Background: an optimization exercise with open tools, aiming at small area and a short achievable clock period. Do not read the settings as production practice. Function was checked by simulation only, so behaviour that the tests miss may differ from the original. The series may have gaps, and a smaller design here may also do less where the tests do not look. The clock cells of runs 14 to 20 come from the design's own scripts or RTL, not from TritonCTS. The clock port is modelled as an ideal driver, which makes a skipped or thinned clock tree look cheaper than it is; a real chip needs a root buffer or a tree. No activity file was given, so power comes from the tool's default toggle rates.

==> design/flow/design.v <==
module CRC32_64bKEEP(
  input             i_clk       ,
  input             i_rst       ,
  input             i_en        ,
  input  [7 :0]     i_data      ,
  input  [7 :0]     i_data_1    ,
  input  [7 :0]     i_data_2    ,
  input  [7 :0]     i_data_3    ,
  input  [7 :0]     i_data_4    ,
  input  [7 :0]     i_data_5    ,
  input  [7 :0]     i_data_6    ,
  input  [7 :0]     i_data_7    ,
  output [31:0]     o_crc_8     , 
  output [31:0]     o_crc_1     , 
  output [31:0]     o_crc_2     , 
  output [31:0]     o_crc_3     , 
  output [31:0]     o_crc_4     , 
  output [31:0]     o_crc_5     , 
  output [31:0]     o_crc_6     , 
  output [31:0]     o_crc_7       
);
    reg  [31:0] crc;
    wire [7 :0] d[0:7];
    wire [31:0] c[0:7];
    wire [31:0] newcrc[0:7];
    reg  [31:0] ro_crc[0:7];
    assign o_crc_8 = ro_crc[7];
    assign o_crc_1 = ro_crc[0];
    assign o_crc_2 = ro_crc[1];
    assign o_crc_3 = ro_crc[2];
    assign o_crc_4 = ro_crc[3];
    assign o_crc_5 = ro_crc[4];
    assign o_crc_6 = ro_crc[5];
    assign o_crc_7 = ro_crc[6];
    assign d[0] = {i_data[0],i_data[1],i_data[2],i_data[3],i_data[4],i_data[5],i_data[6],i_data[7]}; 
    assign d[1] = {i_data_1[0],i_data_1[1],i_data_1[2],i_data_1[3],i_data_1[4],i_data_1[5],i_data_1[6],i_data_1[7]};
    assign d[2] = {i_data_2[0],i_data_2[1],i_data_2[2],i_data_2[3],i_data_2[4],i_data_2[5],i_data_2[6],i_data_2[7]};
    assign d[3] = {i_data_3[0],i_data_3[1],i_data_3[2],i_data_3[3],i_data_3[4],i_data_3[5],i_data_3[6],i_data_3[7]};
    assign d[4] = {i_data_4[0],i_data_4[1],i_data_4[2],i_data_4[3],i_data_4[4],i_data_4[5],i_data_4[6],i_data_4[7]};
    assign d[5] = {i_data_5[0],i_data_5[1],i_data_5[2],i_data_5[3],i_data_5[4],i_data_5[5],i_data_5[6],i_data_5[7]};
    assign d[6] = {i_data_6[0],i_data_6[1],i_data_6[2],i_data_6[3],i_data_6[4],i_data_6[5],i_data_6[6],i_data_6[7]};
    assign d[7] = {i_data_7[0],i_data_7[1],i_data_7[2],i_data_7[3],i_data_7[4],i_data_7[5],i_data_7[6],i_data_7[7]};
    assign c[0]  = crc;
genvar i ;
generate for(i = 0 ; i < 8 ; i = i + 1)
begin
    assign newcrc[i][0]  = i_en ? d[i][6] ^ d[i][0] ^ c[i][24] ^ c[i][30] : 'd0;
    assign newcrc[i][1]  = i_en ? d[i][7] ^ d[i][6] ^ d[i][1] ^ d[i][0] ^ c[i][24] ^ c[i][25] ^ c[i][30] ^ c[i][31]: 'd0;
    assign newcrc[i][2]  = i_en ? d[i][7] ^ d[i][6] ^ d[i][2] ^ d[i][1] ^ d[i][0] ^ c[i][24] ^ c[i][25] ^ c[i][26] ^ c[i][30] ^ c[i][31]: 'd0;
    assign newcrc[i][3]  = i_en ? d[i][7] ^ d[i][3] ^ d[i][2] ^ d[i][1] ^ c[i][25] ^ c[i][26] ^ c[i][27] ^ c[i][31]: 'd0;
    assign newcrc[i][4]  = i_en ? d[i][6] ^ d[i][4] ^ d[i][3] ^ d[i][2] ^ d[i][0] ^ c[i][24] ^ c[i][26] ^ c[i][27] ^ c[i][28] ^ c[i][30]: 'd0;
    assign newcrc[i][5]  = i_en ? d[i][7] ^ d[i][6] ^ d[i][5] ^ d[i][4] ^ d[i][3] ^ d[i][1] ^ d[i][0] ^ c[i][24] ^ c[i][25] ^ c[i][27] ^ c[i][28] ^ c[i][29] ^ c[i][30] ^ c[i][31]: 'd0;
    assign newcrc[i][6]  = i_en ? d[i][7] ^ d[i][6] ^ d[i][5] ^ d[i][4] ^ d[i][2] ^ d[i][1] ^ c[i][25] ^ c[i][26] ^ c[i][28] ^ c[i][29] ^ c[i][30] ^ c[i][31]: 'd0;
    assign newcrc[i][7]  = i_en ? d[i][7] ^ d[i][5] ^ d[i][3] ^ d[i][2] ^ d[i][0] ^ c[i][24] ^ c[i][26] ^ c[i][27] ^ c[i][29] ^ c[i][31]: 'd0;
    assign newcrc[i][8]  = i_en ? d[i][4] ^ d[i][3] ^ d[i][1] ^ d[i][0] ^ c[i][0] ^ c[i][24] ^ c[i][25] ^ c[i][27] ^ c[i][28]: 'd0;
    assign newcrc[i][9]  = i_en ? d[i][5] ^ d[i][4] ^ d[i][2] ^ d[i][1] ^ c[i][1] ^ c[i][25] ^ c[i][26] ^ c[i][28] ^ c[i][29]: 'd0;
    assign newcrc[i][10] = i_en ? d[i][5] ^ d[i][3] ^ d[i][2] ^ d[i][0] ^ c[i][2] ^ c[i][24] ^ c[i][26] ^ c[i][27] ^ c[i][29]: 'd0;
    assign newcrc[i][11] = i_en ? d[i][4] ^ d[i][3] ^ d[i][1] ^ d[i][0] ^ c[i][3] ^ c[i][24] ^ c[i][25] ^ c[i][27] ^ c[i][28]: 'd0;
    assign newcrc[i][12] = i_en ? d[i][6] ^ d[i][5] ^ d[i][4] ^ d[i][2] ^ d[i][1] ^ d[i][0] ^ c[i][4] ^ c[i][24] ^ c[i][25] ^ c[i][26] ^ c[i][28] ^ c[i][29] ^ c[i][30]: 'd0;
    assign newcrc[i][13] = i_en ? d[i][7] ^ d[i][6] ^ d[i][5] ^ d[i][3] ^ d[i][2] ^ d[i][1] ^ c[i][5] ^ c[i][25] ^ c[i][26] ^ c[i][27] ^ c[i][29] ^ c[i][30] ^ c[i][31]: 'd0;
    assign newcrc[i][14] = i_en ? d[i][7] ^ d[i][6] ^ d[i][4] ^ d[i][3] ^ d[i][2] ^ c[i][6] ^ c[i][26] ^ c[i][27] ^ c[i][28] ^ c[i][30] ^ c[i][31]: 'd0;
    assign newcrc[i][15] = i_en ? d[i][7] ^ d[i][5] ^ d[i][4] ^ d[i][3] ^ c[i][7] ^ c[i][27] ^ c[i][28] ^ c[i][29] ^ c[i][31]: 'd0;
    assign newcrc[i][16] = i_en ? d[i][5] ^ d[i][4] ^ d[i][0] ^ c[i][8] ^ c[i][24] ^ c[i][28] ^ c[i][29]: 'd0;
    assign newcrc[i][17] = i_en ? d[i][6] ^ d[i][5] ^ d[i][1] ^ c[i][9] ^ c[i][25] ^ c[i][29] ^ c[i][30]: 'd0;
    assign newcrc[i][18] = i_en ? d[i][7] ^ d[i][6] ^ d[i][2] ^ c[i][10] ^ c[i][26] ^ c[i][30] ^ c[i][31]: 'd0;
    assign newcrc[i][19] = i_en ? d[i][7] ^ d[i][3] ^ c[i][11] ^ c[i][27] ^ c[i][31]: 'd0;
    assign newcrc[i][20] = i_en ? d[i][4] ^ c[i][12] ^ c[i][28]: 'd0;
    assign newcrc[i][21] = i_en ? d[i][5] ^ c[i][13] ^ c[i][29]: 'd0;
    assign newcrc[i][22] = i_en ? d[i][0] ^ c[i][14] ^ c[i][24]: 'd0;
    assign newcrc[i][23] = i_en ? d[i][6] ^ d[i][1] ^ d[i][0] ^ c[i][15] ^ c[i][24] ^ c[i][25] ^ c[i][30]: 'd0;
    assign newcrc[i][24] = i_en ? d[i][7] ^ d[i][2] ^ d[i][1] ^ c[i][16] ^ c[i][25] ^ c[i][26] ^ c[i][31]: 'd0;
    assign newcrc[i][25] = i_en ? d[i][3] ^ d[i][2] ^ c[i][17] ^ c[i][26] ^ c[i][27]: 'd0;
    assign newcrc[i][26] = i_en ? d[i][6] ^ d[i][4] ^ d[i][3] ^ d[i][0] ^ c[i][18] ^ c[i][24] ^ c[i][27] ^ c[i][28] ^ c[i][30]: 'd0;
    assign newcrc[i][27] = i_en ? d[i][7] ^ d[i][5] ^ d[i][4] ^ d[i][1] ^ c[i][19] ^ c[i][25] ^ c[i][28] ^ c[i][29] ^ c[i][31]: 'd0;
    assign newcrc[i][28] = i_en ? d[i][6] ^ d[i][5] ^ d[i][2] ^ c[i][20] ^ c[i][26] ^ c[i][29] ^ c[i][30]: 'd0;
    assign newcrc[i][29] = i_en ? d[i][7] ^ d[i][6] ^ d[i][3] ^ c[i][21] ^ c[i][27] ^ c[i][30] ^ c[i][31]: 'd0;
    assign newcrc[i][30] = i_en ? d[i][7] ^ d[i][4] ^ c[i][22] ^ c[i][28] ^ c[i][31]: 'd0;
    assign newcrc[i][31] = i_en ? d[i][5] ^ c[i][23] ^ c[i][29]: 'd0;
    if(i > 0) begin
        assign c[i] = newcrc[i - 1];
    end
always@(posedge i_clk,posedge i_rst)
begin
  if(i_rst)
    ro_crc[i] <= 'd0;
  else 
    ro_crc[i] <= ~{
                  newcrc[i][0],newcrc[i][1],newcrc[i][2],newcrc[i][3],newcrc[i][4],newcrc[i][5],newcrc[i][6],newcrc[i][7],
                  newcrc[i][8],newcrc[i][9],newcrc[i][10],newcrc[i][11],newcrc[i][12],newcrc[i][13],newcrc[i][14],newcrc[i][15],
                  newcrc[i][16],newcrc[i][17],newcrc[i][18],newcrc[i][19],newcrc[i][20],newcrc[i][21],newcrc[i][22],newcrc[i][23],
                  newcrc[i][24],newcrc[i][25],newcrc[i][26],newcrc[i][27],newcrc[i][28],newcrc[i][29],newcrc[i][30],newcrc[i][31]
                  };
end
end
endgenerate
always@(posedge i_clk,posedge i_rst)
begin
  if(i_rst)
    crc <= 32'hffffffff;
  else if(!i_en)
    crc <= 32'hffffffff;
  else if(i_en)
    crc <= newcrc[7];
  else 
    crc <= crc;
end
endmodule
`timescale 1ns / 1ps
module MAC_RX_header(
    input           i_clk               ,
    input           i_rst               ,
    input  [63:0]   i_xgmii_rxd         ,
    input  [7 :0]   i_xgmii_rxc         ,
    output [63:0]   o_xgmii_rxd         ,
    output [7 :0]   o_xgmii_rxc         
);
reg  [63:0]         ri_xgmii_rxd        ;
reg  [7 :0]         ri_xgmii_rxc        ;
reg  [7 :0]         ri_xgmii_rxc_1d     ;
reg  [63:0]         ri_xgmii_rxd_1d     ;
reg  [63:0]         ro_xgmii_rxd        ;
reg  [7 :0]         ro_xgmii_rxc        ;
wire                w_sof               ;
wire                w_sof_local         ;
wire                w_eof               ;
assign o_xgmii_rxd = ro_xgmii_rxd       ;
assign o_xgmii_rxc = ro_xgmii_rxc       ;
assign w_sof = (ri_xgmii_rxc[7] && ri_xgmii_rxd[63:56] == 8'hFB) || 
               (ri_xgmii_rxc[3] && ri_xgmii_rxd[31:24] == 8'hFB) ;
assign w_sof_local = (ri_xgmii_rxc[7] && ri_xgmii_rxd[63:56] == 8'hFB) ? 0 : 1;
always@(posedge i_clk,posedge i_rst)
begin
    if(i_rst) begin
        ri_xgmii_rxd <= 'd0;
        ri_xgmii_rxc <= 'd0;
        ri_xgmii_rxc_1d <= 'd0;
        ri_xgmii_rxd_1d <= 'd0;
    end else begin
        ri_xgmii_rxd <= i_xgmii_rxd;
        ri_xgmii_rxc <= i_xgmii_rxc;
        ri_xgmii_rxc_1d <= ri_xgmii_rxc;
        ri_xgmii_rxd_1d <= ri_xgmii_rxd;
    end  
end
always@(posedge i_clk,posedge i_rst)
begin
    if(i_rst)   
        ro_xgmii_rxd <= 'd0;
    else if(w_sof && w_sof_local == 0)
        ro_xgmii_rxd <= {ri_xgmii_rxd[63:56],8'h55,ri_xgmii_rxd[55:8]};
    else if(w_sof && w_sof_local == 1)
        ro_xgmii_rxd <= {ri_xgmii_rxd[63:32],ri_xgmii_rxd[31:24],8'h55,ri_xgmii_rxd[23:8]};
    else 
        ro_xgmii_rxd <= {ri_xgmii_rxd_1d[7 :0],ri_xgmii_rxd[63:8]};
end
always@(posedge i_clk,posedge i_rst)
begin
    if(i_rst)   
        ro_xgmii_rxc <= 'd0;
    else if(w_sof && w_sof_local == 0)
        ro_xgmii_rxc <= ri_xgmii_rxc;
    else if(w_sof && w_sof_local == 1)
        ro_xgmii_rxc <= ri_xgmii_rxc;
    else 
        ro_xgmii_rxc <= {ri_xgmii_rxc_1d[0],ri_xgmii_rxc[7:1]};
end
endmodule
`timescale 1ns / 1ps
module TEN_GIG_MAC_RX#(
    parameter       P_SRC_MAC  = 48'h00_00_00_00_00_00   ,
    parameter       P_DST_MAC  = 48'h00_00_00_00_00_00   
)(
    input           i_clk               ,
    input           i_rst               ,
    input  [63:0]   i_xgmii_rxd         ,
    input  [7 :0]   i_xgmii_rxc         ,
    input  [47:0]   i_dynamic_src_mac   ,
    input           i_dynamic_src_valid ,
    input  [47:0]   i_dynamic_dst_mac   ,
    input           i_dynamic_dst_valid ,
    output [63:0]   m_axis_rdata        ,
    output [79:0]   m_axis_ruser        , 
    output [7 :0]   m_axis_rkeep        ,
    output          m_axis_rlast        ,
    output          m_axis_rvalid       ,
    output          o_crc_error         ,
    output          o_crc_valid         
);
localparam      P_FRAME_IDLE    = 8'h07 ,
                P_FRAME_START   = 8'hFB ,
                P_FRAME_END     = 8'hFD ,
                P_FRAME_EEROR   = 8'hFE ;
reg  [47:0]     ri_dynamic_src_mac      ;
reg  [47:0]     ri_dynamic_dst_mac      ;
reg  [63:0]     ri_xgmii_rxd        ;
reg  [7 :0]     ri_xgmii_rxc        ;
reg  [63:0]     ri_xgmii_rxd_1d     ;
reg  [7 :0]     ri_xgmii_rxc_1d     ;
reg  [63:0]     ri_xgmii_rxd_2d     ;
reg  [7 :0]     ri_xgmii_rxc_2d     ;
reg  [63:0]     rm_axis_rdata       ;
reg  [63:0]     rm_axis_rdata_1d    ;
reg  [79:0]     rm_axis_ruser       ;
reg  [7 :0]     rm_axis_rkeep       ;
reg  [7 :0]     rm_axis_rkeep_1d    ;
reg             rm_axis_rlast       ;
reg             rm_axis_rlast_1d    ;
reg             rm_axis_rvalid      ;
reg             rm_axis_rvalid_1d   ;
reg  [15:0]     r_data_len          ;
reg  [15:0]     r_recv_cnt          ;
reg             r_comma             ;
reg  [47:0]     r_dst_mac           ;
reg  [47:0]     r_src_mac           ;
reg  [15:0]     r_type              ;
reg             r_data_run          ; 
reg             r_data_run_1d       ;
reg             r_data_run_2d       ;
reg             r_data_run_3d       ;
reg             r_mac_check         ;
reg             r_sof               ;
reg             r_eof               ;
reg             r_eof_1d            ;
reg  [2 :0]     r_sof_location      ;
reg  [2 :0]     r_eof_location      ;
reg             r_crc_run           ; 
reg             r_crc_run_1d        ;
reg             r_crc_run_2d        ;
reg  [63:0]     r_crc_data          ;
reg  [7 :0]     r_crc_keep          ;
reg  [7 :0]     r_crc_keep_1d       ;
reg             r_crc_end           ;
reg             r_crc_en            ;
reg             r_crc_en_1d         ;
reg  [31:0]     r_crc_result        ;
reg             ro_crc_valid        ;
reg  [31:0]     r_crc_recv          ;
reg             ro_crc_error        ;
reg             r_crc_check         ;
reg             r_crc_out           ;
wire            w_sof               ;
wire            w_eof               ;
wire [2 :0]     w_sof_location      ;
wire [2 :0]     w_eof_location      ;
wire [31:0]     w_crc_8             ;
wire [31:0]     w_crc_1             ;
wire [31:0]     w_crc_2             ;
wire [31:0]     w_crc_3             ;
wire [31:0]     w_crc_4             ;
wire [31:0]     w_crc_5             ;
wire [31:0]     w_crc_6             ;
wire [31:0]     w_crc_7             ;
wire [31:0]     w_crc_recv          ;
CRC32_64bKEEP CRC32_64bKEEP_u0(
  .i_clk        (i_clk              ),
  .i_rst        (i_rst              ),
  .i_en         (r_crc_en           ),
  .i_data       (r_crc_data[63:56]  ),
  .i_data_1     (r_crc_data[55:48]  ),
  .i_data_2     (r_crc_data[47:40]  ),
  .i_data_3     (r_crc_data[39:32]  ),
  .i_data_4     (r_crc_data[31:24]  ),
  .i_data_5     (r_crc_data[23:16]  ),
  .i_data_6     (r_crc_data[15: 8]  ),
  .i_data_7     (r_crc_data[7 : 0]  ),
  .o_crc_8      (w_crc_8            ),
  .o_crc_1      (w_crc_1            ),
  .o_crc_2      (w_crc_2            ),
  .o_crc_3      (w_crc_3            ),
  .o_crc_4      (w_crc_4            ),
  .o_crc_5      (w_crc_5            ),
  .o_crc_6      (w_crc_6            ),
  .o_crc_7      (w_crc_7            ) 
);
assign m_axis_rdata  = rm_axis_rdata_1d ;
assign m_axis_ruser  = rm_axis_ruser    ;
assign m_axis_rkeep  = rm_axis_rkeep_1d ;
assign m_axis_rlast  = rm_axis_rlast_1d ;
assign m_axis_rvalid = rm_axis_rvalid_1d;
assign o_crc_valid   = ro_crc_valid     ;
assign o_crc_error   = ro_crc_error     ;
assign w_crc_recv = {r_crc_recv[7:0],r_crc_recv[15:8],r_crc_recv[23:16],r_crc_recv[31:24]};
assign w_sof =  ((ri_xgmii_rxd[63:56] == P_FRAME_START) && (ri_xgmii_rxc[7] == 1)) || 
                ((ri_xgmii_rxd[31:24] == P_FRAME_START) && (ri_xgmii_rxc[3] == 1));
assign w_sof_location = ((ri_xgmii_rxd[63:56] == P_FRAME_START) && (ri_xgmii_rxc[7] == 1)) ? 7 : 
                        ((ri_xgmii_rxd[31:24] == P_FRAME_START) && (ri_xgmii_rxc[3] == 1)) ? 3 :0;
assign w_eof =  ((ri_xgmii_rxd[63:56] == P_FRAME_END) && (ri_xgmii_rxc[7] == 1)) || 
                ((ri_xgmii_rxd[55:48] == P_FRAME_END) && (ri_xgmii_rxc[6] == 1)) ||
                ((ri_xgmii_rxd[47:40] == P_FRAME_END) && (ri_xgmii_rxc[5] == 1)) ||
                ((ri_xgmii_rxd[39:32] == P_FRAME_END) && (ri_xgmii_rxc[4] == 1)) ||
                ((ri_xgmii_rxd[31:24] == P_FRAME_END) && (ri_xgmii_rxc[3] == 1)) ||
                ((ri_xgmii_rxd[23:16] == P_FRAME_END) && (ri_xgmii_rxc[2] == 1)) ||
                ((ri_xgmii_rxd[15: 8] == P_FRAME_END) && (ri_xgmii_rxc[1] == 1)) ||
                ((ri_xgmii_rxd[7 : 0] == P_FRAME_END) && (ri_xgmii_rxc[0] == 1));
assign w_eof_location = ((ri_xgmii_rxd[63:56] == P_FRAME_END) && (ri_xgmii_rxc[7] == 1)) ? 7 : 
                        ((ri_xgmii_rxd[55:48] == P_FRAME_END) && (ri_xgmii_rxc[6] == 1)) ? 6 :
                        ((ri_xgmii_rxd[47:40] == P_FRAME_END) && (ri_xgmii_rxc[5] == 1)) ? 5 :
                        ((ri_xgmii_rxd[39:32] == P_FRAME_END) && (ri_xgmii_rxc[4] == 1)) ? 4 :
                        ((ri_xgmii_rxd[31:24] == P_FRAME_END) && (ri_xgmii_rxc[3] == 1)) ? 3 :
                        ((ri_xgmii_rxd[23:16] == P_FRAME_END) && (ri_xgmii_rxc[2] == 1)) ? 2 :
                        ((ri_xgmii_rxd[15: 8] == P_FRAME_END) && (ri_xgmii_rxc[1] == 1)) ? 1 :
                        ((ri_xgmii_rxd[7 : 0] == P_FRAME_END) && (ri_xgmii_rxc[0] == 1)) ? 0 : 0;
always @(posedge i_clk or posedge i_rst)begin
    if(i_rst)
        ri_dynamic_src_mac <= P_SRC_MAC;
    else if(i_dynamic_src_valid)
        ri_dynamic_src_mac <= i_dynamic_src_mac;
    else
        ri_dynamic_src_mac <= ri_dynamic_src_mac;
end
always @(posedge i_clk or posedge i_rst)begin
    if(i_rst)
        ri_dynamic_dst_mac <= P_DST_MAC;
    else if(i_dynamic_dst_valid)
        ri_dynamic_dst_mac <= i_dynamic_dst_mac;
    else
        ri_dynamic_dst_mac <= ri_dynamic_dst_mac;
end
always @(posedge i_clk or posedge i_rst)begin
    if(i_rst)begin
        ri_xgmii_rxd    <= 'd0;
        ri_xgmii_rxc    <= 'd0;
        ri_xgmii_rxd_1d <= 'd0;
        ri_xgmii_rxc_1d <= 'd0;
        ri_xgmii_rxd_2d <= 'd0;
        ri_xgmii_rxc_2d <= 'd0;
        r_eof_1d <= 'd0;
    end
    else begin
        ri_xgmii_rxd    <= i_xgmii_rxd      ;
        ri_xgmii_rxc    <= i_xgmii_rxc      ;
        ri_xgmii_rxd_1d <= ri_xgmii_rxd     ;
        ri_xgmii_rxc_1d <= ri_xgmii_rxc     ;
        ri_xgmii_rxd_2d <= ri_xgmii_rxd_1d;
        ri_xgmii_rxc_2d <= ri_xgmii_rxc_1d;
        r_eof_1d <= r_eof;
    end
end
always @(posedge i_clk or posedge i_rst)begin
    if(i_rst)begin
        r_sof           <= 'd0;
        r_sof_location  <= 'd0;
    end
    else if(w_sof)begin
        r_sof           <= w_sof            ;
        r_sof_location  <= w_sof_location   ;
    end
    else begin
        r_sof           <= 'd0            ;
        r_sof_location  <= r_sof_location   ;
    end
end
always @(posedge i_clk or posedge i_rst)begin
    if(i_rst)begin
        r_eof           <= 'd0;
        r_eof_location  <= 'd0;
    end
    else if(w_eof)begin
        r_eof           <= w_eof            ;
        r_eof_location  <= w_eof_location   ;
    end
    else begin
        r_eof           <= 'd0            ;
        r_eof_location  <= r_eof_location   ;    
    end
end 
always @(posedge i_clk or posedge i_rst)begin
    if(i_rst)
        r_comma <= 'd0;
    else if(r_eof)
        r_comma <= 'd0;
    else if((r_sof_location == 7) && (ri_xgmii_rxd_1d[55:0] == 56'h55_5555_5555_5555) && (ri_xgmii_rxd[63:56] == 8'hd5))
        r_comma <= 'd1;
    else if((r_sof_location == 3) && (ri_xgmii_rxd_1d[23:0] == 24'h55_5555) && (ri_xgmii_rxd[63:24] == 40'h55_5555_55d5))
        r_comma <= 'd1;
    else
        r_comma <= r_comma;
end
always @(posedge i_clk or posedge i_rst)begin
    if(i_rst)
        r_recv_cnt <= 'd0;
    else if(r_eof)
        r_recv_cnt <= 'd0;
    else if(r_sof | r_recv_cnt)
        r_recv_cnt <= r_recv_cnt + 'd1;
    else
        r_recv_cnt <= r_recv_cnt;
end
always @(posedge i_clk or posedge i_rst)begin
    if(i_rst)
        r_dst_mac <= 'd0;
    else if(r_sof_location == 7 && r_recv_cnt == 1)
        r_dst_mac <= ri_xgmii_rxd_1d[55:8];
    else if(r_sof_location == 3 && r_recv_cnt == 1)
        r_dst_mac <= {ri_xgmii_rxd_1d[23:0],ri_xgmii_rxd[63:40]};
    else
        r_dst_mac <= r_dst_mac;
end
always @(posedge i_clk or posedge i_rst)begin
    if(i_rst)
        r_src_mac <= 'd0;
    else if(r_sof_location == 7 && r_recv_cnt == 1)
        r_src_mac <= {ri_xgmii_rxd_1d[7:0],ri_xgmii_rxd[63:24]};
    else if(r_sof_location == 3 && r_recv_cnt == 2)
        r_src_mac <= {ri_xgmii_rxd_1d[39:0],ri_xgmii_rxd[63:56]};
    else
        r_src_mac <= r_src_mac;
end
always @(posedge i_clk or posedge i_rst)begin
    if(i_rst)
        r_type <= 'd0;
    else if(r_sof_location == 7 && r_recv_cnt == 2)
        r_type <= ri_xgmii_rxd_1d[23:8];
    else if(r_sof_location == 3 && r_recv_cnt == 3)
        r_type <= ri_xgmii_rxd_1d[55:40];
    else
        r_type <= r_type;
end
always @(posedge i_clk or posedge i_rst)begin
    if(i_rst)
        r_mac_check <= 'd0;
    else if(r_dst_mac == 48'hff_ff_ff_ff_ff_ff && r_recv_cnt == 2)
        r_mac_check <= 'd1;
    else if(r_dst_mac == ri_dynamic_src_mac && r_recv_cnt == 2)
        r_mac_check <= 'd1;
    else if(r_dst_mac != ri_dynamic_src_mac && r_recv_cnt == 2)
        r_mac_check <= 'd0;
    else
        r_mac_check <= r_mac_check;
end
always @(posedge i_clk or posedge i_rst)begin
    if(i_rst)
        r_crc_run <= 'd0;
    else if(r_sof_location == 7 && w_eof && w_eof_location >= 2)
        r_crc_run <= 'd0;
    else if(r_sof_location == 7 && r_eof && r_eof_location < 2)
        r_crc_run <= 'd0;
    else if(r_sof_location == 3 && w_eof && w_eof_location >= 6)
        r_crc_run <= 'd0;
    else if(r_sof_location == 3 && r_eof && r_eof_location < 6)
        r_crc_run <= 'd0;
    else if(r_sof && (r_sof_location == 7 || r_sof_location == 3))
        r_crc_run <= 'd1;
    else
        r_crc_run <= r_crc_run;
end
always @(posedge i_clk or posedge i_rst)begin
    if(i_rst)begin
        r_crc_run_1d <= 'd0;
        r_crc_run_2d <= 'd0;
    end
    else begin
        r_crc_run_1d <= r_crc_run   ;
        r_crc_run_2d <= r_crc_run_1d;
    end
end
always @(posedge i_clk or posedge i_rst)begin
    if(i_rst)
        r_crc_data <= 'd0;
    else if(r_sof_location == 7 && r_crc_run)
        r_crc_data <= {ri_xgmii_rxd_1d[55:0],ri_xgmii_rxd[63:56]};
    else if(r_sof_location == 3 && r_crc_run_1d)
        r_crc_data <= {ri_xgmii_rxd_2d[23:0],ri_xgmii_rxd_1d[63:24]};
    else
        r_crc_data <= 'd0;
end
always @(posedge i_clk or posedge i_rst)begin
    if(i_rst)
        r_crc_keep <= 8'b1111_1111;
    else if(r_sof_location == 7 && w_eof && w_eof_location >= 2)
        case (w_eof_location)
            7       : r_crc_keep <= 8'b1110_0000;
            6       : r_crc_keep <= 8'b1111_0000;
            5       : r_crc_keep <= 8'b1111_1000;
            4       : r_crc_keep <= 8'b1111_1100;
            3       : r_crc_keep <= 8'b1111_1110;
            2       : r_crc_keep <= 8'b1111_1111;
            default : r_crc_keep <= 8'b1111_1111;
        endcase
    else if(r_sof_location == 7 && r_eof && r_eof_location < 2)
        case (r_eof_location)
            1       : r_crc_keep <= 8'b1000_0000;
            0       : r_crc_keep <= 8'b1100_0000;
            default : r_crc_keep <= 8'b1111_1111;
    endcase
    else if(r_sof_location == 3 && w_eof && w_eof_location >= 6)
        case (w_eof_location)
            7       : r_crc_keep <= 8'b1111_1110; 
            6       : r_crc_keep <= 8'b1111_1111; 
            default : r_crc_keep <= 8'b1111_1111;
        endcase
    else if(r_sof_location == 3 && r_eof && r_eof_location < 6)
        case (r_eof_location)
            5       : r_crc_keep <= 8'b1000_0000;
            4       : r_crc_keep <= 8'b1100_0000;
            3       : r_crc_keep <= 8'b1110_0000;
            2       : r_crc_keep <= 8'b1111_0000;
            1       : r_crc_keep <= 8'b1111_1000;
            0       : r_crc_keep <= 8'b1111_1100;
            default : r_crc_keep <= 8'b1111_1111;
        endcase
    else
        r_crc_keep <= 8'b1111_1111;
end
always @(posedge i_clk or posedge i_rst)begin
    if(i_rst)
        r_crc_end <= 'd0;
    else if(r_sof_location == 7 && w_eof && w_eof_location >= 2)
        r_crc_end <= 'd1;
    else if(r_sof_location == 7 && r_eof && r_eof_location < 2)
        r_crc_end <= 'd1;
    else if(r_sof_location == 3 && w_eof && w_eof_location >= 6)
        r_crc_end <= 'd1;
    else if(r_sof_location == 3 && r_eof && r_eof_location < 6)
        r_crc_end <= 'd1;
    else
        r_crc_end <= 'd0;
end
always @(posedge i_clk or posedge i_rst)begin
    if(i_rst)
        r_crc_recv <= 'd0;
    else if(ro_crc_valid)
        r_crc_recv <= 'd0;
    else if(r_eof)
        case (r_eof_location)
            7       : r_crc_recv <= ri_xgmii_rxd_2d[31:0];
            6       : r_crc_recv <= {ri_xgmii_rxd_2d[23:0],ri_xgmii_rxd_1d[63:56]};
            5       : r_crc_recv <= {ri_xgmii_rxd_2d[15:0],ri_xgmii_rxd_1d[63:48]};
            4       : r_crc_recv <= {ri_xgmii_rxd_2d[7 :0],ri_xgmii_rxd_1d[63:40]};
            3       : r_crc_recv <= {ri_xgmii_rxd_1d[63:32]};
            2       : r_crc_recv <= {ri_xgmii_rxd_1d[55:24]};
            1       : r_crc_recv <= {ri_xgmii_rxd_1d[47:16]};
            0       : r_crc_recv <= {ri_xgmii_rxd_1d[39: 8]};
            default : r_crc_recv <= r_crc_recv;
        endcase
    else
        r_crc_recv <= r_crc_recv;
end
always @(posedge i_clk or posedge i_rst)begin
    if(i_rst)
        r_crc_en <= 'd0;
    else if(r_crc_end)
        r_crc_en <= 'd0;
    else if(r_sof_location == 7 && r_crc_run && !r_crc_run_1d)
        r_crc_en <= 'd1;
    else if(r_sof_location == 3 && r_crc_run_1d && !r_crc_run_2d)
        r_crc_en <= 'd1;
    else
        r_crc_en <= r_crc_en;
end
always @(posedge i_clk or posedge i_rst)begin
    if(i_rst)
        r_crc_en_1d <= 'd0;
    else
        r_crc_en_1d <= r_crc_en;
end
always @(posedge i_clk or posedge i_rst)begin
    if(i_rst)
        r_crc_keep_1d <= 'd0;
    else
        r_crc_keep_1d <= r_crc_keep;
end
always @(posedge i_clk or posedge i_rst)begin
    if(i_rst)
        r_crc_result <= 'd0;
    else if(!r_crc_en && r_crc_en_1d)
        case (r_crc_keep_1d)
            8'b1000_0000    : r_crc_result <= w_crc_1;
            8'b1100_0000    : r_crc_result <= w_crc_2;
            8'b1110_0000    : r_crc_result <= w_crc_3;
            8'b1111_0000    : r_crc_result <= w_crc_4;
            8'b1111_1000    : r_crc_result <= w_crc_5; 
            8'b1111_1100    : r_crc_result <= w_crc_6; 
            8'b1111_1110    : r_crc_result <= w_crc_7; 
            8'b1111_1111    : r_crc_result <= w_crc_8; 
            default         : r_crc_result <= 'd0; 
        endcase
    else
        r_crc_result <= 'd0;
end
always @(posedge i_clk or posedge i_rst)begin
    if(i_rst)
        r_crc_check <= 'd0;
    else if(!r_crc_en && r_crc_en_1d)
        r_crc_check <= 'd1;
    else
        r_crc_check <= 'd0;
end
always @(posedge i_clk or posedge i_rst)begin
    if(i_rst)
        ro_crc_error <= 'd0;
    else if(r_crc_check)
        ro_crc_error <= (r_crc_result == w_crc_recv) ? 'd0 : 'd1;
    else
        ro_crc_error <= 'd0;
end
always@(posedge i_clk,posedge i_rst)
begin
    if(i_rst)
        r_crc_out <= 'd0;
    else if(r_crc_check)
        r_crc_out <= 'd0;
    else if(rm_axis_rvalid)       
        r_crc_out <= 'd1;
    else    
        r_crc_out <= r_crc_out;
end
always @(posedge i_clk or posedge i_rst)begin
    if(i_rst)
        ro_crc_valid <= 'd0;
    else if(r_crc_check && r_crc_out)
        ro_crc_valid <= 'd1;
    else
        ro_crc_valid <= 'd0;
end
always @(posedge i_clk or posedge i_rst)begin
    if(i_rst)
        r_data_run <= 'd0;
    else if(r_eof_1d)
        r_data_run <= 'd0;
    else if(r_sof_location == 7 && r_recv_cnt == 1)
        r_data_run <= 'd1;
    else if(r_sof_location == 3 && r_recv_cnt == 2)
        r_data_run <= 'd1;
    else
        r_data_run <= r_data_run;
end
always @(posedge i_clk or posedge i_rst)begin
    if(i_rst)begin
        r_data_run_1d <= 'd0;
        r_data_run_2d <= 'd0;
        r_data_run_3d <= 'd0;
    end
    else begin
        r_data_run_1d <= r_data_run;
        r_data_run_2d <= r_data_run_1d;
        r_data_run_3d <= r_data_run_2d;
    end
end
always @(posedge i_clk or posedge i_rst)begin
    if(i_rst)
        rm_axis_rkeep <= 8'b1111_1111;
    else if(r_sof_location == 7 && w_eof && w_eof_location >= 4)
        case (w_eof_location)
            7       : rm_axis_rkeep <= 8'b1111_1000; 
            6       : rm_axis_rkeep <= 8'b1111_1100; 
            5       : rm_axis_rkeep <= 8'b1111_1110; 
            4       : rm_axis_rkeep <= 8'b1111_1111; 
            default : rm_axis_rkeep <= 8'b1111_1111;
        endcase
    else if(r_sof_location == 7 && r_eof && r_eof_location < 4)
        case (r_eof_location)
            3       : rm_axis_rkeep <= 8'b1000_0000;
            2       : rm_axis_rkeep <= 8'b1100_0000;
            1       : rm_axis_rkeep <= 8'b1110_0000;
            0       : rm_axis_rkeep <= 8'b1111_0000;
            default : rm_axis_rkeep <= 8'b1111_1111;
    endcase
    else if(r_sof_location == 3 && r_eof)
        case (r_eof_location)
            7       : rm_axis_rkeep <= 8'b1000_0000;
            6       : rm_axis_rkeep <= 8'b1100_0000;
            5       : rm_axis_rkeep <= 8'b1110_0000;
            4       : rm_axis_rkeep <= 8'b1111_0000;
            3       : rm_axis_rkeep <= 8'b1111_1000;
            2       : rm_axis_rkeep <= 8'b1111_1100;
            1       : rm_axis_rkeep <= 8'b1111_1110;
            0       : rm_axis_rkeep <= 8'b1111_1111;
            default : rm_axis_rkeep <= 8'b1111_1111;
        endcase
    else
        rm_axis_rkeep <= 8'b1111_1111;
end
always @(posedge i_clk or posedge i_rst)begin
    if(i_rst)
        rm_axis_rdata <= 'd0;
    else if(r_sof_location == 7 && r_data_run_1d)
        rm_axis_rdata <= {ri_xgmii_rxd_2d[7:0],ri_xgmii_rxd_1d[63:8]};
    else if(r_sof_location == 3 && r_data_run_1d)
        rm_axis_rdata <= {ri_xgmii_rxd_2d[39:0],ri_xgmii_rxd_1d[63:40]};
    else
        rm_axis_rdata <= 'd0;
end
always @(posedge i_clk or posedge i_rst)begin
    if(i_rst)
        rm_axis_rlast <= 'd0;
    else if(r_sof_location == 7 && w_eof && w_eof_location >= 4 && rm_axis_rvalid)
        rm_axis_rlast <= 'd1;
    else if(r_sof_location == 7 && r_eof && r_eof_location < 4 && rm_axis_rvalid)
        rm_axis_rlast <= 'd1;
    else if(r_sof_location == 3 && r_eof && rm_axis_rvalid)
        rm_axis_rlast <= 'd1;
    else
        rm_axis_rlast <= 'd0;
end
always @(posedge i_clk or posedge i_rst)begin
    if(i_rst)
        rm_axis_rlast_1d <= 'd0;
    else
        rm_axis_rlast_1d <= rm_axis_rlast; 
end
always @(posedge i_clk or posedge i_rst)begin
    if(i_rst)
        rm_axis_rvalid <= 'd0;
    else if(rm_axis_rlast)
        rm_axis_rvalid <= 'd0; 
    else if(r_data_run_1d && !r_data_run_2d && r_mac_check && r_comma)
        rm_axis_rvalid <= 'd1; 
    else
        rm_axis_rvalid <= rm_axis_rvalid;
end
always @(posedge i_clk or posedge i_rst)begin
    if(i_rst)
        rm_axis_rvalid_1d <= 'd0;
    else
        rm_axis_rvalid_1d <= rm_axis_rvalid; 
end
always @(posedge i_clk or posedge i_rst)begin
    if(i_rst)
        rm_axis_rdata_1d <= 'd0;
    else
        rm_axis_rdata_1d <= rm_axis_rdata;
end
always @(posedge i_clk or posedge i_rst)begin
    if(i_rst)
        rm_axis_rkeep_1d <= 'd0;
    else
        rm_axis_rkeep_1d <= rm_axis_rkeep;
end
always @(posedge i_clk or posedge i_rst)begin
    if(i_rst)
        rm_axis_ruser <= 'd0;
    else
        rm_axis_ruser <= {r_data_len + 16'd1,r_src_mac,r_type};
end
always @(posedge i_clk or posedge i_rst)begin
    if(i_rst)
        r_data_len <= 'd0;
    else if(rm_axis_rlast_1d)
        r_data_len <= 'd0;
    else if((r_data_run_2d && !r_data_run_3d) || r_data_len)
        r_data_len <= r_data_len + 1;
    else
        r_data_len <= r_data_len;
end
endmodule
`timescale 1ns / 1ps
module TEN_GIG_MAC_RX_PATH #(
    parameter       P_SRC_MAC  = 48'h01_02_03_04_05_06
)(
    input           i_clk               ,
    input           i_rst               ,
    input  [63:0]   i_xgmii_rxd         ,
    input  [7 :0]   i_xgmii_rxc         ,
    input  [47:0]   i_dynamic_src_mac   ,
    input           i_dynamic_src_valid ,
    output [63:0]   m_axis_rdata        ,
    output [79:0]   m_axis_ruser        ,
    output [7 :0]   m_axis_rkeep        ,
    output          m_axis_rlast        ,
    output          m_axis_rvalid       ,
    output          o_crc_error         ,
    output          o_crc_valid
);
wire [63:0]     w_xgmii_rxd         ;
wire [7 :0]     w_xgmii_rxc         ;
wire [63:0]     w_xgmii_rxd_7h55    ;
wire [7 :0]     w_xgmii_rxc_7h55    ;
assign w_xgmii_rxd   = {i_xgmii_rxd[7 :0],i_xgmii_rxd[15:8],i_xgmii_rxd[23:16],i_xgmii_rxd[31:24],
                        i_xgmii_rxd[39:32],i_xgmii_rxd[47:40],i_xgmii_rxd[55:48],i_xgmii_rxd[63:56]};
assign w_xgmii_rxc   = {i_xgmii_rxc[0],i_xgmii_rxc[1],i_xgmii_rxc[2],i_xgmii_rxc[3],
                        i_xgmii_rxc[4],i_xgmii_rxc[5],i_xgmii_rxc[6],i_xgmii_rxc[7]};
MAC_RX_header MAC_RX_header_u0(
    .i_clk                  (i_clk                  ),
    .i_rst                  (i_rst                  ),
    .i_xgmii_rxd            (w_xgmii_rxd            ),
    .i_xgmii_rxc            (w_xgmii_rxc            ),
    .o_xgmii_rxd            (w_xgmii_rxd_7h55       ),
    .o_xgmii_rxc            (w_xgmii_rxc_7h55       )
);
TEN_GIG_MAC_RX#(
    .P_SRC_MAC              (P_SRC_MAC          ),
    .P_DST_MAC              (48'h00_00_00_00_00_00)
) TEN_GIG_MAC_RX_u0(
    .i_clk                  (i_clk              ),
    .i_rst                  (i_rst              ),
    .i_dynamic_src_mac      (i_dynamic_src_mac  ),
    .i_dynamic_src_valid    (i_dynamic_src_valid),
    .i_dynamic_dst_mac      (48'd0              ),
    .i_dynamic_dst_valid    (1'b0               ),
    .i_xgmii_rxd            (w_xgmii_rxd_7h55   ),
    .i_xgmii_rxc            (w_xgmii_rxc_7h55   ),
    .m_axis_rdata           (m_axis_rdata       ),
    .m_axis_ruser           (m_axis_ruser       ),
    .m_axis_rkeep           (m_axis_rkeep       ),
    .m_axis_rlast           (m_axis_rlast       ),
    .m_axis_rvalid          (m_axis_rvalid      ),
    .o_crc_error            (o_crc_error        ),
    .o_crc_valid            (o_crc_valid        )
);
endmodule
==> design/flow/run.sh <==
#!/bin/bash
# synth_recipe.tcl (not shown) runs the flow's synth.tcl, then flattens the netlist and writes it again
# the make line also repeats each setting of config.mk as NAME=value (left out here)
make -C /OpenROAD-flow-scripts/flow DESIGN_CONFIG=/design/flow/config.mk WORK_HOME=/design/flow/orfs CLKGATE_MAP_FILE= SYNTH_SCRIPT=/design/flow/synth_recipe.tcl finish
==> design/flow/config.mk <==
export PLATFORM = sky130hd
export DESIGN_NAME = TEN_GIG_MAC_RX_PATH
export DESIGN_NICKNAME = TEN_GIG_MAC_RX_PATH
export VERILOG_FILES = /design/flow/design.v
export SDC_FILE = /design/flow/constraint.sdc
export NUM_CORES = 4
export LEC_CHECK = 0
export CAP_MARGIN = 20
export CORE_MARGIN = 2
export CORE_UTILIZATION = 40
export SLEW_MARGIN = 20
==> design/flow/constraint.sdc <==
create_clock -name core_clock -period 9.0 [get_ports {i_clk}]
set_input_delay 1.8000 -clock core_clock [delete_from_list [all_inputs] [get_ports {i_clk}]]
set_output_delay 1.8000 -clock core_clock [all_outputs]
set_load 0.01 [all_outputs]
==> metrics.yaml, run 1 <==
status: "timing/DRC/antenna clean"
synth_top_family_by_area: "XOR/XNOR gates"
timing.final.ws_setup_ns: 0.141
layoutNonFillerInstCount: 6537
r2r_end: "TEN_GIG_MAC_RX_u0.CRC32_64bKEEP_u0.ro_crc[7][18]$_DFF_PP0_"
synthSimpleGateAreaFrac: 0.0859
skew_ns: 0.0429
hp-class: "register to register"
drc_errors: 0
layout_commonest_cell: "dfrtp_1"
preCtsSetupSlack_ns: 0.310
fillers: 12200
p_leak_nw: 28.5
hold_slack_ns: 0.336
r2r_cells: 23
cts_made_buffers: 134
synth_adder_area_share: 0.00228
antenna_found_initial: 13
dr.first_iter.drc_count: 4248
vias_per_cell: 5.52
htreeDepth: 4
finalHoldViolCount: 0
peakVddDrop_uv: 189
synthArstFlopShare: 1.00
critPathKind: "register to register"
wl_met3_mm: 16.2
clk_pin_slew_worst_paths_ns: 0.06
fin_crit_ns: 8.86
[run 1: what timing repair did]
| item | 4_1_cts | 5_1_grt |
|---|---|---|
| endpoints found under the setup margin | 0 | 1 |
| buffers inserted | 0 | 0 |
| gates resized for setup | 0 | 1 |
[run 1: layout make-up]
cell class / instances / area, sq um / share of cell area
antenna: 9 / 22.5 / 0.000348
clock buffer: 184 / 3780 / 0.0585
clock inverter: 55 / 838 / 0.0130
inverter: 37 / 143 / 0.00221
multi-input combinational: 2875 / 23700 / 0.367
sequential: 1202 / 30200 / 0.466
tap: 1781 / 2230 / 0.0345
timing repair buffer: 394 / 3770 / 0.0583
[run 1: synthesized netlist by cell type, drive strengths merged, types with 9 or more instances]
master and count:
a22oi 33, or2 28, dfrtp 1147, and2 22, a31oi 9, a21oi 188
and3 17, nand3 34, mux2 90, nor2b 19, nor4 45, xnor2 510
dfstp 55, a22o 128, a221oi 26, nor3 28, o21ai 106, xor3 45
nand4 47, a222oi 64, buf 53, inv 35, or3 9, nand2 440
nor4bb 9, xnor3 125, nand2b 60, mux2i 217, nor2 236, clkbuf 215
ha 10, xor2 263
Fig. 1: run 1, wire density map
(1 px per um) 37 x 37 tiles, from dark purple (low) to yellow (high), scaled to the fullest tile. Values are wire area over tile area, all layers added.
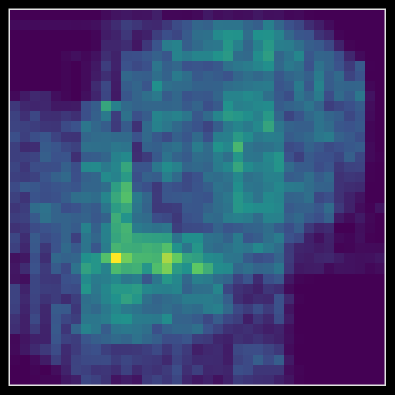
tiles over half the peak = 5.8%
densest ninth of the die = center
fullest tile = 0.96
emptiest ninth of the die = south-east
nearly empty tiles = 17%
gr usage total: 0.275
per-cell routed wire length: 29.7 um
drt total wl: 194 mm
vias: 36.1k

Fig. 2: run 1, pin map
(1 px per um) Pins as bars across the die edge, other pins in gray.
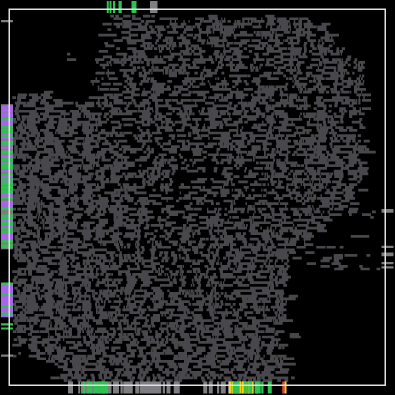
`m_axis_ruser` -> green  # pins 80, direction output, edge 40 west, 31 south, 9 north
`i_xgmii_rxd` -> purple  # pins 64, direction input, edge west
`m_axis_rkeep` -> yellow  # pins 8, direction output, edge south
`o_crc_error` -> red  # pins 1, direction output, edge south

Fig. 3: run 1, sequential cells colored by instance or generate block
(1 px per um)
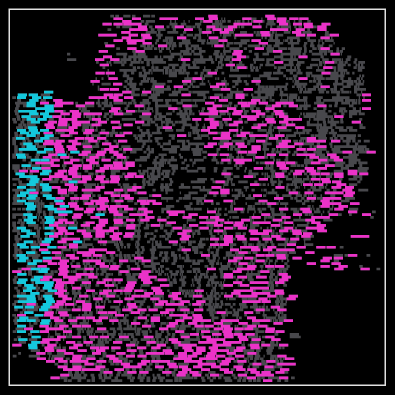
`TEN_GIG_MAC_RX_u0` -> magenta  # flops 1049, where widely spread
`MAC_RX_header_u0` -> cyan  # flops 153
Final Util: 0.476
die area: 140000 sq um

Fig. 4: run 1, cell outlines without signal wires
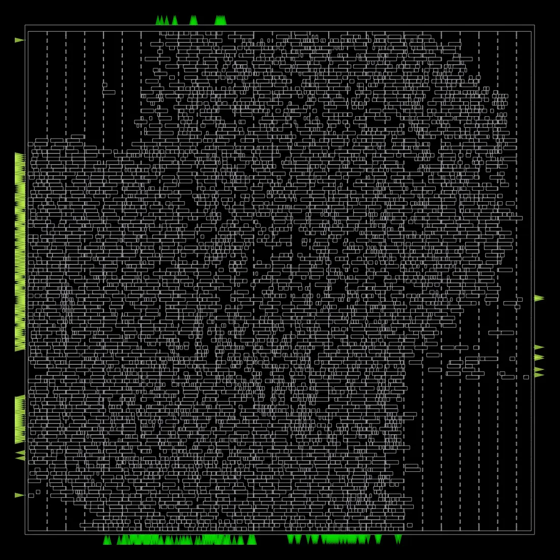
tap cells: 1781
register share of the cell area: 0.466
Core ar.: 136000 sq um

Fig. 5: run 1, the metal 4 layer
(1 px per um)
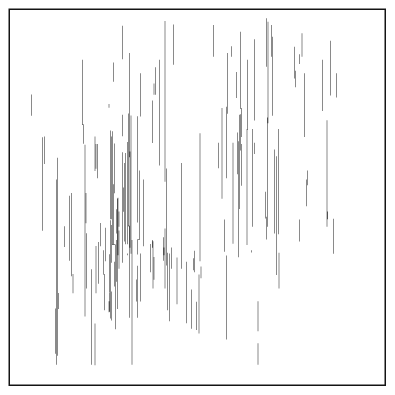

==> run 2: a larger rewrite; changed files in full <==
==> design/flow/design.v <==
module CRC32_64bKEEP(
    input  [31:0] c,
    input  [63:0] d,
    output [31:0] n
);
assign n[0] = c[1] ^ c[3] ^ c[4] ^ c[6] ^ c[9] ^ c[10] ^ c[11] ^ c[14] ^ c[16] ^ c[17] ^ c[19] ^ c[20] ^ c[27] ^ c[30] ^ d[1] ^ d[3] ^ d[4] ^ d[6] ^ d[9] ^ d[10] ^ d[11] ^ d[14] ^ d[16] ^ d[17] ^ d[19] ^ d[20] ^ d[27] ^ d[30] ^ d[32] ^ d[33] ^ d[34] ^ d[35] ^ d[36] ^ d[38] ^ d[39] ^ d[40] ^ d[48] ^ d[52] ^ d[54] ^ d[55] ^ d[58];
assign n[1] = c[0] ^ c[2] ^ c[4] ^ c[5] ^ c[7] ^ c[10] ^ c[11] ^ c[12] ^ c[15] ^ c[17] ^ c[18] ^ c[20] ^ c[21] ^ c[28] ^ c[31] ^ d[0] ^ d[2] ^ d[4] ^ d[5] ^ d[7] ^ d[10] ^ d[11] ^ d[12] ^ d[15] ^ d[17] ^ d[18] ^ d[20] ^ d[21] ^ d[28] ^ d[31] ^ d[33] ^ d[34] ^ d[35] ^ d[36] ^ d[37] ^ d[39] ^ d[40] ^ d[41] ^ d[49] ^ d[53] ^ d[55] ^ d[56] ^ d[59];
assign n[2] = c[0] ^ c[1] ^ c[3] ^ c[5] ^ c[6] ^ c[8] ^ c[11] ^ c[12] ^ c[13] ^ c[16] ^ c[18] ^ c[19] ^ c[21] ^ c[22] ^ c[29] ^ d[0] ^ d[1] ^ d[3] ^ d[5] ^ d[6] ^ d[8] ^ d[11] ^ d[12] ^ d[13] ^ d[16] ^ d[18] ^ d[19] ^ d[21] ^ d[22] ^ d[29] ^ d[32] ^ d[34] ^ d[35] ^ d[36] ^ d[37] ^ d[38] ^ d[40] ^ d[41] ^ d[42] ^ d[50] ^ d[54] ^ d[56] ^ d[57] ^ d[60];
assign n[3] = c[0] ^ c[1] ^ c[2] ^ c[4] ^ c[6] ^ c[7] ^ c[9] ^ c[12] ^ c[13] ^ c[14] ^ c[17] ^ c[19] ^ c[20] ^ c[22] ^ c[23] ^ c[30] ^ d[0] ^ d[1] ^ d[2] ^ d[4] ^ d[6] ^ d[7] ^ d[9] ^ d[12] ^ d[13] ^ d[14] ^ d[17] ^ d[19] ^ d[20] ^ d[22] ^ d[23] ^ d[30] ^ d[33] ^ d[35] ^ d[36] ^ d[37] ^ d[38] ^ d[39] ^ d[41] ^ d[42] ^ d[43] ^ d[51] ^ d[55] ^ d[57] ^ d[58] ^ d[61];
assign n[4] = c[0] ^ c[1] ^ c[2] ^ c[3] ^ c[5] ^ c[7] ^ c[8] ^ c[10] ^ c[13] ^ c[14] ^ c[15] ^ c[18] ^ c[20] ^ c[21] ^ c[23] ^ c[24] ^ c[31] ^ d[0] ^ d[1] ^ d[2] ^ d[3] ^ d[5] ^ d[7] ^ d[8] ^ d[10] ^ d[13] ^ d[14] ^ d[15] ^ d[18] ^ d[20] ^ d[21] ^ d[23] ^ d[24] ^ d[31] ^ d[34] ^ d[36] ^ d[37] ^ d[38] ^ d[39] ^ d[40] ^ d[42] ^ d[43] ^ d[44] ^ d[52] ^ d[56] ^ d[58] ^ d[59] ^ d[62];
assign n[5] = c[1] ^ c[2] ^ c[3] ^ c[4] ^ c[6] ^ c[8] ^ c[9] ^ c[11] ^ c[14] ^ c[15] ^ c[16] ^ c[19] ^ c[21] ^ c[22] ^ c[24] ^ c[25] ^ d[1] ^ d[2] ^ d[3] ^ d[4] ^ d[6] ^ d[8] ^ d[9] ^ d[11] ^ d[14] ^ d[15] ^ d[16] ^ d[19] ^ d[21] ^ d[22] ^ d[24] ^ d[25] ^ d[32] ^ d[35] ^ d[37] ^ d[38] ^ d[39] ^ d[40] ^ d[41] ^ d[43] ^ d[44] ^ d[45] ^ d[53] ^ d[57] ^ d[59] ^ d[60] ^ d[63];
assign n[6] = c[1] ^ c[2] ^ c[5] ^ c[6] ^ c[7] ^ c[11] ^ c[12] ^ c[14] ^ c[15] ^ c[19] ^ c[22] ^ c[23] ^ c[25] ^ c[26] ^ c[27] ^ c[30] ^ d[1] ^ d[2] ^ d[5] ^ d[6] ^ d[7] ^ d[11] ^ d[12] ^ d[14] ^ d[15] ^ d[19] ^ d[22] ^ d[23] ^ d[25] ^ d[26] ^ d[27] ^ d[30] ^ d[32] ^ d[34] ^ d[35] ^ d[41] ^ d[42] ^ d[44] ^ d[45] ^ d[46] ^ d[48] ^ d[52] ^ d[55] ^ d[60] ^ d[61];
assign n[7] = c[0] ^ c[2] ^ c[3] ^ c[6] ^ c[7] ^ c[8] ^ c[12] ^ c[13] ^ c[15] ^ c[16] ^ c[20] ^ c[23] ^ c[24] ^ c[26] ^ c[27] ^ c[28] ^ c[31] ^ d[0] ^ d[2] ^ d[3] ^ d[6] ^ d[7] ^ d[8] ^ d[12] ^ d[13] ^ d[15] ^ d[16] ^ d[20] ^ d[23] ^ d[24] ^ d[26] ^ d[27] ^ d[28] ^ d[31] ^ d[33] ^ d[35] ^ d[36] ^ d[42] ^ d[43] ^ d[45] ^ d[46] ^ d[47] ^ d[49] ^ d[53] ^ d[56] ^ d[61] ^ d[62];
assign n[8] = c[1] ^ c[3] ^ c[4] ^ c[7] ^ c[8] ^ c[9] ^ c[13] ^ c[14] ^ c[16] ^ c[17] ^ c[21] ^ c[24] ^ c[25] ^ c[27] ^ c[28] ^ c[29] ^ d[1] ^ d[3] ^ d[4] ^ d[7] ^ d[8] ^ d[9] ^ d[13] ^ d[14] ^ d[16] ^ d[17] ^ d[21] ^ d[24] ^ d[25] ^ d[27] ^ d[28] ^ d[29] ^ d[32] ^ d[34] ^ d[36] ^ d[37] ^ d[43] ^ d[44] ^ d[46] ^ d[47] ^ d[48] ^ d[50] ^ d[54] ^ d[57] ^ d[62] ^ d[63];
assign n[9] = c[1] ^ c[2] ^ c[3] ^ c[5] ^ c[6] ^ c[8] ^ c[11] ^ c[15] ^ c[16] ^ c[18] ^ c[19] ^ c[20] ^ c[22] ^ c[25] ^ c[26] ^ c[27] ^ c[28] ^ c[29] ^ d[1] ^ d[2] ^ d[3] ^ d[5] ^ d[6] ^ d[8] ^ d[11] ^ d[15] ^ d[16] ^ d[18] ^ d[19] ^ d[20] ^ d[22] ^ d[25] ^ d[26] ^ d[27] ^ d[28] ^ d[29] ^ d[32] ^ d[34] ^ d[36] ^ d[37] ^ d[39] ^ d[40] ^ d[44] ^ d[45] ^ d[47] ^ d[49] ^ d[51] ^ d[52] ^ d[54] ^ d[63];
assign n[10] = c[1] ^ c[2] ^ c[7] ^ c[10] ^ c[11] ^ c[12] ^ c[14] ^ c[21] ^ c[23] ^ c[26] ^ c[28] ^ c[29] ^ d[1] ^ d[2] ^ d[7] ^ d[10] ^ d[11] ^ d[12] ^ d[14] ^ d[21] ^ d[23] ^ d[26] ^ d[28] ^ d[29] ^ d[32] ^ d[34] ^ d[36] ^ d[37] ^ d[39] ^ d[41] ^ d[45] ^ d[46] ^ d[50] ^ d[53] ^ d[54] ^ d[58];
assign n[11] = c[2] ^ c[3] ^ c[8] ^ c[11] ^ c[12] ^ c[13] ^ c[15] ^ c[22] ^ c[24] ^ c[27] ^ c[29] ^ c[30] ^ d[2] ^ d[3] ^ d[8] ^ d[11] ^ d[12] ^ d[13] ^ d[15] ^ d[22] ^ d[24] ^ d[27] ^ d[29] ^ d[30] ^ d[33] ^ d[35] ^ d[37] ^ d[38] ^ d[40] ^ d[42] ^ d[46] ^ d[47] ^ d[51] ^ d[54] ^ d[55] ^ d[59];
assign n[12] = c[3] ^ c[4] ^ c[9] ^ c[12] ^ c[13] ^ c[14] ^ c[16] ^ c[23] ^ c[25] ^ c[28] ^ c[30] ^ c[31] ^ d[3] ^ d[4] ^ d[9] ^ d[12] ^ d[13] ^ d[14] ^ d[16] ^ d[23] ^ d[25] ^ d[28] ^ d[30] ^ d[31] ^ d[34] ^ d[36] ^ d[38] ^ d[39] ^ d[41] ^ d[43] ^ d[47] ^ d[48] ^ d[52] ^ d[55] ^ d[56] ^ d[60];
assign n[13] = c[4] ^ c[5] ^ c[10] ^ c[13] ^ c[14] ^ c[15] ^ c[17] ^ c[24] ^ c[26] ^ c[29] ^ c[31] ^ d[4] ^ d[5] ^ d[10] ^ d[13] ^ d[14] ^ d[15] ^ d[17] ^ d[24] ^ d[26] ^ d[29] ^ d[31] ^ d[32] ^ d[35] ^ d[37] ^ d[39] ^ d[40] ^ d[42] ^ d[44] ^ d[48] ^ d[49] ^ d[53] ^ d[56] ^ d[57] ^ d[61];
assign n[14] = c[5] ^ c[6] ^ c[11] ^ c[14] ^ c[15] ^ c[16] ^ c[18] ^ c[25] ^ c[27] ^ c[30] ^ d[5] ^ d[6] ^ d[11] ^ d[14] ^ d[15] ^ d[16] ^ d[18] ^ d[25] ^ d[27] ^ d[30] ^ d[32] ^ d[33] ^ d[36] ^ d[38] ^ d[40] ^ d[41] ^ d[43] ^ d[45] ^ d[49] ^ d[50] ^ d[54] ^ d[57] ^ d[58] ^ d[62];
assign n[15] = c[6] ^ c[7] ^ c[12] ^ c[15] ^ c[16] ^ c[17] ^ c[19] ^ c[26] ^ c[28] ^ c[31] ^ d[6] ^ d[7] ^ d[12] ^ d[15] ^ d[16] ^ d[17] ^ d[19] ^ d[26] ^ d[28] ^ d[31] ^ d[33] ^ d[34] ^ d[37] ^ d[39] ^ d[41] ^ d[42] ^ d[44] ^ d[46] ^ d[50] ^ d[51] ^ d[55] ^ d[58] ^ d[59] ^ d[63];
assign n[16] = c[1] ^ c[3] ^ c[4] ^ c[6] ^ c[7] ^ c[8] ^ c[9] ^ c[10] ^ c[11] ^ c[13] ^ c[14] ^ c[18] ^ c[19] ^ c[29] ^ c[30] ^ d[1] ^ d[3] ^ d[4] ^ d[6] ^ d[7] ^ d[8] ^ d[9] ^ d[10] ^ d[11] ^ d[13] ^ d[14] ^ d[18] ^ d[19] ^ d[29] ^ d[30] ^ d[33] ^ d[36] ^ d[39] ^ d[42] ^ d[43] ^ d[45] ^ d[47] ^ d[48] ^ d[51] ^ d[54] ^ d[55] ^ d[56] ^ d[58] ^ d[59] ^ d[60];
assign n[17] = c[0] ^ c[2] ^ c[4] ^ c[5] ^ c[7] ^ c[8] ^ c[9] ^ c[10] ^ c[11] ^ c[12] ^ c[14] ^ c[15] ^ c[19] ^ c[20] ^ c[30] ^ c[31] ^ d[0] ^ d[2] ^ d[4] ^ d[5] ^ d[7] ^ d[8] ^ d[9] ^ d[10] ^ d[11] ^ d[12] ^ d[14] ^ d[15] ^ d[19] ^ d[20] ^ d[30] ^ d[31] ^ d[34] ^ d[37] ^ d[40] ^ d[43] ^ d[44] ^ d[46] ^ d[48] ^ d[49] ^ d[52] ^ d[55] ^ d[56] ^ d[57] ^ d[59] ^ d[60] ^ d[61];
assign n[18] = c[1] ^ c[3] ^ c[5] ^ c[6] ^ c[8] ^ c[9] ^ c[10] ^ c[11] ^ c[12] ^ c[13] ^ c[15] ^ c[16] ^ c[20] ^ c[21] ^ c[31] ^ d[1] ^ d[3] ^ d[5] ^ d[6] ^ d[8] ^ d[9] ^ d[10] ^ d[11] ^ d[12] ^ d[13] ^ d[15] ^ d[16] ^ d[20] ^ d[21] ^ d[31] ^ d[32] ^ d[35] ^ d[38] ^ d[41] ^ d[44] ^ d[45] ^ d[47] ^ d[49] ^ d[50] ^ d[53] ^ d[56] ^ d[57] ^ d[58] ^ d[60] ^ d[61] ^ d[62];
assign n[19] = c[0] ^ c[2] ^ c[4] ^ c[6] ^ c[7] ^ c[9] ^ c[10] ^ c[11] ^ c[12] ^ c[13] ^ c[14] ^ c[16] ^ c[17] ^ c[21] ^ c[22] ^ d[0] ^ d[2] ^ d[4] ^ d[6] ^ d[7] ^ d[9] ^ d[10] ^ d[11] ^ d[12] ^ d[13] ^ d[14] ^ d[16] ^ d[17] ^ d[21] ^ d[22] ^ d[32] ^ d[33] ^ d[36] ^ d[39] ^ d[42] ^ d[45] ^ d[46] ^ d[48] ^ d[50] ^ d[51] ^ d[54] ^ d[57] ^ d[58] ^ d[59] ^ d[61] ^ d[62] ^ d[63];
assign n[20] = c[4] ^ c[5] ^ c[6] ^ c[7] ^ c[8] ^ c[9] ^ c[12] ^ c[13] ^ c[15] ^ c[16] ^ c[18] ^ c[19] ^ c[20] ^ c[22] ^ c[23] ^ c[27] ^ c[30] ^ d[4] ^ d[5] ^ d[6] ^ d[7] ^ d[8] ^ d[9] ^ d[12] ^ d[13] ^ d[15] ^ d[16] ^ d[18] ^ d[19] ^ d[20] ^ d[22] ^ d[23] ^ d[27] ^ d[30] ^ d[32] ^ d[35] ^ d[36] ^ d[37] ^ d[38] ^ d[39] ^ d[43] ^ d[46] ^ d[47] ^ d[48] ^ d[49] ^ d[51] ^ d[54] ^ d[59] ^ d[60] ^ d[62] ^ d[63];
assign n[21] = c[0] ^ c[1] ^ c[3] ^ c[4] ^ c[5] ^ c[7] ^ c[8] ^ c[11] ^ c[13] ^ c[21] ^ c[23] ^ c[24] ^ c[27] ^ c[28] ^ c[30] ^ c[31] ^ d[0] ^ d[1] ^ d[3] ^ d[4] ^ d[5] ^ d[7] ^ d[8] ^ d[11] ^ d[13] ^ d[21] ^ d[23] ^ d[24] ^ d[27] ^ d[28] ^ d[30] ^ d[31] ^ d[32] ^ d[34] ^ d[35] ^ d[37] ^ d[44] ^ d[47] ^ d[49] ^ d[50] ^ d[54] ^ d[58] ^ d[60] ^ d[61] ^ d[63];
assign n[22] = c[2] ^ c[3] ^ c[5] ^ c[8] ^ c[10] ^ c[11] ^ c[12] ^ c[16] ^ c[17] ^ c[19] ^ c[20] ^ c[22] ^ c[24] ^ c[25] ^ c[27] ^ c[28] ^ c[29] ^ c[30] ^ c[31] ^ d[2] ^ d[3] ^ d[5] ^ d[8] ^ d[10] ^ d[11] ^ d[12] ^ d[16] ^ d[17] ^ d[19] ^ d[20] ^ d[22] ^ d[24] ^ d[25] ^ d[27] ^ d[28] ^ d[29] ^ d[30] ^ d[31] ^ d[34] ^ d[39] ^ d[40] ^ d[45] ^ d[50] ^ d[51] ^ d[52] ^ d[54] ^ d[58] ^ d[59] ^ d[61] ^ d[62];
assign n[23] = c[0] ^ c[3] ^ c[4] ^ c[6] ^ c[9] ^ c[11] ^ c[12] ^ c[13] ^ c[17] ^ c[18] ^ c[20] ^ c[21] ^ c[23] ^ c[25] ^ c[26] ^ c[28] ^ c[29] ^ c[30] ^ c[31] ^ d[0] ^ d[3] ^ d[4] ^ d[6] ^ d[9] ^ d[11] ^ d[12] ^ d[13] ^ d[17] ^ d[18] ^ d[20] ^ d[21] ^ d[23] ^ d[25] ^ d[26] ^ d[28] ^ d[29] ^ d[30] ^ d[31] ^ d[32] ^ d[35] ^ d[40] ^ d[41] ^ d[46] ^ d[51] ^ d[52] ^ d[53] ^ d[55] ^ d[59] ^ d[60] ^ d[62] ^ d[63];
assign n[24] = c[3] ^ c[5] ^ c[6] ^ c[7] ^ c[9] ^ c[11] ^ c[12] ^ c[13] ^ c[16] ^ c[17] ^ c[18] ^ c[20] ^ c[21] ^ c[22] ^ c[24] ^ c[26] ^ c[29] ^ c[31] ^ d[3] ^ d[5] ^ d[6] ^ d[7] ^ d[9] ^ d[11] ^ d[12] ^ d[13] ^ d[16] ^ d[17] ^ d[18] ^ d[20] ^ d[21] ^ d[22] ^ d[24] ^ d[26] ^ d[29] ^ d[31] ^ d[34] ^ d[35] ^ d[38] ^ d[39] ^ d[40] ^ d[41] ^ d[42] ^ d[47] ^ d[48] ^ d[53] ^ d[55] ^ d[56] ^ d[58] ^ d[60] ^ d[61] ^ d[63];
assign n[25] = c[1] ^ c[3] ^ c[7] ^ c[8] ^ c[9] ^ c[11] ^ c[12] ^ c[13] ^ c[16] ^ c[18] ^ c[20] ^ c[21] ^ c[22] ^ c[23] ^ c[25] ^ d[1] ^ d[3] ^ d[7] ^ d[8] ^ d[9] ^ d[11] ^ d[12] ^ d[13] ^ d[16] ^ d[18] ^ d[20] ^ d[21] ^ d[22] ^ d[23] ^ d[25] ^ d[33] ^ d[34] ^ d[38] ^ d[41] ^ d[42] ^ d[43] ^ d[49] ^ d[52] ^ d[55] ^ d[56] ^ d[57] ^ d[58] ^ d[59] ^ d[61] ^ d[62];
assign n[26] = c[0] ^ c[2] ^ c[4] ^ c[8] ^ c[9] ^ c[10] ^ c[12] ^ c[13] ^ c[14] ^ c[17] ^ c[19] ^ c[21] ^ c[22] ^ c[23] ^ c[24] ^ c[26] ^ d[0] ^ d[2] ^ d[4] ^ d[8] ^ d[9] ^ d[10] ^ d[12] ^ d[13] ^ d[14] ^ d[17] ^ d[19] ^ d[21] ^ d[22] ^ d[23] ^ d[24] ^ d[26] ^ d[34] ^ d[35] ^ d[39] ^ d[42] ^ d[43] ^ d[44] ^ d[50] ^ d[53] ^ d[56] ^ d[57] ^ d[58] ^ d[59] ^ d[60] ^ d[62] ^ d[63];
assign n[27] = c[0] ^ c[4] ^ c[5] ^ c[6] ^ c[13] ^ c[15] ^ c[16] ^ c[17] ^ c[18] ^ c[19] ^ c[22] ^ c[23] ^ c[24] ^ c[25] ^ c[30] ^ d[0] ^ d[4] ^ d[5] ^ d[6] ^ d[13] ^ d[15] ^ d[16] ^ d[17] ^ d[18] ^ d[19] ^ d[22] ^ d[23] ^ d[24] ^ d[25] ^ d[30] ^ d[32] ^ d[33] ^ d[34] ^ d[38] ^ d[39] ^ d[43] ^ d[44] ^ d[45] ^ d[48] ^ d[51] ^ d[52] ^ d[55] ^ d[57] ^ d[59] ^ d[60] ^ d[61] ^ d[63];
assign n[28] = c[3] ^ c[4] ^ c[5] ^ c[7] ^ c[9] ^ c[10] ^ c[11] ^ c[18] ^ c[23] ^ c[24] ^ c[25] ^ c[26] ^ c[27] ^ c[30] ^ c[31] ^ d[3] ^ d[4] ^ d[5] ^ d[7] ^ d[9] ^ d[10] ^ d[11] ^ d[18] ^ d[23] ^ d[24] ^ d[25] ^ d[26] ^ d[27] ^ d[30] ^ d[31] ^ d[32] ^ d[36] ^ d[38] ^ d[44] ^ d[45] ^ d[46] ^ d[48] ^ d[49] ^ d[53] ^ d[54] ^ d[55] ^ d[56] ^ d[60] ^ d[61] ^ d[62];
assign n[29] = c[4] ^ c[5] ^ c[6] ^ c[8] ^ c[10] ^ c[11] ^ c[12] ^ c[19] ^ c[24] ^ c[25] ^ c[26] ^ c[27] ^ c[28] ^ c[31] ^ d[4] ^ d[5] ^ d[6] ^ d[8] ^ d[10] ^ d[11] ^ d[12] ^ d[19] ^ d[24] ^ d[25] ^ d[26] ^ d[27] ^ d[28] ^ d[31] ^ d[32] ^ d[33] ^ d[37] ^ d[39] ^ d[45] ^ d[46] ^ d[47] ^ d[49] ^ d[50] ^ d[54] ^ d[55] ^ d[56] ^ d[57] ^ d[61] ^ d[62] ^ d[63];
assign n[30] = c[0] ^ c[1] ^ c[3] ^ c[4] ^ c[5] ^ c[7] ^ c[10] ^ c[12] ^ c[13] ^ c[14] ^ c[16] ^ c[17] ^ c[19] ^ c[25] ^ c[26] ^ c[28] ^ c[29] ^ c[30] ^ d[0] ^ d[1] ^ d[3] ^ d[4] ^ d[5] ^ d[7] ^ d[10] ^ d[12] ^ d[13] ^ d[14] ^ d[16] ^ d[17] ^ d[19] ^ d[25] ^ d[26] ^ d[28] ^ d[29] ^ d[30] ^ d[35] ^ d[36] ^ d[39] ^ d[46] ^ d[47] ^ d[50] ^ d[51] ^ d[52] ^ d[54] ^ d[56] ^ d[57] ^ d[62] ^ d[63];
assign n[31] = c[0] ^ c[2] ^ c[3] ^ c[5] ^ c[8] ^ c[9] ^ c[10] ^ c[13] ^ c[15] ^ c[16] ^ c[18] ^ c[19] ^ c[26] ^ c[29] ^ c[31] ^ d[0] ^ d[2] ^ d[3] ^ d[5] ^ d[8] ^ d[9] ^ d[10] ^ d[13] ^ d[15] ^ d[16] ^ d[18] ^ d[19] ^ d[26] ^ d[29] ^ d[31] ^ d[32] ^ d[33] ^ d[34] ^ d[35] ^ d[37] ^ d[38] ^ d[39] ^ d[47] ^ d[51] ^ d[53] ^ d[54] ^ d[57] ^ d[63];
endmodule
`timescale 1ns / 1ps
module TEN_GIG_MAC_RX_PATH #(
    parameter       P_SRC_MAC  = 48'h01_02_03_04_05_06
)(
    input           i_clk               ,
    input           i_rst               ,
    input  [63:0]   i_xgmii_rxd         ,
    input  [7 :0]   i_xgmii_rxc         ,
    input  [47:0]   i_dynamic_src_mac   ,
    input           i_dynamic_src_valid ,
    output [63:0]   m_axis_rdata        ,
    output [79:0]   m_axis_ruser        ,
    output [7 :0]   m_axis_rkeep        ,
    output          m_axis_rlast        ,
    output          m_axis_rvalid       ,
    output          o_crc_error         ,
    output          o_crc_valid
);
reg  [63:0] d1;              
reg  [7 :0] c1;
reg  [31:0] r2;              
always @(posedge i_clk) begin
    d1 <= i_xgmii_rxd;
    c1 <= i_xgmii_rxc;
    r2 <= d1[63:32];
end
wire        fb0 = c1[0] && d1[7 :0 ] == 8'hFB;      
wire        fb4 = c1[4] && d1[39:32] == 8'hFB;      
wire [7:0]  fd;                                     
genvar gi;
generate for (gi = 0; gi < 8; gi = gi + 1) begin : g_fd
    assign fd[gi] = c1[gi] && d1[8*gi+7 -: 8] == 8'hFD;
end endgenerate
reg         loc3;            
reg         sof4d;
reg  [3:0]  fdr;             
always @(posedge i_clk or posedge i_rst) begin
    if (i_rst) begin
        loc3  <= 1'b0;
        sof4d <= 1'b0;
        fdr   <= 4'd0;
    end else begin
        if (fb0)
            loc3 <= 1'b0;
        else if (fb4)
            loc3 <= 1'b1;
        sof4d <= fb4 && !fb0;
        fdr   <= fd[7:4];
    end
end
wire [63:0] acur  = loc3 ? {d1[31:0], r2} : d1;
wire [7 :0] fda   = loc3 ? {fd[3:0], fdr} : fd;
wire        sofa  = fb0 || sof4d;
wire        eofa  = |fda;
wire [2 :0] phia  = {fda[4] | fda[5] | fda[6] | fda[7],
                     fda[2] | fda[3] | fda[6] | fda[7],
                     fda[1] | fda[3] | fda[5] | fda[7]};
reg  [63:0] a2, a3, a4, a5, a6;
reg  [15:0] a7;              
always @(posedge i_clk) begin
    a2 <= acur;
    a3 <= a2;
    a4 <= a3;
    a5 <= a4;
    a6 <= a5;
    a7 <= a6[63:48];
end
assign m_axis_rdata = {a7[7:0], a7[15:8], a6[7:0], a6[15:8], a6[23:16],
                       a6[31:24], a6[39:32], a6[47:40]};
reg         s2, s3, s4;      
reg         e2, e3, e4, e5;  
reg  [2:0]  phi;
reg         busy, cnt1, cnt2, vs, vs2, p6, p7, p8, p9;
reg         rv_int, rlast_int, rlast_out, rvalid_out, rl2;
reg  [7:0]  rkeep_out;
reg         k1, k2, chk, crc_out, crc_valid;
reg  [15:0] ulen;
reg  [47:0] local_mac;
wire        r_eof  = (e4 && phi != 3'd7) || (e5 && phi == 3'd7);
wire        kc     = (e3 && phi <= 3'd2) || (e4 && phi >= 3'd3);
wire        clr    = (e3 && phi <= 3'd4) || (e4 && phi >= 3'd5);
wire [47:0] dst    = {a4[7:0], a4[15:8], a4[23:16], a4[31:24], a4[39:32], a4[47:40]};
wire [47:0] mac_c  = (i_dynamic_src_valid && !loc3) ? i_dynamic_src_mac : local_mac;
wire        mac_ok = (&dst) || (dst == mac_c);
reg  [7:0]  kv;
always @(*) begin
    case (phi)
        3'd0: kv = 8'b1111_1100;
        3'd1: kv = 8'b1111_1110;
        3'd2: kv = 8'b1111_1111;
        3'd3: kv = 8'b1000_0000;
        3'd4: kv = 8'b1100_0000;
        3'd5: kv = 8'b1110_0000;
        3'd6: kv = 8'b1111_0000;
        default: kv = 8'b1111_1000;
    endcase
end
always @(posedge i_clk or posedge i_rst) begin
    if (i_rst) begin
        s2 <= 1'b0; s3 <= 1'b0; s4 <= 1'b0;
        e2 <= 1'b0; e3 <= 1'b0; e4 <= 1'b0; e5 <= 1'b0;
        phi <= 3'd0;
        busy <= 1'b0; cnt1 <= 1'b0; cnt2 <= 1'b0; vs <= 1'b0; vs2 <= 1'b0;
        p6 <= 1'b0; p7 <= 1'b0; p8 <= 1'b0; p9 <= 1'b0;
        rv_int <= 1'b0; rlast_int <= 1'b0; rlast_out <= 1'b0;
        rvalid_out <= 1'b0; rl2 <= 1'b0;
        k1 <= 1'b0; k2 <= 1'b0; chk <= 1'b0;
        crc_out <= 1'b0; crc_valid <= 1'b0;
        ulen <= 16'd1;
        local_mac <= P_SRC_MAC;
    end else begin
        s2 <= sofa; s3 <= s2; s4 <= s3;
        e2 <= eofa; e3 <= e2; e4 <= e3; e5 <= e4;
        if (eofa)
            phi <= phia;
        busy <= !r_eof && (s3 || busy);
        cnt1 <= !r_eof && s3 && !busy;
        cnt2 <= !r_eof && cnt1;
        vs   <= cnt2 && mac_ok;
        vs2  <= vs;
        p6 <= cnt2; p7 <= p6; p8 <= p7; p9 <= p8;
        if (rlast_int)
            rv_int <= 1'b0;
        else if (vs2)
            rv_int <= 1'b1;
        rlast_int  <= rv_int && kc;
        rlast_out  <= rlast_int;
        rvalid_out <= rv_int;
        rl2        <= rlast_out;
        k1 <= clr; k2 <= k1; chk <= k2;
        if (chk)
            crc_out <= 1'b0;
        else if (rv_int)
            crc_out <= 1'b1;
        crc_valid <= chk && crc_out;
        if (rl2)
            ulen <= 16'd1;
        else if (p9 || ulen != 16'd1)
            ulen <= ulen + 16'd1;
        if (i_dynamic_src_valid)
            local_mac <= i_dynamic_src_mac;
    end
end
reg  [63:0] st;
always @(posedge i_clk) begin
    rkeep_out <= rlast_int ? kv : 8'hFF;
    if (p8)
        st <= m_axis_rdata;
end
reg  [31:0] crc;
reg         crc_err;
wire [31:0] crc_nxt;
reg  [31:0] kres;
always @(*) begin
    case (phi)
        3'd0: kres = 32'hc37bc775;
        3'd1: kres = 32'h7749d4fa;
        3'd2: kres = 32'h4ee46c06;
        3'd3: kres = 32'he0ef52e5;
        3'd4: kres = 32'h3abbfb0d;
        3'd5: kres = 32'h0eaac366;
        3'd6: kres = 32'h714b540f;
        default: kres = 32'hfad18643;
    endcase
end
CRC32_64bKEEP u_crc (.c(crc), .d(a4), .n(crc_nxt));
always @(posedge i_clk) begin
    crc <= s4 ? 32'hFFFF_FFFF : crc_nxt;
    if (e5)
        crc_err <= crc != kres;
end
assign m_axis_rvalid = rvalid_out;
assign m_axis_rlast  = rlast_out;
assign m_axis_rkeep  = rkeep_out;
assign m_axis_ruser  = {ulen, st};
assign o_crc_valid   = crc_valid;
assign o_crc_error   = crc_err;
endmodule
Fig. 6: run 2, the metal 4 layer
(1.5 px per um)
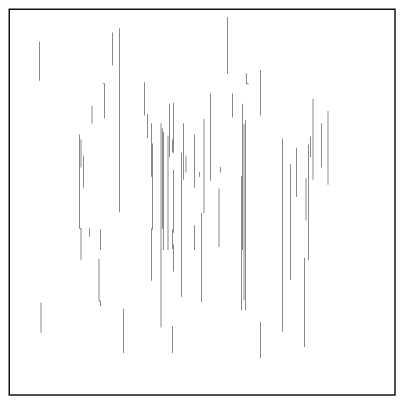
longest straight run = 136 um
main direction = vertical

Fig. 7: run 2, met3 routing
(2 px per um)
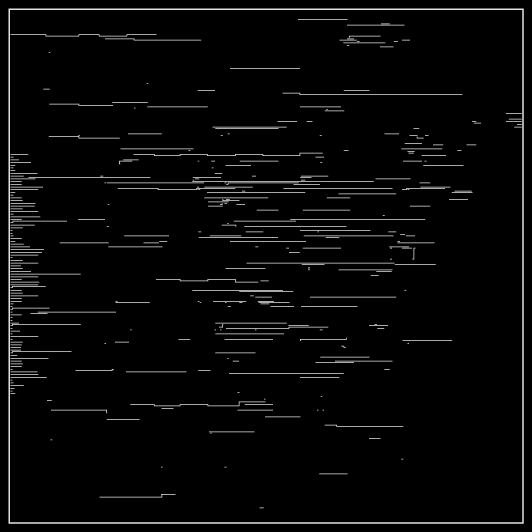
wire length on this layer = 4170 um
share of all routed wire = 5.4%
longest straight run = 90.4 um

Fig. 8: run 2, cell outlines without signal wires
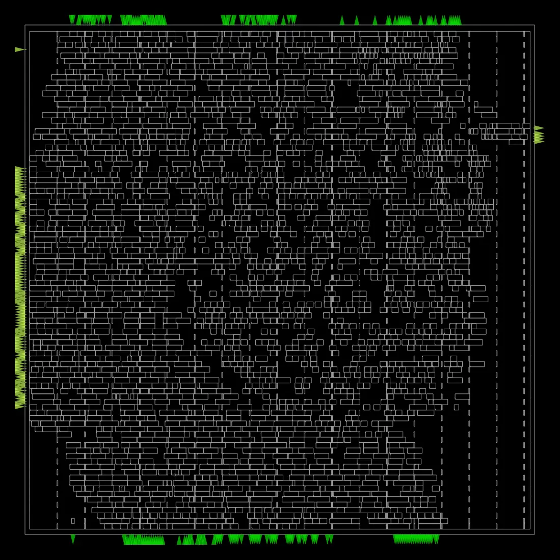
tap cells: 846
final sequential cell count: 643
Core ar.: 63000 sq um
Final Util: 0.491
post-route insts no fill: 3126

Fig. 9: run 2, pin map
(2 px per um) Pins as bars across the die edge, other pins in gray.
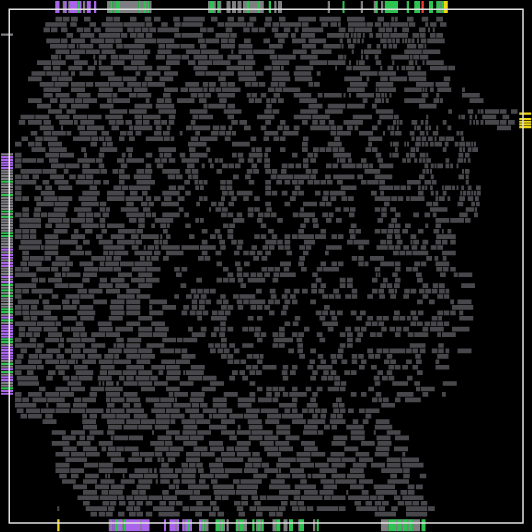
`i_xgmii_rxd` -> purple  # pins 64, direction input, edge 28 west, 25 south, 11 north
`m_axis_rkeep` -> yellow  # pins 8, direction output, edge 5 east, 2 north, 1 south
`o_crc_error` -> red  # pins 1, direction output, edge north
`m_axis_ruser` -> green  # pins 80, direction output, edge 32 south, 31 north, 17 west
all pins by edge = 92 north, 92 south, 90 west, 5 east
Die X-Extent: 256 um
Die H: 256 um
Port Buf Inserts: 277

==> run 2 against run 1 <==
Compared with the run above:
- still clean on timing, DRC and antenna
- critical endpoint is now vs$_DFF_PP0_
- global-route usage fell by 4.1 points
- core utilization up 1.5 points
- clock power fell by 51%
- largest cell class unchanged
- sequential power down 36%
- largest power group is now combinational cells
- critical path type is now input pin to register
- routed wire length is 60% lower
- clock skew fell by 0.0065 ns
==> metrics.yaml, run 2 <==
synth_top_family_by_area: "XOR/XNOR gates"  # unchanged
skew_ns: 0.0364  # was 0.0429 ns
drt-total-wl_mm: 77.3  # was 194 mm
n_antenna_cell: 0  # was 9
hold_slack_ns: 0.317  # was 0.336 ns
peakVddDrop_uv: 333  # was 189 uV
dp.cells: 3004  # was 6288
drc_errors: 0  # unchanged
avgRoutedWirePerCell_um: 24.7  # was 29.7 um
seq_area_sq_um: 14000  # was 30200 sq um
p_leak_nw: 11.9  # was 28.5 nW
finalHoldViolCount: 0  # unchanged
worst_pin_slew_ns: 1.02  # was 1.26 ns
timing.final.ws_setup_ns: 4.75  # was 0.141 ns
multi_input_area_sq_um: 10400  # was 23700 sq um
place_congestion: 0.955  # was 0.941
finalSetupViolations: 0  # unchanged
antenna_found_initial: 3  # was 13
synth_adder_area_share: 0.00246  # was 0.00228
synth_common_cells: "xnor2_1 (498), dfxtp_1 (479), xor2_1 (173)"  # was dfrtp_1 (1147), xnor2_1 (464), nand2_1 (431)
synthArstFlopShare: 0.154  # was 1.00
num_vias: 15000  # was 36.1k
fin_crit_ns: 4.25  # was 8.86 ns
htreeDepth: 3  # was 4
rows: 92  # was 135
vias_per_cell: 4.80  # was 5.52
hp-class: "register to register"  # unchanged
synth_most_common_cell: "xnor2_1"  # was dfrtp_1
layout_commonest_cell: "xnor2_1"  # was dfrtp_1
fmax_mhz: 235  # was 113 MHz
dr.first_iter.drc_count: 1031  # was 4248
status: "timing/DRC/antenna clean"  # unchanged
fillers: 5561  # was 12.2k
cts-resized-gates: 0  # unchanged
clk_pin_slew_worst_paths_ns: 0.06  # about the same
required_ns: 9.53  # was 9.68 ns
post-cts-setup-buffers: 0  # unchanged
grt_usage: 0.234  # was 0.275
dieArea_sq_um: 65600  # was 140000 sq um
preCtsSetupSlack_ns: 4.17  # was 0.310 ns
critPathKind: "input pin to register"  # was register to register
cts_made_buffers: 67  # was 134
worstSetupEndpointType: "register"  # unchanged
synth-edff-count: 65  # was 0
cp_slowest_cell: "buf_4"  # was xnor3_2
==> run 2: path summary, 6_finish.rpt <==
check                                          from             endpoint  slack, ns  cells past startpoint
worst max-delay path            i_dynamic_src_valid         vs$_DFF_PP0_       4.75                     10
max in group asynchronous                     i_rst     loc3$_DFFE_PP0P_       6.18                      3
min in group asynchronous                     i_rst  ulen[5]$_DFFE_PP0P_       1.55                      2
worst min register to register       a3[27]$_DFF_P_       a4[27]$_DFF_P_       0.32                      0
worst min-delay path                 a3[27]$_DFF_P_       a4[27]$_DFF_P_       0.32                      0
worst max register to register   phi[2]$_DFFE_PP0P_    crc_err$_DFFE_PP_       5.43                      9
==> run 2: layout make-up <==
type                    instances  share of cell area
inverters                      16             0.00202
repair buffers                306              0.0972
multi-input cells            1193               0.338
clock inverters                30              0.0124
well taps                     846              0.0342
clock buffers                  92              0.0622
flip-flops and latches        643               0.454
==> run 2: power by group <==
group	switching (mW)	internal, mW
registers	0.532	3.32
clock network	1.15	1.67
logic	4.28	4.15
total	5.97	9.13
==> run 2: per-layer routing <==
layer,vias up,part of all wire,global-route usage
met3,127,0.054,0.0433
met1,7419,0.44,0.308
met4,2,0.034,0.0854
li1,6977,-,-
met2,494,0.47,0.384
met5,-,0.00017,0
Fig. 10: run 2, wire density map
(1.5 px per um) 26 x 26 tiles, from dark purple (low) to yellow (high), scaled to the fullest tile. Values are wire area over tile area, all layers added.
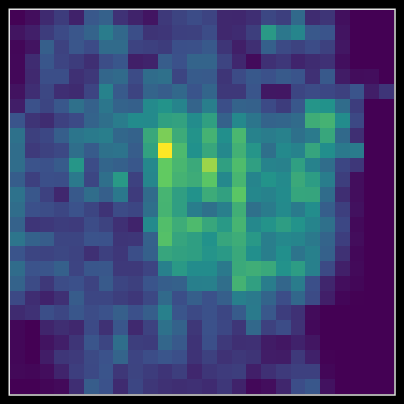

--- run 3 (changed files replaced; the others as in run 2) ---
==> design/flow/design.v <==
module CRC32_64bKEEP(
    input  [31:0] c,
    input  [63:0] d,
    output [31:0] n
);
wire [31:0] x = c ^ d[31:0];
wire t64 = x[3] ^ x[13];
wire t65 = x[4] ^ d[39];
wire t66 = x[11] ^ d[32];
wire t67 = x[6] ^ x[16];
wire t68 = x[7] ^ x[12];
wire t69 = d[36] ^ d[54];
wire t70 = x[5] ^ x[15];
wire t71 = x[8] ^ d[37];
wire t72 = x[9] ^ d[38];
wire t73 = x[19] ^ d[34];
wire t74 = x[30] ^ d[55];
wire t75 = x[10] ^ d[56];
wire t76 = d[47] ^ t64;
wire t77 = d[35] ^ d[53];
wire t78 = x[1] ^ x[14];
wire t79 = x[31] ^ d[61];
wire t80 = d[45] ^ t66;
wire t81 = d[50] ^ d[57];
wire t82 = d[42] ^ d[58];
wire t83 = d[43] ^ d[59];
wire t84 = d[44] ^ d[60];
wire t85 = d[46] ^ d[62];
wire t86 = d[51] ^ d[63];
wire t87 = x[20] ^ d[40];
wire t88 = x[0] ^ x[2];
wire t89 = x[21] ^ d[41];
wire t90 = x[25] ^ d[52];
wire t91 = x[17] ^ t65;
wire t92 = x[24] ^ x[27];
wire t93 = x[26] ^ x[28];
wire t94 = d[48] ^ t74;
wire t95 = x[18] ^ t70;
wire t96 = x[22] ^ t67;
wire t97 = d[49] ^ t79;
wire t98 = x[29] ^ t69;
wire t99 = d[33] ^ t68;
wire t100 = x[23] ^ d[34];
wire t101 = t77 ^ t89;
wire t102 = x[13] ^ t91;
wire t103 = t75 ^ t97;
wire t104 = x[12] ^ t81;
wire t105 = x[18] ^ d[60];
wire t106 = x[24] ^ t83;
wire t107 = x[23] ^ t84;
wire t108 = x[8] ^ d[62];
wire t109 = t85 ^ t86;
wire t110 = d[35] ^ t78;
wire t111 = t73 ^ t87;
wire t112 = d[36] ^ t88;
wire t113 = d[35] ^ t71;
wire t114 = x[20] ^ t72;
wire t115 = x[19] ^ t65;
wire t116 = t85 ^ t92;
wire t117 = x[16] ^ t90;
wire t118 = d[49] ^ t95;
wire t119 = t82 ^ t99;
wire t120 = x[2] ^ t80;
wire t121 = d[38] ^ d[40];
wire t122 = d[41] ^ d[43];
wire t123 = d[57] ^ d[61];
wire t124 = d[39] ^ d[44];
wire t125 = d[32] ^ d[48];
wire t126 = d[50] ^ d[58];
wire t127 = d[33] ^ d[54];
wire t128 = x[27] ^ t69;
wire t129 = x[11] ^ d[55];
wire t130 = x[31] ^ d[59];
wire t131 = x[0] ^ x[5];
wire t132 = x[22] ^ d[51];
wire t133 = x[7] ^ x[21];
wire t134 = x[25] ^ d[63];
wire t135 = x[4] ^ x[9];
wire t136 = x[10] ^ d[39];
wire t137 = x[12] ^ x[29];
wire t138 = x[26] ^ x[29];
wire t139 = x[3] ^ t72;
wire t140 = d[58] ^ t67;
wire t141 = t71 ^ t78;
wire t142 = t75 ^ t82;
wire t143 = x[26] ^ t107;
wire t144 = d[46] ^ t68;
wire t145 = t93 ^ t98;
wire t146 = t73 ^ t86;
wire t147 = x[14] ^ t88;
wire t148 = d[33] ^ t94;
wire t149 = t87 ^ t101;
wire t150 = d[56] ^ t76;
wire t151 = t70 ^ t103;
wire t152 = d[40] ^ d[57];
wire t153 = x[28] ^ d[34];
wire t154 = x[1] ^ d[56];
wire t155 = d[42] ^ t121;
wire t156 = x[6] ^ x[23];
wire t157 = x[8] ^ d[45];
wire t158 = d[42] ^ t77;
wire t159 = d[44] ^ t125;
wire t160 = x[2] ^ x[11];
wire t161 = x[15] ^ d[46];
wire t162 = x[14] ^ t122;
wire t163 = x[30] ^ t81;
wire t164 = x[11] ^ t83;
wire t165 = x[1] ^ t84;
wire t166 = x[9] ^ x[21];
wire t167 = x[28] ^ x[30];
wire t168 = d[54] ^ t126;
wire t169 = x[5] ^ x[17];
wire t170 = d[37] ^ t130;
wire t171 = t64 ^ t66;
wire t172 = t73 ^ t104;
wire t173 = t89 ^ t154;
wire t174 = t98 ^ t105;
wire t175 = t74 ^ t132;
wire t176 = x[31] ^ t100;
wire t177 = d[38] ^ t106;
wire t178 = x[27] ^ t90;
wire t179 = t67 ^ t93;
wire t180 = x[17] ^ t135;
wire t181 = d[47] ^ t71;
wire t182 = d[59] ^ t92;
wire t183 = t137 ^ t160;
wire t184 = x[24] ^ t138;
wire t185 = d[57] ^ t71;
wire t186 = t68 ^ t109;
wire t187 = t167 ^ t168;
wire t188 = t79 ^ t169;
wire t189 = x[0] ^ t90;
wire t190 = x[22] ^ t108;
wire t191 = d[52] ^ t111;
wire t192 = t91 ^ t110;
wire t193 = t128 ^ t140;
wire t194 = t99 ^ t112;
wire t195 = t96 ^ t113;
wire t196 = t114 ^ t123;
wire t197 = t95 ^ t177;
wire t198 = t133 ^ t141;
wire t199 = t115 ^ t134;
wire t200 = t94 ^ t143;
wire t201 = d[43] ^ t116;
wire t202 = x[16] ^ t76;
wire t203 = x[3] ^ t111;
wire t204 = t76 ^ t113;
wire t205 = t182 ^ t183;
wire t206 = x[25] ^ t80;
wire t207 = t80 ^ t104;
wire t208 = d[48] ^ t96;
wire t209 = t147 ^ t166;
wire t210 = d[32] ^ t146;
wire t211 = x[5] ^ t116;
wire t212 = t129 ^ t149;
wire t213 = d[37] ^ t102;
wire t214 = t119 ^ t196;
wire t215 = t96 ^ t120;
wire t216 = t120 ^ t144;
wire t217 = t72 ^ t150;
wire t218 = t102 ^ t209;
wire t219 = t103 ^ t211;
assign n[0] = ((t191 ^ t192) ^ (t193 ^ (((x[10] ^ t66) ^ t139) ^ t148)));
assign n[1] = (t212 ^ ((t118 ^ t194) ^ (t91 ^ ((t153 ^ t75) ^ t170))));
assign n[2] = (((t172 ^ t173) ^ t195) ^ (t174 ^ ((t131 ^ t155) ^ t171)));
assign n[3] = (t214 ^ (((((t122 ^ x[19]) ^ t156) ^ t110) ^ (t112 ^ t175)) ^ t213));
assign n[4] = ((t176 ^ (t112 ^ t142)) ^ (t198 ^ ((t87 ^ (((d[52] ^ d[62]) ^ t124) ^ t64)) ^ t197)));
assign n[5] = (t215 ^ (((t106 ^ (x[15] ^ (t152 ^ t84))) ^ t199) ^ (t141 ^ (t101 ^ t139))));
assign n[6] = (t216 ^ (t200 ^ ((((d[61] ^ (d[41] ^ d[42])) ^ (x[22] ^ x[6])) ^ (t70 ^ t73)) ^ (t110 ^ t178))));
assign n[7] = ((t150 ^ t194) ^ (t201 ^ (((t157 ^ t158) ^ (x[23] ^ (x[15] ^ x[20]))) ^ (t179 ^ t97))));
assign n[8] = ((t198 ^ t201) ^ (t202 ^ (((t81 ^ t134) ^ t180) ^ (t98 ^ (t153 ^ t159)))));
assign n[9] = (t215 ^ ((((x[1] ^ (t124 ^ t86)) ^ t145) ^ (t178 ^ t181)) ^ (t118 ^ t203)));
assign n[10] = ((((t136 ^ t78) ^ t145) ^ (t89 ^ (((d[37] ^ d[53]) ^ t126) ^ t100))) ^ t216);
assign n[11] = ((t175 ^ (t161 ^ (t127 ^ t155))) ^ (t204 ^ t205));
assign n[12] = (t217 ^ ((t117 ^ t176) ^ (t94 ^ ((t162 ^ t65) ^ (x[28] ^ ((d[36] ^ d[60]) ^ x[12]))))));
assign n[13] = (t213 ^ ((t184 ^ (t159 ^ ((t152 ^ x[14]) ^ t158))) ^ t151));
assign n[14] = (((t163 ^ (((d[33] ^ d[62]) ^ t121) ^ t162)) ^ t118) ^ (t193 ^ t206));
assign n[15] = (((t161 ^ ((d[55] ^ (d[41] ^ d[50])) ^ (t124 ^ x[17]))) ^ t119) ^ (t179 ^ (t146 ^ t170)));
assign n[16] = ((t76 ^ ((t157 ^ t164) ^ t115)) ^ (t148 ^ ((t142 ^ t174) ^ (t78 ^ ((d[51] ^ x[6]) ^ (x[7] ^ x[9]))))));
assign n[17] = (t151 ^ (((t144 ^ t147) ^ (t164 ^ (t84 ^ t135))) ^ ((t185 ^ t94) ^ t191)));
assign n[18] = (t151 ^ (((t114 ^ t140) ^ t207) ^ (t76 ^ ((t108 ^ t165) ^ t101))));
assign n[19] = (t218 ^ ((t119 ^ t208) ^ (t80 ^ (t109 ^ (((d[59] ^ d[61]) ^ t69) ^ (t81 ^ x[10]))))));
assign n[20] = ((t186 ^ ((((d[47] ^ d[60]) ^ t125) ^ (t83 ^ x[13])) ^ ((x[23] ^ x[30]) ^ t128))) ^ (t195 ^ ((t114 ^ t115) ^ t118)));
assign n[21] = ((((t131 ^ t133) ^ (t165 ^ t66)) ^ (t187 ^ t97)) ^ ((t92 ^ ((d[63] ^ x[4]) ^ t100)) ^ t204));
assign n[22] = ((t188 ^ ((d[45] ^ t108) ^ (t132 ^ t136))) ^ (t205 ^ ((t117 ^ t187) ^ t203)));
assign n[23] = ((t189 ^ ((t130 ^ t137) ^ (t156 ^ t74))) ^ (t149 ^ ((t171 ^ t180) ^ (t93 ^ (t105 ^ t109)))));
assign n[24] = ((t208 ^ (((t105 ^ t68) ^ (t82 ^ (d[63] ^ (d[34] ^ d[39])))) ^ (t184 ^ t188))) ^ (t212 ^ t217));
assign n[25] = (t214 ^ ((t64 ^ (t100 ^ t129)) ^ (((x[18] ^ (d[49] ^ t83)) ^ t117) ^ (t173 ^ t190))));
assign n[26] = (t218 ^ ((t143 ^ t172) ^ (t190 ^ (((d[63] ^ t77) ^ t106) ^ t142))));
assign n[27] = ((t96 ^ (((d[45] ^ t123) ^ t107) ^ t189)) ^ ((t102 ^ t148) ^ (t197 ^ t210)));
assign n[28] = (t219 ^ ((t139 ^ ((x[18] ^ x[4]) ^ (x[7] ^ (d[53] ^ t69)))) ^ (t200 ^ t206)));
assign n[29] = (t219 ^ ((t181 ^ (t93 ^ (x[6] ^ (d[55] ^ t127)))) ^ (t199 ^ t207)));
assign n[30] = ((((t163 ^ t75) ^ (x[19] ^ t131)) ^ (t117 ^ t145)) ^ ((t186 ^ t76) ^ t192));
assign n[31] = ((t95 ^ ((t136 ^ t138) ^ (t72 ^ t88))) ^ (t210 ^ (((x[31] ^ (t127 ^ t77)) ^ t185) ^ t202)));
endmodule
`timescale 1ns / 1ps
module TEN_GIG_MAC_RX_PATH #(
    parameter       P_SRC_MAC  = 48'h01_02_03_04_05_06
)(
    input           i_clk               ,
    input           i_rst               ,
    input  [63:0]   i_xgmii_rxd         ,
    input  [7 :0]   i_xgmii_rxc         ,
    input  [47:0]   i_dynamic_src_mac   ,
    input           i_dynamic_src_valid ,
    output [63:0]   m_axis_rdata        ,
    output [79:0]   m_axis_ruser        ,
    output [7 :0]   m_axis_rkeep        ,
    output          m_axis_rlast        ,
    output          m_axis_rvalid       ,
    output          o_crc_error         ,
    output          o_crc_valid
);
reg  [63:0] d1;              
reg  [7 :0] c1;
reg  [31:0] r2;              
always @(posedge i_clk) begin
    d1 <= i_xgmii_rxd;
    c1 <= i_xgmii_rxc;
    r2 <= d1[63:32];
end
wire        fb0 = c1[0] && d1[7 :0 ] == 8'hFB;      
wire        fb4 = c1[4] && d1[39:32] == 8'hFB;      
wire [7:0]  fd;                                     
genvar gi;
generate for (gi = 0; gi < 8; gi = gi + 1) begin : g_fd
    assign fd[gi] = c1[gi] && d1[8*gi+7 -: 8] == 8'hFD;
end endgenerate
reg         loc3;            
reg         sof4d;
reg  [3:0]  fdr;             
always @(posedge i_clk or posedge i_rst) begin
    if (i_rst) begin
        loc3  <= 1'b0;
        sof4d <= 1'b0;
        fdr   <= 4'd0;
    end else begin
        if (fb0)
            loc3 <= 1'b0;
        else if (fb4)
            loc3 <= 1'b1;
        sof4d <= fb4 && !fb0;
        fdr   <= fd[7:4];
    end
end
wire [63:0] acur  = loc3 ? {d1[31:0], r2} : d1;
wire [7 :0] fda   = loc3 ? {fd[3:0], fdr} : fd;
wire        sofa  = fb0 || sof4d;
wire        eofa  = |fda;
wire [2 :0] phia  = {fda[4] | fda[5] | fda[6] | fda[7],
                     fda[2] | fda[3] | fda[6] | fda[7],
                     fda[1] | fda[3] | fda[5] | fda[7]};
reg  [63:0] a2, a3, a4, a5, a6;
reg  [15:0] a7;              
always @(posedge i_clk) begin
    a2 <= acur;
    a3 <= a2;
    a4 <= a3;
    a5 <= a4;
    a6 <= a5;
    a7 <= a6[63:48];
end
assign m_axis_rdata = {a7[7:0], a7[15:8], a6[7:0], a6[15:8], a6[23:16],
                       a6[31:24], a6[39:32], a6[47:40]};
reg         s2, s3, s4;      
reg         e2, e3, e4, e5, e6;  
reg  [2:0]  phi;
reg         busy, cnt1, cnt2, mok, p6, p7, p8, p9;
reg         rv_int, rlast_int, rlast_out, rvalid_out, rl2;
reg  [7:0]  rkeep_out;
reg         k1, k2, chk, crc_out, crc_valid;
reg  [15:0] ulen;
reg  [47:0] local_mac;
wire        r_eof  = (e4 && phi != 3'd7) || (e5 && phi == 3'd7);
wire        kc     = (e3 && phi <= 3'd2) || (e4 && phi >= 3'd3);
wire        clr    = (e3 && phi <= 3'd4) || (e4 && phi >= 3'd5);
wire [47:0] da4    = {a4[7:0], a4[15:8], a4[23:16], a4[31:24], a4[39:32], a4[47:40]};
wire [47:0] da5    = {a5[7:0], a5[15:8], a5[23:16], a5[31:24], a5[39:32], a5[47:40]};
wire [47:0] dst    = loc3 ? da4 : da5;
wire        mac_ok = (&dst) || (dst == local_mac);
wire        mac_at = loc3 ? cnt2 : p6;
reg  [7:0]  kv;
always @(*) begin
    case (phi)
        3'd0: kv = 8'b1111_1100;
        3'd1: kv = 8'b1111_1110;
        3'd2: kv = 8'b1111_1111;
        3'd3: kv = 8'b1000_0000;
        3'd4: kv = 8'b1100_0000;
        3'd5: kv = 8'b1110_0000;
        3'd6: kv = 8'b1111_0000;
        default: kv = 8'b1111_1000;
    endcase
end
always @(posedge i_clk or posedge i_rst) begin
    if (i_rst) begin
        s2 <= 1'b0; s3 <= 1'b0; s4 <= 1'b0;
        e2 <= 1'b0; e3 <= 1'b0; e4 <= 1'b0; e5 <= 1'b0; e6 <= 1'b0;
        phi <= 3'd0;
        busy <= 1'b0; cnt1 <= 1'b0; cnt2 <= 1'b0; mok <= 1'b0;
        p6 <= 1'b0; p7 <= 1'b0; p8 <= 1'b0; p9 <= 1'b0;
        rv_int <= 1'b0; rlast_int <= 1'b0; rlast_out <= 1'b0;
        rvalid_out <= 1'b0; rl2 <= 1'b0;
        k1 <= 1'b0; k2 <= 1'b0; chk <= 1'b0;
        crc_out <= 1'b0; crc_valid <= 1'b0;
        ulen <= 16'd1;
        local_mac <= P_SRC_MAC;
    end else begin
        s2 <= sofa; s3 <= s2; s4 <= s3;
        e2 <= eofa; e3 <= e2; e4 <= e3; e5 <= e4; e6 <= e5;
        if (eofa)
            phi <= phia;
        busy <= !r_eof && (s3 || busy);
        cnt1 <= !r_eof && s3 && !busy;
        cnt2 <= !r_eof && cnt1;
        if (mac_at)
            mok <= mac_ok;
        p6 <= cnt2; p7 <= p6; p8 <= p7; p9 <= p8;
        if (rlast_int)
            rv_int <= 1'b0;
        else if (p7 && mok)
            rv_int <= 1'b1;
        rlast_int  <= rv_int && kc;
        rlast_out  <= rlast_int;
        rvalid_out <= rv_int;
        rl2        <= rlast_out;
        k1 <= clr; k2 <= k1; chk <= k2;
        if (chk)
            crc_out <= 1'b0;
        else if (rv_int)
            crc_out <= 1'b1;
        crc_valid <= chk && crc_out;
        if (rl2)
            ulen <= 16'd1;
        else if (p9 || ulen != 16'd1)
            ulen <= ulen + 16'd1;
        if (i_dynamic_src_valid)
            local_mac <= i_dynamic_src_mac;
    end
end
reg  [63:0] st;
always @(posedge i_clk) begin
    rkeep_out <= rlast_int ? kv : 8'hFF;
    if (p8)
        st <= m_axis_rdata;
end
reg  [31:0] crc;
reg         crc_err;
wire [31:0] crc_nxt;
reg  [31:0] kres;
always @(*) begin
    case (phi)
        3'd0: kres = 32'hc37bc775;
        3'd1: kres = 32'h7749d4fa;
        3'd2: kres = 32'h4ee46c06;
        3'd3: kres = 32'he0ef52e5;
        3'd4: kres = 32'h3abbfb0d;
        3'd5: kres = 32'h0eaac366;
        3'd6: kres = 32'h714b540f;
        default: kres = 32'hfad18643;
    endcase
end
CRC32_64bKEEP u_crc (.c(crc), .d(a4), .n(crc_nxt));
wire [31:0] crc_x = crc ^ kres;
reg  [3:0]  crc_m;
always @(posedge i_clk) begin
    crc <= s4 ? 32'hFFFF_FFFF : crc_nxt;
    crc_m <= {~|crc_x[31:24], ~|crc_x[23:16], ~|crc_x[15:8], ~|crc_x[7:0]};
    if (e6)
        crc_err <= !(&crc_m);
end
assign m_axis_rvalid = rvalid_out;
assign m_axis_rlast  = rlast_out;
assign m_axis_rkeep  = rkeep_out;
assign m_axis_ruser  = {ulen, st};
assign o_crc_valid   = crc_valid;
assign o_crc_error   = crc_err;
endmodule
==> design/flow/config.mk <==
export PLATFORM = sky130hd
export DESIGN_NAME = TEN_GIG_MAC_RX_PATH
export DESIGN_NICKNAME = TEN_GIG_MAC_RX_PATH
export VERILOG_FILES = /design/flow/design.v
export SDC_FILE = /design/flow/constraint.sdc
export NUM_CORES = 4
export LEC_CHECK = 0
export CAP_MARGIN = 20
export CORE_MARGIN = 2
export CORE_UTILIZATION = 60
export SETUP_SLACK_MARGIN = 5
export SLEW_MARGIN = 20
Fig. 11: run 3, wire density map
(2 px per um) 20 x 20 tiles, from dark purple (low) to yellow (high), scaled to the fullest tile. Values are wire area over tile area, all layers added.
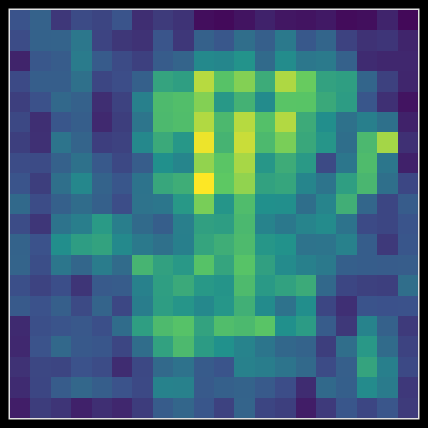
tiles over half the peak = 26%
fullest tile = 0.66
densest ninth of the die = center
per-cell routed wire length: 25.2 um
drt total wl: 64.3 mm
vias: 14.1k
gr usage total: 0.312

Fig. 12: run 3, cell outlines without signal wires
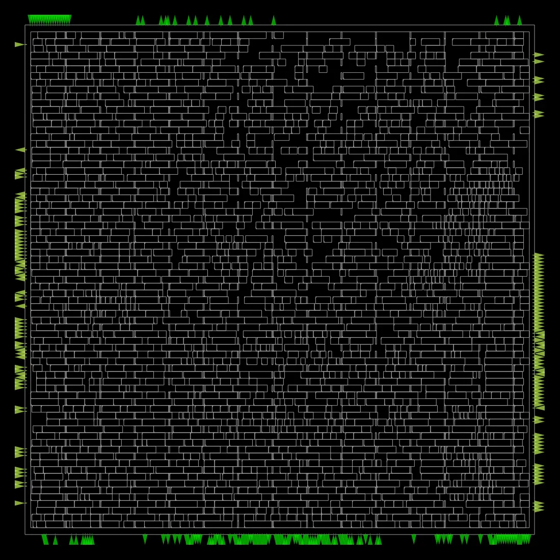
std cell rows: 73
Final Util: 0.731
register share of the cell area: 0.488
Core ar.: 39600 sq um
Filler Cells Inserted: 2606

Fig. 13: run 3, the metal 4 layer
(2 px per um)
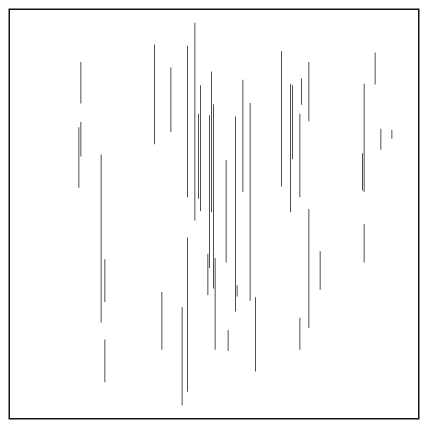
nets with wire on the layer = 30
share of all routed wire = 2.9%

Fig. 14: run 3, pin map
(2 px per um) Pins as bars across the die edge, other pins in gray.
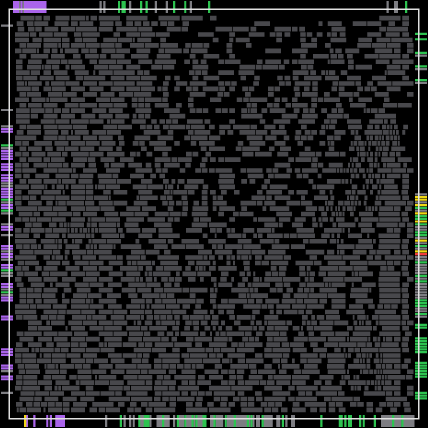
`o_crc_error` -> red  # pins 1, direction output, edge east
`m_axis_ruser` -> green  # pins 80, direction output, edge 36 east, 30 south, 9 north, 5 west
`i_xgmii_rxd` -> purple  # pins 64, direction input, edge 39 west, 16 north, 9 south
`m_axis_rkeep` -> yellow  # pins 8, direction output, edge 7 east, 1 south
all pins by edge = 110 south, 71 east, 62 west, 36 north

==> run 3 against run 2 <==
Compared with the run above:
- still clean
- non-clock buffer count down 17
- cell count down 18%
- via count down 5.9%
- synthesized cell count down 14%
- clock skew down 0.013 ns
- core utilization up 24 points
- fmax up 19%
- combinational power down about 10%
- routed wire length down 17%
- worst setup slack better by 0.67 ns
- register-to-register slack better by 0.19 ns
- sequential cell count up 4
- critical path type is now register to output port
- highest routed layer is now met4
==> metrics.yaml, run 3 <==
die_x_um: 204  # was 256 um
worstSetupEndpointType: "output port"  # was register
peakVddDrop_uv: 325  # was 333 uV
met3_usage: 0.0552  # was 0.0433
multi_input_cells: 967  # was 1193
cts_made_buffers: 60  # was 67
pwr-share-comb: 0.545  # was 0.558
buf_share: 0.0992  # was 0.0972
power_switching_mw: 5.05  # was 5.97 mW
taps: 525  # was 846
status: "timing/DRC/antenna clean"  # unchanged
timing.final.ws_setup_ns: 5.42  # was 4.75 ns
synth_top_family_by_area: "XOR/XNOR gates"  # unchanged
required_ns: 7.20  # was 9.53 ns
p_int_mw: 8.80  # was 9.13 mW
top_layer: "met4"  # was met5
n_clock_buffer: 86  # was 92
largest_class: "flip-flops and latches"  # unchanged
dr.first_iter.drc_count: 1259  # was 1031
fin_crit_ns: 3.58  # was 4.25 ns
sw_frac_of_total: 0.365  # was 0.395
met1Wirelength_mm: 27.7  # was 34.3 mm
critPathKind: "register to output port"  # was input pin to register
n_antenna_cell: 0  # unchanged
dieArea_sq_um: 41600  # was 65600 sq um
p_leak_nw: 11.9  # about the same
inverters: 12  # was 16
clkCellAreaFrac: 0.0697  # was 0.0746
worst_pin_slew_ns: 1.04  # was 1.02 ns
layoutNonFillerInstCount: 2553  # was 3126
htreeDepth: 2  # was 3
post-cts-setup-buffers: 0  # unchanged
finalHoldViolCount: 0  # unchanged
top_power_group: "combinational cells"  # unchanged
synthSimpleGateAreaFrac: 0.0567  # was 0.0451
cp_slowest_cell: "dfstp_2"  # was buf_4
dp.cells: 2439  # was 3004
buffers_excl_clock: 289  # was 306
drc_errors: 0  # unchanged
p_seq_frac: 0.270  # was 0.255
die_y_um: 204  # was 256 um
==> run 3: cell types whose count changed after synthesis, moves of 12 or more <==
cell / previous run / this run
nand2b_1: 33 / 21
and3_1: 0 / 12
xnor3_1: 26 / 72
clkbuf_1: 48 / 33
nor2_1: 30 / 48
xnor2_1: 498 / 196
nand3_1: 12 / 31
xor2_1: 173 / 128
xnor2_2: 7 / 19
buf_2: 58 / 8
o21ai_0: 32 / 20
nor3_1: 9 / 24
==> run 3: path summary, 6_finish.rpt <==
kind	startpoint	end	slack, ns	cells past startpoint
hold reg to reg	a2[32]$_DFF_P_	a3[32]$_DFF_P_	0.32	0
max in group asynchronous	i_rst	p8$_DFF_PP0_	6.18	4
hold / removal	a2[32]$_DFF_P_	a3[32]$_DFF_P_	0.32	0
setup reg to reg	loc3$_DFFE_PP0P_	mok$_DFFE_PP0P_	5.62	7
setup / recovery	ulen[0]$_DFFE_PP1P_	m_axis_ruser[64]	5.42	1
min in group asynchronous	i_rst	ulen[1]$_DFFE_PP0P_	1.47	2
Fig. 15: run 3, met3 routing
(2 px per um)
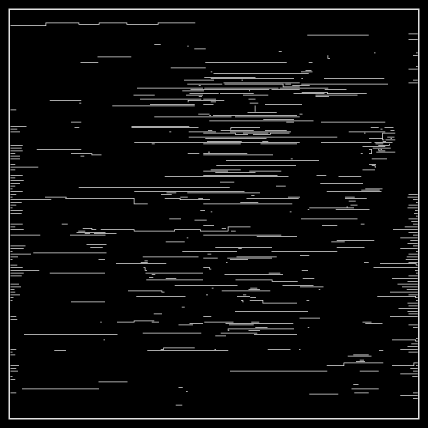

==> inputs of run 4 (changes only) <==
--- a/design/flow/config.mk
+++ b/design/flow/config.mk
@@ -8,5 +8,4 @@
 export CAP_MARGIN = 20
 export CORE_MARGIN = 2
-export CORE_UTILIZATION = 60
-export SETUP_SLACK_MARGIN = 5
+export CORE_UTILIZATION = 40
 export SLEW_MARGIN = 20
Fig. 16: run 4, met3 routing
(2 px per um)
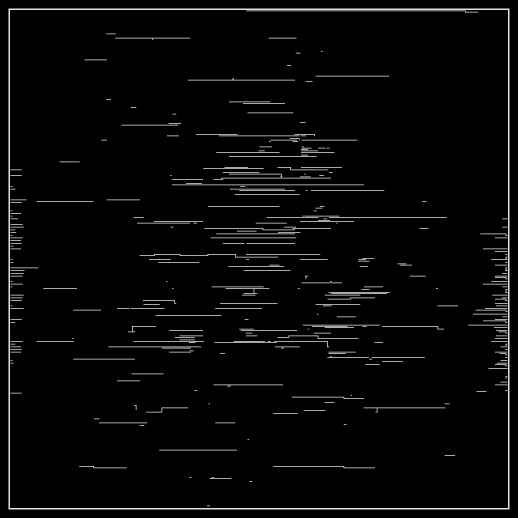
drt total wl: 66.8 mm
vias: 13.8k
met3 usage: 0.0356

Fig. 17: run 4, pin map
(2 px per um) Pins as bars across the die edge, other pins in gray.
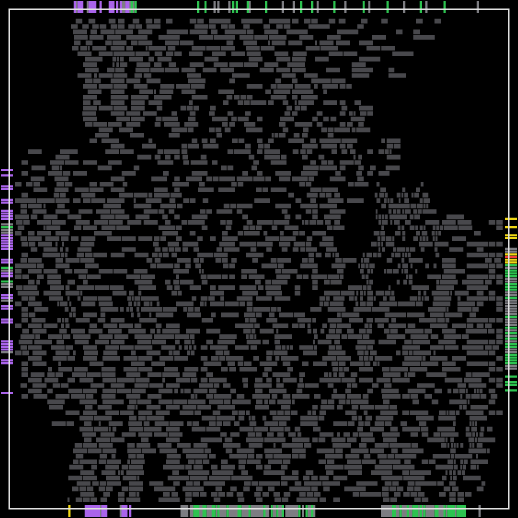
`m_axis_ruser` -> green  # pins 80, direction output, edge 40 south, 22 east, 15 north, 3 west
`m_axis_rkeep` -> yellow  # pins 8, direction output, edge 7 east, 1 south
`i_xgmii_rxd` -> purple  # pins 64, direction input, edge 33 west, 16 north, 15 south
`o_crc_error` -> red  # pins 1, direction output, edge east
all pins by edge = 133 south, 53 east, 49 north, 44 west
Die H: 249 um
Die X-Extent: 249 um

==> run 4 against run 3 <==
Compared with the run above:
- still clean
- cell count is 10% higher
- clock power rose by 13%
- sequential power barely moved
- die area up 49%
- non-clock buffer count decreased by 3
- area after synthesis stayed put
- count of clock-buffer cells in the layout increased by 1
- largest cell class unchanged
==> metrics.yaml, run 4 <==
layout_commonest_cell: "dfxtp_1"  # unchanged
ant_nets: 0  # unchanged
worstSetupEndpointType: "output port"  # unchanged
synth_adder_area_share: 0.00261  # unchanged
worstSetupEndpoint: "m_axis_ruser[45]"  # was m_axis_ruser[64]
critPathKind: "register to output port"  # unchanged
synthArstFlopShare: 0.153  # unchanged
hold-path-cell-count: 0  # unchanged
synth_top_area_cell: "dfxtp_1"  # unchanged
peakVddDrop_uv: 261  # was 325 uV
finalSetupViolations: 0  # unchanged
r2r_end: "phi[0]$_DFFE_PP0P_"  # was mok$_DFFE_PP0P_
worstReg2RegStart: "loc3$_DFFE_PP0P_"  # unchanged
synth-edff-count: 65  # unchanged
dr.first_iter.drc_count: 944  # was 1259
required_ns: 7.20  # about the same
cp-startpoint: "st[45]$_DFFE_PP_"  # was ulen[0]$_DFFE_PP1P_
whs_endpoint: "a3[16]$_DFF_P_"  # was a3[32]$_DFF_P_
synth_top_family_by_area: "XOR/XNOR gates"  # unchanged
finalHoldViolCount: 0  # unchanged
arrival_ns: 1.78  # about the same
drc_errors: 0  # unchanged
cp_num_cells: 1  # unchanged
cts_made_buffers: 69  # was 60
place_congestion: 0.959  # was 0.997
hold_slack_ns: 0.316  # was 0.320 ns
synthSimpleGateAreaFrac: 0.0567  # unchanged
grt_use_met2: 0.343  # was 0.496
synth_compound_area_frac: 0.0222  # unchanged
synth_most_common_cell: "dfxtp_1"  # unchanged
hold_start: "a2[16]$_DFF_P_"  # was a2[32]$_DFF_P_
post-cts-setup-buffers: 0  # unchanged
vias_per_cell: 4.89  # was 5.54
synth_common_cells: "dfxtp_1 (483), xnor2_1 (196), xor2_1 (128)"  # unchanged
busiest_layer: "met2"  # unchanged
fin_crit_ns: 3.58  # about the same
timing.final.ws_setup_ns: 5.42  # about the same
regToRegSetupSlack_ns: 5.74  # was 5.62 ns
use_met1: 0.291  # was 0.438
portBuffers: 277  # unchanged
dp.cells: 2685  # was 2439
clk_pin_slew_worst_paths_ns: 0.07  # about the same
cp_slowest_cell: "clkdlybuf4s50_1"  # was dfstp_2
fillers: 5018  # was 2606
hp-class: "register to register"  # unchanged
dieArea_sq_um: 62000  # was 41600 sq um
cts-resized-gates: 0  # unchanged
worst_pin_slew_ns: 1.03  # was 1.04 ns
fmax_mhz: 279  # was 280 MHz
utilization: 0.500  # was 0.731
antenna_found_initial: 2  # was 0
htreeDepth: 3  # was 2
synthMuxAreaShare: 0.0801  # unchanged
status: "timing/DRC/antenna clean"  # unchanged
crit_chain: "clkdlybuf4s50_1"  # unchanged
r2r_cells: 5  # was 7
p_leak_nw: 12.0  # was 11.9 nW
core-area_sq_um: 59100  # was 39600 sq um
layoutNonFillerInstCount: 2811  # was 2553
skew_ns: 0.0367  # was 0.0235 ns
Fig. 18: run 4, wire density map
(1.5 px per um) 25 x 25 tiles, from dark purple (low) to yellow (high), scaled to the fullest tile. Values are wire area over tile area, all layers added.
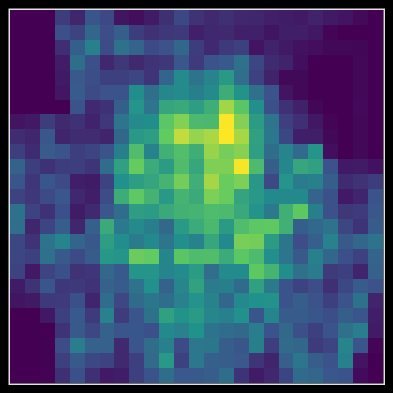
fullest tile = 0.58
emptiest ninth of the die = north-east
tiles over half the peak = 19%
gr usage total: 0.214
per-cell routed wire length: 23.8 um

Fig. 19: run 4, cell outlines without signal wires
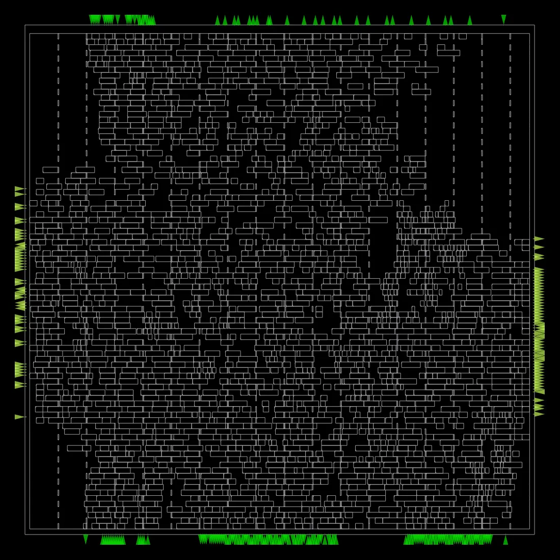
std cell rows: 89
tap cells: 773

[run 4: cell counts after synthesis]
Identical to the previous run, type by type.
[run 4: where the power goes]
group	internal (mW)	total, mW	leakage, nW	switching, mW
registers	3.33	3.75	5.89	0.423
clock network	1.67	2.87	1.14	1.20
logic	4.00	7.56	5.00	3.56
[run 4: area by class of cell]
class,instances,area [sq um],area share
clock buffers,87,1900,0.0641
repair buffers,286,2840,0.0960
clock inverters,37,458,0.0155
diodes,2,5.00,0.000169
multi-input cells,967,9240,0.313
well taps,773,967,0.0327
inverters,12,47.5,0.00161
flip-flops and latches,647,14100,0.477
[run 4: worst register-to-register path: stages (launching register included)]
cell and delay (ns):
dfrtp_4 1.03, buf_4 0.82, nor4_1 0.19, o21ai_0 0.66
nand2b_1 0.26, mux2i_1 0.21
[run 4: layer usage]
layer	up-vias	wire length, um
li1	6368	-
met1	6806	29800
met2	477	31100
met3	103	3720
met4	2	2150
met5	-	13
Fig. 20: run 4, the metal 4 layer
(1.5 px per um)
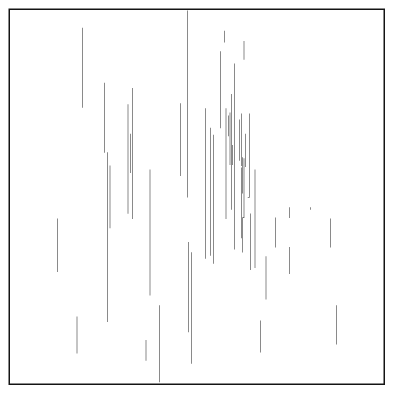

==> inputs of run 5 (changes only) <==
--- a/design/flow/design.v
+++ b/design/flow/design.v
@@ -304,5 +304,5 @@
         k1 <= 1'b0; k2 <= 1'b0; chk <= 1'b0;
         crc_out <= 1'b0; crc_valid <= 1'b0;
-        ulen <= 16'd1;
+        ulen <= 16'd0;
         local_mac <= P_SRC_MAC;
     end else begin
==> design/flow/flow/run.sh (new file) <==
#!/bin/bash
set -euo pipefail
W=$(pwd)
MARGIN=6.2
CLUSTER=12
DIAM=60
export BUFFER_PORTS_ARGS="-buffer_cell sky130_fd_sc_hd__buf_2"
export CTS_ARGS="-sink_clustering_enable -repair_clock_nets -dont_use_dummy_load -buf_list {sky130_fd_sc_hd__clkbuf_4 sky130_fd_sc_hd__clkbuf_8} -sink_clustering_size $CLUSTER -sink_clustering_max_diameter $DIAM"
if [[ $MARGIN != 0 ]]; then export SETUP_SLACK_MARGIN=$MARGIN; fi
bash standard.sh > $W/standard_flow.log 2>&1
==> design/flow/standard.sh (new file) <==
#!/bin/bash
# synth_recipe.tcl (not shown) runs the flow's synth.tcl, then flattens the netlist and writes it again
# the make line also repeats each setting of config.mk as NAME=value (left out here)
make -C /OpenROAD-flow-scripts/flow DESIGN_CONFIG=/design/flow/config.mk WORK_HOME=/design/flow/orfs CLKGATE_MAP_FILE= SYNTH_SCRIPT=/design/flow/synth_recipe.tcl "${@:-finish}"
removed: design/flow/run.sh
Fig. 21: run 5, the metal 4 layer
(1.5 px per um)
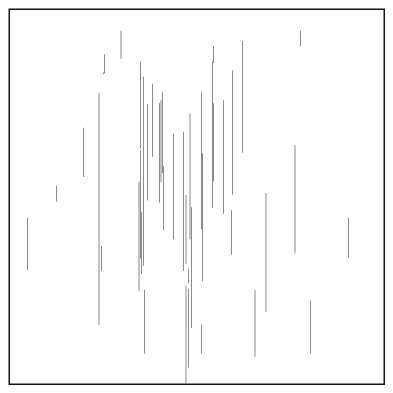
share of all routed wire = 3.6%
main direction = vertical
nets with wire on the layer = 34

Fig. 22: run 5, cell outlines without signal wires
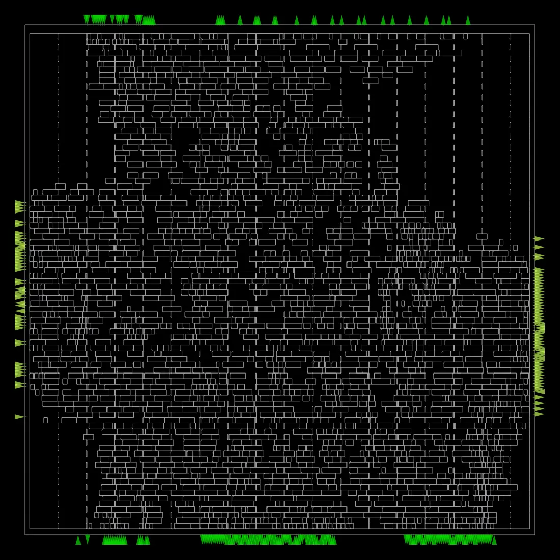
Filler Cells Inserted: 5220
Final Util: 0.471

Fig. 23: run 5, pin map
(2 px per um) Pins as bars across the die edge, other pins in gray.
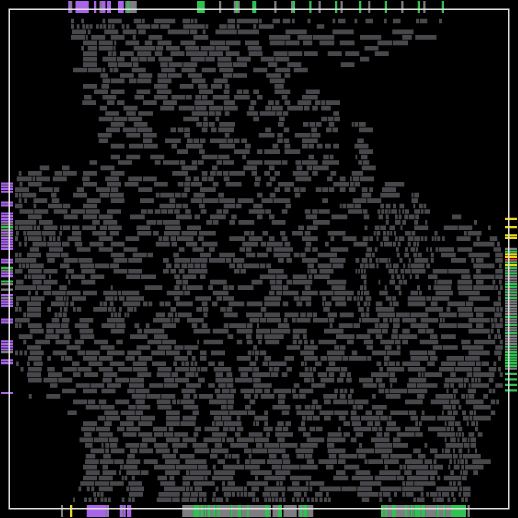
Die X-Extent: 249 um
Die H: 249 um

Fig. 24: run 5, wire density map
(1.5 px per um) 25 x 25 tiles, from dark purple (low) to yellow (high), scaled to the fullest tile. Values are wire area over tile area, all layers added.
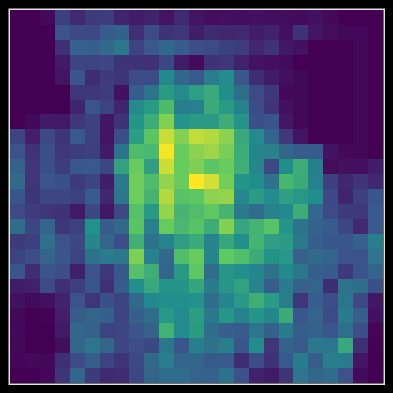
per-cell routed wire length: 23.8 um
gr usage total: 0.212
drt total wl: 66.3 mm
vias: 13.7k

==> run 5 against run 4 <==
Compared with the run above:
- still clean
- design area down 5.8%
- first-iteration DRC count up 3.2%
- sequential cell count unchanged
- via count down 0.15%
- worst hold slack worse by 0.015 ns
- critical path type unchanged
- critical endpoint is now m_axis_ruser[72]
- largest cell class unchanged
- largest power group unchanged
==> metrics.yaml, run 5 <==
status: "timing/DRC/antenna clean"  # unchanged
n_antenna_cell: 2  # unchanged
p_leak_nw: 11.8  # was 12.0 nW
hp-class: "register to register"  # unchanged
peakVddDrop_uv: 267  # was 261 uV
clk_pin_slew_worst_paths_ns: 0.07  # about the same
grt_use_met2: 0.338  # was 0.343
ant_nets: 0  # unchanged
taps: 773  # unchanged
synthArstFlopShare: 0.153  # unchanged
clkCellAreaFrac: 0.0341  # was 0.0796
place_congestion: 0.939  # was 0.959
synth-edff-count: 65  # unchanged
post-cts-setup-buffers: 19  # was 0
finalSetupViolations: 0  # unchanged
cp-startpoint: "ulen[8]$_DFFE_PP0P_"  # was st[45]$_DFFE_PP_
dp_hpwl_mm: 50.5  # was 50.7 mm
fin_crit_ns: 3.04  # was 3.58 ns
rows: 89  # unchanged
synth_common_cells: "dfxtp_1 (483), xnor2_1 (196), xor2_1 (128)"  # unchanged
worst_pin_slew_ns: 1.13  # was 1.03 ns
buffers_excl_clock: 314  # was 286
busiest_layer: "met2"  # unchanged
buf_share: 0.0775  # was 0.0960
cp_slowest_cell: "dfrtp_1"  # was clkdlybuf4s50_1
layout_commonest_cell: "dfxtp_1"  # unchanged
skew_ns: 0.0957  # was 0.0367 ns
crit_chain: "buf_2"  # was clkdlybuf4s50_1
regToRegSetupSlack_ns: 6.20  # was 5.74 ns
largest_class: "flip-flops and latches"  # unchanged
met3_usage: 0.0350  # was 0.0356
cts-resized-gates: 165  # was 0
r2r_end: "crc[17]$_SDFF_PP1_"  # was phi[0]$_DFFE_PP0P_
required_ns: 7.20  # about the same
n_clock_buffer: 69  # was 87
powerDensity_nw_per_um2: 474  # was 480 nW/um^2
critPathKind: "register to output port"  # unchanged
worstSetupEndpoint: "m_axis_ruser[72]"  # was m_axis_ruser[45]
drc_errors: 0  # unchanged
wl_met3_mm: 4.09  # was 3.72 mm
dp.cells: 2687  # was 2685
htreeDepth: 3  # unchanged
preCtsSetupSlack_ns: 5.80  # was 5.44 ns
finalHoldViolCount: 0  # unchanged
seq_share: 0.510  # was 0.477
r2r_cells: 6  # was 5
antenna_found_initial: 3  # was 2
multi_input_area_share: 0.341  # was 0.313
dieArea_sq_um: 62000  # about the same
cp_num_cells: 1  # unchanged
timing.final.ws_setup_ns: 5.96  # was 5.42 ns
synth_most_common_cell: "dfxtp_1"  # unchanged
met1Wirelength_mm: 29.0  # was 29.8 mm
wl_met2_mm: 30.7  # was 31.1 mm
worstReg2RegStart: "crc[31]$_SDFF_PP1_"  # was loc3$_DFFE_PP0P_
dr.first_iter.drc_count: 974  # was 944
multi_input_cells: 967  # unchanged
vias_per_cell: 4.93  # was 4.89
layoutNonFillerInstCount: 2784  # was 2811
netlist_instances: 1735  # unchanged
==> run 5: kinds of logic (layout without fill, tap and decap cells) <==
family,after synthesis,in the layout,synth area share
flops,647,647,0.588
mux,178,178,0.0801
fa+ha+maj,5,5,0.00261
other cells,1,3,0.000156
simple gates,257,257,0.0567
buf+inv,121,395,0.0271
compound gates,84,84,0.0222
xor+xnor,442,442,0.223
==> run 5: how the worst min path moves through the flow <==
stage | start | to | slack [ns] | depth (start not counted)
2_1_floorplan | a2[0]$_DFF_P_ | a3[0]$_DFF_P_ | 0.31 | 0
3_3_place_gp | a3[59]$_DFF_P_ | a4[59]$_DFF_P_ | 0.31 | 0
3_5_place_dp | a5[59]$_DFF_P_ | a6[59]$_DFF_P_ | 0.31 | 0
4_1_cts | a2[40]$_DFF_P_ | a3[40]$_DFF_P_ | 0.30 | 0
5_1_grt | a2[40]$_DFF_P_ | a3[40]$_DFF_P_ | 0.30 | 0
6_report | a2[40]$_DFF_P_ | a3[40]$_DFF_P_ | 0.30 | 0
==> run 5: power breakdown <==
| group | internal [mW] | switching (mW) |
|---|---|---|
| Sequential | 3.33 | 0.425 |
| Combinational | 4.11 | 3.77 |
| Clock | 0.683 | 0.907 |
Fig. 25: run 5, met3 routing
(2 px per um)
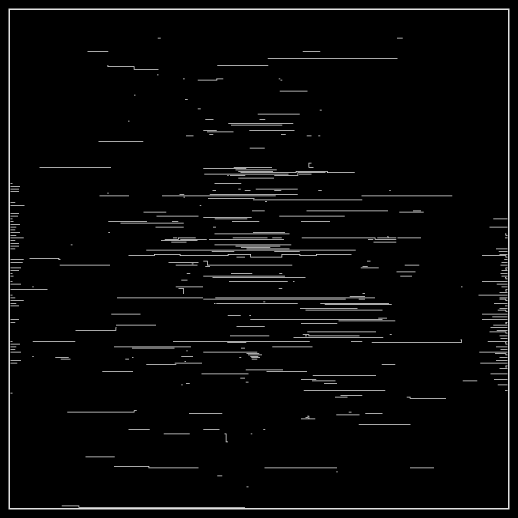

==> inputs of run 6 (changes only) <==
==> design/flow/flow/run.sh (replaced) <==
#!/bin/bash
set -euo pipefail
W=$(pwd)
MARGIN=6.0
CLUSTER=16
DIAM=60
export BUFFER_PORTS_ARGS="-buffer_cell sky130_fd_sc_hd__buf_2"
export CTS_ARGS="-sink_clustering_enable -repair_clock_nets -dont_use_dummy_load -buf_list {sky130_fd_sc_hd__clkbuf_8 sky130_fd_sc_hd__clkbuf_16} -root_buf sky130_fd_sc_hd__clkbuf_16 -sink_clustering_size $CLUSTER -sink_clustering_max_diameter $DIAM"
if [[ $MARGIN != 0 ]]; then export SETUP_SLACK_MARGIN=$MARGIN; fi
bash standard.sh > $W/standard_flow.log 2>&1
Fig. 26: run 6, met3 routing
(2 px per um)
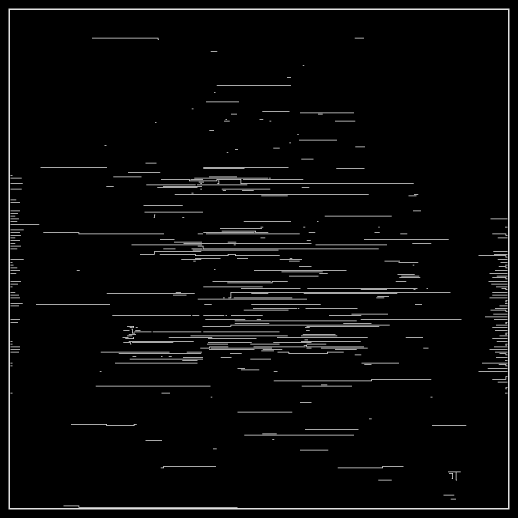
share of all routed wire = 6.9%
nets with wire on the layer = 244
longest straight run = 110 um
drt total wl: 67.6 mm
met3 usage: 0.0413
vias: 13.8k

Fig. 27: run 6, wire density map
(1.5 px per um) 25 x 25 tiles, from dark purple (low) to yellow (high), scaled to the fullest tile. Values are wire area over tile area, all layers added.
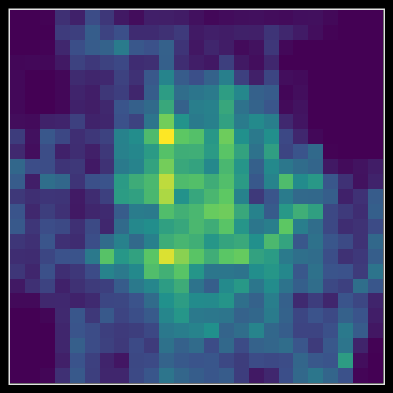
fullest tile = 0.68
mean over tiles = 0.18
nearly empty tiles = 14%
tiles over half the peak = 15%
densest ninth of the die = center

==> run 6 against run 5 <==
Compared with the run above:
- still clean
- count of clock-buffer cells in the layout is 17 lower
- sequential power is essentially flat
- critical path type unchanged
- register-to-register slack worse by 0.15 ns
- worst setup slack improved by 0.077 ns
==> metrics.yaml, run 6 <==
wl_met3_mm: 4.69  # was 4.09 mm
cts_made_buffers: 52  # was 69
seq_area_sq_um: 14100  # was 14200 sq um
worstSetupEndpointType: "output port"  # unchanged
multi_input_cells: 967  # unchanged
met1Wirelength_mm: 29.3  # was 29.0 mm
pwr-share-comb: 0.576  # was 0.596
layout_commonest_cell: "dfxtp_1"  # unchanged
p_seq_frac: 0.278  # was 0.284
pg_seq_mw: 3.74  # was 3.76 mW
buf_share: 0.0593  # was 0.0775
antenna_found_initial: 3  # unchanged
multi_input_area_sq_um: 9330  # was 9520 sq um
largest_class: "flip-flops and latches"  # unchanged
r2r_end: "crc[5]$_SDFF_PP1_"  # was crc[17]$_SDFF_PP1_
synth_compound_area_frac: 0.0222  # unchanged
status: "timing/DRC/antenna clean"  # unchanged
power.share.clock: 0.146  # was 0.120
pg_comb_mw: 7.75  # was 7.87 mW
grt_use_met2: 0.341  # was 0.338
vias_per_cell: 5.01  # was 4.93
use_met1: 0.290  # was 0.285
cp_slowest_cell: "dfrtp_2"  # was dfrtp_1
powerDensity_nw_per_um2: 491  # was 474 nW/um^2
avgRoutedWirePerCell_um: 24.5  # was 23.8 um
finalSetupViolations: 0  # unchanged
layoutNonFillerInstCount: 2757  # was 2784
grt_usage: 0.215  # was 0.212
core-area_sq_um: 59100  # unchanged
sw_frac_of_total: 0.382  # was 0.386
netlist_instances: 1735  # unchanged
synth_xor_area_frac: 0.223  # unchanged
dp.cells: 2687  # unchanged
synth_common_cells: "dfxtp_1 (483), xnor2_1 (196), xor2_1 (128)"  # unchanged
required_ns: 7.20  # about the same
skew_ns: 0.0834  # was 0.0957 ns
worstReg2RegStart: "a4[9]$_DFF_P_"  # was crc[31]$_SDFF_PP1_
hp-class: "register to register"  # unchanged
pg_clk_mw: 1.96  # was 1.59 mW
arrival_ns: 1.16  # was 1.24 ns
n_clock_buffer: 52  # was 69
inverters: 12  # unchanged
multi_input_area_share: 0.340  # was 0.341
synth-edff-count: 65  # unchanged
whs_endpoint: "a3[2]$_DFF_P_"  # was a3[40]$_DFF_P_
portBuffers: 277  # unchanged
p_int_mw: 8.31  # was 8.12 mW
preCtsSetupSlack_ns: 5.47  # was 5.80 ns
clk_pin_slew_worst_paths_ns: 0.07  # about the same
timing.final.ws_setup_ns: 6.04  # was 5.96 ns
critPathKind: "register to output port"  # unchanged
dr.first_iter.drc_count: 1067  # was 974
top_layer: "met5"  # was met4
Fig. 28: run 6, pin map
(2 px per um) Pins as bars across the die edge, other pins in gray.
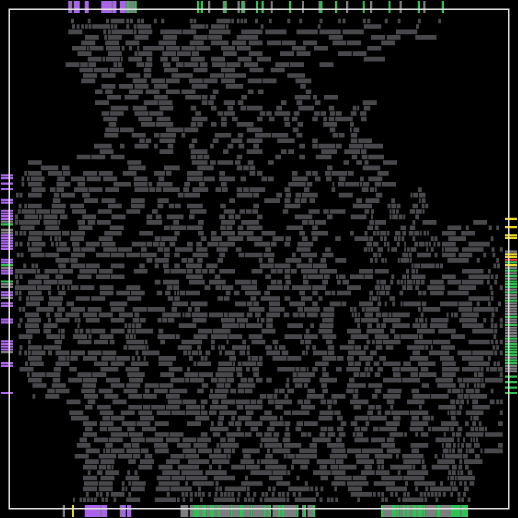
`m_axis_rkeep` -> yellow  # pins 8, direction output, edge 7 east, 1 south
`i_xgmii_rxd` -> purple  # pins 64, direction input, edge 33 west, 16 north, 15 south
`o_crc_error` -> red  # pins 1, direction output, edge east
`m_axis_ruser` -> green  # pins 80, direction output, edge 40 south, 22 east, 15 north, 3 west
all pins by edge = 134 south, 53 east, 48 north, 44 west

Fig. 29: run 6, the metal 4 layer
(1.5 px per um)
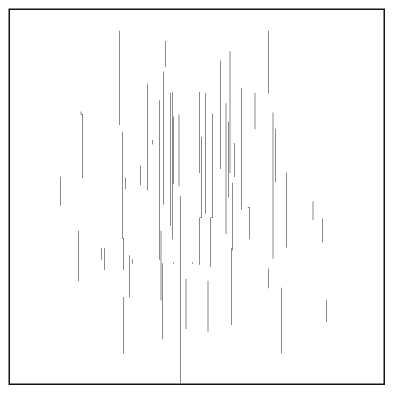

==> run 6: cell counts after synthesis <==
No cell type changed its count.
==> run 6: worst reg2reg max path: stages, from the launching register on <==
cell and delay, ns:
dfxtp_1 0.55, xnor3_1 0.77, xnor2_2 0.43, xnor3_2 0.50, xnor3_1 0.35, xnor2_1 0.15
nand2b_1 0.07
==> run 6: worst max path at each step <==
stage | slack, ns | to | from | cells past startpoint
4_1_cts | 6.00 | m_axis_ruser[64] | ulen[0]$_DFFE_PP0P_ | 1
5_1_grt | 5.96 | phi[0]$_DFFE_PP0P_ | loc3$_DFFE_PP0P_ | 6
3_5_place_dp | 5.47 | phi[0]$_DFFE_PP0P_ | loc3$_DFFE_PP0P_ | 6
2_1_floorplan | 6.03 | busy$_DFF_PP0_ | i_rst | 1
6_report | 6.04 | m_axis_ruser[70] | ulen[6]$_DFFE_PP0P_ | 1
3_3_place_gp | 5.61 | phi[0]$_DFFE_PP0P_ | loc3$_DFFE_PP0P_ | 6
==> run 6: what timing repair did <==
item | CTS | global route
hold endpoints to repair | 0 | 0
resized for setup | 9 | 14
setup endpoints to repair | 24 | 16
buffers inserted | 17 | 0
Fig. 30: run 6, cell outlines without signal wires
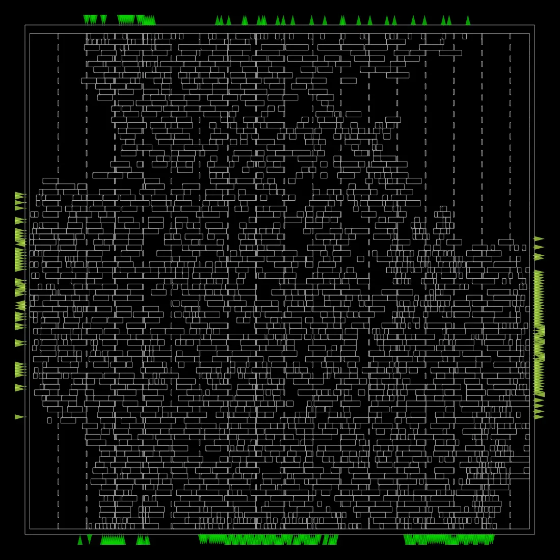

==> inputs of run 7 (changes only) <==
--- a/design/flow/config.mk
+++ b/design/flow/config.mk
@@ -8,4 +8,4 @@
 export CAP_MARGIN = 20
 export CORE_MARGIN = 2
-export CORE_UTILIZATION = 40
+export CORE_UTILIZATION = 60
 export SLEW_MARGIN = 20
Fig. 31: run 7, cell outlines without signal wires
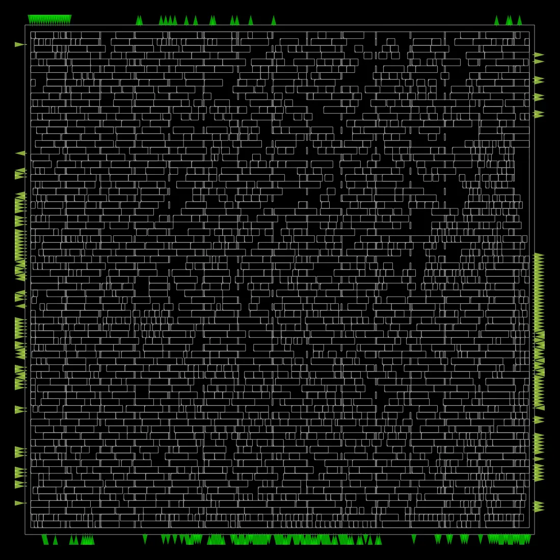
tap cells: 525
Filler Cells Inserted: 2858

Fig. 32: run 7, wire density map
(2 px per um) 20 x 20 tiles, from dark purple (low) to yellow (high), scaled to the fullest tile. Values are wire area over tile area, all layers added.
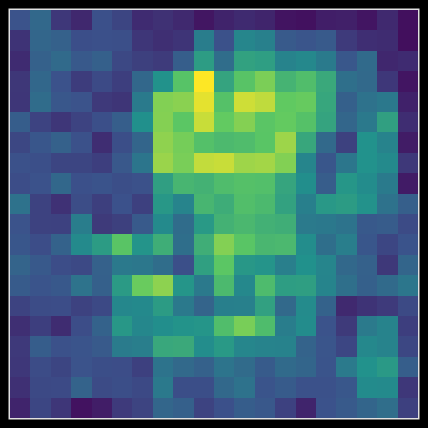
densest ninth of the die = center
fullest tile = 0.65
tiles over half the peak = 26%
mean over tiles = 0.25

Fig. 33: run 7, the metal 4 layer
(2 px per um)
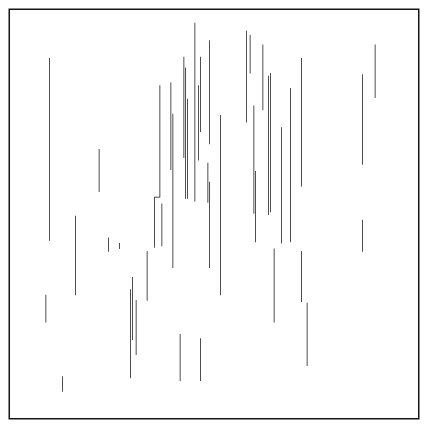
drt total wl: 62.8 mm
vias: 13.8k

Fig. 34: run 7, pin map
(2 px per um) Pins as bars across the die edge, other pins in gray.
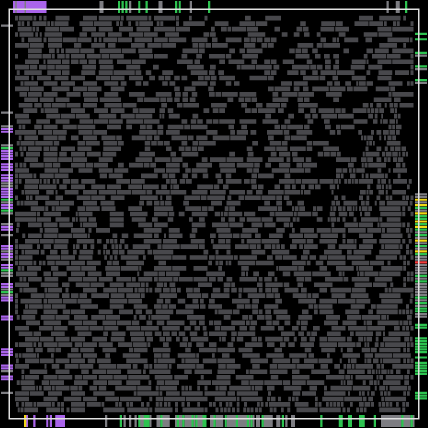
`o_crc_error` -> red  # pins 1, direction output, edge east
`i_xgmii_rxd` -> purple  # pins 64, direction input, edge 39 west, 16 north, 9 south
`m_axis_ruser` -> green  # pins 80, direction output, edge 36 east, 30 south, 9 north, 5 west
`m_axis_rkeep` -> yellow  # pins 8, direction output, edge 7 east, 1 south
Die X-Extent: 204 um
Die H: 204 um

==> run 7 against run 6 <==
Compared with the run above:
- routed wire length down 7.0%
- count of clock-buffer cells in the layout down 1
- non-clock buffer count up 4
- area after synthesis unchanged
- sequential cell count unchanged
- first-iteration DRC count up 20%
- fmax down 0.20%
- largest power group unchanged
==> metrics.yaml, run 7 <==
worstSetupEndpointType: "register"  # was output port
crit_chain: "xnor2_1 -> xnor2_2 -> xnor3_1 -> xnor3_1 -> xnor2_1 -> nand2b_1"  # was buf_2
antenna_found_initial: 1  # was 3
synth-edff-count: 65  # unchanged
top_layer: "met4"  # was met5
grt_usage: 0.304  # was 0.215
hp-class: "register to register"  # unchanged
grt_use_met2: 0.462  # was 0.341
place_congestion: 1.03  # was 1.01
synth_top_area_cell: "dfxtp_1"  # unchanged
wl_met3_mm: 5.78  # was 4.69 mm
fin_crit_ns: 2.97  # was 2.96 ns
arrival_ns: 3.40  # was 1.16 ns
status: "timing/DRC/antenna clean"  # unchanged
hold_slack_ns: 0.307  # was 0.309 ns
synth_top_family_by_area: "XOR/XNOR gates"  # unchanged
p_leak_nw: 11.7  # about the same
dr.first_iter.drc_count: 1285  # was 1067
sw_frac_of_total: 0.374  # was 0.382
synth_xor_area_frac: 0.223  # unchanged
finalHoldViolCount: 0  # unchanged
skew_ns: 0.0885  # was 0.0834 ns
pwr-share-comb: 0.573  # was 0.576
portBuffers: 277  # unchanged
use_met1: 0.432  # was 0.290
cp_slowest_cell: "xnor2_1"  # was dfrtp_2
fmax_mhz: 337  # was 338 MHz
synth_adder_area_share: 0.00261  # unchanged
met1Wirelength_mm: 27.2  # was 29.3 mm
peakVddDrop_uv: 323  # was 304 uV
htreeDepth: 2  # unchanged
timing.final.ws_setup_ns: 6.03  # was 6.04 ns
power.share.clock: 0.145  # was 0.146
dp.cells: 2441  # was 2687
-- run 7: final cells by class --
cell class	instances	share of cell area
Sequential cell	647	0.522
Multi-Input combinational cell	967	0.344
Timing Repair Buffer	309	0.0604
Clock buffer	51	0.0472
Tap cell	525	0.0243
Inverter	12	0.00194
Antenna cell	2	0.000185
-- run 7: timing repair --
item	CTS	global route
setup buffers	10	9
setup endpoints to repair	18	10
gates resized for setup	10	6
hold buffers	0	0
-- run 7: final timing paths --
kind / to / slack (ns)
setup / recovery: crc[16]$_SDFF_PP1_ / 6.03
max in group asynchronous: p8$_DFF_PP0_ / 6.50
min in group asynchronous: local_mac[16]$_DFFE_PP0P_ / 1.45
hold reg to reg: a4[2]$_DFF_P_ / 0.31
setup reg to reg: crc[16]$_SDFF_PP1_ / 6.03
hold / removal: a4[2]$_DFF_P_ / 0.31
-- run 7: power by group through the flow --
stage          Combinational (mW)  Clock [mW]  Sequential [mW]
4_1_cts                      7.50        1.95             3.73
3_5_place_dp                 7.39           0             3.80
2_1_floorplan                5.93           0             3.57
5_1_grt                      8.02        2.05             3.76
6_report                     7.59        1.92             3.74
3_3_place_gp                 7.38           0             3.79
Fig. 35: run 7, met3 routing
(2 px per um)
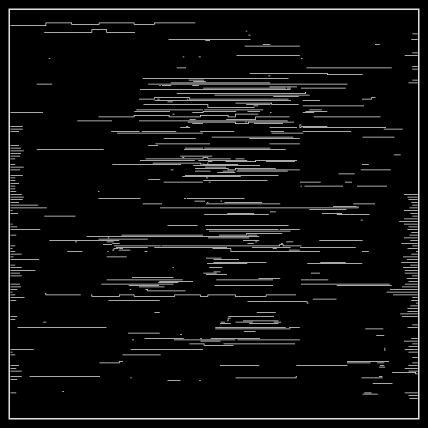

==> inputs of run 8 (changes only) <==
--- a/design/flow/flow/run.sh
+++ b/design/flow/flow/run.sh
@@ -2,7 +2,7 @@
 set -euo pipefail
 W=$(pwd)
-MARGIN=6.0
-CLUSTER=16
-DIAM=60
+MARGIN=6.3
+CLUSTER=30
+DIAM=80
 export BUFFER_PORTS_ARGS="-buffer_cell sky130_fd_sc_hd__buf_2"
 export CTS_ARGS="-sink_clustering_enable -repair_clock_nets -dont_use_dummy_load -buf_list {sky130_fd_sc_hd__clkbuf_8 sky130_fd_sc_hd__clkbuf_16} -root_buf sky130_fd_sc_hd__clkbuf_16 -sink_clustering_size $CLUSTER -sink_clustering_max_diameter $DIAM"
Fig. 36: run 8, met3 routing
(2 px per um)
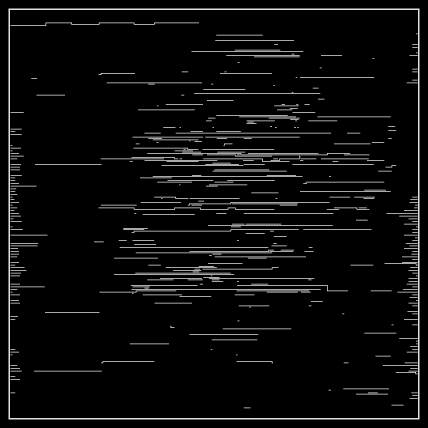
vias: 13.8k
drt total wl: 62.7 mm

Fig. 37: run 8, the metal 4 layer
(2 px per um)
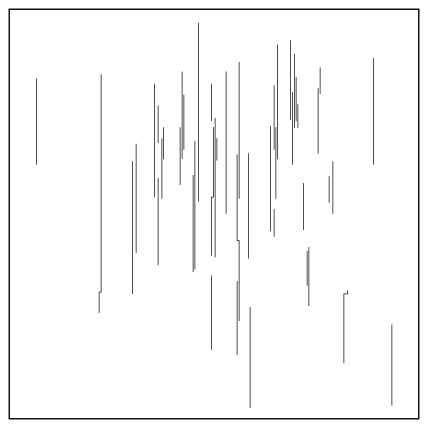
nets with wire on the layer = 37
longest straight run = 109 um
share of all routed wire = 3.1%
wire length on this layer = 1930 um
main direction = vertical

Fig. 38: run 8, cell outlines without signal wires
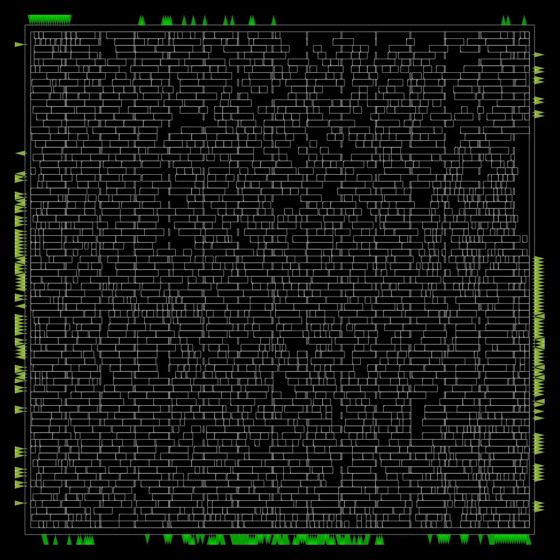
final sequential cell count: 647
register share of the cell area: 0.514
post-route insts no fill: 2516

Fig. 39: run 8, wire density map
(2 px per um) 20 x 20 tiles, from dark purple (low) to yellow (high), scaled to the fullest tile. Values are wire area over tile area, all layers added.
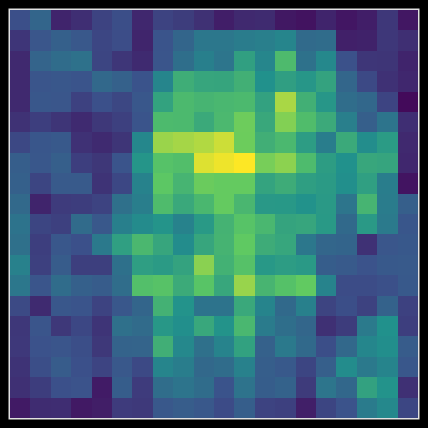
tiles over half the peak = 29%
mean over tiles = 0.24
fullest tile = 0.64
densest ninth of the die = center

==> run 8 against run 7 <==
Compared with the run above:
- area after synthesis unchanged
- worst setup slack worse by 0.017 ns
- combinational power up 5.1%
- clock skew up 0.016 ns
- clock power down 26%
- routed wire length down 0.21%
- fmax down 0.56%
- core utilization up 1.9 points
- non-clock buffer count up 26
- cell count up 0.12%
- critical path type is now register to output port
- highest routed layer unchanged
==> metrics.yaml, run 8 <==
status: "timing/DRC/antenna clean"  # unchanged
top_layer: "met4"  # unchanged
layout_commonest_cell: "dfxtp_1"  # unchanged
arrival_ns: 1.18  # was 3.40 ns
clkCellAreaFrac: 0.0270  # was 0.0472
hold-path-cell-count: 0  # unchanged
n_antenna_cell: 0  # was 2
grt_use_met2: 0.470  # was 0.462
skew_ns: 0.104  # was 0.0885 ns
worst_pin_slew_ns: 1.01  # was 0.994 ns
avgRoutedWirePerCell_um: 24.9  # was 25.0 um
hold_slack_ns: 0.252  # was 0.307 ns
buffers_excl_clock: 335  # was 309
preCtsSetupSlack_ns: 5.56  # was 5.72 ns
dieArea_sq_um: 41600  # unchanged
synth-edff-count: 65  # unchanged
cp_slowest_cell: "edfxtp_1"  # was xnor2_1
powerDensity_nw_per_um2: 475  # was 490 nW/um^2
htreeDepth: 1  # was 2
fin_crit_ns: 2.98  # was 2.97 ns
power_switching_mw: 5.04  # was 4.95 mW
multi_input_cells: 967  # unchanged
wl_met2_mm: 28.5  # was 28.1 mm
netlist_instances: 1735  # unchanged
finalSetupViolations: 0  # unchanged
rows: 73  # unchanged
synthArstFlopShare: 0.153  # unchanged
finalHoldViolCount: 0  # unchanged
wl_met3_mm: 4.77  # was 5.78 mm
timing.final.ws_setup_ns: 6.02  # was 6.03 ns
n_clock_buffer: 30  # was 51
p_int_mw: 8.16  # was 8.30 mW
synth_common_cells: "dfxtp_1 (483), xnor2_1 (196), xor2_1 (128)"  # unchanged
multi_input_area_share: 0.350  # was 0.344
antenna_found_initial: 1  # unchanged
use_met1: 0.435  # was 0.432
drc_errors: 0  # unchanged
vias_per_cell: 5.49  # about the same
utilization: 0.701  # was 0.682
busiest_layer: "met2"  # unchanged
fillers: 2854  # was 2858
p_seq_frac: 0.288  # was 0.282
dp.cells: 2432  # was 2441
r2r_cells: 8  # was 6
worstSetupEndpointType: "output port"  # was register
worstReg2RegStart: "phi[2]$_DFFE_PP0P_"  # was a4[11]$_DFF_P_
sw_frac_of_total: 0.382  # was 0.374
worstSetupEndpoint: "m_axis_ruser[26]"  # was crc[16]$_SDFF_PP1_
grt_usage: 0.301  # was 0.304
die_x_um: 204  # unchanged
ant_nets: 0  # unchanged
core-area_sq_um: 39600  # unchanged
largest_class: "flip-flops and latches"  # unchanged
==> run 8: cell count changes in the layout (fill, tap and decap cells not counted), sizes merged <==
cell      change
clkbuf       -21
buf          +26
diode         -2
inv           +1
clkinvlp      -1
==> run 8: timing repair <==
item                                    4_1_cts  5_1_grt
resized for setup                           205       45
pin swaps                                     3        7
endpoints found under the setup margin      228      182
setup buffers                                28       26
==> run 8: logic make-up after synthesis <==
kind of cell / Yosys count / synth area share
AOI/OAI and AO/OA: 84 / 0.0222
xor gates and xnor gates: 442 / 0.223
adders and majority gates: 5 / 0.00261
buffers and inverters: 121 / 0.0271
DFF: 647 / 0.588
muxes: 178 / 0.0801
other: 1 / 0.000156
and+or+nand+nor: 257 / 0.0567
==> run 8: power groups by stage <==
stage | Combinational (mW) | Clock [mW] | Sequential (mW)
final | 7.98 | 1.42 | 3.80
after global routing | 8.34 | 1.54 | 3.83
after global placement | 7.32 | 0 | 3.81
after floorplan | 5.93 | 0 | 3.57
after detailed placement | 7.37 | 0 | 3.82
after CTS | 7.61 | 1.44 | 3.77
Fig. 40: run 8, pin map
(2 px per um) Pins as bars across the die edge, other pins in gray.
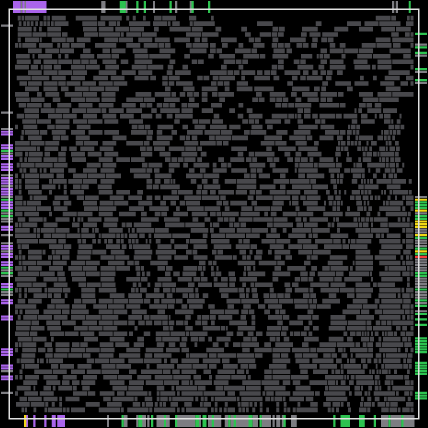

==> inputs of run 9 (changes only) <==
--- a/design/flow/flow/run.sh
+++ b/design/flow/flow/run.sh
@@ -2,5 +2,5 @@
 set -euo pipefail
 W=$(pwd)
-MARGIN=6.3
+MARGIN=6.6
 CLUSTER=30
 DIAM=80
Fig. 41: run 9, pin map
(2 px per um) Pins as bars across the die edge, other pins in gray.
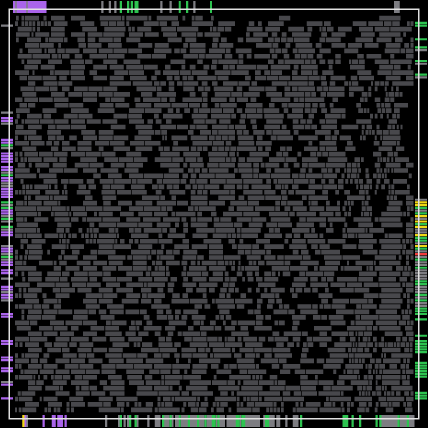
`m_axis_ruser` -> green  # pins 80, direction output, edge 37 east, 28 south, 8 north, 7 west
`i_xgmii_rxd` -> purple  # pins 64, direction input, edge 40 west, 16 north, 8 south
`o_crc_error` -> red  # pins 1, direction output, edge east
`m_axis_rkeep` -> yellow  # pins 8, direction output, edge 7 east, 1 south
all pins by edge = 111 south, 68 east, 65 west, 35 north

Fig. 42: run 9, cell outlines without signal wires
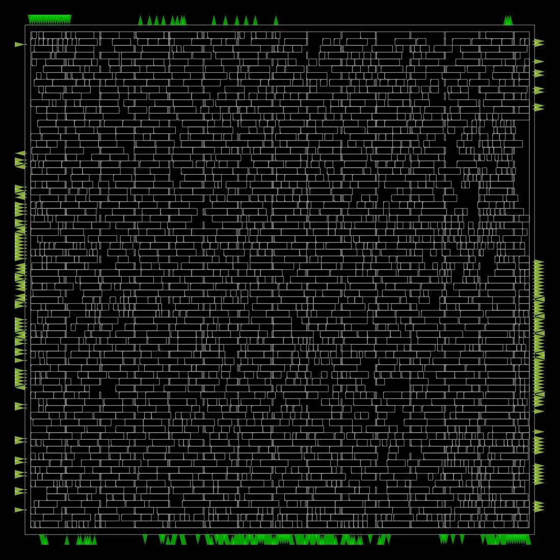
post-route insts no fill: 2569
std cell rows: 73

Fig. 43: run 9, wire density map
(2 px per um) 20 x 20 tiles, from dark purple (low) to yellow (high), scaled to the fullest tile. Values are wire area over tile area, all layers added.
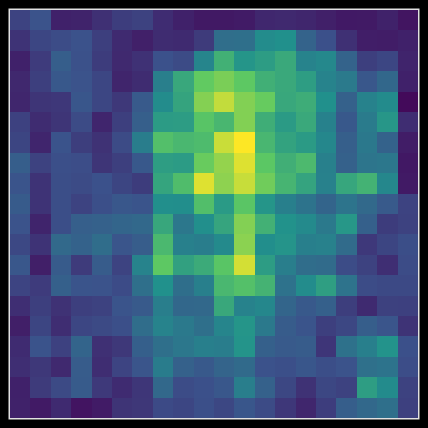
mean over tiles = 0.26
tiles over half the peak = 20%
densest ninth of the die = center
fullest tile = 0.76
per-cell routed wire length: 25.2 um
gr usage total: 0.307
drt total wl: 64.7 mm
vias: 14.2k

Fig. 44: run 9, the metal 4 layer
(2 px per um)
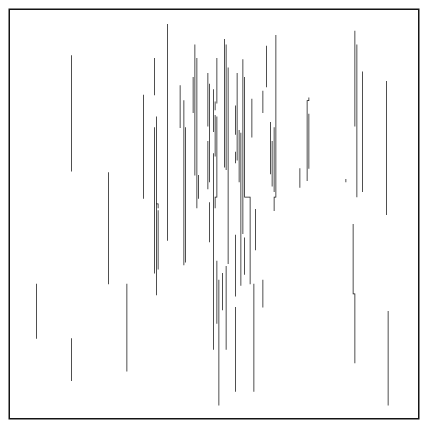

==> run 9 against run 8 <==
Compared with the run above:
- global-route usage grew 0.62 points
- first-iteration DRC count increased by 9.5%
- highest routed layer unchanged
- die area unchanged
- design area increased by 4.7%
- total power rose by 5.4%
- routed wire length is 3.2% higher
- fmax grew 0.38%
- via count is 3.0% higher
- critical path depth is the same
==> metrics.yaml, run 9 <==
sw_frac_of_total: 0.380  # was 0.382
cts-resized-gates: 316  # was 205
hold_buffers: 0  # unchanged
whs_endpoint: "a7[15]$_DFF_P_"  # was a4[42]$_DFF_P_
required_ns: 7.20  # about the same
p_seq_frac: 0.273  # was 0.288
post-cts-setup-buffers: 62  # was 28
layout_commonest_cell: "dfxtp_1"  # unchanged
worstReg2RegStart: "a4[11]$_DFF_P_"  # was phi[2]$_DFFE_PP0P_
p_leak_nw: 12.4  # was 11.9 nW
powerDensity_nw_per_um2: 478  # was 475 nW/um^2
status: "timing/DRC/antenna clean"  # unchanged
fmax_mhz: 337  # was 335 MHz
die_y_um: 204  # unchanged
grt_use_met2: 0.483  # was 0.470
netlist_instances: 1735  # unchanged
wl_met2_mm: 29.3  # was 28.5 mm
dp_hpwl_mm: 47.2  # was 47.3 mm
n_antenna_cell: 0  # unchanged
skew_ns: 0.0787  # was 0.104 ns
r2r_end: "crc[24]$_SDFF_PP1_"  # was crc_m[2]$_DFF_P_
finalSetupViolations: 0  # unchanged
peakVddDrop_uv: 360  # was 355 uV
ant_nets: 0  # unchanged
synth_most_common_cell: "dfxtp_1"  # unchanged
clk_pin_slew_worst_paths_ns: 0.11  # was 0.10 ns
dieArea_sq_um: 41600  # unchanged
place_congestion: 1.02  # was 1.00
synth_common_cells: "dfxtp_1 (483), xnor2_1 (196), xor2_1 (128)"  # unchanged
met1Wirelength_mm: 27.2  # was 27.6 mm
hold_start: "a6[63]$_DFF_P_"  # was a3[42]$_DFF_P_
portBuffers: 277  # unchanged
cp-startpoint: "st[55]$_DFFE_PP_"  # was st[26]$_DFFE_PP_
core-area_sq_um: 39600  # unchanged
drc_errors: 0  # unchanged
cp_num_cells: 1  # unchanged
power.share.clock: 0.102  # was 0.108
antenna_found_initial: 2  # was 1
pg_seq_mw: 3.80  # about the same
die_x_um: 204  # unchanged
top_layer: "met4"  # unchanged
top_power_group: "combinational cells"  # unchanged
p_int_mw: 8.63  # was 8.16 mW
busiest_layer: "met2"  # unchanged
worst_pin_slew_ns: 0.981  # was 1.01 ns
regToRegSetupSlack_ns: 6.57  # was 6.29 ns
met3_usage: 0.0482  # was 0.0556
[run 9: cell families (layout without fill, tap and decap cells)]
kind of cell	Yosys count	in the layout	share of synthesized area
AO/OA/AOI/OAI	84	84	0.0222
XOR/XNOR	442	442	0.223
adder cells (fa/ha/maj)	5	5	0.00261
buffers and inverters	121	430	0.0271
flip-flops	647	647	0.588
multiplexers	178	178	0.0801
other	1	1	0.000156
AND/OR/NAND/NOR	257	257	0.0567
[run 9: through the flow]
step / hold WS (ns) / cell area, sq um / util / worst slack, ns / std cells
after floorplan: 0.310 / 24200 / - / 6.03 / 1735
final: 0.268 / 29100 / 0.734 / 6.03 / 2569
after CTS: 0.279 / 28300 / 0.714 / 6.00 / 2528
after global routing: 0.279 / 29100 / 0.734 / 5.97 / 2569
after detailed placement: 0.312 / 25600 / 0.646 / 5.77 / 2437
after global placement: 0.310 / 25600 / 0.646 / 5.81 / 2437
[run 9: layout make-up]
type,instances,area [sq um],area share
sequential,647,14400,0.495
multi-input combinational,967,10500,0.359
timing repair buffer,389,2810,0.0964
clock buffer,29,726,0.0249
tap,525,657,0.0226
inverter,12,56.3,0.00194
Fig. 45: run 9, met3 routing
(2 px per um)
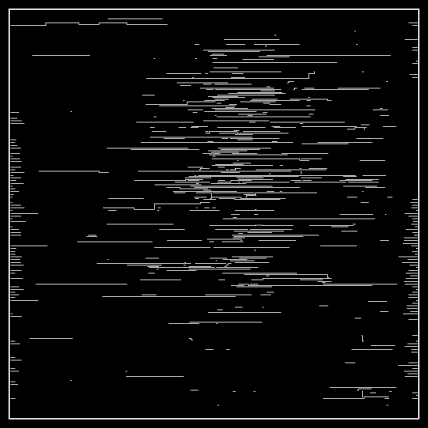

==> inputs of run 10 (changes only) <==
--- a/design/flow/flow/run.sh
+++ b/design/flow/flow/run.sh
@@ -2,5 +2,5 @@
 set -euo pipefail
 W=$(pwd)
-MARGIN=6.6
+MARGIN=6.0
 CLUSTER=30
 DIAM=80
Fig. 46: run 10, met3 routing
(2 px per um)
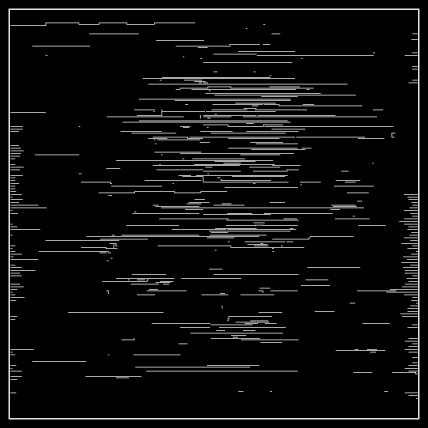
wire length on this layer = 5750 um
main direction = horizontal
drt total wl: 62.0 mm
vias: 13.7k

Fig. 47: run 10, pin map
(2 px per um) Pins as bars across the die edge, other pins in gray.
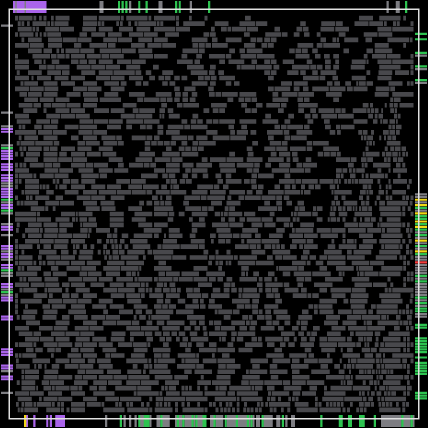
`m_axis_ruser` -> green  # pins 80, direction output, edge 36 east, 30 south, 9 north, 5 west
`o_crc_error` -> red  # pins 1, direction output, edge east
`i_xgmii_rxd` -> purple  # pins 64, direction input, edge 39 west, 16 north, 9 south
`m_axis_rkeep` -> yellow  # pins 8, direction output, edge 7 east, 1 south
all pins by edge = 110 south, 71 east, 62 west, 36 north

==> run 10 against run 9 <==
Compared with the run above:
- still clean on timing, DRC and antenna
- via count is 4.0% lower
- area after synthesis stayed put
- fmax is 0.47% lower
- design area is 8.9% lower
- critical path type unchanged
- critical endpoint is now m_axis_ruser[49]
==> metrics.yaml, run 10 <==
status: "timing/DRC/antenna clean"  # unchanged
worst_pin_slew_ns: 0.992  # was 0.981 ns
hold_slack_ns: 0.294  # was 0.268 ns
dr.first_iter.drc_count: 1144  # was 1270
power.share.clock: 0.110  # was 0.102
r2r_cells: 6  # was 7
hold_start: "a5[61]$_DFF_P_"  # was a6[63]$_DFF_P_
antenna_found_initial: 2  # unchanged
rows: 73  # unchanged
post-cts-setup-buffers: 12  # was 62
drc_errors: 0  # unchanged
clk_pin_slew_worst_paths_ns: 0.10  # was 0.11 ns
p_seq_frac: 0.294  # was 0.273
timing.final.ws_setup_ns: 6.02  # was 6.03 ns
required_ns: 7.20  # about the same
power_switching_mw: 4.84  # was 5.29 mW
seq_area_sq_um: 14100  # was 14400 sq um
p_int_mw: 7.87  # was 8.63 mW
fmax_mhz: 335  # was 337 MHz
preCtsSetupSlack_ns: 5.72  # was 5.77 ns
regToRegSetupSlack_ns: 6.07  # was 6.57 ns
sw_frac_of_total: 0.381  # was 0.380
htreeDepth: 1  # unchanged
peakVddDrop_uv: 332  # was 360 uV
ant_nets: 0  # unchanged
cts_made_buffers: 29  # unchanged
netlist_instances: 1735  # unchanged
pwr-share-comb: 0.596  # was 0.625
hold-path-cell-count: 0  # unchanged
die_x_um: 204  # unchanged
synth_common_cells: "dfxtp_1 (483), xnor2_1 (196), xor2_1 (128)"  # unchanged
crit_chain: "buf_2"  # unchanged
cp-startpoint: "st[49]$_DFFE_PP_"  # was st[55]$_DFFE_PP_
cp_num_cells: 1  # unchanged
finalHoldViolCount: 0  # unchanged
synth-edff-count: 65  # unchanged
cts-resized-gates: 11  # was 316
hold_buffers: 0  # unchanged
r2r_end: "crc[16]$_SDFF_PP1_"  # was crc[24]$_SDFF_PP1_
p_leak_nw: 11.4  # was 12.4 nW
skew_ns: 0.0843  # was 0.0787 ns
dp_hpwl_mm: 47.9  # was 47.2 mm
powerDensity_nw_per_um2: 480  # was 478 nW/um^2
avgRoutedWirePerCell_um: 24.9  # was 25.2 um
place_congestion: 1.03  # was 1.02
die_y_um: 204  # unchanged
Fig. 48: run 10, the metal 4 layer
(2 px per um)
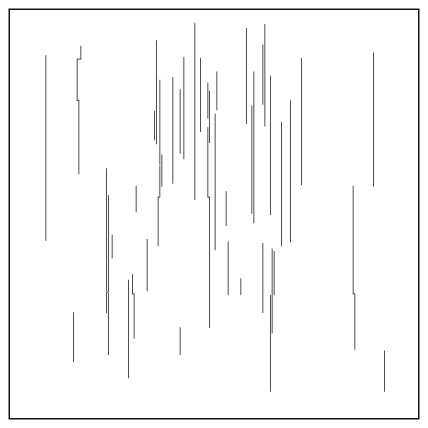
share of all routed wire = 3.3%
main direction = vertical
wire length on this layer = 2030 um
longest straight run = 92.5 um

Fig. 49: run 10, cell outlines without signal wires
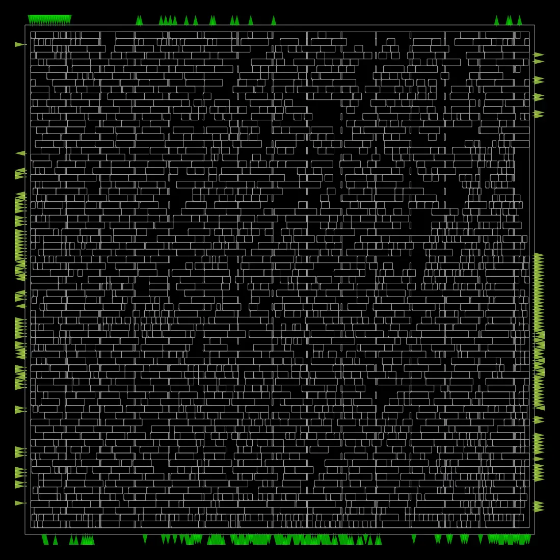
post-route insts no fill: 2490
register share of the cell area: 0.533
Filler Cells Inserted: 2901
Final Util: 0.669

-- run 10: cell counts after synthesis --
No cell type changed its count.
-- run 10: final cells by class --
class                      count  area share
sequential                   647       0.533
multi-input combinational    967       0.351
timing repair buffer         309      0.0616
clock buffer                  29      0.0274
tap                          525      0.0248
inverter                      12     0.00198
antenna                        1   0.0000944
-- run 10: logic make-up (layout without fill, tap and decap cells) --
family,after synthesis,after routing,synth area share
flops,647,647,0.588
xor+xnor,442,442,0.223
simple gates,257,257,0.0567
mux,178,178,0.0801
buf+inv,121,350,0.0271
compound gates,84,84,0.0222
fa+ha+maj,5,5,0.00261
other cells,1,2,0.000156
-- run 10: power by group through the flow --
stage	clock (mW)	sequential (mW)	combinational, mW
floorplan	0	3.57	5.93
global placement	0	3.79	7.38
detailed placement	0	3.80	7.39
CTS	1.43	3.72	7.50
global route	1.53	3.76	8.01
finish	1.40	3.74	7.58
-- run 10: metal layers --
| metal | GRT usage | up-vias | part of all wire |
|---|---|---|---|
| li1 | - | 6274 | - |
| met1 | 0.430 | 6668 | 0.43 |
| met2 | 0.453 | 624 | 0.44 |
| met3 | 0.0689 | 104 | 0.093 |
| met4 | 0.0880 | 0 | 0.033 |
| met5 | 0 | - | 0 |
Fig. 50: run 10, wire density map
(2 px per um) 20 x 20 tiles, from dark purple (low) to yellow (high), scaled to the fullest tile. Values are wire area over tile area, all layers added.
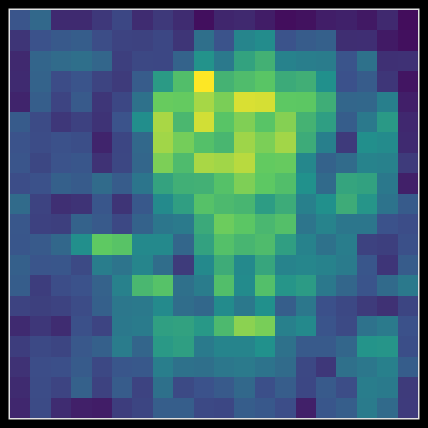

==> inputs of run 11 (changes only) <==
--- a/design/flow/config.mk
+++ b/design/flow/config.mk
@@ -8,4 +8,4 @@
 export CAP_MARGIN = 20
 export CORE_MARGIN = 2
-export CORE_UTILIZATION = 60
+export CORE_UTILIZATION = 70
 export SLEW_MARGIN = 20
Fig. 51: run 11, wire density map
(2 px per um) 38 x 38 tiles, from dark purple (low) to yellow (high), scaled to the fullest tile. Values are wire area over tile area, all layers added.
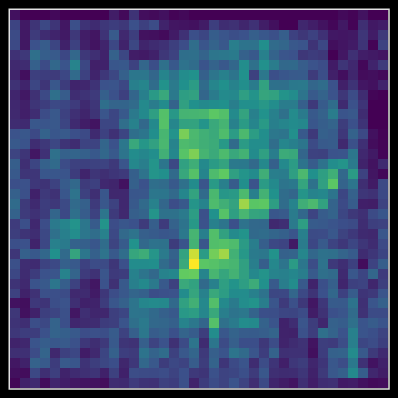
fullest tile = 1.0
mean over tiles = 0.29
tiles over half the peak = 12%
densest ninth of the die = center
nearly empty tiles = 3.1%
vias: 14.2k
gr usage total: 0.346
drt total wl: 62.2 mm
per-cell routed wire length: 26.0 um

Fig. 52: run 11, pin map
(2 px per um) Pins as bars across the die edge, other pins in gray.
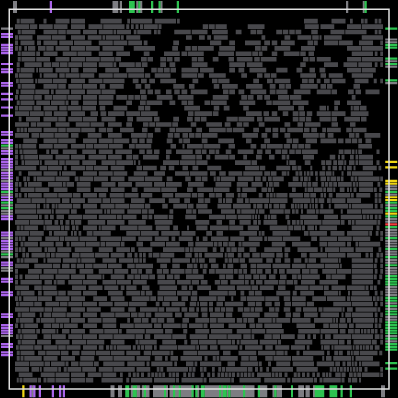
`i_xgmii_rxd` -> purple  # pins 64, direction input, edge 57 west, 6 south, 1 north
`o_crc_error` -> red  # pins 1, direction output, edge east
`m_axis_ruser` -> green  # pins 80, direction output, edge 36 east, 31 south, 8 north, 5 west
`m_axis_rkeep` -> yellow  # pins 8, direction output, edge 7 east, 1 south
all pins by edge = 105 south, 78 east, 76 west, 20 north

==> run 11 against run 10 <==
Compared with the run above:
- via count grew 3.8%
- total power shrank 0.21%
- worst hold slack gained 0.020 ns
- area after synthesis is the same
- still clean on timing, DRC and antenna
- core utilization grew 11 points
- sequential share of layout area grew 0.60 points
- synthesized cell count is the same
- die area shrank 14%
- design area shrank 1.2%
- worst setup slack lost 0.043 ns
==> metrics.yaml, run 11 <==
synthArstFlopShare: 0.153  # unchanged
drc_errors: 0  # unchanged
top_power_group: "combinational cells"  # unchanged
cts_made_buffers: 26  # was 29
power.share.clock: 0.105  # was 0.110
layout_commonest_cell: "dfxtp_1"  # unchanged
worstReg2RegStart: "a4[12]$_DFF_P_"  # was a4[8]$_DFF_P_
htreeDepth: 1  # unchanged
p_seq_frac: 0.294  # about the same
synth_common_cells: "dfxtp_1 (483), xnor2_1 (196), xor2_1 (128)"  # unchanged
skew_ns: 0.0932  # was 0.0843 ns
antenna_found_initial: 0  # was 2
timing.final.ws_setup_ns: 5.97  # was 6.02 ns
hp-class: "register to register"  # unchanged
status: "timing/DRC/antenna clean"  # unchanged
cp_num_cells: 1  # unchanged
wl_met3_mm: 6.49  # was 5.75 mm
pg_comb_mw: 7.62  # was 7.58 mW
cp_slowest_cell: "edfxtp_1"  # unchanged
arrival_ns: 1.23  # was 1.18 ns
peakVddDrop_uv: 514  # was 332 uV
final_cell_area_sq_um: 26200  # was 26500 sq um
powerDensity_nw_per_um2: 484  # was 480 nW/um^2
synth_top_area_cell: "dfxtp_1"  # unchanged
busiest_layer: "met2"  # unchanged
cp-startpoint: "st[26]$_DFFE_PP_"  # was st[49]$_DFFE_PP_
hold_slack_ns: 0.314  # was 0.294 ns
pg_seq_mw: 3.73  # was 3.74 mW
dieArea_sq_um: 35800  # was 41600 sq um
vias_per_cell: 5.94  # was 5.49
top_layer: "met4"  # unchanged
Fig. 53: run 11, the metal 4 layer
(2 px per um)
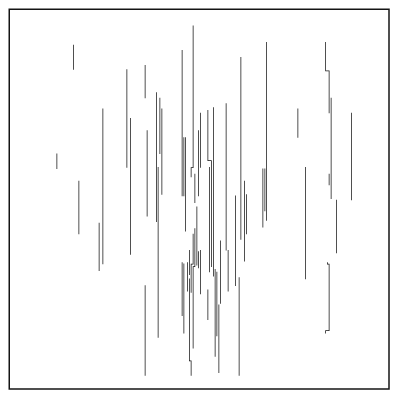
wire length on this layer = 2300 um
main direction = vertical
longest straight run = 91.1 um
share of all routed wire = 3.7%

Fig. 54: run 11, cell outlines without signal wires
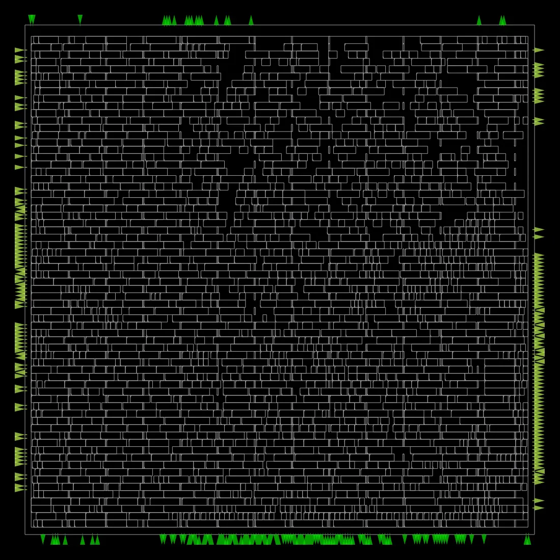
Core ar.: 33600 sq um
Final Util: 0.779

-- run 11: cell counts after synthesis --
Identical to the previous run, type by type.
-- run 11: cell families after synthesis --
logic type / count (synthesis) / share of synthesized area
DFF: 647 / 0.588
xor gates and xnor gates: 442 / 0.223
AOI/OAI and AO/OA: 84 / 0.0222
muxes: 178 / 0.0801
other: 1 / 0.000156
buffers and inverters: 121 / 0.0271
adders and majority gates: 5 / 0.00261
and+or+nand+nor: 257 / 0.0567
-- run 11: final cells by class --
type | instances | area [sq um]
Multi-Input combinational cell | 967 | 9290
Antenna cell | 1 | 2.50
Inverter | 12 | 48.8
Sequential cell | 647 | 14100
Timing Repair Buffer | 290 | 1510
Fill cell | 1996 | 7420
Tap cell | 448 | 561
Clock buffer | 26 | 651
-- run 11: repair_timing --
action / CTS / global route
setup endpoints to repair: 8 / 17
buffers inserted: 1 / 3
gates resized for setup: 7 / 12
-- run 11: metrics by stage --
| step | total power, mW | std cells |
|---|---|---|
| 6_report | 12.7 | 2391 |
| 5_1_grt | 13.2 | 2390 |
| 4_1_cts | 12.5 | 2387 |
| 3_5_place_dp | 11.2 | 2360 |
| 3_3_place_gp | 11.1 | 2360 |
| 2_1_floorplan | 9.49 | 1735 |
Fig. 55: run 11, met3 routing
(2 px per um)
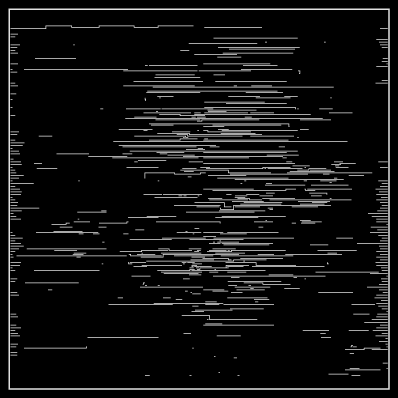

==> inputs of run 12 (changes only) <==
==> design/flow/flow/run.sh (replaced) <==
#!/bin/bash
set -euo pipefail
W=$(pwd)
MARGIN=6.0
CLUSTER=30
DIAM=80
export DONT_BUFFER_PORTS=1
export PRE_GLOBAL_PLACE_TCL=$W/flow/ports.tcl
export CTS_ARGS="-sink_clustering_enable -repair_clock_nets -dont_use_dummy_load -buf_list {sky130_fd_sc_hd__clkbuf_8 sky130_fd_sc_hd__clkbuf_16} -root_buf sky130_fd_sc_hd__clkbuf_16 -sink_clustering_size $CLUSTER -sink_clustering_max_diameter $DIAM"
if [[ $MARGIN != 0 ]]; then export SETUP_SLACK_MARGIN=$MARGIN; fi
bash standard.sh > $W/standard_flow.log 2>&1
==> design/flow/flow/ports.tcl (new file) <==
# Sourced before global placement (PRE_GLOBAL_PLACE_TCL). The standard step
# removes the synthesis buffers and then buffers every port; here the port
# buffering (DONT_BUFFER_PORTS=1 skips the standard one) follows
# remove_buffers directly, with buf_1 on inputs and buf_2 on outputs.
rename remove_buffers my_std_remove_buffers
proc remove_buffers {args} {
  my_std_remove_buffers {*}$args
  buffer_ports -inputs -buffer_cell sky130_fd_sc_hd__buf_1
  buffer_ports -outputs -buffer_cell sky130_fd_sc_hd__buf_2
}
--- a/design/flow/config.mk
+++ b/design/flow/config.mk
@@ -8,4 +8,4 @@
 export CAP_MARGIN = 20
 export CORE_MARGIN = 2
-export CORE_UTILIZATION = 70
+export CORE_UTILIZATION = 60
 export SLEW_MARGIN = 20
Fig. 56: run 12, met3 routing
(2 px per um)
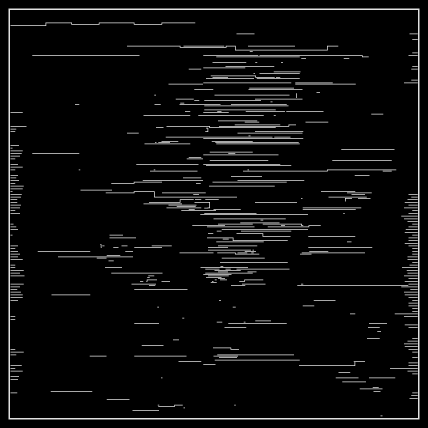
longest straight run = 55.2 um
nets with wire on the layer = 303
met3 usage: 0.0364
drt total wl: 62.8 mm
vias: 13.8k

Fig. 57: run 12, the metal 4 layer
(2 px per um)
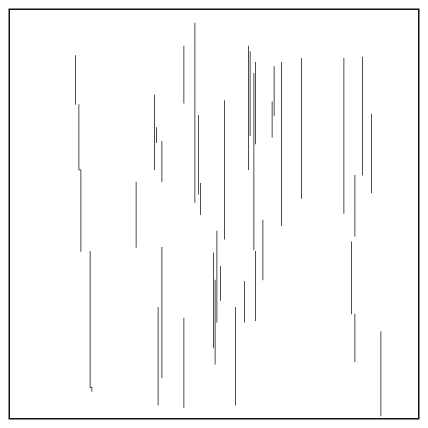

Fig. 58: run 12, cell outlines without signal wires
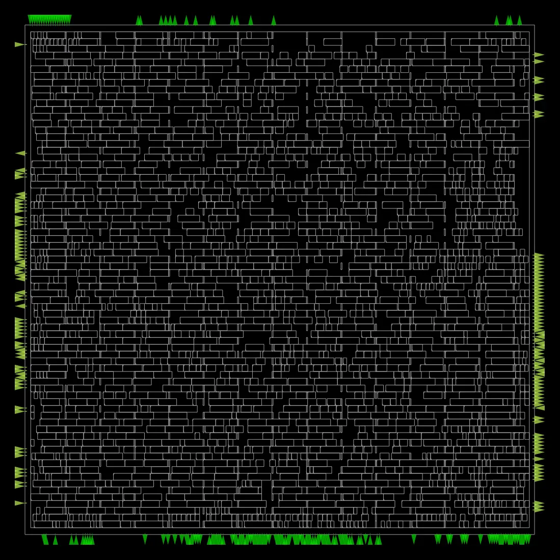
Core ar.: 39600 sq um
Filler Cells Inserted: 2954
register share of the cell area: 0.536

Fig. 59: run 12, pin map
(2 px per um) Pins as bars across the die edge, other pins in gray.
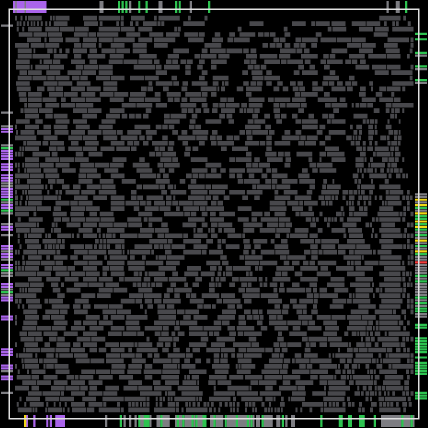

==> run 12 against run 11 <==
Compared with the run above:
- total power up 1.1%
- area after synthesis is the same
- critical endpoint is now m_axis_ruser[62]
- worst setup slack improved by 0.062 ns
- still clean
==> metrics.yaml, run 12 <==
status: "timing/DRC/antenna clean"  # unchanged
skew_ns: 0.0923  # was 0.0932 ns
synthSimpleGateAreaFrac: 0.0567  # unchanged
antenna_found_initial: 0  # unchanged
rows: 73  # was 67
synth_xor_area_frac: 0.223  # unchanged
utilization: 0.665  # was 0.779
worstReg2RegStart: "crc[13]$_SDFF_PP1_"  # was a4[12]$_DFF_P_
synth_most_common_cell: "dfxtp_1"  # unchanged
p_leak_nw: 11.1  # was 11.3 nW
pg_comb_mw: 7.72  # was 7.62 mW
worstSetupEndpoint: "m_axis_ruser[62]"  # was m_axis_ruser[26]
die_x_um: 204  # was 189 um
layoutNonFillerInstCount: 2486  # was 2391
synth-edff-count: 65  # unchanged
timing.final.ws_setup_ns: 6.03  # was 5.97 ns
hold_buffers: 0  # unchanged
p_seq_frac: 0.290  # was 0.294
r2r_end: "crc[7]$_SDFF_PP1_"  # was crc[19]$_SDFF_PP1_
n_antenna_cell: 0  # was 1
die_y_um: 204  # was 189 um
finalPower_mw: 12.8  # was 12.7 mW
powerDensity_nw_per_um2: 487  # was 484 nW/um^2
synthArstFlopShare: 0.153  # unchanged
crit_chain: "buf_2"  # unchanged
dp_hpwl_mm: 48.3  # was 46.4 mm
power.share.clock: 0.109  # was 0.105
top_power_group: "combinational cells"  # unchanged
cp_slowest_cell: "edfxtp_1"  # unchanged
placed_area_sq_um: 25400  # about the same
fin_crit_ns: 2.97  # was 3.03 ns
==> run 12: what timing repair did <==
item,4_1_cts,5_1_grt
resized for setup,14,13
endpoints found under the hold margin,0,0
pin swaps,0,0
setup endpoints to repair,22,23
buffers inserted,12,3
==> run 12: area by class of cell <==
type | count | area [sq um]
clock buffers | 29 | 726
fillers | 2954 | 13300
inverters | 12 | 50.0
multi-input cells | 967 | 9320
flip-flops and latches | 647 | 14100
well taps | 525 | 657
repair buffers | 306 | 1470
==> run 12: kinds of logic (layout without fill, tap and decap cells) <==
kind of cell | Yosys count | in the layout
buffers and inverters | 121 | 347
multiplexers | 178 | 178
XOR/XNOR | 442 | 442
other | 1 | 1
flip-flops | 647 | 647
adder cells (fa/ha/maj) | 5 | 5
AND/OR/NAND/NOR | 257 | 257
AO/OA/AOI/OAI | 84 | 84
==> run 12: metal layers <==
| layer | up-vias | track usage | wire (um) |
|---|---|---|---|
| li1 | 6250 | - | - |
| met1 | 6850 | 0.447 | 28000 |
| met2 | 599 | 0.468 | 28400 |
| met3 | 88 | 0.0364 | 4730 |
| met4 | 0 | 0.0761 | 1690 |
| met5 | - | 0 | 0 |
Fig. 60: run 12, wire density map
(2 px per um) 20 x 20 tiles, from dark purple (low) to yellow (high), scaled to the fullest tile. Values are wire area over tile area, all layers added.
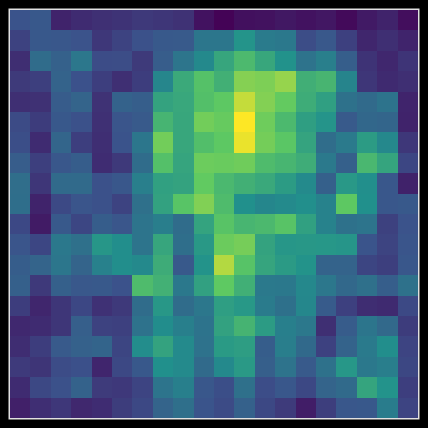

==> inputs of run 13 (changes only) <==
--- a/design/flow/design.v
+++ b/design/flow/design.v
@@ -304,5 +304,5 @@
         k1 <= 1'b0; k2 <= 1'b0; chk <= 1'b0;
         crc_out <= 1'b0; crc_valid <= 1'b0;
-        ulen <= 16'd0;
+        ulen <= 16'd1;
         local_mac <= P_SRC_MAC;
     end else begin
==> design/flow/flow/run.sh (replaced) <==
#!/bin/bash
# Own layout flow: the standard ORFS flow (standard.sh), with
#  - port buffers chosen here (buf_1 on inputs, buf_2 on outputs) instead of
#    the resizer's default cell, one buffer per port as the standard flow does;
#  - timing repair asked to leave more setup slack than the default, so the
#    layout reaches a shorter clock period (the SDC and clock are the standard flow's).
set -euo pipefail
W=$(pwd)
export DONT_BUFFER_PORTS=1
export PRE_GLOBAL_PLACE_TCL=$W/flow/ports.tcl
export SETUP_SLACK_MARGIN=${RUN_SETUP_MARGIN:-6.0}
export CTS_BUF_LIST="sky130_fd_sc_hd__clkbuf_4 sky130_fd_sc_hd__clkbuf_8"
bash standard.sh > $W/standard_flow.log 2>&1
==> design/flow/flow/ports.tcl (replaced) <==
# one buffer on every input and output port (the clock port is left to CTS)
buffer_ports -inputs -buffer_cell sky130_fd_sc_hd__buf_1
buffer_ports -outputs -buffer_cell sky130_fd_sc_hd__buf_2
--- a/design/flow/config.mk
+++ b/design/flow/config.mk
@@ -8,4 +8,4 @@
 export CAP_MARGIN = 20
 export CORE_MARGIN = 2
-export CORE_UTILIZATION = 60
+export CORE_UTILIZATION = 40
 export SLEW_MARGIN = 20
Fig. 61: run 13, wire density map
(1.5 px per um) 25 x 25 tiles, from dark purple (low) to yellow (high), scaled to the fullest tile. Values are wire area over tile area, all layers added.
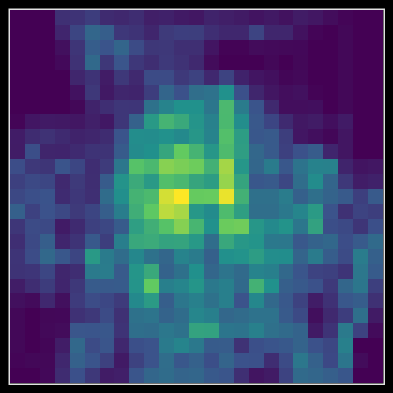
gr usage total: 0.216
per-cell routed wire length: 25.8 um

Fig. 62: run 13, cell outlines without signal wires
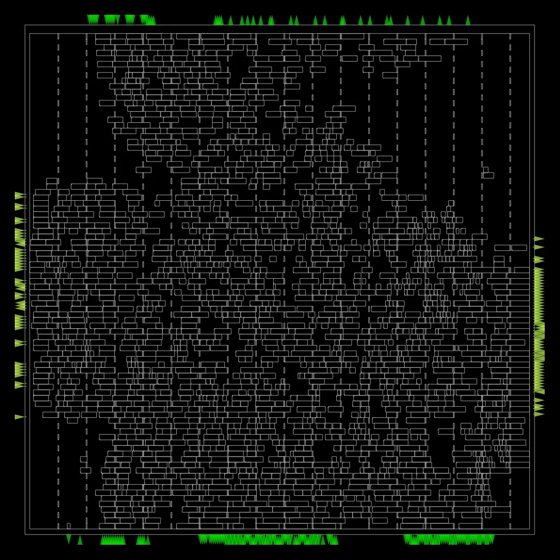
tap cells: 773
post-route insts no fill: 2604

Fig. 63: run 13, met3 routing
(2 px per um)
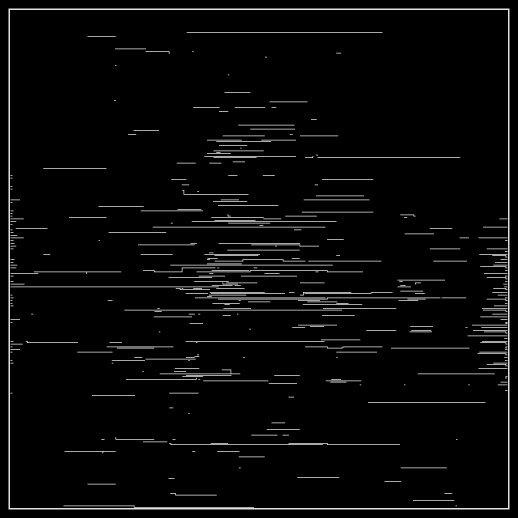
share of all routed wire = 6.9%
longest straight run = 109 um
main direction = horizontal
nets with wire on the layer = 225
met3 usage: 0.0521
drt total wl: 67.3 mm
vias: 13.0k

Fig. 64: run 13, the metal 4 layer
(1.5 px per um)
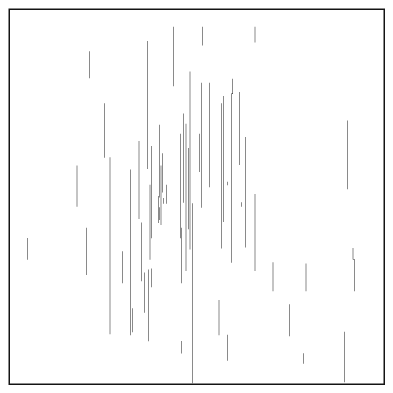
wire length on this layer = 2420 um
main direction = vertical
share of all routed wire = 3.6%
longest straight run = 120 um

==> run 13 against run 12 <==
Compared with the run above:
- still clean on timing, DRC and antenna
- count of clock-buffer cells in the layout grew 131
- sequential power grew 2%
- combinational power shrank 2%
- clock skew shrank 0.032 ns
- non-clock buffer count shrank 293
- core utilization shrank 21 points
- total power grew 10%
- register-to-register slack gained 0.03 ns
- worst hold slack lost 0.042 ns
- sequential cell count is the same
- first-iteration DRC count shrank 23%
- critical endpoint is now m_axis_ruser[64]
==> metrics.yaml, run 13 <==
status: "timing/DRC/antenna clean"  # unchanged
finalPower_mw: 14.1  # was 12.8 mW
dr.first_iter.drc_count: 919  # was 1201
powerDensity_nw_per_um2: 524  # was 487 nW/um^2
die_y_um: 249  # was 204 um
clk_pin_slew_worst_paths_ns: 0.06  # was 0.11 ns
p_int_mw: 8.89  # was 7.87 mW
whs_endpoint: "a3[2]$_DFF_P_"  # was a4[24]$_DFF_P_
sw_frac_of_total: 0.371  # was 0.387
critPathKind: "register to output port"  # unchanged
portBuffers: 276  # was 277
worst_pin_slew_ns: 1.01  # about the same
preCtsSetupSlack_ns: 5.68  # was 5.65 ns
synth_adder_area_share: 0.00261  # about the same
place_congestion: 1.02  # was 1.07
r2r_end: "crc[31]$_SDFF_PP1_"  # was crc[7]$_SDFF_PP1_
pwr-share-comb: 0.533  # was 0.601
fin_crit_ns: 3.14  # was 2.97 ns
rows: 89  # was 73
final_cell_area_sq_um: 27000  # was 26400 sq um
seq_area_sq_um: 14100  # about the same
htreeDepth: 3  # was 1
skew_ns: 0.0601  # was 0.0923 ns
utilization: 0.456  # was 0.665
antenna_found_initial: 4  # was 0
cts-resized-gates: 22  # was 14
power.share.clock: 0.199  # was 0.109
top_power_group: "combinational cells"  # unchanged
vias_per_cell: 5.01  # was 5.55
synth-edff-count: 65  # unchanged
synth_xor_area_frac: 0.223  # about the same
p_seq_frac: 0.269  # was 0.290
synthSimpleGateAreaFrac: 0.0567  # about the same
pg_clk_mw: 2.81  # was 1.40 mW
die_x_um: 249  # was 204 um
synthMuxAreaShare: 0.0801  # about the same
multi_input_area_sq_um: 9270  # was 9320 sq um
power_switching_mw: 5.24  # was 4.96 mW
layout_commonest_cell: "dfxtp_1"  # unchanged
netlist_instances: 1735  # unchanged
## run 13: cell types whose count changed after synthesis, sizes merged
cell	change
dfrtp	-1
dfstp	+1
## run 13: worst max path at each step
stage / startpoint / endpoint / cells past startpoint
detailed placement: i_rst / loc3$_DFFE_PP0P_ / 2
global placement: i_rst / loc3$_DFFE_PP0P_ / 2
CTS: ulen[0]$_DFFE_PP1P_ / m_axis_ruser[64] / 0
finish: ulen[0]$_DFFE_PP1P_ / m_axis_ruser[64] / 0
global route: ulen[0]$_DFFE_PP1P_ / m_axis_ruser[64] / 0
floorplan: i_rst / busy$_DFF_PP0_ / 1
## run 13: per-layer routing
layer / vias up / share of wire / track usage
li1: 5903 / - / -
met3: 128 / 0.069 / 0.0521
met5: - / 0.00077 / 0
met1: 6494 / 0.44 / 0.288
met4: 4 / 0.036 / 0.0876
met2: 514 / 0.45 / 0.337
## run 13: final cells by class
class,instances,share of cell area
Sequential cell,647,0.525
Multi-Input combinational cell,967,0.344
Clock buffer,160,0.0749
Tap cell,773,0.0359
Clock inverter,29,0.0138
Timing Repair Buffer,13,0.00496
Inverter,12,0.00181
Antenna cell,3,0.000278
Fig. 65: run 13, pin map
(2 px per um) Pins as bars across the die edge, other pins in gray.
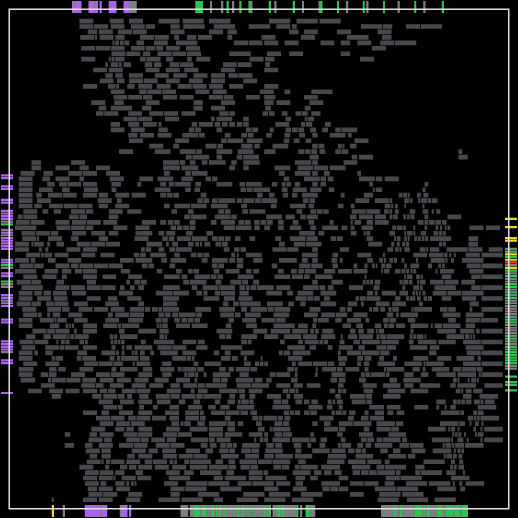

==> inputs of run 14 (changes only) <==
--- a/design/flow/design.v
+++ b/design/flow/design.v
@@ -304,5 +304,5 @@
         k1 <= 1'b0; k2 <= 1'b0; chk <= 1'b0;
         crc_out <= 1'b0; crc_valid <= 1'b0;
-        ulen <= 16'd1;
+        ulen <= 16'd0;
         local_mac <= P_SRC_MAC;
     end else begin
@@ -339,9 +339,11 @@
     end
 end
+wire [63:0] nxt_rdata = {a6[55:48], a6[63:56], a5[7:0], a5[15:8], a5[23:16],
+                         a5[31:24], a5[39:32], a5[47:40]};
 reg  [63:0] st;
 always @(posedge i_clk) begin
     rkeep_out <= rlast_int ? kv : 8'hFF;
-    if (p8)
-        st <= m_axis_rdata;
+    if (p7)
+        st <= nxt_rdata;
 end
 reg  [31:0] crc;
==> design/flow/flow/run.sh (replaced) <==
#!/bin/bash
set -euo pipefail
W=$(pwd)
MARGIN=6.25
CLUSTER=30
DIAM=80
export DONT_BUFFER_PORTS=1
export PRE_GLOBAL_PLACE_TCL=$W/flow/ports.tcl
export CTS_ARGS="-sink_clustering_enable -repair_clock_nets -dont_use_dummy_load -buf_list {sky130_fd_sc_hd__clkbuf_8 sky130_fd_sc_hd__clkbuf_16} -root_buf sky130_fd_sc_hd__clkbuf_16 -sink_clustering_size $CLUSTER -sink_clustering_max_diameter $DIAM"
NLEAF=26
if [[ $NLEAF != 0 ]]; then export PRE_CTS_TCL=$W/flow/cts.tcl; fi
if [[ $MARGIN != 0 ]]; then export SETUP_SLACK_MARGIN=$MARGIN; fi
bash standard.sh > $W/standard_flow.log 2>&1
==> design/flow/flow/cts.tcl (new file) <==
# Sourced at the start of the CTS step (PRE_CTS_TCL): builds the clock tree
# here instead of TritonCTS, whose H-tree always puts three buffers between the
# clock port and the registers.  This tree has two levels: one root buffer
# driving one leaf buffer per cluster of registers (k-means on the placed
# register locations, at most a fixed number per cluster), every register one root and one leaf buffer from the
# port, so clock arrival is balanced.  The rest of the CTS step (placement
# legalisation, timing repair) runs as usual.
proc my_two_level_cts {nleaf leafcell rootcell} {
  set block [ord::get_db_block]
  set db [ord::get_db]
  set clknet [$block findNet i_clk]
  set sinks {}
  foreach it [$clknet getITerms] {
    set inst [$it getInst]
    set loc [$inst getLocation]
    lappend sinks [list $it [lindex $loc 0] [lindex $loc 1]]
  }
  set n [llength $sinks]
  set sorted [lsort -real -index 1 $sinks]
  set cents {}
  for {set k 0} {$k < $nleaf} {incr k} {
    set s [lindex $sorted [expr {int(($k + 0.5) * $n / $nleaf)}]]
    lappend cents [list [lindex $s 1] [lindex $s 2]]
  }
  # k-means with at most cap registers per cluster: registers are assigned
  # in order of their distance to the nearest centre, each to the nearest
  # centre that still has room
  set cap [expr {int(ceil(1.12 * $n / $nleaf))}]
  for {set iter 0} {$iter < 30} {incr iter} {
    set order {}
    set i 0
    foreach s $sinks {
      set ds {}
      for {set k 0} {$k < $nleaf} {incr k} {
        set c [lindex $cents $k]
        lappend ds [list $k [expr {abs([lindex $s 1] - [lindex $c 0]) + abs([lindex $s 2] - [lindex $c 1])}]]
      }
      set ds [lsort -real -index 1 $ds]
      lappend order [list $i [lindex $ds 0 1] $ds]
      incr i
    }
    set sumx [lrepeat $nleaf 0.0]; set sumy [lrepeat $nleaf 0.0]; set cnt [lrepeat $nleaf 0]
    set assign [lrepeat $n 0]
    foreach o [lsort -real -index 1 $order] {
      set i [lindex $o 0]
      foreach kd [lindex $o 2] {
        set k [lindex $kd 0]
        if {[lindex $cnt $k] < $cap} { break }
      }
      set s [lindex $sinks $i]
      lset assign $i $k
      lset sumx $k [expr {[lindex $sumx $k] + [lindex $s 1]}]
      lset sumy $k [expr {[lindex $sumy $k] + [lindex $s 2]}]
      lset cnt $k [expr {[lindex $cnt $k] + 1}]
    }
    for {set k 0} {$k < $nleaf} {incr k} {
      if {[lindex $cnt $k] > 0} {
        lset cents $k [list [expr {[lindex $sumx $k] / [lindex $cnt $k]}] [expr {[lindex $sumy $k] / [lindex $cnt $k]}]]
      }
    }
  }
  puts "two-level clock tree: $n registers, cluster sizes [lsort -integer $cnt]"
  set rootm [$db findMaster $rootcell]
  set leafm [$db findMaster $leafcell]
  set root [odb::dbInst_create $block $rootm clktree_root]
  set rootnet [odb::dbNet_create $block clktree_root_net]
  $rootnet setSigType CLOCK
  [$root findITerm A] connect $clknet
  [$root findITerm X] connect $rootnet
  set rx 0.0; set ry 0.0; set used 0
  for {set k 0} {$k < $nleaf} {incr k} {
    if {[lindex $cnt $k] == 0} { continue }
    set leaf [odb::dbInst_create $block $leafm clktree_leaf_$k]
    set lnet [odb::dbNet_create $block clktree_leaf_net_$k]
    $lnet setSigType CLOCK
    [$leaf findITerm A] connect $rootnet
    [$leaf findITerm X] connect $lnet
    set c [lindex $cents $k]
    $leaf setLocation [expr {int([lindex $c 0])}] [expr {int([lindex $c 1])}]
    $leaf setPlacementStatus PLACED
    set rx [expr {$rx + [lindex $c 0]}]; set ry [expr {$ry + [lindex $c 1]}]
    incr used
    set leaves($k) $lnet
  }
  $root setLocation [expr {int($rx / $used)}] [expr {int($ry / $used)}]
  $root setPlacementStatus PLACED
  set i 0
  foreach s $sinks {
    set it [lindex $s 0]
    $it disconnect
    $it connect $leaves([lindex $assign $i])
    incr i
  }
}

my_two_level_cts 26 sky130_fd_sc_hd__clkbuf_16 sky130_fd_sc_hd__clkbuf_16

# the tree is built: the step's clock_tree_synthesis call only sets the
# clock propagated, as TritonCTS leaves it
rename clock_tree_synthesis my_unused_clock_tree_synthesis
proc clock_tree_synthesis {args} {
  puts "clock tree built by flow/cts.tcl; TritonCTS not run"
  set_propagated_clock [all_clocks]
}
==> design/flow/flow/ports.tcl (replaced) <==
# Sourced before global placement (PRE_GLOBAL_PLACE_TCL). The standard step
# removes the synthesis buffers and then buffers every port; here the port
# buffering (DONT_BUFFER_PORTS=1 skips the standard one) follows
# remove_buffers directly, with buf_1 on inputs and buf_2 on outputs.
rename remove_buffers my_std_remove_buffers
proc remove_buffers {args} {
  my_std_remove_buffers {*}$args
  buffer_ports -inputs -buffer_cell sky130_fd_sc_hd__buf_1
  buffer_ports -outputs -buffer_cell sky130_fd_sc_hd__buf_2
}
--- a/design/flow/config.mk
+++ b/design/flow/config.mk
@@ -8,4 +8,4 @@
 export CAP_MARGIN = 20
 export CORE_MARGIN = 2
-export CORE_UTILIZATION = 40
+export CORE_UTILIZATION = 60
 export SLEW_MARGIN = 20
Fig. 66: run 14, pin map
(2 px per um) Pins as bars across the die edge, other pins in gray.
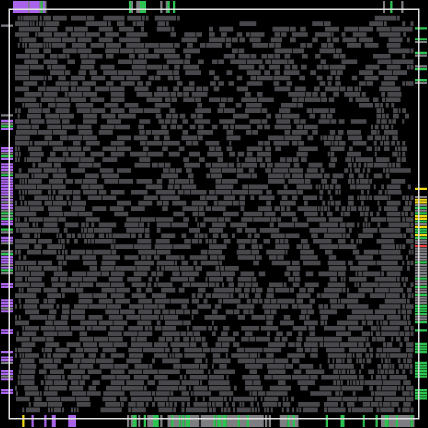
`o_crc_error` -> red  # pins 1, direction output, edge east
`m_axis_ruser` -> green  # pins 80, direction output, edge 35 east, 29 south, 8 west, 8 north
`m_axis_rkeep` -> yellow  # pins 8, direction output, edge 7 east, 1 south
`i_xgmii_rxd` -> purple  # pins 64, direction input, edge 42 west, 14 north, 8 south

Fig. 67: run 14, the metal 4 layer
(2 px per um)
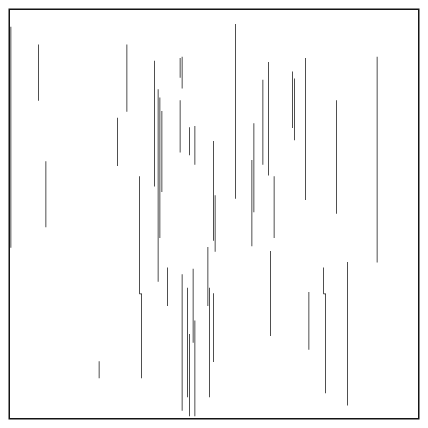
vias: 13.6k
drt total wl: 62.3 mm

Fig. 68: run 14, wire density map
(2 px per um) 20 x 20 tiles, from dark purple (low) to yellow (high), scaled to the fullest tile. Values are wire area over tile area, all layers added.
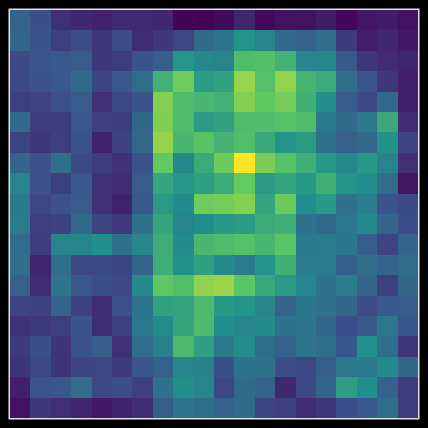
per-cell routed wire length: 24.9 um
gr usage total: 0.296

Fig. 69: run 14, cell outlines without signal wires
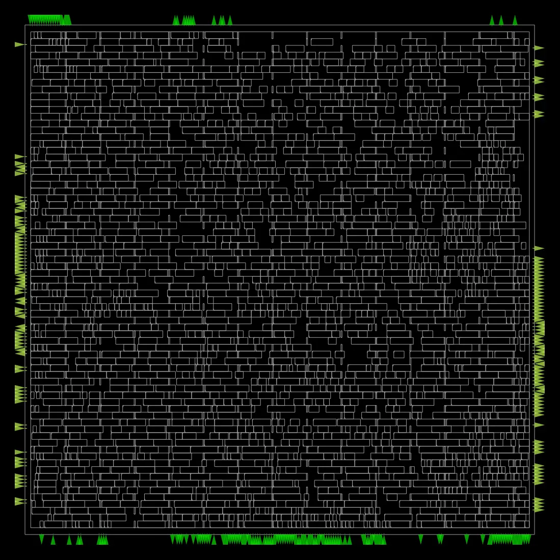
Filler Cells Inserted: 2900
tap cells: 525
Final Util: 0.678

==> run 14 against run 13 <==
Compared with the run above:
- first-iteration DRC count grew 16%
- largest cell class unchanged
- worst setup slack better by 0.12 ns
- cell count down 4.0%
- area after synthesis about the same
- design area decreased by 0.40%
- total power is 8.8% lower
- sequential share of layout area increased by 0.33 points
- clock power shrank 52%
==> metrics.yaml, run 14 <==
timing.final.ws_setup_ns: 5.98  # was 5.86 ns
sw_frac_of_total: 0.385  # was 0.371
layout_commonest_cell: "dfxtp_1"  # unchanged
use_met1: 0.437  # was 0.288
vias_per_cell: 5.45  # was 5.01
required_ns: 7.20  # about the same
pg_comb_mw: 7.81  # was 7.53 mW
multi_input_area_sq_um: 9470  # was 9270 sq um
top_layer: "met4"  # was met5
portBuffers: 277  # was 276
met3_usage: 0.0391  # was 0.0521
busiest_layer: "met2"  # unchanged
regToRegSetupSlack_ns: 6.24  # was 6.07 ns
p_int_mw: 7.92  # was 8.89 mW
fin_crit_ns: 3.02  # was 3.14 ns
cp-startpoint: "ulen[8]$_DFFE_PP0P_"  # was ulen[0]$_DFFE_PP1P_
grt_use_met2: 0.467  # was 0.337
preCtsSetupSlack_ns: 5.66  # was 5.68 ns
whs_endpoint: "a4[0]$_DFF_P_"  # was a3[2]$_DFF_P_
p_leak_nw: 11.2  # was 11.1 nW
clk_pin_slew_worst_paths_ns: 0.10  # was 0.06 ns
finalHoldViolCount: 0  # unchanged
rows: 73  # was 89
synth-edff-count: 65  # unchanged
power_switching_mw: 4.96  # was 5.24 mW
antenna_found_initial: 0  # was 4
worstSetupEndpoint: "m_axis_ruser[72]"  # was m_axis_ruser[64]
die_x_um: 204  # was 249 um
place_congestion: 0.998  # was 1.02
status: "timing/DRC/antenna clean"  # unchanged
hold-path-cell-count: 0  # unchanged
worst_pin_slew_ns: 1.02  # was 1.01 ns
wl_met2_mm: 28.0  # was 30.4 mm
pwr-share-comb: 0.607  # was 0.533
top_power_group: "combinational cells"  # unchanged
pg_seq_mw: 3.73  # was 3.80 mW
worstSetupEndpointType: "output port"  # unchanged
[run 14: changes by cell type in the layout (fill, tap and decap cells not counted), sizes merged, moves of 4 or more]
cell,before,now
clkbuf,160,28
bufinv,7,0
buf,13,318
clkinv,19,2
inv,13,9
[run 14: logic make-up (layout without fill, tap and decap cells)]
| logic type | count (synthesis) | after routing | synth area share |
|---|---|---|---|
| DFF | 647 | 647 | 0.588 |
| xor gates and xnor gates | 442 | 442 | 0.223 |
| and+or+nand+nor | 257 | 257 | 0.0567 |
| muxes | 178 | 178 | 0.0801 |
| buffers and inverters | 121 | 358 | 0.0271 |
| AOI/OAI and AO/OA | 84 | 84 | 0.0222 |
| adders and majority gates | 5 | 5 | 0.00261 |
| other | 1 | 3 | 0.000156 |
[run 14: timing repair]
item / in CTS / in global routing
setup endpoints to repair: 174 / 228
pin swaps: 1 / 3
resized for setup: 70 / 49
buffers inserted: 15 / 10
[run 14: cell type report]
cell class / instances / area share
Timing Repair Buffer: 319 / 0.0678
Tap cell: 525 / 0.0245
Buffer: 27 / 0.0252
Multi-Input combinational cell: 967 / 0.353
Inverter: 12 / 0.00186
Antenna cell: 2 / 0.000186
Sequential cell: 647 / 0.528
Fig. 70: run 14, met3 routing
(2 px per um)
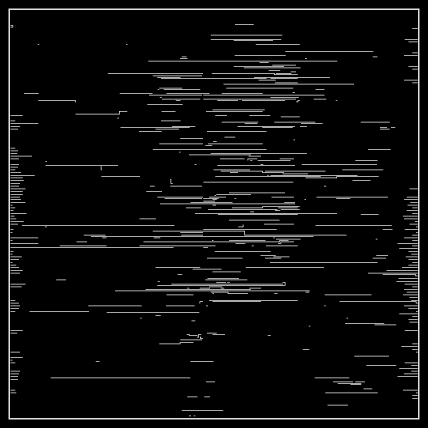

==> inputs of run 15 (changes only) <==
==> design/flow/flow/run.sh (replaced) <==
#!/bin/bash
set -euo pipefail
W=$(pwd)
MARGIN=6.15
CLUSTER=30
DIAM=80
export DONT_BUFFER_PORTS=1
export PRE_GLOBAL_PLACE_TCL=$W/flow/ports.tcl
export CTS_ARGS="-sink_clustering_enable -repair_clock_nets -dont_use_dummy_load -buf_list {sky130_fd_sc_hd__clkbuf_8 sky130_fd_sc_hd__clkbuf_16} -root_buf sky130_fd_sc_hd__clkbuf_16 -sink_clustering_size $CLUSTER -sink_clustering_max_diameter $DIAM"
NLEAF=24
if [[ $NLEAF != 0 ]]; then export PRE_CTS_TCL=$W/flow/cts.tcl; fi
if [[ $MARGIN != 0 ]]; then export SETUP_SLACK_MARGIN=$MARGIN; fi
bash standard.sh > $W/standard_flow.log 2>&1
--- a/design/flow/flow/cts.tcl
+++ b/design/flow/flow/cts.tcl
@@ -94,5 +94,5 @@
 }
 
-my_two_level_cts 26 sky130_fd_sc_hd__clkbuf_16 sky130_fd_sc_hd__clkbuf_16
+my_two_level_cts 24 sky130_fd_sc_hd__clkbuf_16 sky130_fd_sc_hd__clkbuf_16
 
 # the tree is built: the step's clock_tree_synthesis call only sets the
Fig. 71: run 15, met3 routing
(2 px per um)
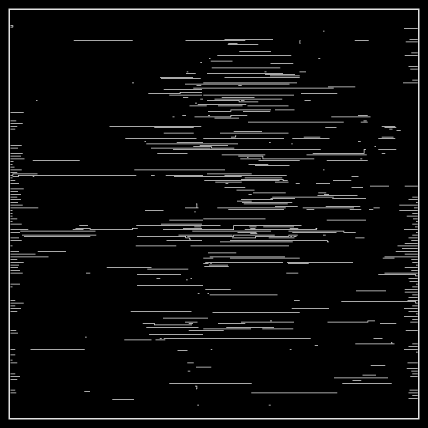
longest straight run = 73.6 um
share of all routed wire = 8.0%
wire length on this layer = 4960 um

Fig. 72: run 15, the metal 4 layer
(2 px per um)
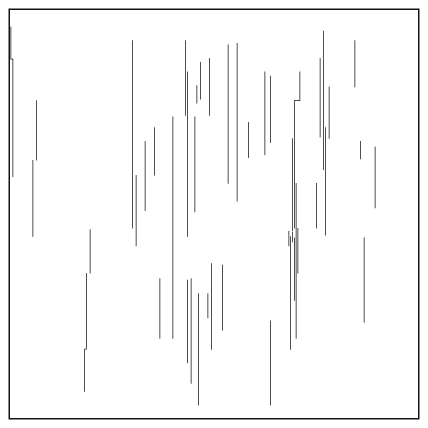
drt total wl: 62.4 mm
vias: 13.7k

==> run 15 against run 14 <==
Compared with the run above:
- clock skew grew 0.015 ns
- routed wire length grew 0.17%
- clock power shrank 3%
- core utilization shrank 0.45 points
==> metrics.yaml, run 15 <==
status: "timing/DRC/antenna clean"  # unchanged
dieArea_sq_um: 41600  # unchanged
fmax_mhz: 330  # was 331 MHz
required_ns: 7.20  # about the same
grt_usage: 0.297  # was 0.296
cp_slowest_cell: "edfxtp_1"  # was dfrtp_1
die_x_um: 204  # unchanged
r2r_cells: 6  # unchanged
cp_num_cells: 1  # unchanged
arrival_ns: 1.23  # was 1.22 ns
clk_pin_slew_worst_paths_ns: 0.12  # was 0.10 ns
drc_errors: 0  # unchanged
synth_common_cells: "dfxtp_1 (483), xnor2_1 (196), xor2_1 (128)"  # unchanged
final_cell_area_sq_um: 26700  # was 26900 sq um
portBuffers: 277  # unchanged
whs_endpoint: "a3[51]$_DFF_P_"  # was a4[0]$_DFF_P_
worstReg2RegStart: "a4[0]$_DFF_P_"  # was a4[13]$_DFF_P_
pg_clk_mw: 1.30  # was 1.34 mW
layout_commonest_cell: "dfxtp_1"  # unchanged
crit_chain: "buf_2"  # unchanged
hold-path-cell-count: 0  # unchanged
p_leak_nw: 11.1  # was 11.2 nW
sw_frac_of_total: 0.379  # was 0.385
hold_start: "a2[51]$_DFF_P_"  # was a3[0]$_DFF_P_
placed_area_sq_um: 25400  # about the same
hp-class: "register to register"  # unchanged
synth-edff-count: 65  # unchanged
synthArstFlopShare: 0.153  # unchanged
timing.final.ws_setup_ns: 5.97  # was 5.98 ns
regToRegSetupSlack_ns: 6.16  # was 6.24 ns
n_antenna_cell: 0  # was 2
core-area_sq_um: 39600  # unchanged
powerDensity_nw_per_um2: 475  # was 479 nW/um^2
finalSetupViolations: 0  # unchanged
fin_crit_ns: 3.03  # was 3.02 ns
dr.first_iter.drc_count: 1262  # was 1064
pg_comb_mw: 7.63  # was 7.81 mW
power.share.clock: 0.102  # was 0.104
hold_buffers: 0  # unchanged
peakVddDrop_uv: 305  # was 297 uV
preCtsSetupSlack_ns: 5.78  # was 5.66 ns
ant_nets: 0  # unchanged
layoutNonFillerInstCount: 2488  # was 2499
place_congestion: 0.985  # was 0.998
rows: 73  # unchanged
r2r_end: "crc[3]$_SDFF_PP1_"  # was crc[7]$_SDFF_PP1_
p_int_mw: 7.86  # was 7.92 mW
p_seq_frac: 0.295  # was 0.290
finalPower_mw: 12.7  # was 12.9 mW
pwr-share-comb: 0.602  # was 0.607
Fig. 73: run 15, pin map
(2 px per um) Pins as bars across the die edge, other pins in gray.
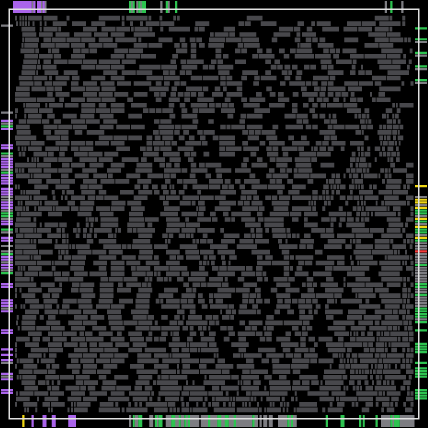
`i_xgmii_rxd` -> purple  # pins 64, direction input, edge 41 west, 14 north, 9 south
`o_crc_error` -> red  # pins 1, direction output, edge east
`m_axis_ruser` -> green  # pins 80, direction output, edge 34 east, 30 south, 8 west, 8 north
`m_axis_rkeep` -> yellow  # pins 8, direction output, edge 7 east, 1 south
all pins by edge = 110 south, 71 east, 66 west, 32 north

Fig. 74: run 15, cell outlines without signal wires
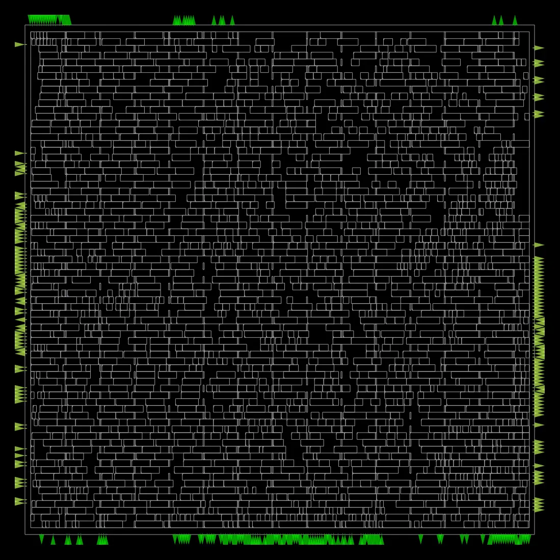
Final Util: 0.673
Filler Cells Inserted: 2943
register share of the cell area: 0.531

==> run 15: cell counts after synthesis <==
Identical to the previous run, type by type.
==> run 15: final cells by class <==
class | count | area share
Buffer | 25 | 0.0234
Inverter | 12 | 0.00197
Sequential cell | 647 | 0.531
Timing Repair Buffer | 312 | 0.0657
Tap cell | 525 | 0.0246
Multi-Input combinational cell | 967 | 0.353
==> run 15: kinds of logic after synthesis <==
family,synth area share
flip-flops,0.588
XOR/XNOR,0.223
AND/OR/NAND/NOR,0.0567
multiplexers,0.0801
buffers and inverters,0.0271
AO/OA/AOI/OAI,0.0222
adder cells (fa/ha/maj),0.00261
other,0.000156
==> run 15: per-layer routing <==
metal	wire [um]	vias to the layer above	global-route usage
met5	0	-	0
met1	27300	6728	0.438
li1	-	6261	-
met2	28200	615	0.470
met4	1940	0	0.0787
met3	4960	102	0.0354
==> run 15: what timing repair did <==
| action | CTS | global route |
|---|---|---|
| gates resized for setup | 58 | 47 |
| pin swaps | 0 | 0 |
| hold endpoints to repair | 0 | 0 |
| buffers inserted | 17 | 3 |
| setup endpoints to repair | 168 | 169 |
Fig. 75: run 15, wire density map
(2 px per um) 20 x 20 tiles, from dark purple (low) to yellow (high), scaled to the fullest tile. Values are wire area over tile area, all layers added.
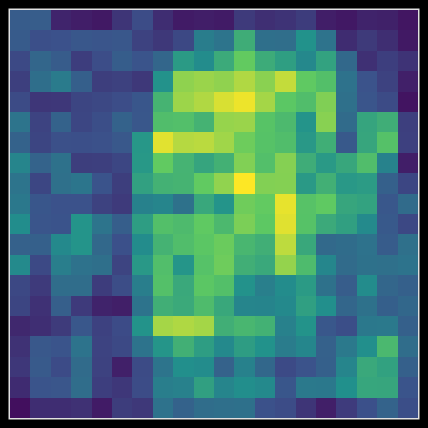

==> inputs of run 16 (changes only) <==
==> design/flow/flow/run.sh (replaced) <==
#!/bin/bash
set -euo pipefail
W=$(pwd)
MARGIN=6.5
CLUSTER=30
DIAM=80
export DONT_BUFFER_PORTS=1
export PRE_GLOBAL_PLACE_TCL=$W/flow/ports.tcl
export CTS_ARGS="-sink_clustering_enable -repair_clock_nets -dont_use_dummy_load -buf_list {sky130_fd_sc_hd__clkbuf_8 sky130_fd_sc_hd__clkbuf_16} -root_buf sky130_fd_sc_hd__clkbuf_16 -sink_clustering_size $CLUSTER -sink_clustering_max_diameter $DIAM"
NLEAF=26
if [[ $NLEAF != 0 ]]; then export PRE_CTS_TCL=$W/flow/cts.tcl; fi
if [[ $MARGIN != 0 ]]; then export SETUP_SLACK_MARGIN=$MARGIN; fi
bash standard.sh > $W/standard_flow.log 2>&1
--- a/design/flow/flow/cts.tcl
+++ b/design/flow/flow/cts.tcl
@@ -1,10 +1,3 @@
-# Sourced at the start of the CTS step (PRE_CTS_TCL): builds the clock tree
-# here instead of TritonCTS, whose H-tree always puts three buffers between the
-# clock port and the registers.  This tree has two levels: one root buffer
-# driving one leaf buffer per cluster of registers (k-means on the placed
-# register locations, at most a fixed number per cluster), every register one root and one leaf buffer from the
-# port, so clock arrival is balanced.  The rest of the CTS step (placement
-# legalisation, timing repair) runs as usual.
-proc my_two_level_cts {nleaf leafcell rootcell} {
+proc my_two_level_cts {nroot nleaf leafcell rootcell} {
   set block [ord::get_db_block]
   set db [ord::get_db]
@@ -60,29 +53,73 @@
     }
   }
-  puts "two-level clock tree: $n registers, cluster sizes [lsort -integer $cnt]"
+  puts "clock tree: $n registers, $nleaf leaf clusters, sizes [lsort -integer $cnt]"
+  # group the leaf clusters into nroot groups (k-means on their centres)
+  set lc {}
+  for {set k 0} {$k < $nleaf} {incr k} {
+    if {[lindex $cnt $k] > 0} { lappend lc [list $k {*}[lindex $cents $k]] }
+  }
+  set nl [llength $lc]
+  set sortedl [lsort -real -index 1 $lc]
+  set rc {}
+  for {set r 0} {$r < $nroot} {incr r} {
+    set s [lindex $sortedl [expr {int(($r + 0.5) * $nl / $nroot)}]]
+    lappend rc [list [lindex $s 1] [lindex $s 2]]
+  }
+  set rcap [expr {int(ceil(1.0 * $nl / $nroot))}]
+  for {set iter 0} {$iter < 30} {incr iter} {
+    set order {}
+    foreach l $lc {
+      set ds {}
+      for {set r 0} {$r < $nroot} {incr r} {
+        set c [lindex $rc $r]
+        lappend ds [list $r [expr {abs([lindex $l 1] - [lindex $c 0]) + abs([lindex $l 2] - [lindex $c 1])}]]
+      }
+      set ds [lsort -real -index 1 $ds]
+      lappend order [list $l [lindex $ds 0 1] $ds]
+    }
+    set rsx [lrepeat $nroot 0.0]; set rsy [lrepeat $nroot 0.0]; set rcnt [lrepeat $nroot 0]
+    array unset rof
+    foreach o [lsort -real -index 1 $order] {
+      set l [lindex $o 0]
+      foreach kd [lindex $o 2] {
+        set r [lindex $kd 0]
+        if {[lindex $rcnt $r] < $rcap} { break }
+      }
+      set rof([lindex $l 0]) $r
+      lset rsx $r [expr {[lindex $rsx $r] + [lindex $l 1]}]
+      lset rsy $r [expr {[lindex $rsy $r] + [lindex $l 2]}]
+      lset rcnt $r [expr {[lindex $rcnt $r] + 1}]
+    }
+    for {set r 0} {$r < $nroot} {incr r} {
+      if {[lindex $rcnt $r] > 0} {
+        lset rc $r [list [expr {[lindex $rsx $r] / [lindex $rcnt $r]}] [expr {[lindex $rsy $r] / [lindex $rcnt $r]}]]
+      }
+    }
+  }
+  puts "clock tree: $nroot root buffers driving [lsort -integer $rcnt] leaf buffers"
   set rootm [$db findMaster $rootcell]
   set leafm [$db findMaster $leafcell]
-  set root [odb::dbInst_create $block $rootm clktree_root]
-  set rootnet [odb::dbNet_create $block clktree_root_net]
-  $rootnet setSigType CLOCK
-  [$root findITerm A] connect $clknet
-  [$root findITerm X] connect $rootnet
-  set rx 0.0; set ry 0.0; set used 0
-  for {set k 0} {$k < $nleaf} {incr k} {
-    if {[lindex $cnt $k] == 0} { continue }
+  for {set r 0} {$r < $nroot} {incr r} {
+    if {[lindex $rcnt $r] == 0} { continue }
+    set root [odb::dbInst_create $block $rootm clktree_root_$r]
+    set rnet($r) [odb::dbNet_create $block clktree_root_net_$r]
+    $rnet($r) setSigType CLOCK
+    [$root findITerm A] connect $clknet
+    [$root findITerm X] connect $rnet($r)
+    set c [lindex $rc $r]
+    $root setLocation [expr {int([lindex $c 0])}] [expr {int([lindex $c 1])}]
+    $root setPlacementStatus PLACED
+  }
+  foreach l $lc {
+    set k [lindex $l 0]
     set leaf [odb::dbInst_create $block $leafm clktree_leaf_$k]
     set lnet [odb::dbNet_create $block clktree_leaf_net_$k]
     $lnet setSigType CLOCK
-    [$leaf findITerm A] connect $rootnet
+    [$leaf findITerm A] connect $rnet($rof($k))
     [$leaf findITerm X] connect $lnet
-    set c [lindex $cents $k]
-    $leaf setLocation [expr {int([lindex $c 0])}] [expr {int([lindex $c 1])}]
+    $leaf setLocation [expr {int([lindex $l 1])}] [expr {int([lindex $l 2])}]
     $leaf setPlacementStatus PLACED
-    set rx [expr {$rx + [lindex $c 0]}]; set ry [expr {$ry + [lindex $c 1]}]
-    incr used
     set leaves($k) $lnet
   }
-  $root setLocation [expr {int($rx / $used)}] [expr {int($ry / $used)}]
-  $root setPlacementStatus PLACED
   set i 0
   foreach s $sinks {
@@ -94,5 +131,5 @@
 }
 
-my_two_level_cts 24 sky130_fd_sc_hd__clkbuf_16 sky130_fd_sc_hd__clkbuf_16
+my_two_level_cts 4 26 sky130_fd_sc_hd__clkbuf_16 sky130_fd_sc_hd__clkbuf_16
 
 # the tree is built: the step's clock_tree_synthesis call only sets the
Fig. 76: run 16, wire density map
(2 px per um) 20 x 20 tiles, from dark purple (low) to yellow (high), scaled to the fullest tile. Values are wire area over tile area, all layers added.
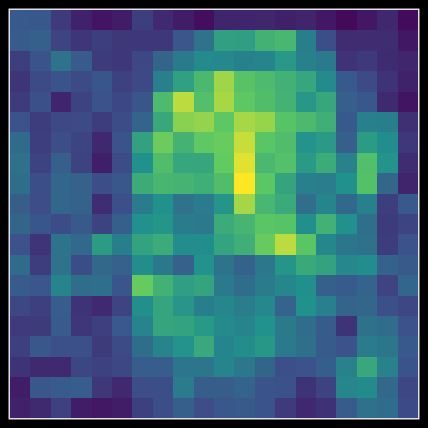
mean over tiles = 0.25
densest ninth of the die = center
tiles over half the peak = 25%
drt total wl: 64.3 mm
vias: 14.1k
gr usage total: 0.303
per-cell routed wire length: 25.3 um

Fig. 77: run 16, cell outlines without signal wires
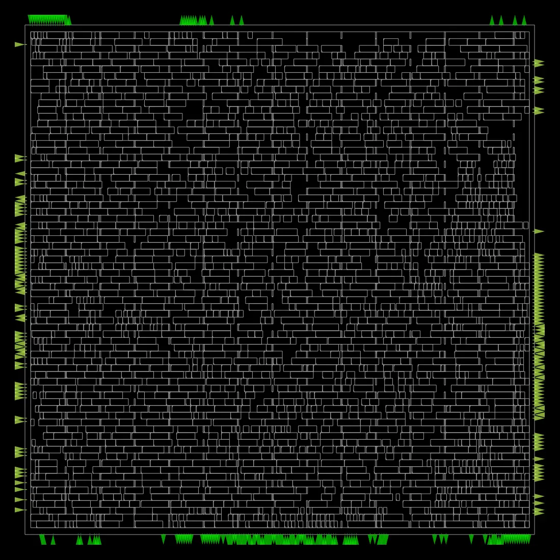
Filler Cells Inserted: 2803
register share of the cell area: 0.511
post-route insts no fill: 2541

Fig. 78: run 16, the metal 4 layer
(2 px per um)
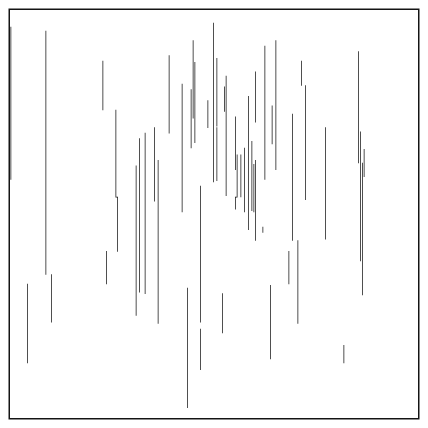
main direction = vertical
share of all routed wire = 3.5%

Fig. 79: run 16, pin map
(2 px per um) Pins as bars across the die edge, other pins in gray.
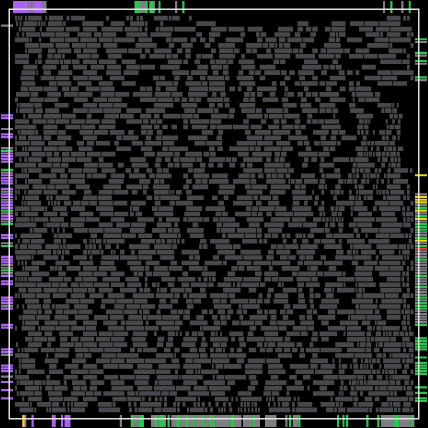
`i_xgmii_rxd` -> purple  # pins 64, direction input, edge 42 west, 14 north, 8 south
`m_axis_rkeep` -> yellow  # pins 8, direction output, edge 7 east, 1 south
`o_crc_error` -> red  # pins 1, direction output, edge east
`m_axis_ruser` -> green  # pins 80, direction output, edge 34 east, 30 south, 10 north, 6 west
all pins by edge = 108 south, 73 east, 63 west, 35 north

==> run 16 against run 15 <==
Compared with the run above:
- still clean
- cell count up 2.1%
- sequential cell count stayed put
- design area is 4.7% higher
- global-route usage grew 0.60 points
- core utilization increased by 3.2 points
- sequential power increased by 2%
- critical path type unchanged
- largest cell class unchanged
- highest routed layer unchanged
==> metrics.yaml, run 16 <==
status: "timing/DRC/antenna clean"  # unchanged
hold_start: "a5[51]$_DFF_P_"  # was a2[51]$_DFF_P_
peakVddDrop_uv: 310  # was 305 uV
synth_common_cells: "dfxtp_1 (483), xnor2_1 (196), xor2_1 (128)"  # unchanged
critPathKind: "register to output port"  # unchanged
antenna_found_initial: 0  # was 1
fmax_mhz: 359  # was 330 MHz
crit_chain: "buf_2"  # unchanged
synthMuxAreaShare: 0.0801  # unchanged
cp_num_cells: 1  # unchanged
finalSetupViolations: 0  # unchanged
powerDensity_nw_per_um2: 482  # was 475 nW/um^2
finalPower_mw: 13.5  # was 12.7 mW
layout_commonest_cell: "dfxtp_1"  # unchanged
netlist_instances: 1735  # unchanged
dp.cells: 2441  # was 2443
worstReg2RegStart: "crc[24]$_SDFF_PP1_"  # was a4[0]$_DFF_P_
portBuffers: 277  # unchanged
synth_adder_area_share: 0.00261  # unchanged
preCtsSetupSlack_ns: 5.66  # was 5.78 ns
die_y_um: 204  # unchanged
place_congestion: 0.998  # was 0.985
n_antenna_cell: 0  # unchanged
synth_xor_area_frac: 0.223  # unchanged
worstSetupEndpoint: "m_axis_ruser[73]"  # was m_axis_ruser[8]
dr.first_iter.drc_count: 1273  # was 1262
worstSetupEndpointType: "output port"  # unchanged
hold_slack_ns: 0.301  # was 0.308 ns
cp-startpoint: "ulen[9]$_DFFE_PP0P_"  # was st[8]$_DFFE_PP_
hold-path-cell-count: 0  # unchanged
vias_per_cell: 5.53  # was 5.51
final_cell_area_sq_um: 27900  # was 26700 sq um
synth-edff-count: 65  # unchanged
r2r_end: "crc[27]$_SDFF_PP1_"  # was crc[3]$_SDFF_PP1_
[run 16: cell count changes in the layout (fill, tap and decap cells not counted), sizes merged]
cell | before | now
inv | 9 | 8
clkinvlp | 2 | 3
clkbuf | 26 | 31
buf | 311 | 359
[run 16: final cells by class]
class	count	area, sq um	share of cell area
buffer	30	751	0.0269
inverter	12	57.6	0.00206
multi-input combinational	967	10100	0.360
sequential	647	14300	0.511
tap	525	657	0.0235
timing repair buffer	360	2120	0.0758
[run 16: metal layers]
layer | up-vias | part of all wire | global-route usage
met5 | - | 0 | 0
met3 | 116 | 0.083 | 0.0359
met4 | 0 | 0.035 | 0.0942
li1 | 6379 | - | -
met1 | 6907 | 0.43 | 0.448
met2 | 657 | 0.45 | 0.472
[run 16: power breakdown]
| part | switching, mW | internal [mW] |
|---|---|---|
| clock | 0.814 | 0.602 |
| sequential | 0.455 | 3.35 |
| combinational | 3.78 | 4.45 |
| total | 5.05 | 8.40 |
[run 16: what timing repair did]
action	CTS	global route
cloned	0	0
gates resized for setup	165	87
endpoints found under the setup margin	326	187
buffers inserted	34	36
pin swaps	17	21
Fig. 80: run 16, met3 routing
(2 px per um)
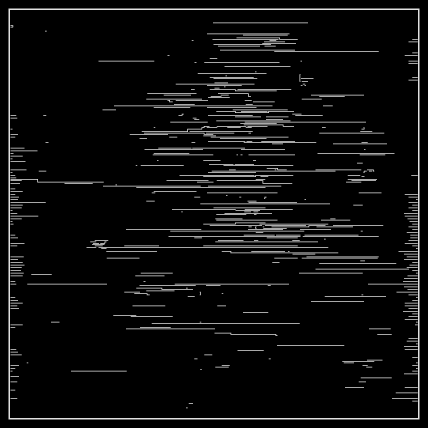

==> inputs of run 17 (changes only) <==
--- a/design/flow/flow/run.sh
+++ b/design/flow/flow/run.sh
@@ -2,5 +2,5 @@
 set -euo pipefail
 W=$(pwd)
-MARGIN=6.5
+MARGIN=6.35
 CLUSTER=30
 DIAM=80
Fig. 81: run 17, met3 routing
(2 px per um)
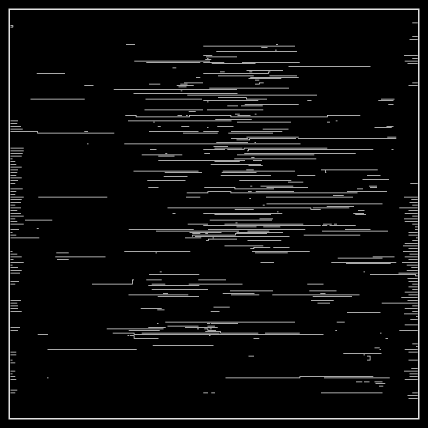
vias: 13.7k
drt total wl: 62.3 mm
met3 usage: 0.0470

Fig. 82: run 17, wire density map
(2 px per um) 20 x 20 tiles, from dark purple (low) to yellow (high), scaled to the fullest tile. Values are wire area over tile area, all layers added.
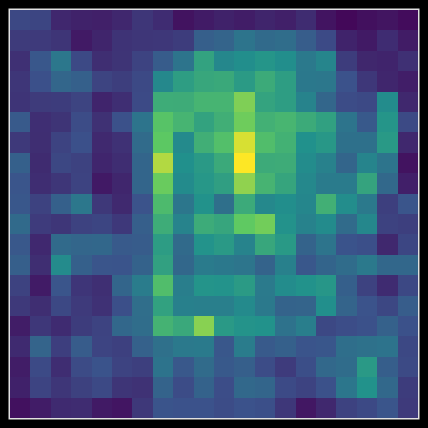
tiles over half the peak = 20%
densest ninth of the die = center
fullest tile = 0.75
mean over tiles = 0.25

Fig. 83: run 17, the metal 4 layer
(2 px per um)
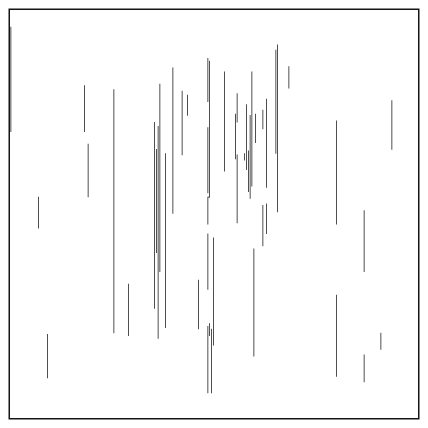
wire length on this layer = 1900 um
main direction = vertical
longest straight run = 122 um
nets with wire on the layer = 38

Fig. 84: run 17, cell outlines without signal wires
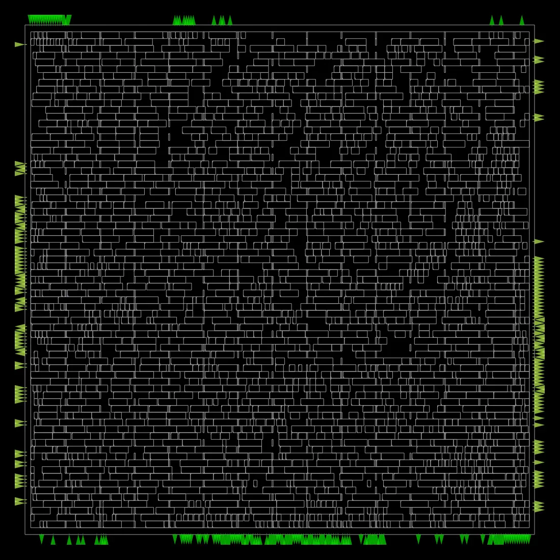
Filler Cells Inserted: 2954
post-route insts no fill: 2507
Final Util: 0.680

==> run 17 against run 16 <==
Compared with the run above:
- sequential share of layout area is 1.5 points higher
- sequential cell count stayed put
- worst hold slack worse by 0.0056 ns
- cell count is 1.3% lower
- first-iteration DRC count is 2.0% lower
- global-route usage is 0.77 points lower
- critical endpoint is now m_axis_ruser[75]
- largest cell class unchanged
==> metrics.yaml, run 17 <==
status: "timing/DRC/antenna clean"  # unchanged
busiest_layer: "met2"  # unchanged
synthArstFlopShare: 0.153  # unchanged
p_seq_frac: 0.290  # was 0.282
n_antenna_cell: 0  # unchanged
place_congestion: 1.03  # was 0.998
dr.first_iter.drc_count: 1247  # was 1273
clk_pin_slew_worst_paths_ns: 0.10  # was 0.11 ns
synth_compound_area_frac: 0.0222  # unchanged
finalPower_mw: 12.9  # was 13.5 mW
cp_slowest_cell: "dfrtp_2"  # was dfrtp_1
synth_top_area_cell: "dfxtp_1"  # unchanged
regToRegSetupSlack_ns: 6.31  # was 6.48 ns
crit_chain: "buf_6"  # was buf_2
fmax_mhz: 365  # was 359 MHz
dieArea_sq_um: 41600  # unchanged
pg_clk_mw: 1.40  # was 1.42 mW
pwr-share-comb: 0.602  # was 0.612
worst_pin_slew_ns: 1.04  # was 1.05 ns
layout_commonest_cell: "dfxtp_1"  # unchanged
top_power_group: "combinational cells"  # unchanged
antenna_found_initial: 4  # was 0
post-cts-setup-buffers: 21  # was 34
pg_comb_mw: 7.78  # was 8.24 mW
timing.final.ws_setup_ns: 6.26  # was 6.22 ns
finalSetupViolations: 0  # unchanged
cts-resized-gates: 47  # was 165
final_cell_area_sq_um: 26900  # was 27900 sq um
avgRoutedWirePerCell_um: 24.9  # was 25.3 um
synthMuxAreaShare: 0.0801  # unchanged
rows: 73  # unchanged
core-area_sq_um: 39600  # unchanged
preCtsSetupSlack_ns: 5.79  # was 5.66 ns
die_x_um: 204  # unchanged
synthSimpleGateAreaFrac: 0.0567  # unchanged
worstSetupEndpointType: "output port"  # unchanged
die_y_um: 204  # unchanged
drc_errors: 0  # unchanged
required_ns: 7.20  # about the same
powerDensity_nw_per_um2: 480  # was 482 nW/um^2
grt_use_met2: 0.470  # was 0.472
placed_area_sq_um: 25400  # about the same
synth_common_cells: "dfxtp_1 (483), xnor2_1 (196), xor2_1 (128)"  # unchanged
hold_slack_ns: 0.296  # was 0.301 ns
p_leak_nw: 11.3  # was 11.7 nW
synth-edff-count: 65  # unchanged
ant_nets: 0  # unchanged
hp-class: "register to register"  # unchanged
finalHoldViolCount: 0  # unchanged
synth_xor_area_frac: 0.223  # unchanged
dp.cells: 2445  # was 2441
==> run 17: cell count changes in the layout (fill, tap and decap cells not counted), moves of 8 or more <==
cell	change
dfxtp_1	+40
xnor2_1	+22
xnor2_4	-15
xor2_1	+8
dfxtp_2	-21
buf_4	-30
xor2_4	-9
dfxtp_4	-19
buf_2	+14
buf_6	-15
==> run 17: metal layers <==
metal  up-vias  share of wire
met2       620           0.46
met1      6690           0.43
met5         -        0.00029
li1       6298              -
met3       112          0.084
met4         2          0.030
==> run 17: final timing paths <==
check	from	end	cells past startpoint
setup reg to reg	crc[30]$_SDFF_PP1_	crc[23]$_SDFF_PP1_	5
hold / removal	a5[51]$_DFF_P_	a6[51]$_DFF_P_	0
hold reg to reg	a5[51]$_DFF_P_	a6[51]$_DFF_P_	0
max in group asynchronous	i_rst	local_mac[25]$_DFFE_PP1P_	4
setup / recovery	ulen[11]$_DFFE_PP0P_	m_axis_ruser[75]	1
min in group asynchronous	i_rst	p8$_DFF_PP0_	3
==> run 17: layout make-up <==
class	count	area (sq um)
Sequential cell	647	14200
Fill cell	2954	12700
Multi-Input combinational cell	967	9560
Timing Repair Buffer	326	1740
Buffer	30	751
Tap cell	525	657
Inverter	12	56.3
Fig. 85: run 17, pin map
(2 px per um) Pins as bars across the die edge, other pins in gray.
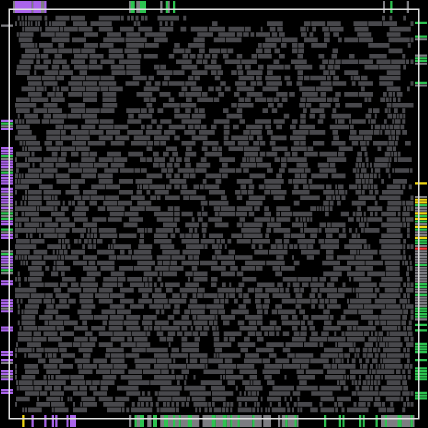

==> inputs of run 18 (changes only) <==
--- a/design/flow/config.mk
+++ b/design/flow/config.mk
@@ -10,2 +10,3 @@
 export CORE_UTILIZATION = 60
 export SLEW_MARGIN = 20
+export TNS_END_PERCENT = 10
Fig. 86: run 18, pin map
(2 px per um) Pins as bars across the die edge, other pins in gray.
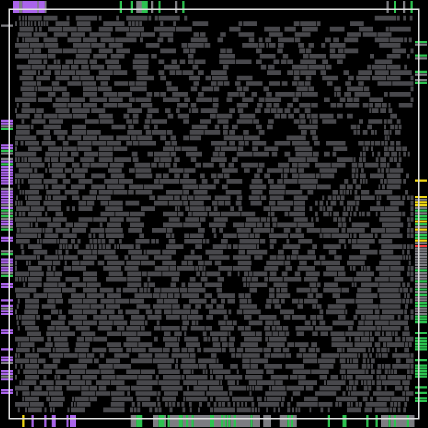

Fig. 87: run 18, wire density map
(2 px per um) 20 x 20 tiles, from dark purple (low) to yellow (high), scaled to the fullest tile. Values are wire area over tile area, all layers added.
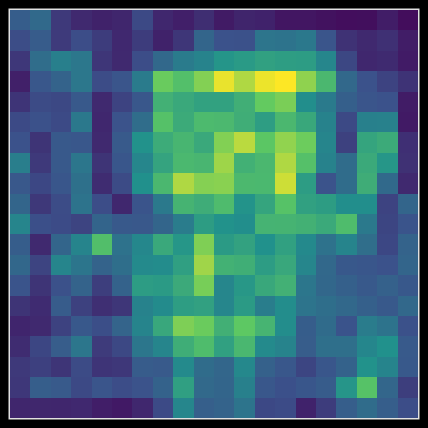
gr usage total: 0.294
per-cell routed wire length: 25.0 um

Fig. 88: run 18, met3 routing
(2 px per um)
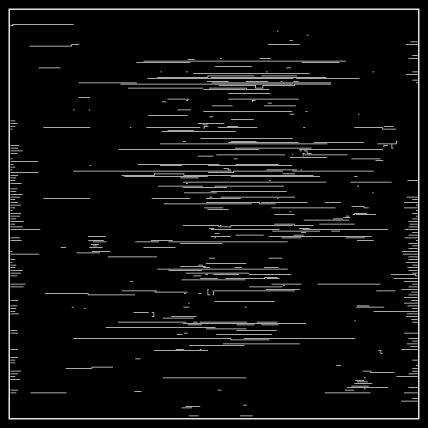
met3 usage: 0.0630
drt total wl: 62.3 mm

Fig. 89: run 18, the metal 4 layer
(2 px per um)
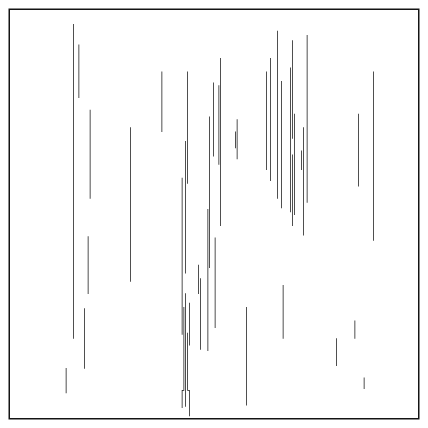
share of all routed wire = 3.3%
main direction = vertical
vias: 13.8k

==> run 18 against run 17 <==
Compared with the run above:
- synthesized cell count unchanged
- clock skew decreased by 0.0096 ns
- die area is the same
- critical endpoint is now crc[17]$_SDFF_PP1_
- largest cell class unchanged
- largest power group unchanged
==> metrics.yaml, run 18 <==
status: "timing/DRC/antenna clean"  # unchanged
pg_comb_mw: 7.94  # was 7.78 mW
p_leak_nw: 11.2  # was 11.3 nW
p_seq_frac: 0.286  # was 0.290
r2r_cells: 7  # was 5
pg_clk_mw: 1.41  # was 1.40 mW
critPathKind: "register to register"  # was register to output port
whs_endpoint: "a3[15]$_DFF_P_"  # was a6[51]$_DFF_P_
core-area_sq_um: 39600  # unchanged
finalPower_mw: 13.1  # was 12.9 mW
preCtsSetupSlack_ns: 5.57  # was 5.79 ns
antenna_found_initial: 2  # was 4
vias_per_cell: 5.51  # was 5.47
die_y_um: 204  # unchanged
r2r_end: "crc[17]$_SDFF_PP1_"  # was crc[23]$_SDFF_PP1_
busiest_layer: "met2"  # unchanged
top_layer: "met4"  # was met5
synth_common_cells: "dfxtp_1 (483), xnor2_1 (196), xor2_1 (128)"  # unchanged
hold_start: "a2[15]$_DFF_P_"  # was a5[51]$_DFF_P_
place_congestion: 0.974  # was 1.03
worstReg2RegStart: "crc[5]$_SDFF_PP1_"  # was crc[30]$_SDFF_PP1_
use_met1: 0.425  # was 0.426
required_ns: 9.27  # was 7.20 ns
powerDensity_nw_per_um2: 489  # was 480 nW/um^2
die_x_um: 204  # unchanged
placed_area_sq_um: 25400  # about the same
portBuffers: 277  # unchanged
finalHoldViolCount: 0  # unchanged
worstSetupEndpointType: "register"  # was output port
layoutNonFillerInstCount: 2495  # was 2507
finalSetupViolations: 0  # unchanged
wl_met2_mm: 27.6  # was 28.6 mm
hp-class: "register to register"  # unchanged
dr.first_iter.drc_count: 1203  # was 1247
dp_hpwl_mm: 47.4  # was 47.7 mm
rows: 73  # unchanged
fmax_mhz: 359  # was 365 MHz
p_int_mw: 8.04  # was 8.03 mW
sw_frac_of_total: 0.386  # was 0.379
utilization: 0.676  # was 0.680
regToRegSetupSlack_ns: 6.21  # was 6.31 ns
pwr-share-comb: 0.607  # was 0.602
cp-startpoint: "crc[5]$_SDFF_PP1_"  # was ulen[11]$_DFFE_PP0P_
timing.final.ws_setup_ns: 6.21  # was 6.26 ns
hold-path-cell-count: 0  # unchanged
final_cell_area_sq_um: 26800  # was 26900 sq um
drc_errors: 0  # unchanged
dp.cells: 2442  # was 2445
hold_slack_ns: 0.328  # was 0.296 ns
power.share.clock: 0.107  # was 0.109
synth_top_area_cell: "dfxtp_1"  # unchanged
arrival_ns: 3.05  # was 0.94 ns
peakVddDrop_uv: 314  # was 316 uV
dieArea_sq_um: 41600  # unchanged
worstSetupEndpoint: "crc[17]$_SDFF_PP1_"  # was m_axis_ruser[75]
[run 18: kinds of logic after synthesis]
family / Yosys count / synth area share
flip-flops: 647 / 0.588
XOR/XNOR: 442 / 0.223
AND/OR/NAND/NOR: 257 / 0.0567
multiplexers: 178 / 0.0801
buffers and inverters: 121 / 0.0271
AO/OA/AOI/OAI: 84 / 0.0222
adder cells (fa/ha/maj): 5 / 0.00261
other: 1 / 0.000156
[run 18: final cells by class]
| cell class | count | area [sq um] |
|---|---|---|
| inverters | 12 | 52.6 |
| repair inverters | 1 | 7.51 |
| plain buffers | 30 | 751 |
| well taps | 525 | 657 |
| flip-flops and latches | 647 | 14200 |
| diodes | 1 | 2.50 |
| repair buffers | 312 | 1560 |
| fillers | 2954 | 12900 |
| multi-input cells | 967 | 9600 |
[run 18: repair_timing]
action                     CTS  global route
gates cloned                 1             0
pin swaps                    2             0
setup buffers                5            16
gates resized for setup     31            51
setup endpoints to repair  180           130
hold buffers                 0             0
[run 18: worst max-delay path: stages (launching register included)]
cell and delay, ns:
dfxtp_1 0.57, xor2_4 0.12, buf_4 0.19, xnor2_1 0.34
xnor3_1 0.62, xor2_1 0.25, xnor2_1 0.37, mux2i_1 0.22
Fig. 90: run 18, cell outlines without signal wires
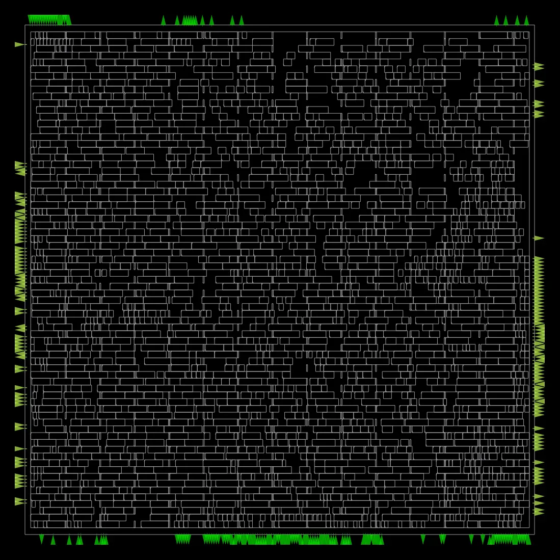

==> inputs of run 19 (changes only) <==
--- a/design/flow/config.mk
+++ b/design/flow/config.mk
@@ -10,3 +10,3 @@
 export CORE_UTILIZATION = 60
 export SLEW_MARGIN = 20
-export TNS_END_PERCENT = 10
+export TNS_END_PERCENT = 30
Fig. 91: run 19, cell outlines without signal wires
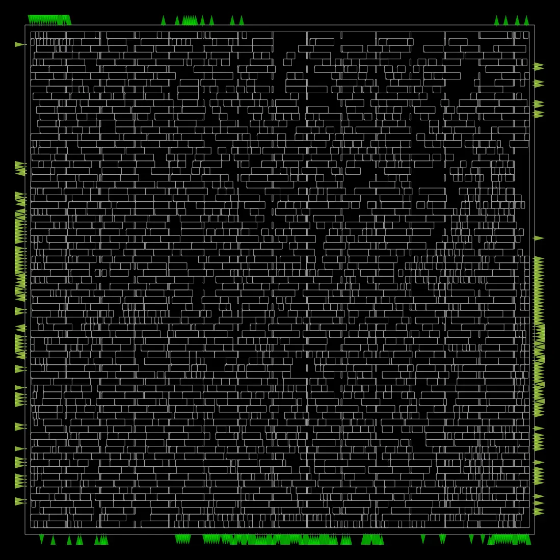
register share of the cell area: 0.525
post-route insts no fill: 2510
Filler Cells Inserted: 2940
Final Util: 0.681

Fig. 92: run 19, wire density map
(2 px per um) 20 x 20 tiles, from dark purple (low) to yellow (high), scaled to the fullest tile. Values are wire area over tile area, all layers added.
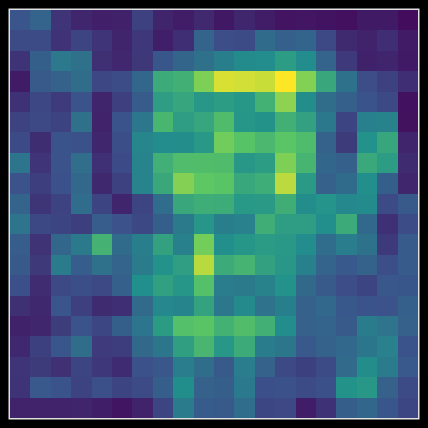
fullest tile = 0.70
mean over tiles = 0.25
densest ninth of the die = center
tiles over half the peak = 23%
per-cell routed wire length: 24.8 um
gr usage total: 0.294
vias: 13.8k
drt total wl: 62.2 mm

Fig. 93: run 19, pin map
(2 px per um) Pins as bars across the die edge, other pins in gray.
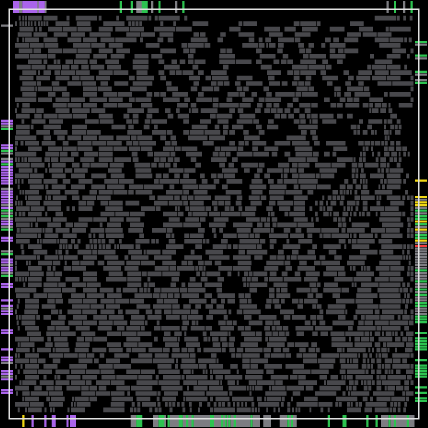
`m_axis_rkeep` -> yellow  # pins 8, direction output, edge 7 east, 1 south
`o_crc_error` -> red  # pins 1, direction output, edge east
`i_xgmii_rxd` -> purple  # pins 64, direction input, edge 42 west, 14 north, 8 south
`m_axis_ruser` -> green  # pins 80, direction output, edge 35 east, 28 south, 9 north, 8 west

Fig. 94: run 19, the metal 4 layer
(2 px per um)
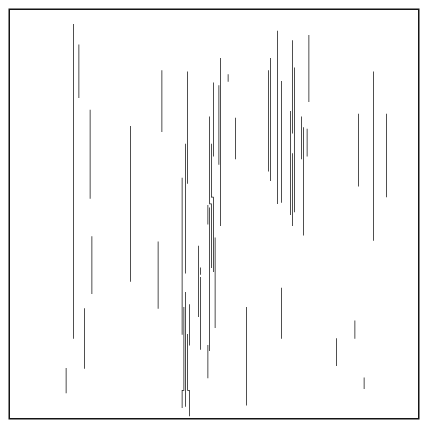
wire length on this layer = 2200 um
main direction = vertical
longest straight run = 157 um
share of all routed wire = 3.5%

==> run 19 against run 18 <==
Compared with the run above:
- combinational power up 0.8%
- sequential cell count unchanged
- cell count up 0.60%
- via count up 0.32%
- largest cell class unchanged
- register-to-register slack better by 0.11 ns
- critical endpoint is now m_axis_ruser[71]
- first-iteration DRC count down 0.58%
- design area up 0.83%
- largest power group unchanged
- sequential power about the same
==> metrics.yaml, run 19 <==
inverters: 13  # unchanged
wl_met3_mm: 5.25  # was 5.20 mm
layout_commonest_cell: "dfxtp_1"  # unchanged
finalHoldViolCount: 0  # unchanged
cp_slowest_cell: "dfrtp_2"  # was xnor3_1
cts-resized-gates: 37  # was 31
worst_pin_slew_ns: 1.03  # was 1.04 ns
taps: 525  # unchanged
top_layer: "met4"  # unchanged
portBuffers: 277  # unchanged
cp_num_cells: 1  # was 7
largest_class: "flip-flops and latches"  # unchanged
fmax_mhz: 360  # was 359 MHz
powerDensity_nw_per_um2: 487  # was 489 nW/um^2
dieArea_sq_um: 41600  # unchanged
status: "timing/DRC/antenna clean"  # unchanged
hp-class: "register to register"  # unchanged
vias_per_cell: 5.50  # was 5.51
worstSetupEndpoint: "m_axis_ruser[71]"  # was crc[17]$_SDFF_PP1_
wl_met2_mm: 27.5  # was 27.6 mm
critPathKind: "register to output port"  # was register to register
dr.first_iter.drc_count: 1196  # was 1203
multi_input_cells: 967  # unchanged
skew_ns: 0.0447  # was 0.0441 ns
crit_chain: "buf_6"  # was xor2_4 -> buf_4 -> xnor2_1 -> xnor3_1 -> xor2_1 -> xnor2_1 -> mux2i_1
required_ns: 7.20  # was 9.27 ns
r2r_end: "crc[9]$_SDFF_PP1_"  # was crc[17]$_SDFF_PP1_
arrival_ns: 0.98  # was 3.05 ns
dp.cells: 2442  # unchanged
p_leak_nw: 11.3  # was 11.2 nW
seq_area_sq_um: 14200  # about the same
worstSetupEndpointType: "output port"  # was register
drc_errors: 0  # unchanged
finalPower_mw: 13.1  # about the same
fin_crit_ns: 2.78  # was 2.79 ns
r2r_cells: 6  # was 7
cp-startpoint: "ulen[7]$_DFFE_PP0P_"  # was crc[5]$_SDFF_PP1_
synthArstFlopShare: 0.153  # unchanged
final_cell_area_sq_um: 27000  # was 26800 sq um
place_congestion: 0.974  # unchanged
netlist_instances: 1735  # unchanged
synth_most_common_cell: "dfxtp_1"  # unchanged
design.seq.count: 647  # unchanged
ant_nets: 0  # unchanged
n_antenna_cell: 2  # was 1
slowest_delay_ns: 0.47  # was 0.62 ns
hold_start: "a3[53]$_DFF_P_"  # was a2[15]$_DFF_P_
met1Wirelength_mm: 27.2  # was 27.4 mm
clk_pin_slew_worst_paths_ns: 0.10  # about the same
synth_top_area_cell: "dfxtp_1"  # unchanged
synth_common_cells: "dfxtp_1 (483), xnor2_1 (196), xor2_1 (128)"  # unchanged
antenna_found_initial: 3  # was 2
die_x_um: 204  # unchanged
worstReg2RegStart: "a4[11]$_DFF_P_"  # was crc[5]$_SDFF_PP1_
path_delay_family: "flip-flops"  # was XOR/XNOR gates
==> run 19: cell count changes in the layout (fill, tap and decap cells not counted), sizes merged <==
cell      change
buf          +14
clkinv        -1
clkinvlp      +1
diode         +1
==> run 19: through the flow <==
stage	hold WS (ns)	setup WS (ns)
global route	0.331	6.20
CTS	0.330	6.16
floorplan	0.310	6.03
finish	0.328	6.22
detailed placement	0.312	5.57
global placement	0.310	5.62
==> run 19: kinds of logic (layout without fill, tap and decap cells) <==
kind of cell | Yosys count | in the layout | share of synthesized area
adders and majority gates | 5 | 5 | 0.00261
other | 1 | 3 | 0.000156
buffers and inverters | 121 | 369 | 0.0271
muxes | 178 | 178 | 0.0801
AOI/OAI and AO/OA | 84 | 84 | 0.0222
and+or+nand+nor | 257 | 257 | 0.0567
DFF | 647 | 647 | 0.588
xor gates and xnor gates | 442 | 442 | 0.223
==> run 19: power breakdown <==
group	internal (mW)	switching, mW
Clock	0.602	0.800
Combinational	4.16	3.84
Sequential	3.33	0.413
Total	8.09	5.05
==> run 19: layer usage <==
metal / GRT usage / up-vias
met3: 0.0601 / 116
met2: 0.448 / 611
met1: 0.426 / 6766
li1: - / 6305
met5: 0 / -
met4: 0.0927 / 0
Fig. 95: run 19, met3 routing
(2 px per um)
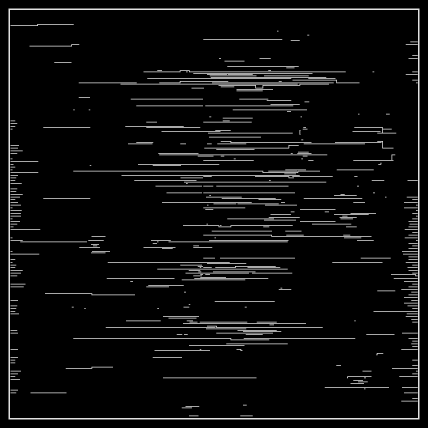

==> inputs of run 20 (changes only) <==
==> design/flow/flow/run.sh (replaced) <==
#!/bin/bash
set -euo pipefail
W=$(pwd)
MARGIN=6.25
CLUSTER=30
DIAM=80
export DONT_BUFFER_PORTS=1
export PRE_GLOBAL_PLACE_TCL=$W/flow/ports.tcl
export CTS_ARGS="-sink_clustering_enable -repair_clock_nets -dont_use_dummy_load -buf_list {sky130_fd_sc_hd__clkbuf_8 sky130_fd_sc_hd__clkbuf_16} -root_buf sky130_fd_sc_hd__clkbuf_16 -sink_clustering_size $CLUSTER -sink_clustering_max_diameter $DIAM"
NLEAF=32
if [[ $NLEAF != 0 ]]; then export PRE_CTS_TCL=$W/flow/cts.tcl; fi
if [[ $MARGIN != 0 ]]; then export SETUP_SLACK_MARGIN=$MARGIN; fi
bash standard.sh > $W/standard_flow.log 2>&1
--- a/design/flow/flow/cts.tcl
+++ b/design/flow/flow/cts.tcl
@@ -131,5 +131,5 @@
 }
 
-my_two_level_cts 4 26 sky130_fd_sc_hd__clkbuf_16 sky130_fd_sc_hd__clkbuf_16
+my_two_level_cts 4 32 sky130_fd_sc_hd__clkbuf_16 sky130_fd_sc_hd__clkbuf_16
 
 # the tree is built: the step's clock_tree_synthesis call only sets the
--- a/design/flow/config.mk
+++ b/design/flow/config.mk
@@ -10,3 +10,2 @@
 export CORE_UTILIZATION = 60
 export SLEW_MARGIN = 20
-export TNS_END_PERCENT = 30
Fig. 96: run 20, met3 routing
(2 px per um)
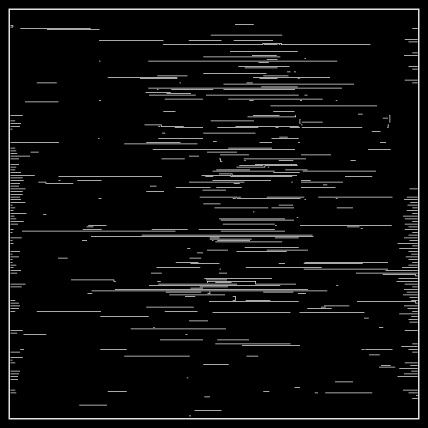
main direction = horizontal
longest straight run = 118 um
wire length on this layer = 5170 um
share of all routed wire = 8.3%
nets with wire on the layer = 283

Fig. 97: run 20, pin map
(2 px per um) Pins as bars across the die edge, other pins in gray.
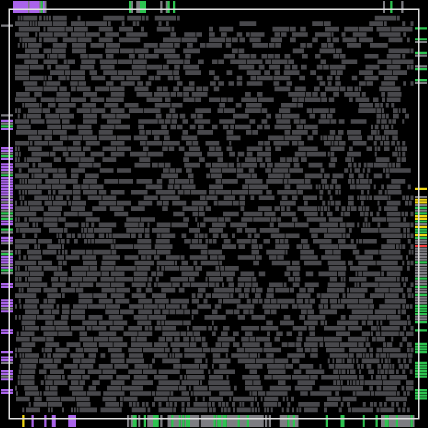
`i_xgmii_rxd` -> purple  # pins 64, direction input, edge 42 west, 14 north, 8 south
`m_axis_rkeep` -> yellow  # pins 8, direction output, edge 7 east, 1 south
`o_crc_error` -> red  # pins 1, direction output, edge east
`m_axis_ruser` -> green  # pins 80, direction output, edge 35 east, 29 south, 8 west, 8 north

Fig. 98: run 20, the metal 4 layer
(2 px per um)
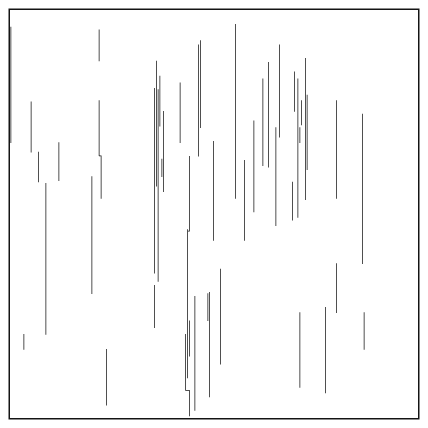
drt total wl: 62.3 mm
vias: 13.7k

Fig. 99: run 20, cell outlines without signal wires
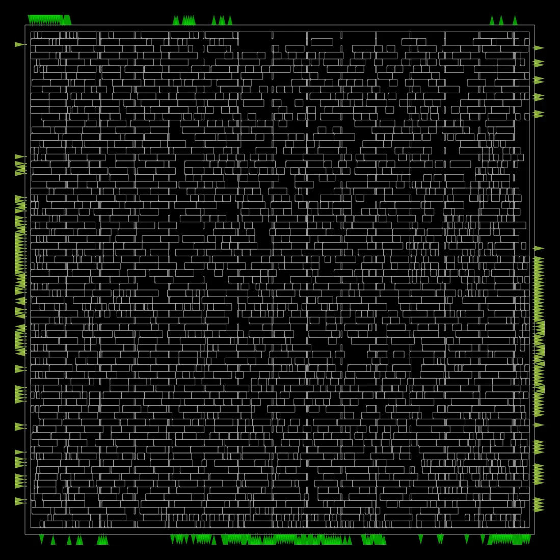
Final Util: 0.676
Filler Cells Inserted: 2911
register share of the cell area: 0.527
post-route insts no fill: 2501

==> run 20 against run 19 <==
Compared with the run above:
- cell count fell by 0.36%
- global-route usage up 0.29 points
- largest power group unchanged
- area after synthesis unchanged
- highest routed layer unchanged
- fmax is 0.14% lower
- sequential share of layout area up 0.26 points
- clock power is 11% higher
- design area decreased by 0.75%
- critical endpoint is now crc[7]$_SDFF_PP1_
- die area stayed put
- still clean on timing, DRC and antenna
- worst setup slack got worse by 0.0039 ns
==> metrics.yaml, run 20 <==
worstSetupEndpoint: "crc[7]$_SDFF_PP1_"  # was m_axis_ruser[71]
cp_num_cells: 6  # was 1
arrival_ns: 3.11  # was 0.98 ns
synthMuxAreaShare: 0.0801  # unchanged
synth_most_common_cell: "dfxtp_1"  # unchanged
cp-startpoint: "crc[13]$_SDFF_PP1_"  # was ulen[7]$_DFFE_PP0P_
whs_endpoint: "a4[30]$_DFF_P_"  # was a4[53]$_DFF_P_
p_leak_nw: 11.2  # was 11.3 nW
synthSimpleGateAreaFrac: 0.0567  # unchanged
finalHoldViolCount: 0  # unchanged
portBuffers: 277  # unchanged
worstSetupEndpointType: "register"  # was output port
finalSetupViolations: 0  # unchanged
ant_nets: 0  # unchanged
skew_ns: 0.0718  # was 0.0447 ns
hold-path-cell-count: 0  # unchanged
crit_buf_inv: 0  # was 1
worstReg2RegStart: "crc[13]$_SDFF_PP1_"  # was a4[11]$_DFF_P_
dp_hpwl_mm: 47.8  # was 47.4 mm
path_delay_family: "XOR/XNOR gates"  # was flip-flops
peakVddDrop_uv: 299  # was 309 uV
fmax_mhz: 359  # was 360 MHz
status: "timing/DRC/antenna clean"  # unchanged
synth_adder_area_share: 0.00261  # unchanged
die_x_um: 204  # unchanged
preCtsSetupSlack_ns: 5.66  # was 5.57 ns
worst_pin_slew_ns: 1.02  # was 1.03 ns
grt_usage: 0.297  # was 0.294
n_antenna_cell: 0  # was 2
finalPower_mw: 13.1  # about the same
hp-class: "register to register"  # unchanged
synth_top_family_by_area: "XOR/XNOR gates"  # unchanged
die_y_um: 204  # unchanged
critPathKind: "register to register"  # was register to output port
rows: 73  # unchanged
layout_commonest_cell: "dfxtp_1"  # unchanged
crit_chain: "xor2_4 -> xor3_2 -> xor2_1 -> xnor2_1 -> xnor3_1 -> nand2b_1"  # was buf_6
fin_crit_ns: 2.78  # about the same
clk_pin_slew_worst_paths_ns: 0.09  # was 0.10 ns
[run 20: area by class of cell]
class / instances / area [sq um]
Buffer: 36 / 901
Timing Repair Buffer: 314 / 1600
Multi-Input combinational cell: 967 / 9470
Tap cell: 525 / 657
Inverter: 12 / 50.0
Fill cell: 2911 / 12800
Sequential cell: 647 / 14100
[run 20: report_power, final]
part           switching (mW)  leakage [nW]  total [mW]  internal, mW
Sequential              0.394          5.88        3.72          3.33
Combinational            3.74          4.92        7.78          4.04
Clock                   0.837         0.444        1.55         0.714
Total                    4.97          11.2        13.1          8.08
[run 20: worst register-to-register path: stages, from the launching register on]
cell	delay (ns)
dfxtp_1	0.59
xor2_4	0.41
xor3_2	0.56
xor2_1	0.32
xnor2_1	0.22
xnor3_1	0.51
nand2b_1	0.10
[run 20: per-layer routing]
layer  global-route usage  vias up  part of all wire
met5                    0        -                 0
met4               0.0802        0             0.033
met3               0.0429      109             0.083
met2                0.465      587              0.45
met1                0.436     6670              0.43
li1                     -     6295                 -
[run 20: repair_timing]
action	in CTS	in global routing
endpoints found under the setup margin	87	31
hold endpoints to repair	0	0
resized for setup	22	24
setup buffers	14	5
gates cloned	0	0

-- port drivers added, routing unchanged --
The results above use ideal ports. As a check the final layouts listed here were re-extracted and re-timed, cells and wires unchanged. Step 1 (the two cells are an assumption about what drives the block):
set clk [get_ports {i_clk}]
set_driving_cell -lib_cell sky130_fd_sc_hd__clkbuf_16 $clk
set_driving_cell -lib_cell sky130_fd_sc_hd__buf_2 [delete_from_list [all_inputs] $clk]
Step 2 times the ports against the registers' clock, not the clock port: input delays grow and output delays shrink by t, the midpoint of the rising clock arrivals with the driver on. a / b / c = ideal ports / drivers / drivers and shift; a / b = the first two.
run	shift t [ns]	setup WS [ns]	worst register clock-pin slew, ns	worst data-port slew with drivers (ns)	cell pins on the clock port's net
run 1	0.853	0.141 / 0.141 / 0.141	0.07 / 0.07	0.06	1
run 2	0.663	4.753 / 4.790 / 4.127	0.06 / 0.06	0.07	1
run 3	0.671	5.423 / 5.365 / 5.531	0.08 / 0.08	0.07	1
run 4	0.676	5.422 / 5.363 / 5.521	0.07 / 0.07	0.07	1
run 5	0.679	5.964 / 5.910 / 5.776	0.09 / 0.09	0.06	1
run 6	0.633	6.041 / 5.983 / 5.817	0.07 / 0.07	0.07	1
run 7	0.618	6.035 / 5.987 / 5.912	0.07 / 0.07	0.07	1
run 8	0.640	6.018 / 5.963 / 5.954	0.12 / 0.12	0.06	1
run 9	0.645	6.029 / 5.972 / 6.097	0.11 / 0.11	0.07	1
run 10	0.634	6.015 / 5.960 / 5.885	0.11 / 0.11	0.07	1
run 11	0.613	5.972 / 5.919 / 5.884	0.12 / 0.12	0.06	1
run 12	0.639	6.034 / 5.977 / 5.693	0.11 / 0.11	0.07	1
run 13	0.753	5.860 / 5.805 / 5.870	0.07 / 0.07	1.12	1
run 14	0.663	5.977 / 5.921 / 5.953	0.10 / 0.10	0.07	1
run 15	0.655	5.965 / 5.911 / 5.853	0.12 / 0.12	0.07	1
run 16	0.460	6.216 / 6.111 / 6.182	0.11 / 0.11	0.07	4
run 17	0.468	6.260 / 6.143 / 6.041	0.11 / 0.11	0.07	4
run 18	0.477	6.214 / 6.098 / 6.060	0.10 / 0.10	0.07	4
run 19	0.474	6.220 / 6.097 / 6.059	0.10 / 0.10	0.07	4
run 20	0.486	6.216 / 6.124 / 6.044	0.09 / 0.09	0.08	4
After both steps every run listed still meets setup and hold. The setup slack of run 2, which loses most, moves by +0.037 ns with the drivers and by -0.626 ns with both steps. Setup slack includes reset recovery checks.
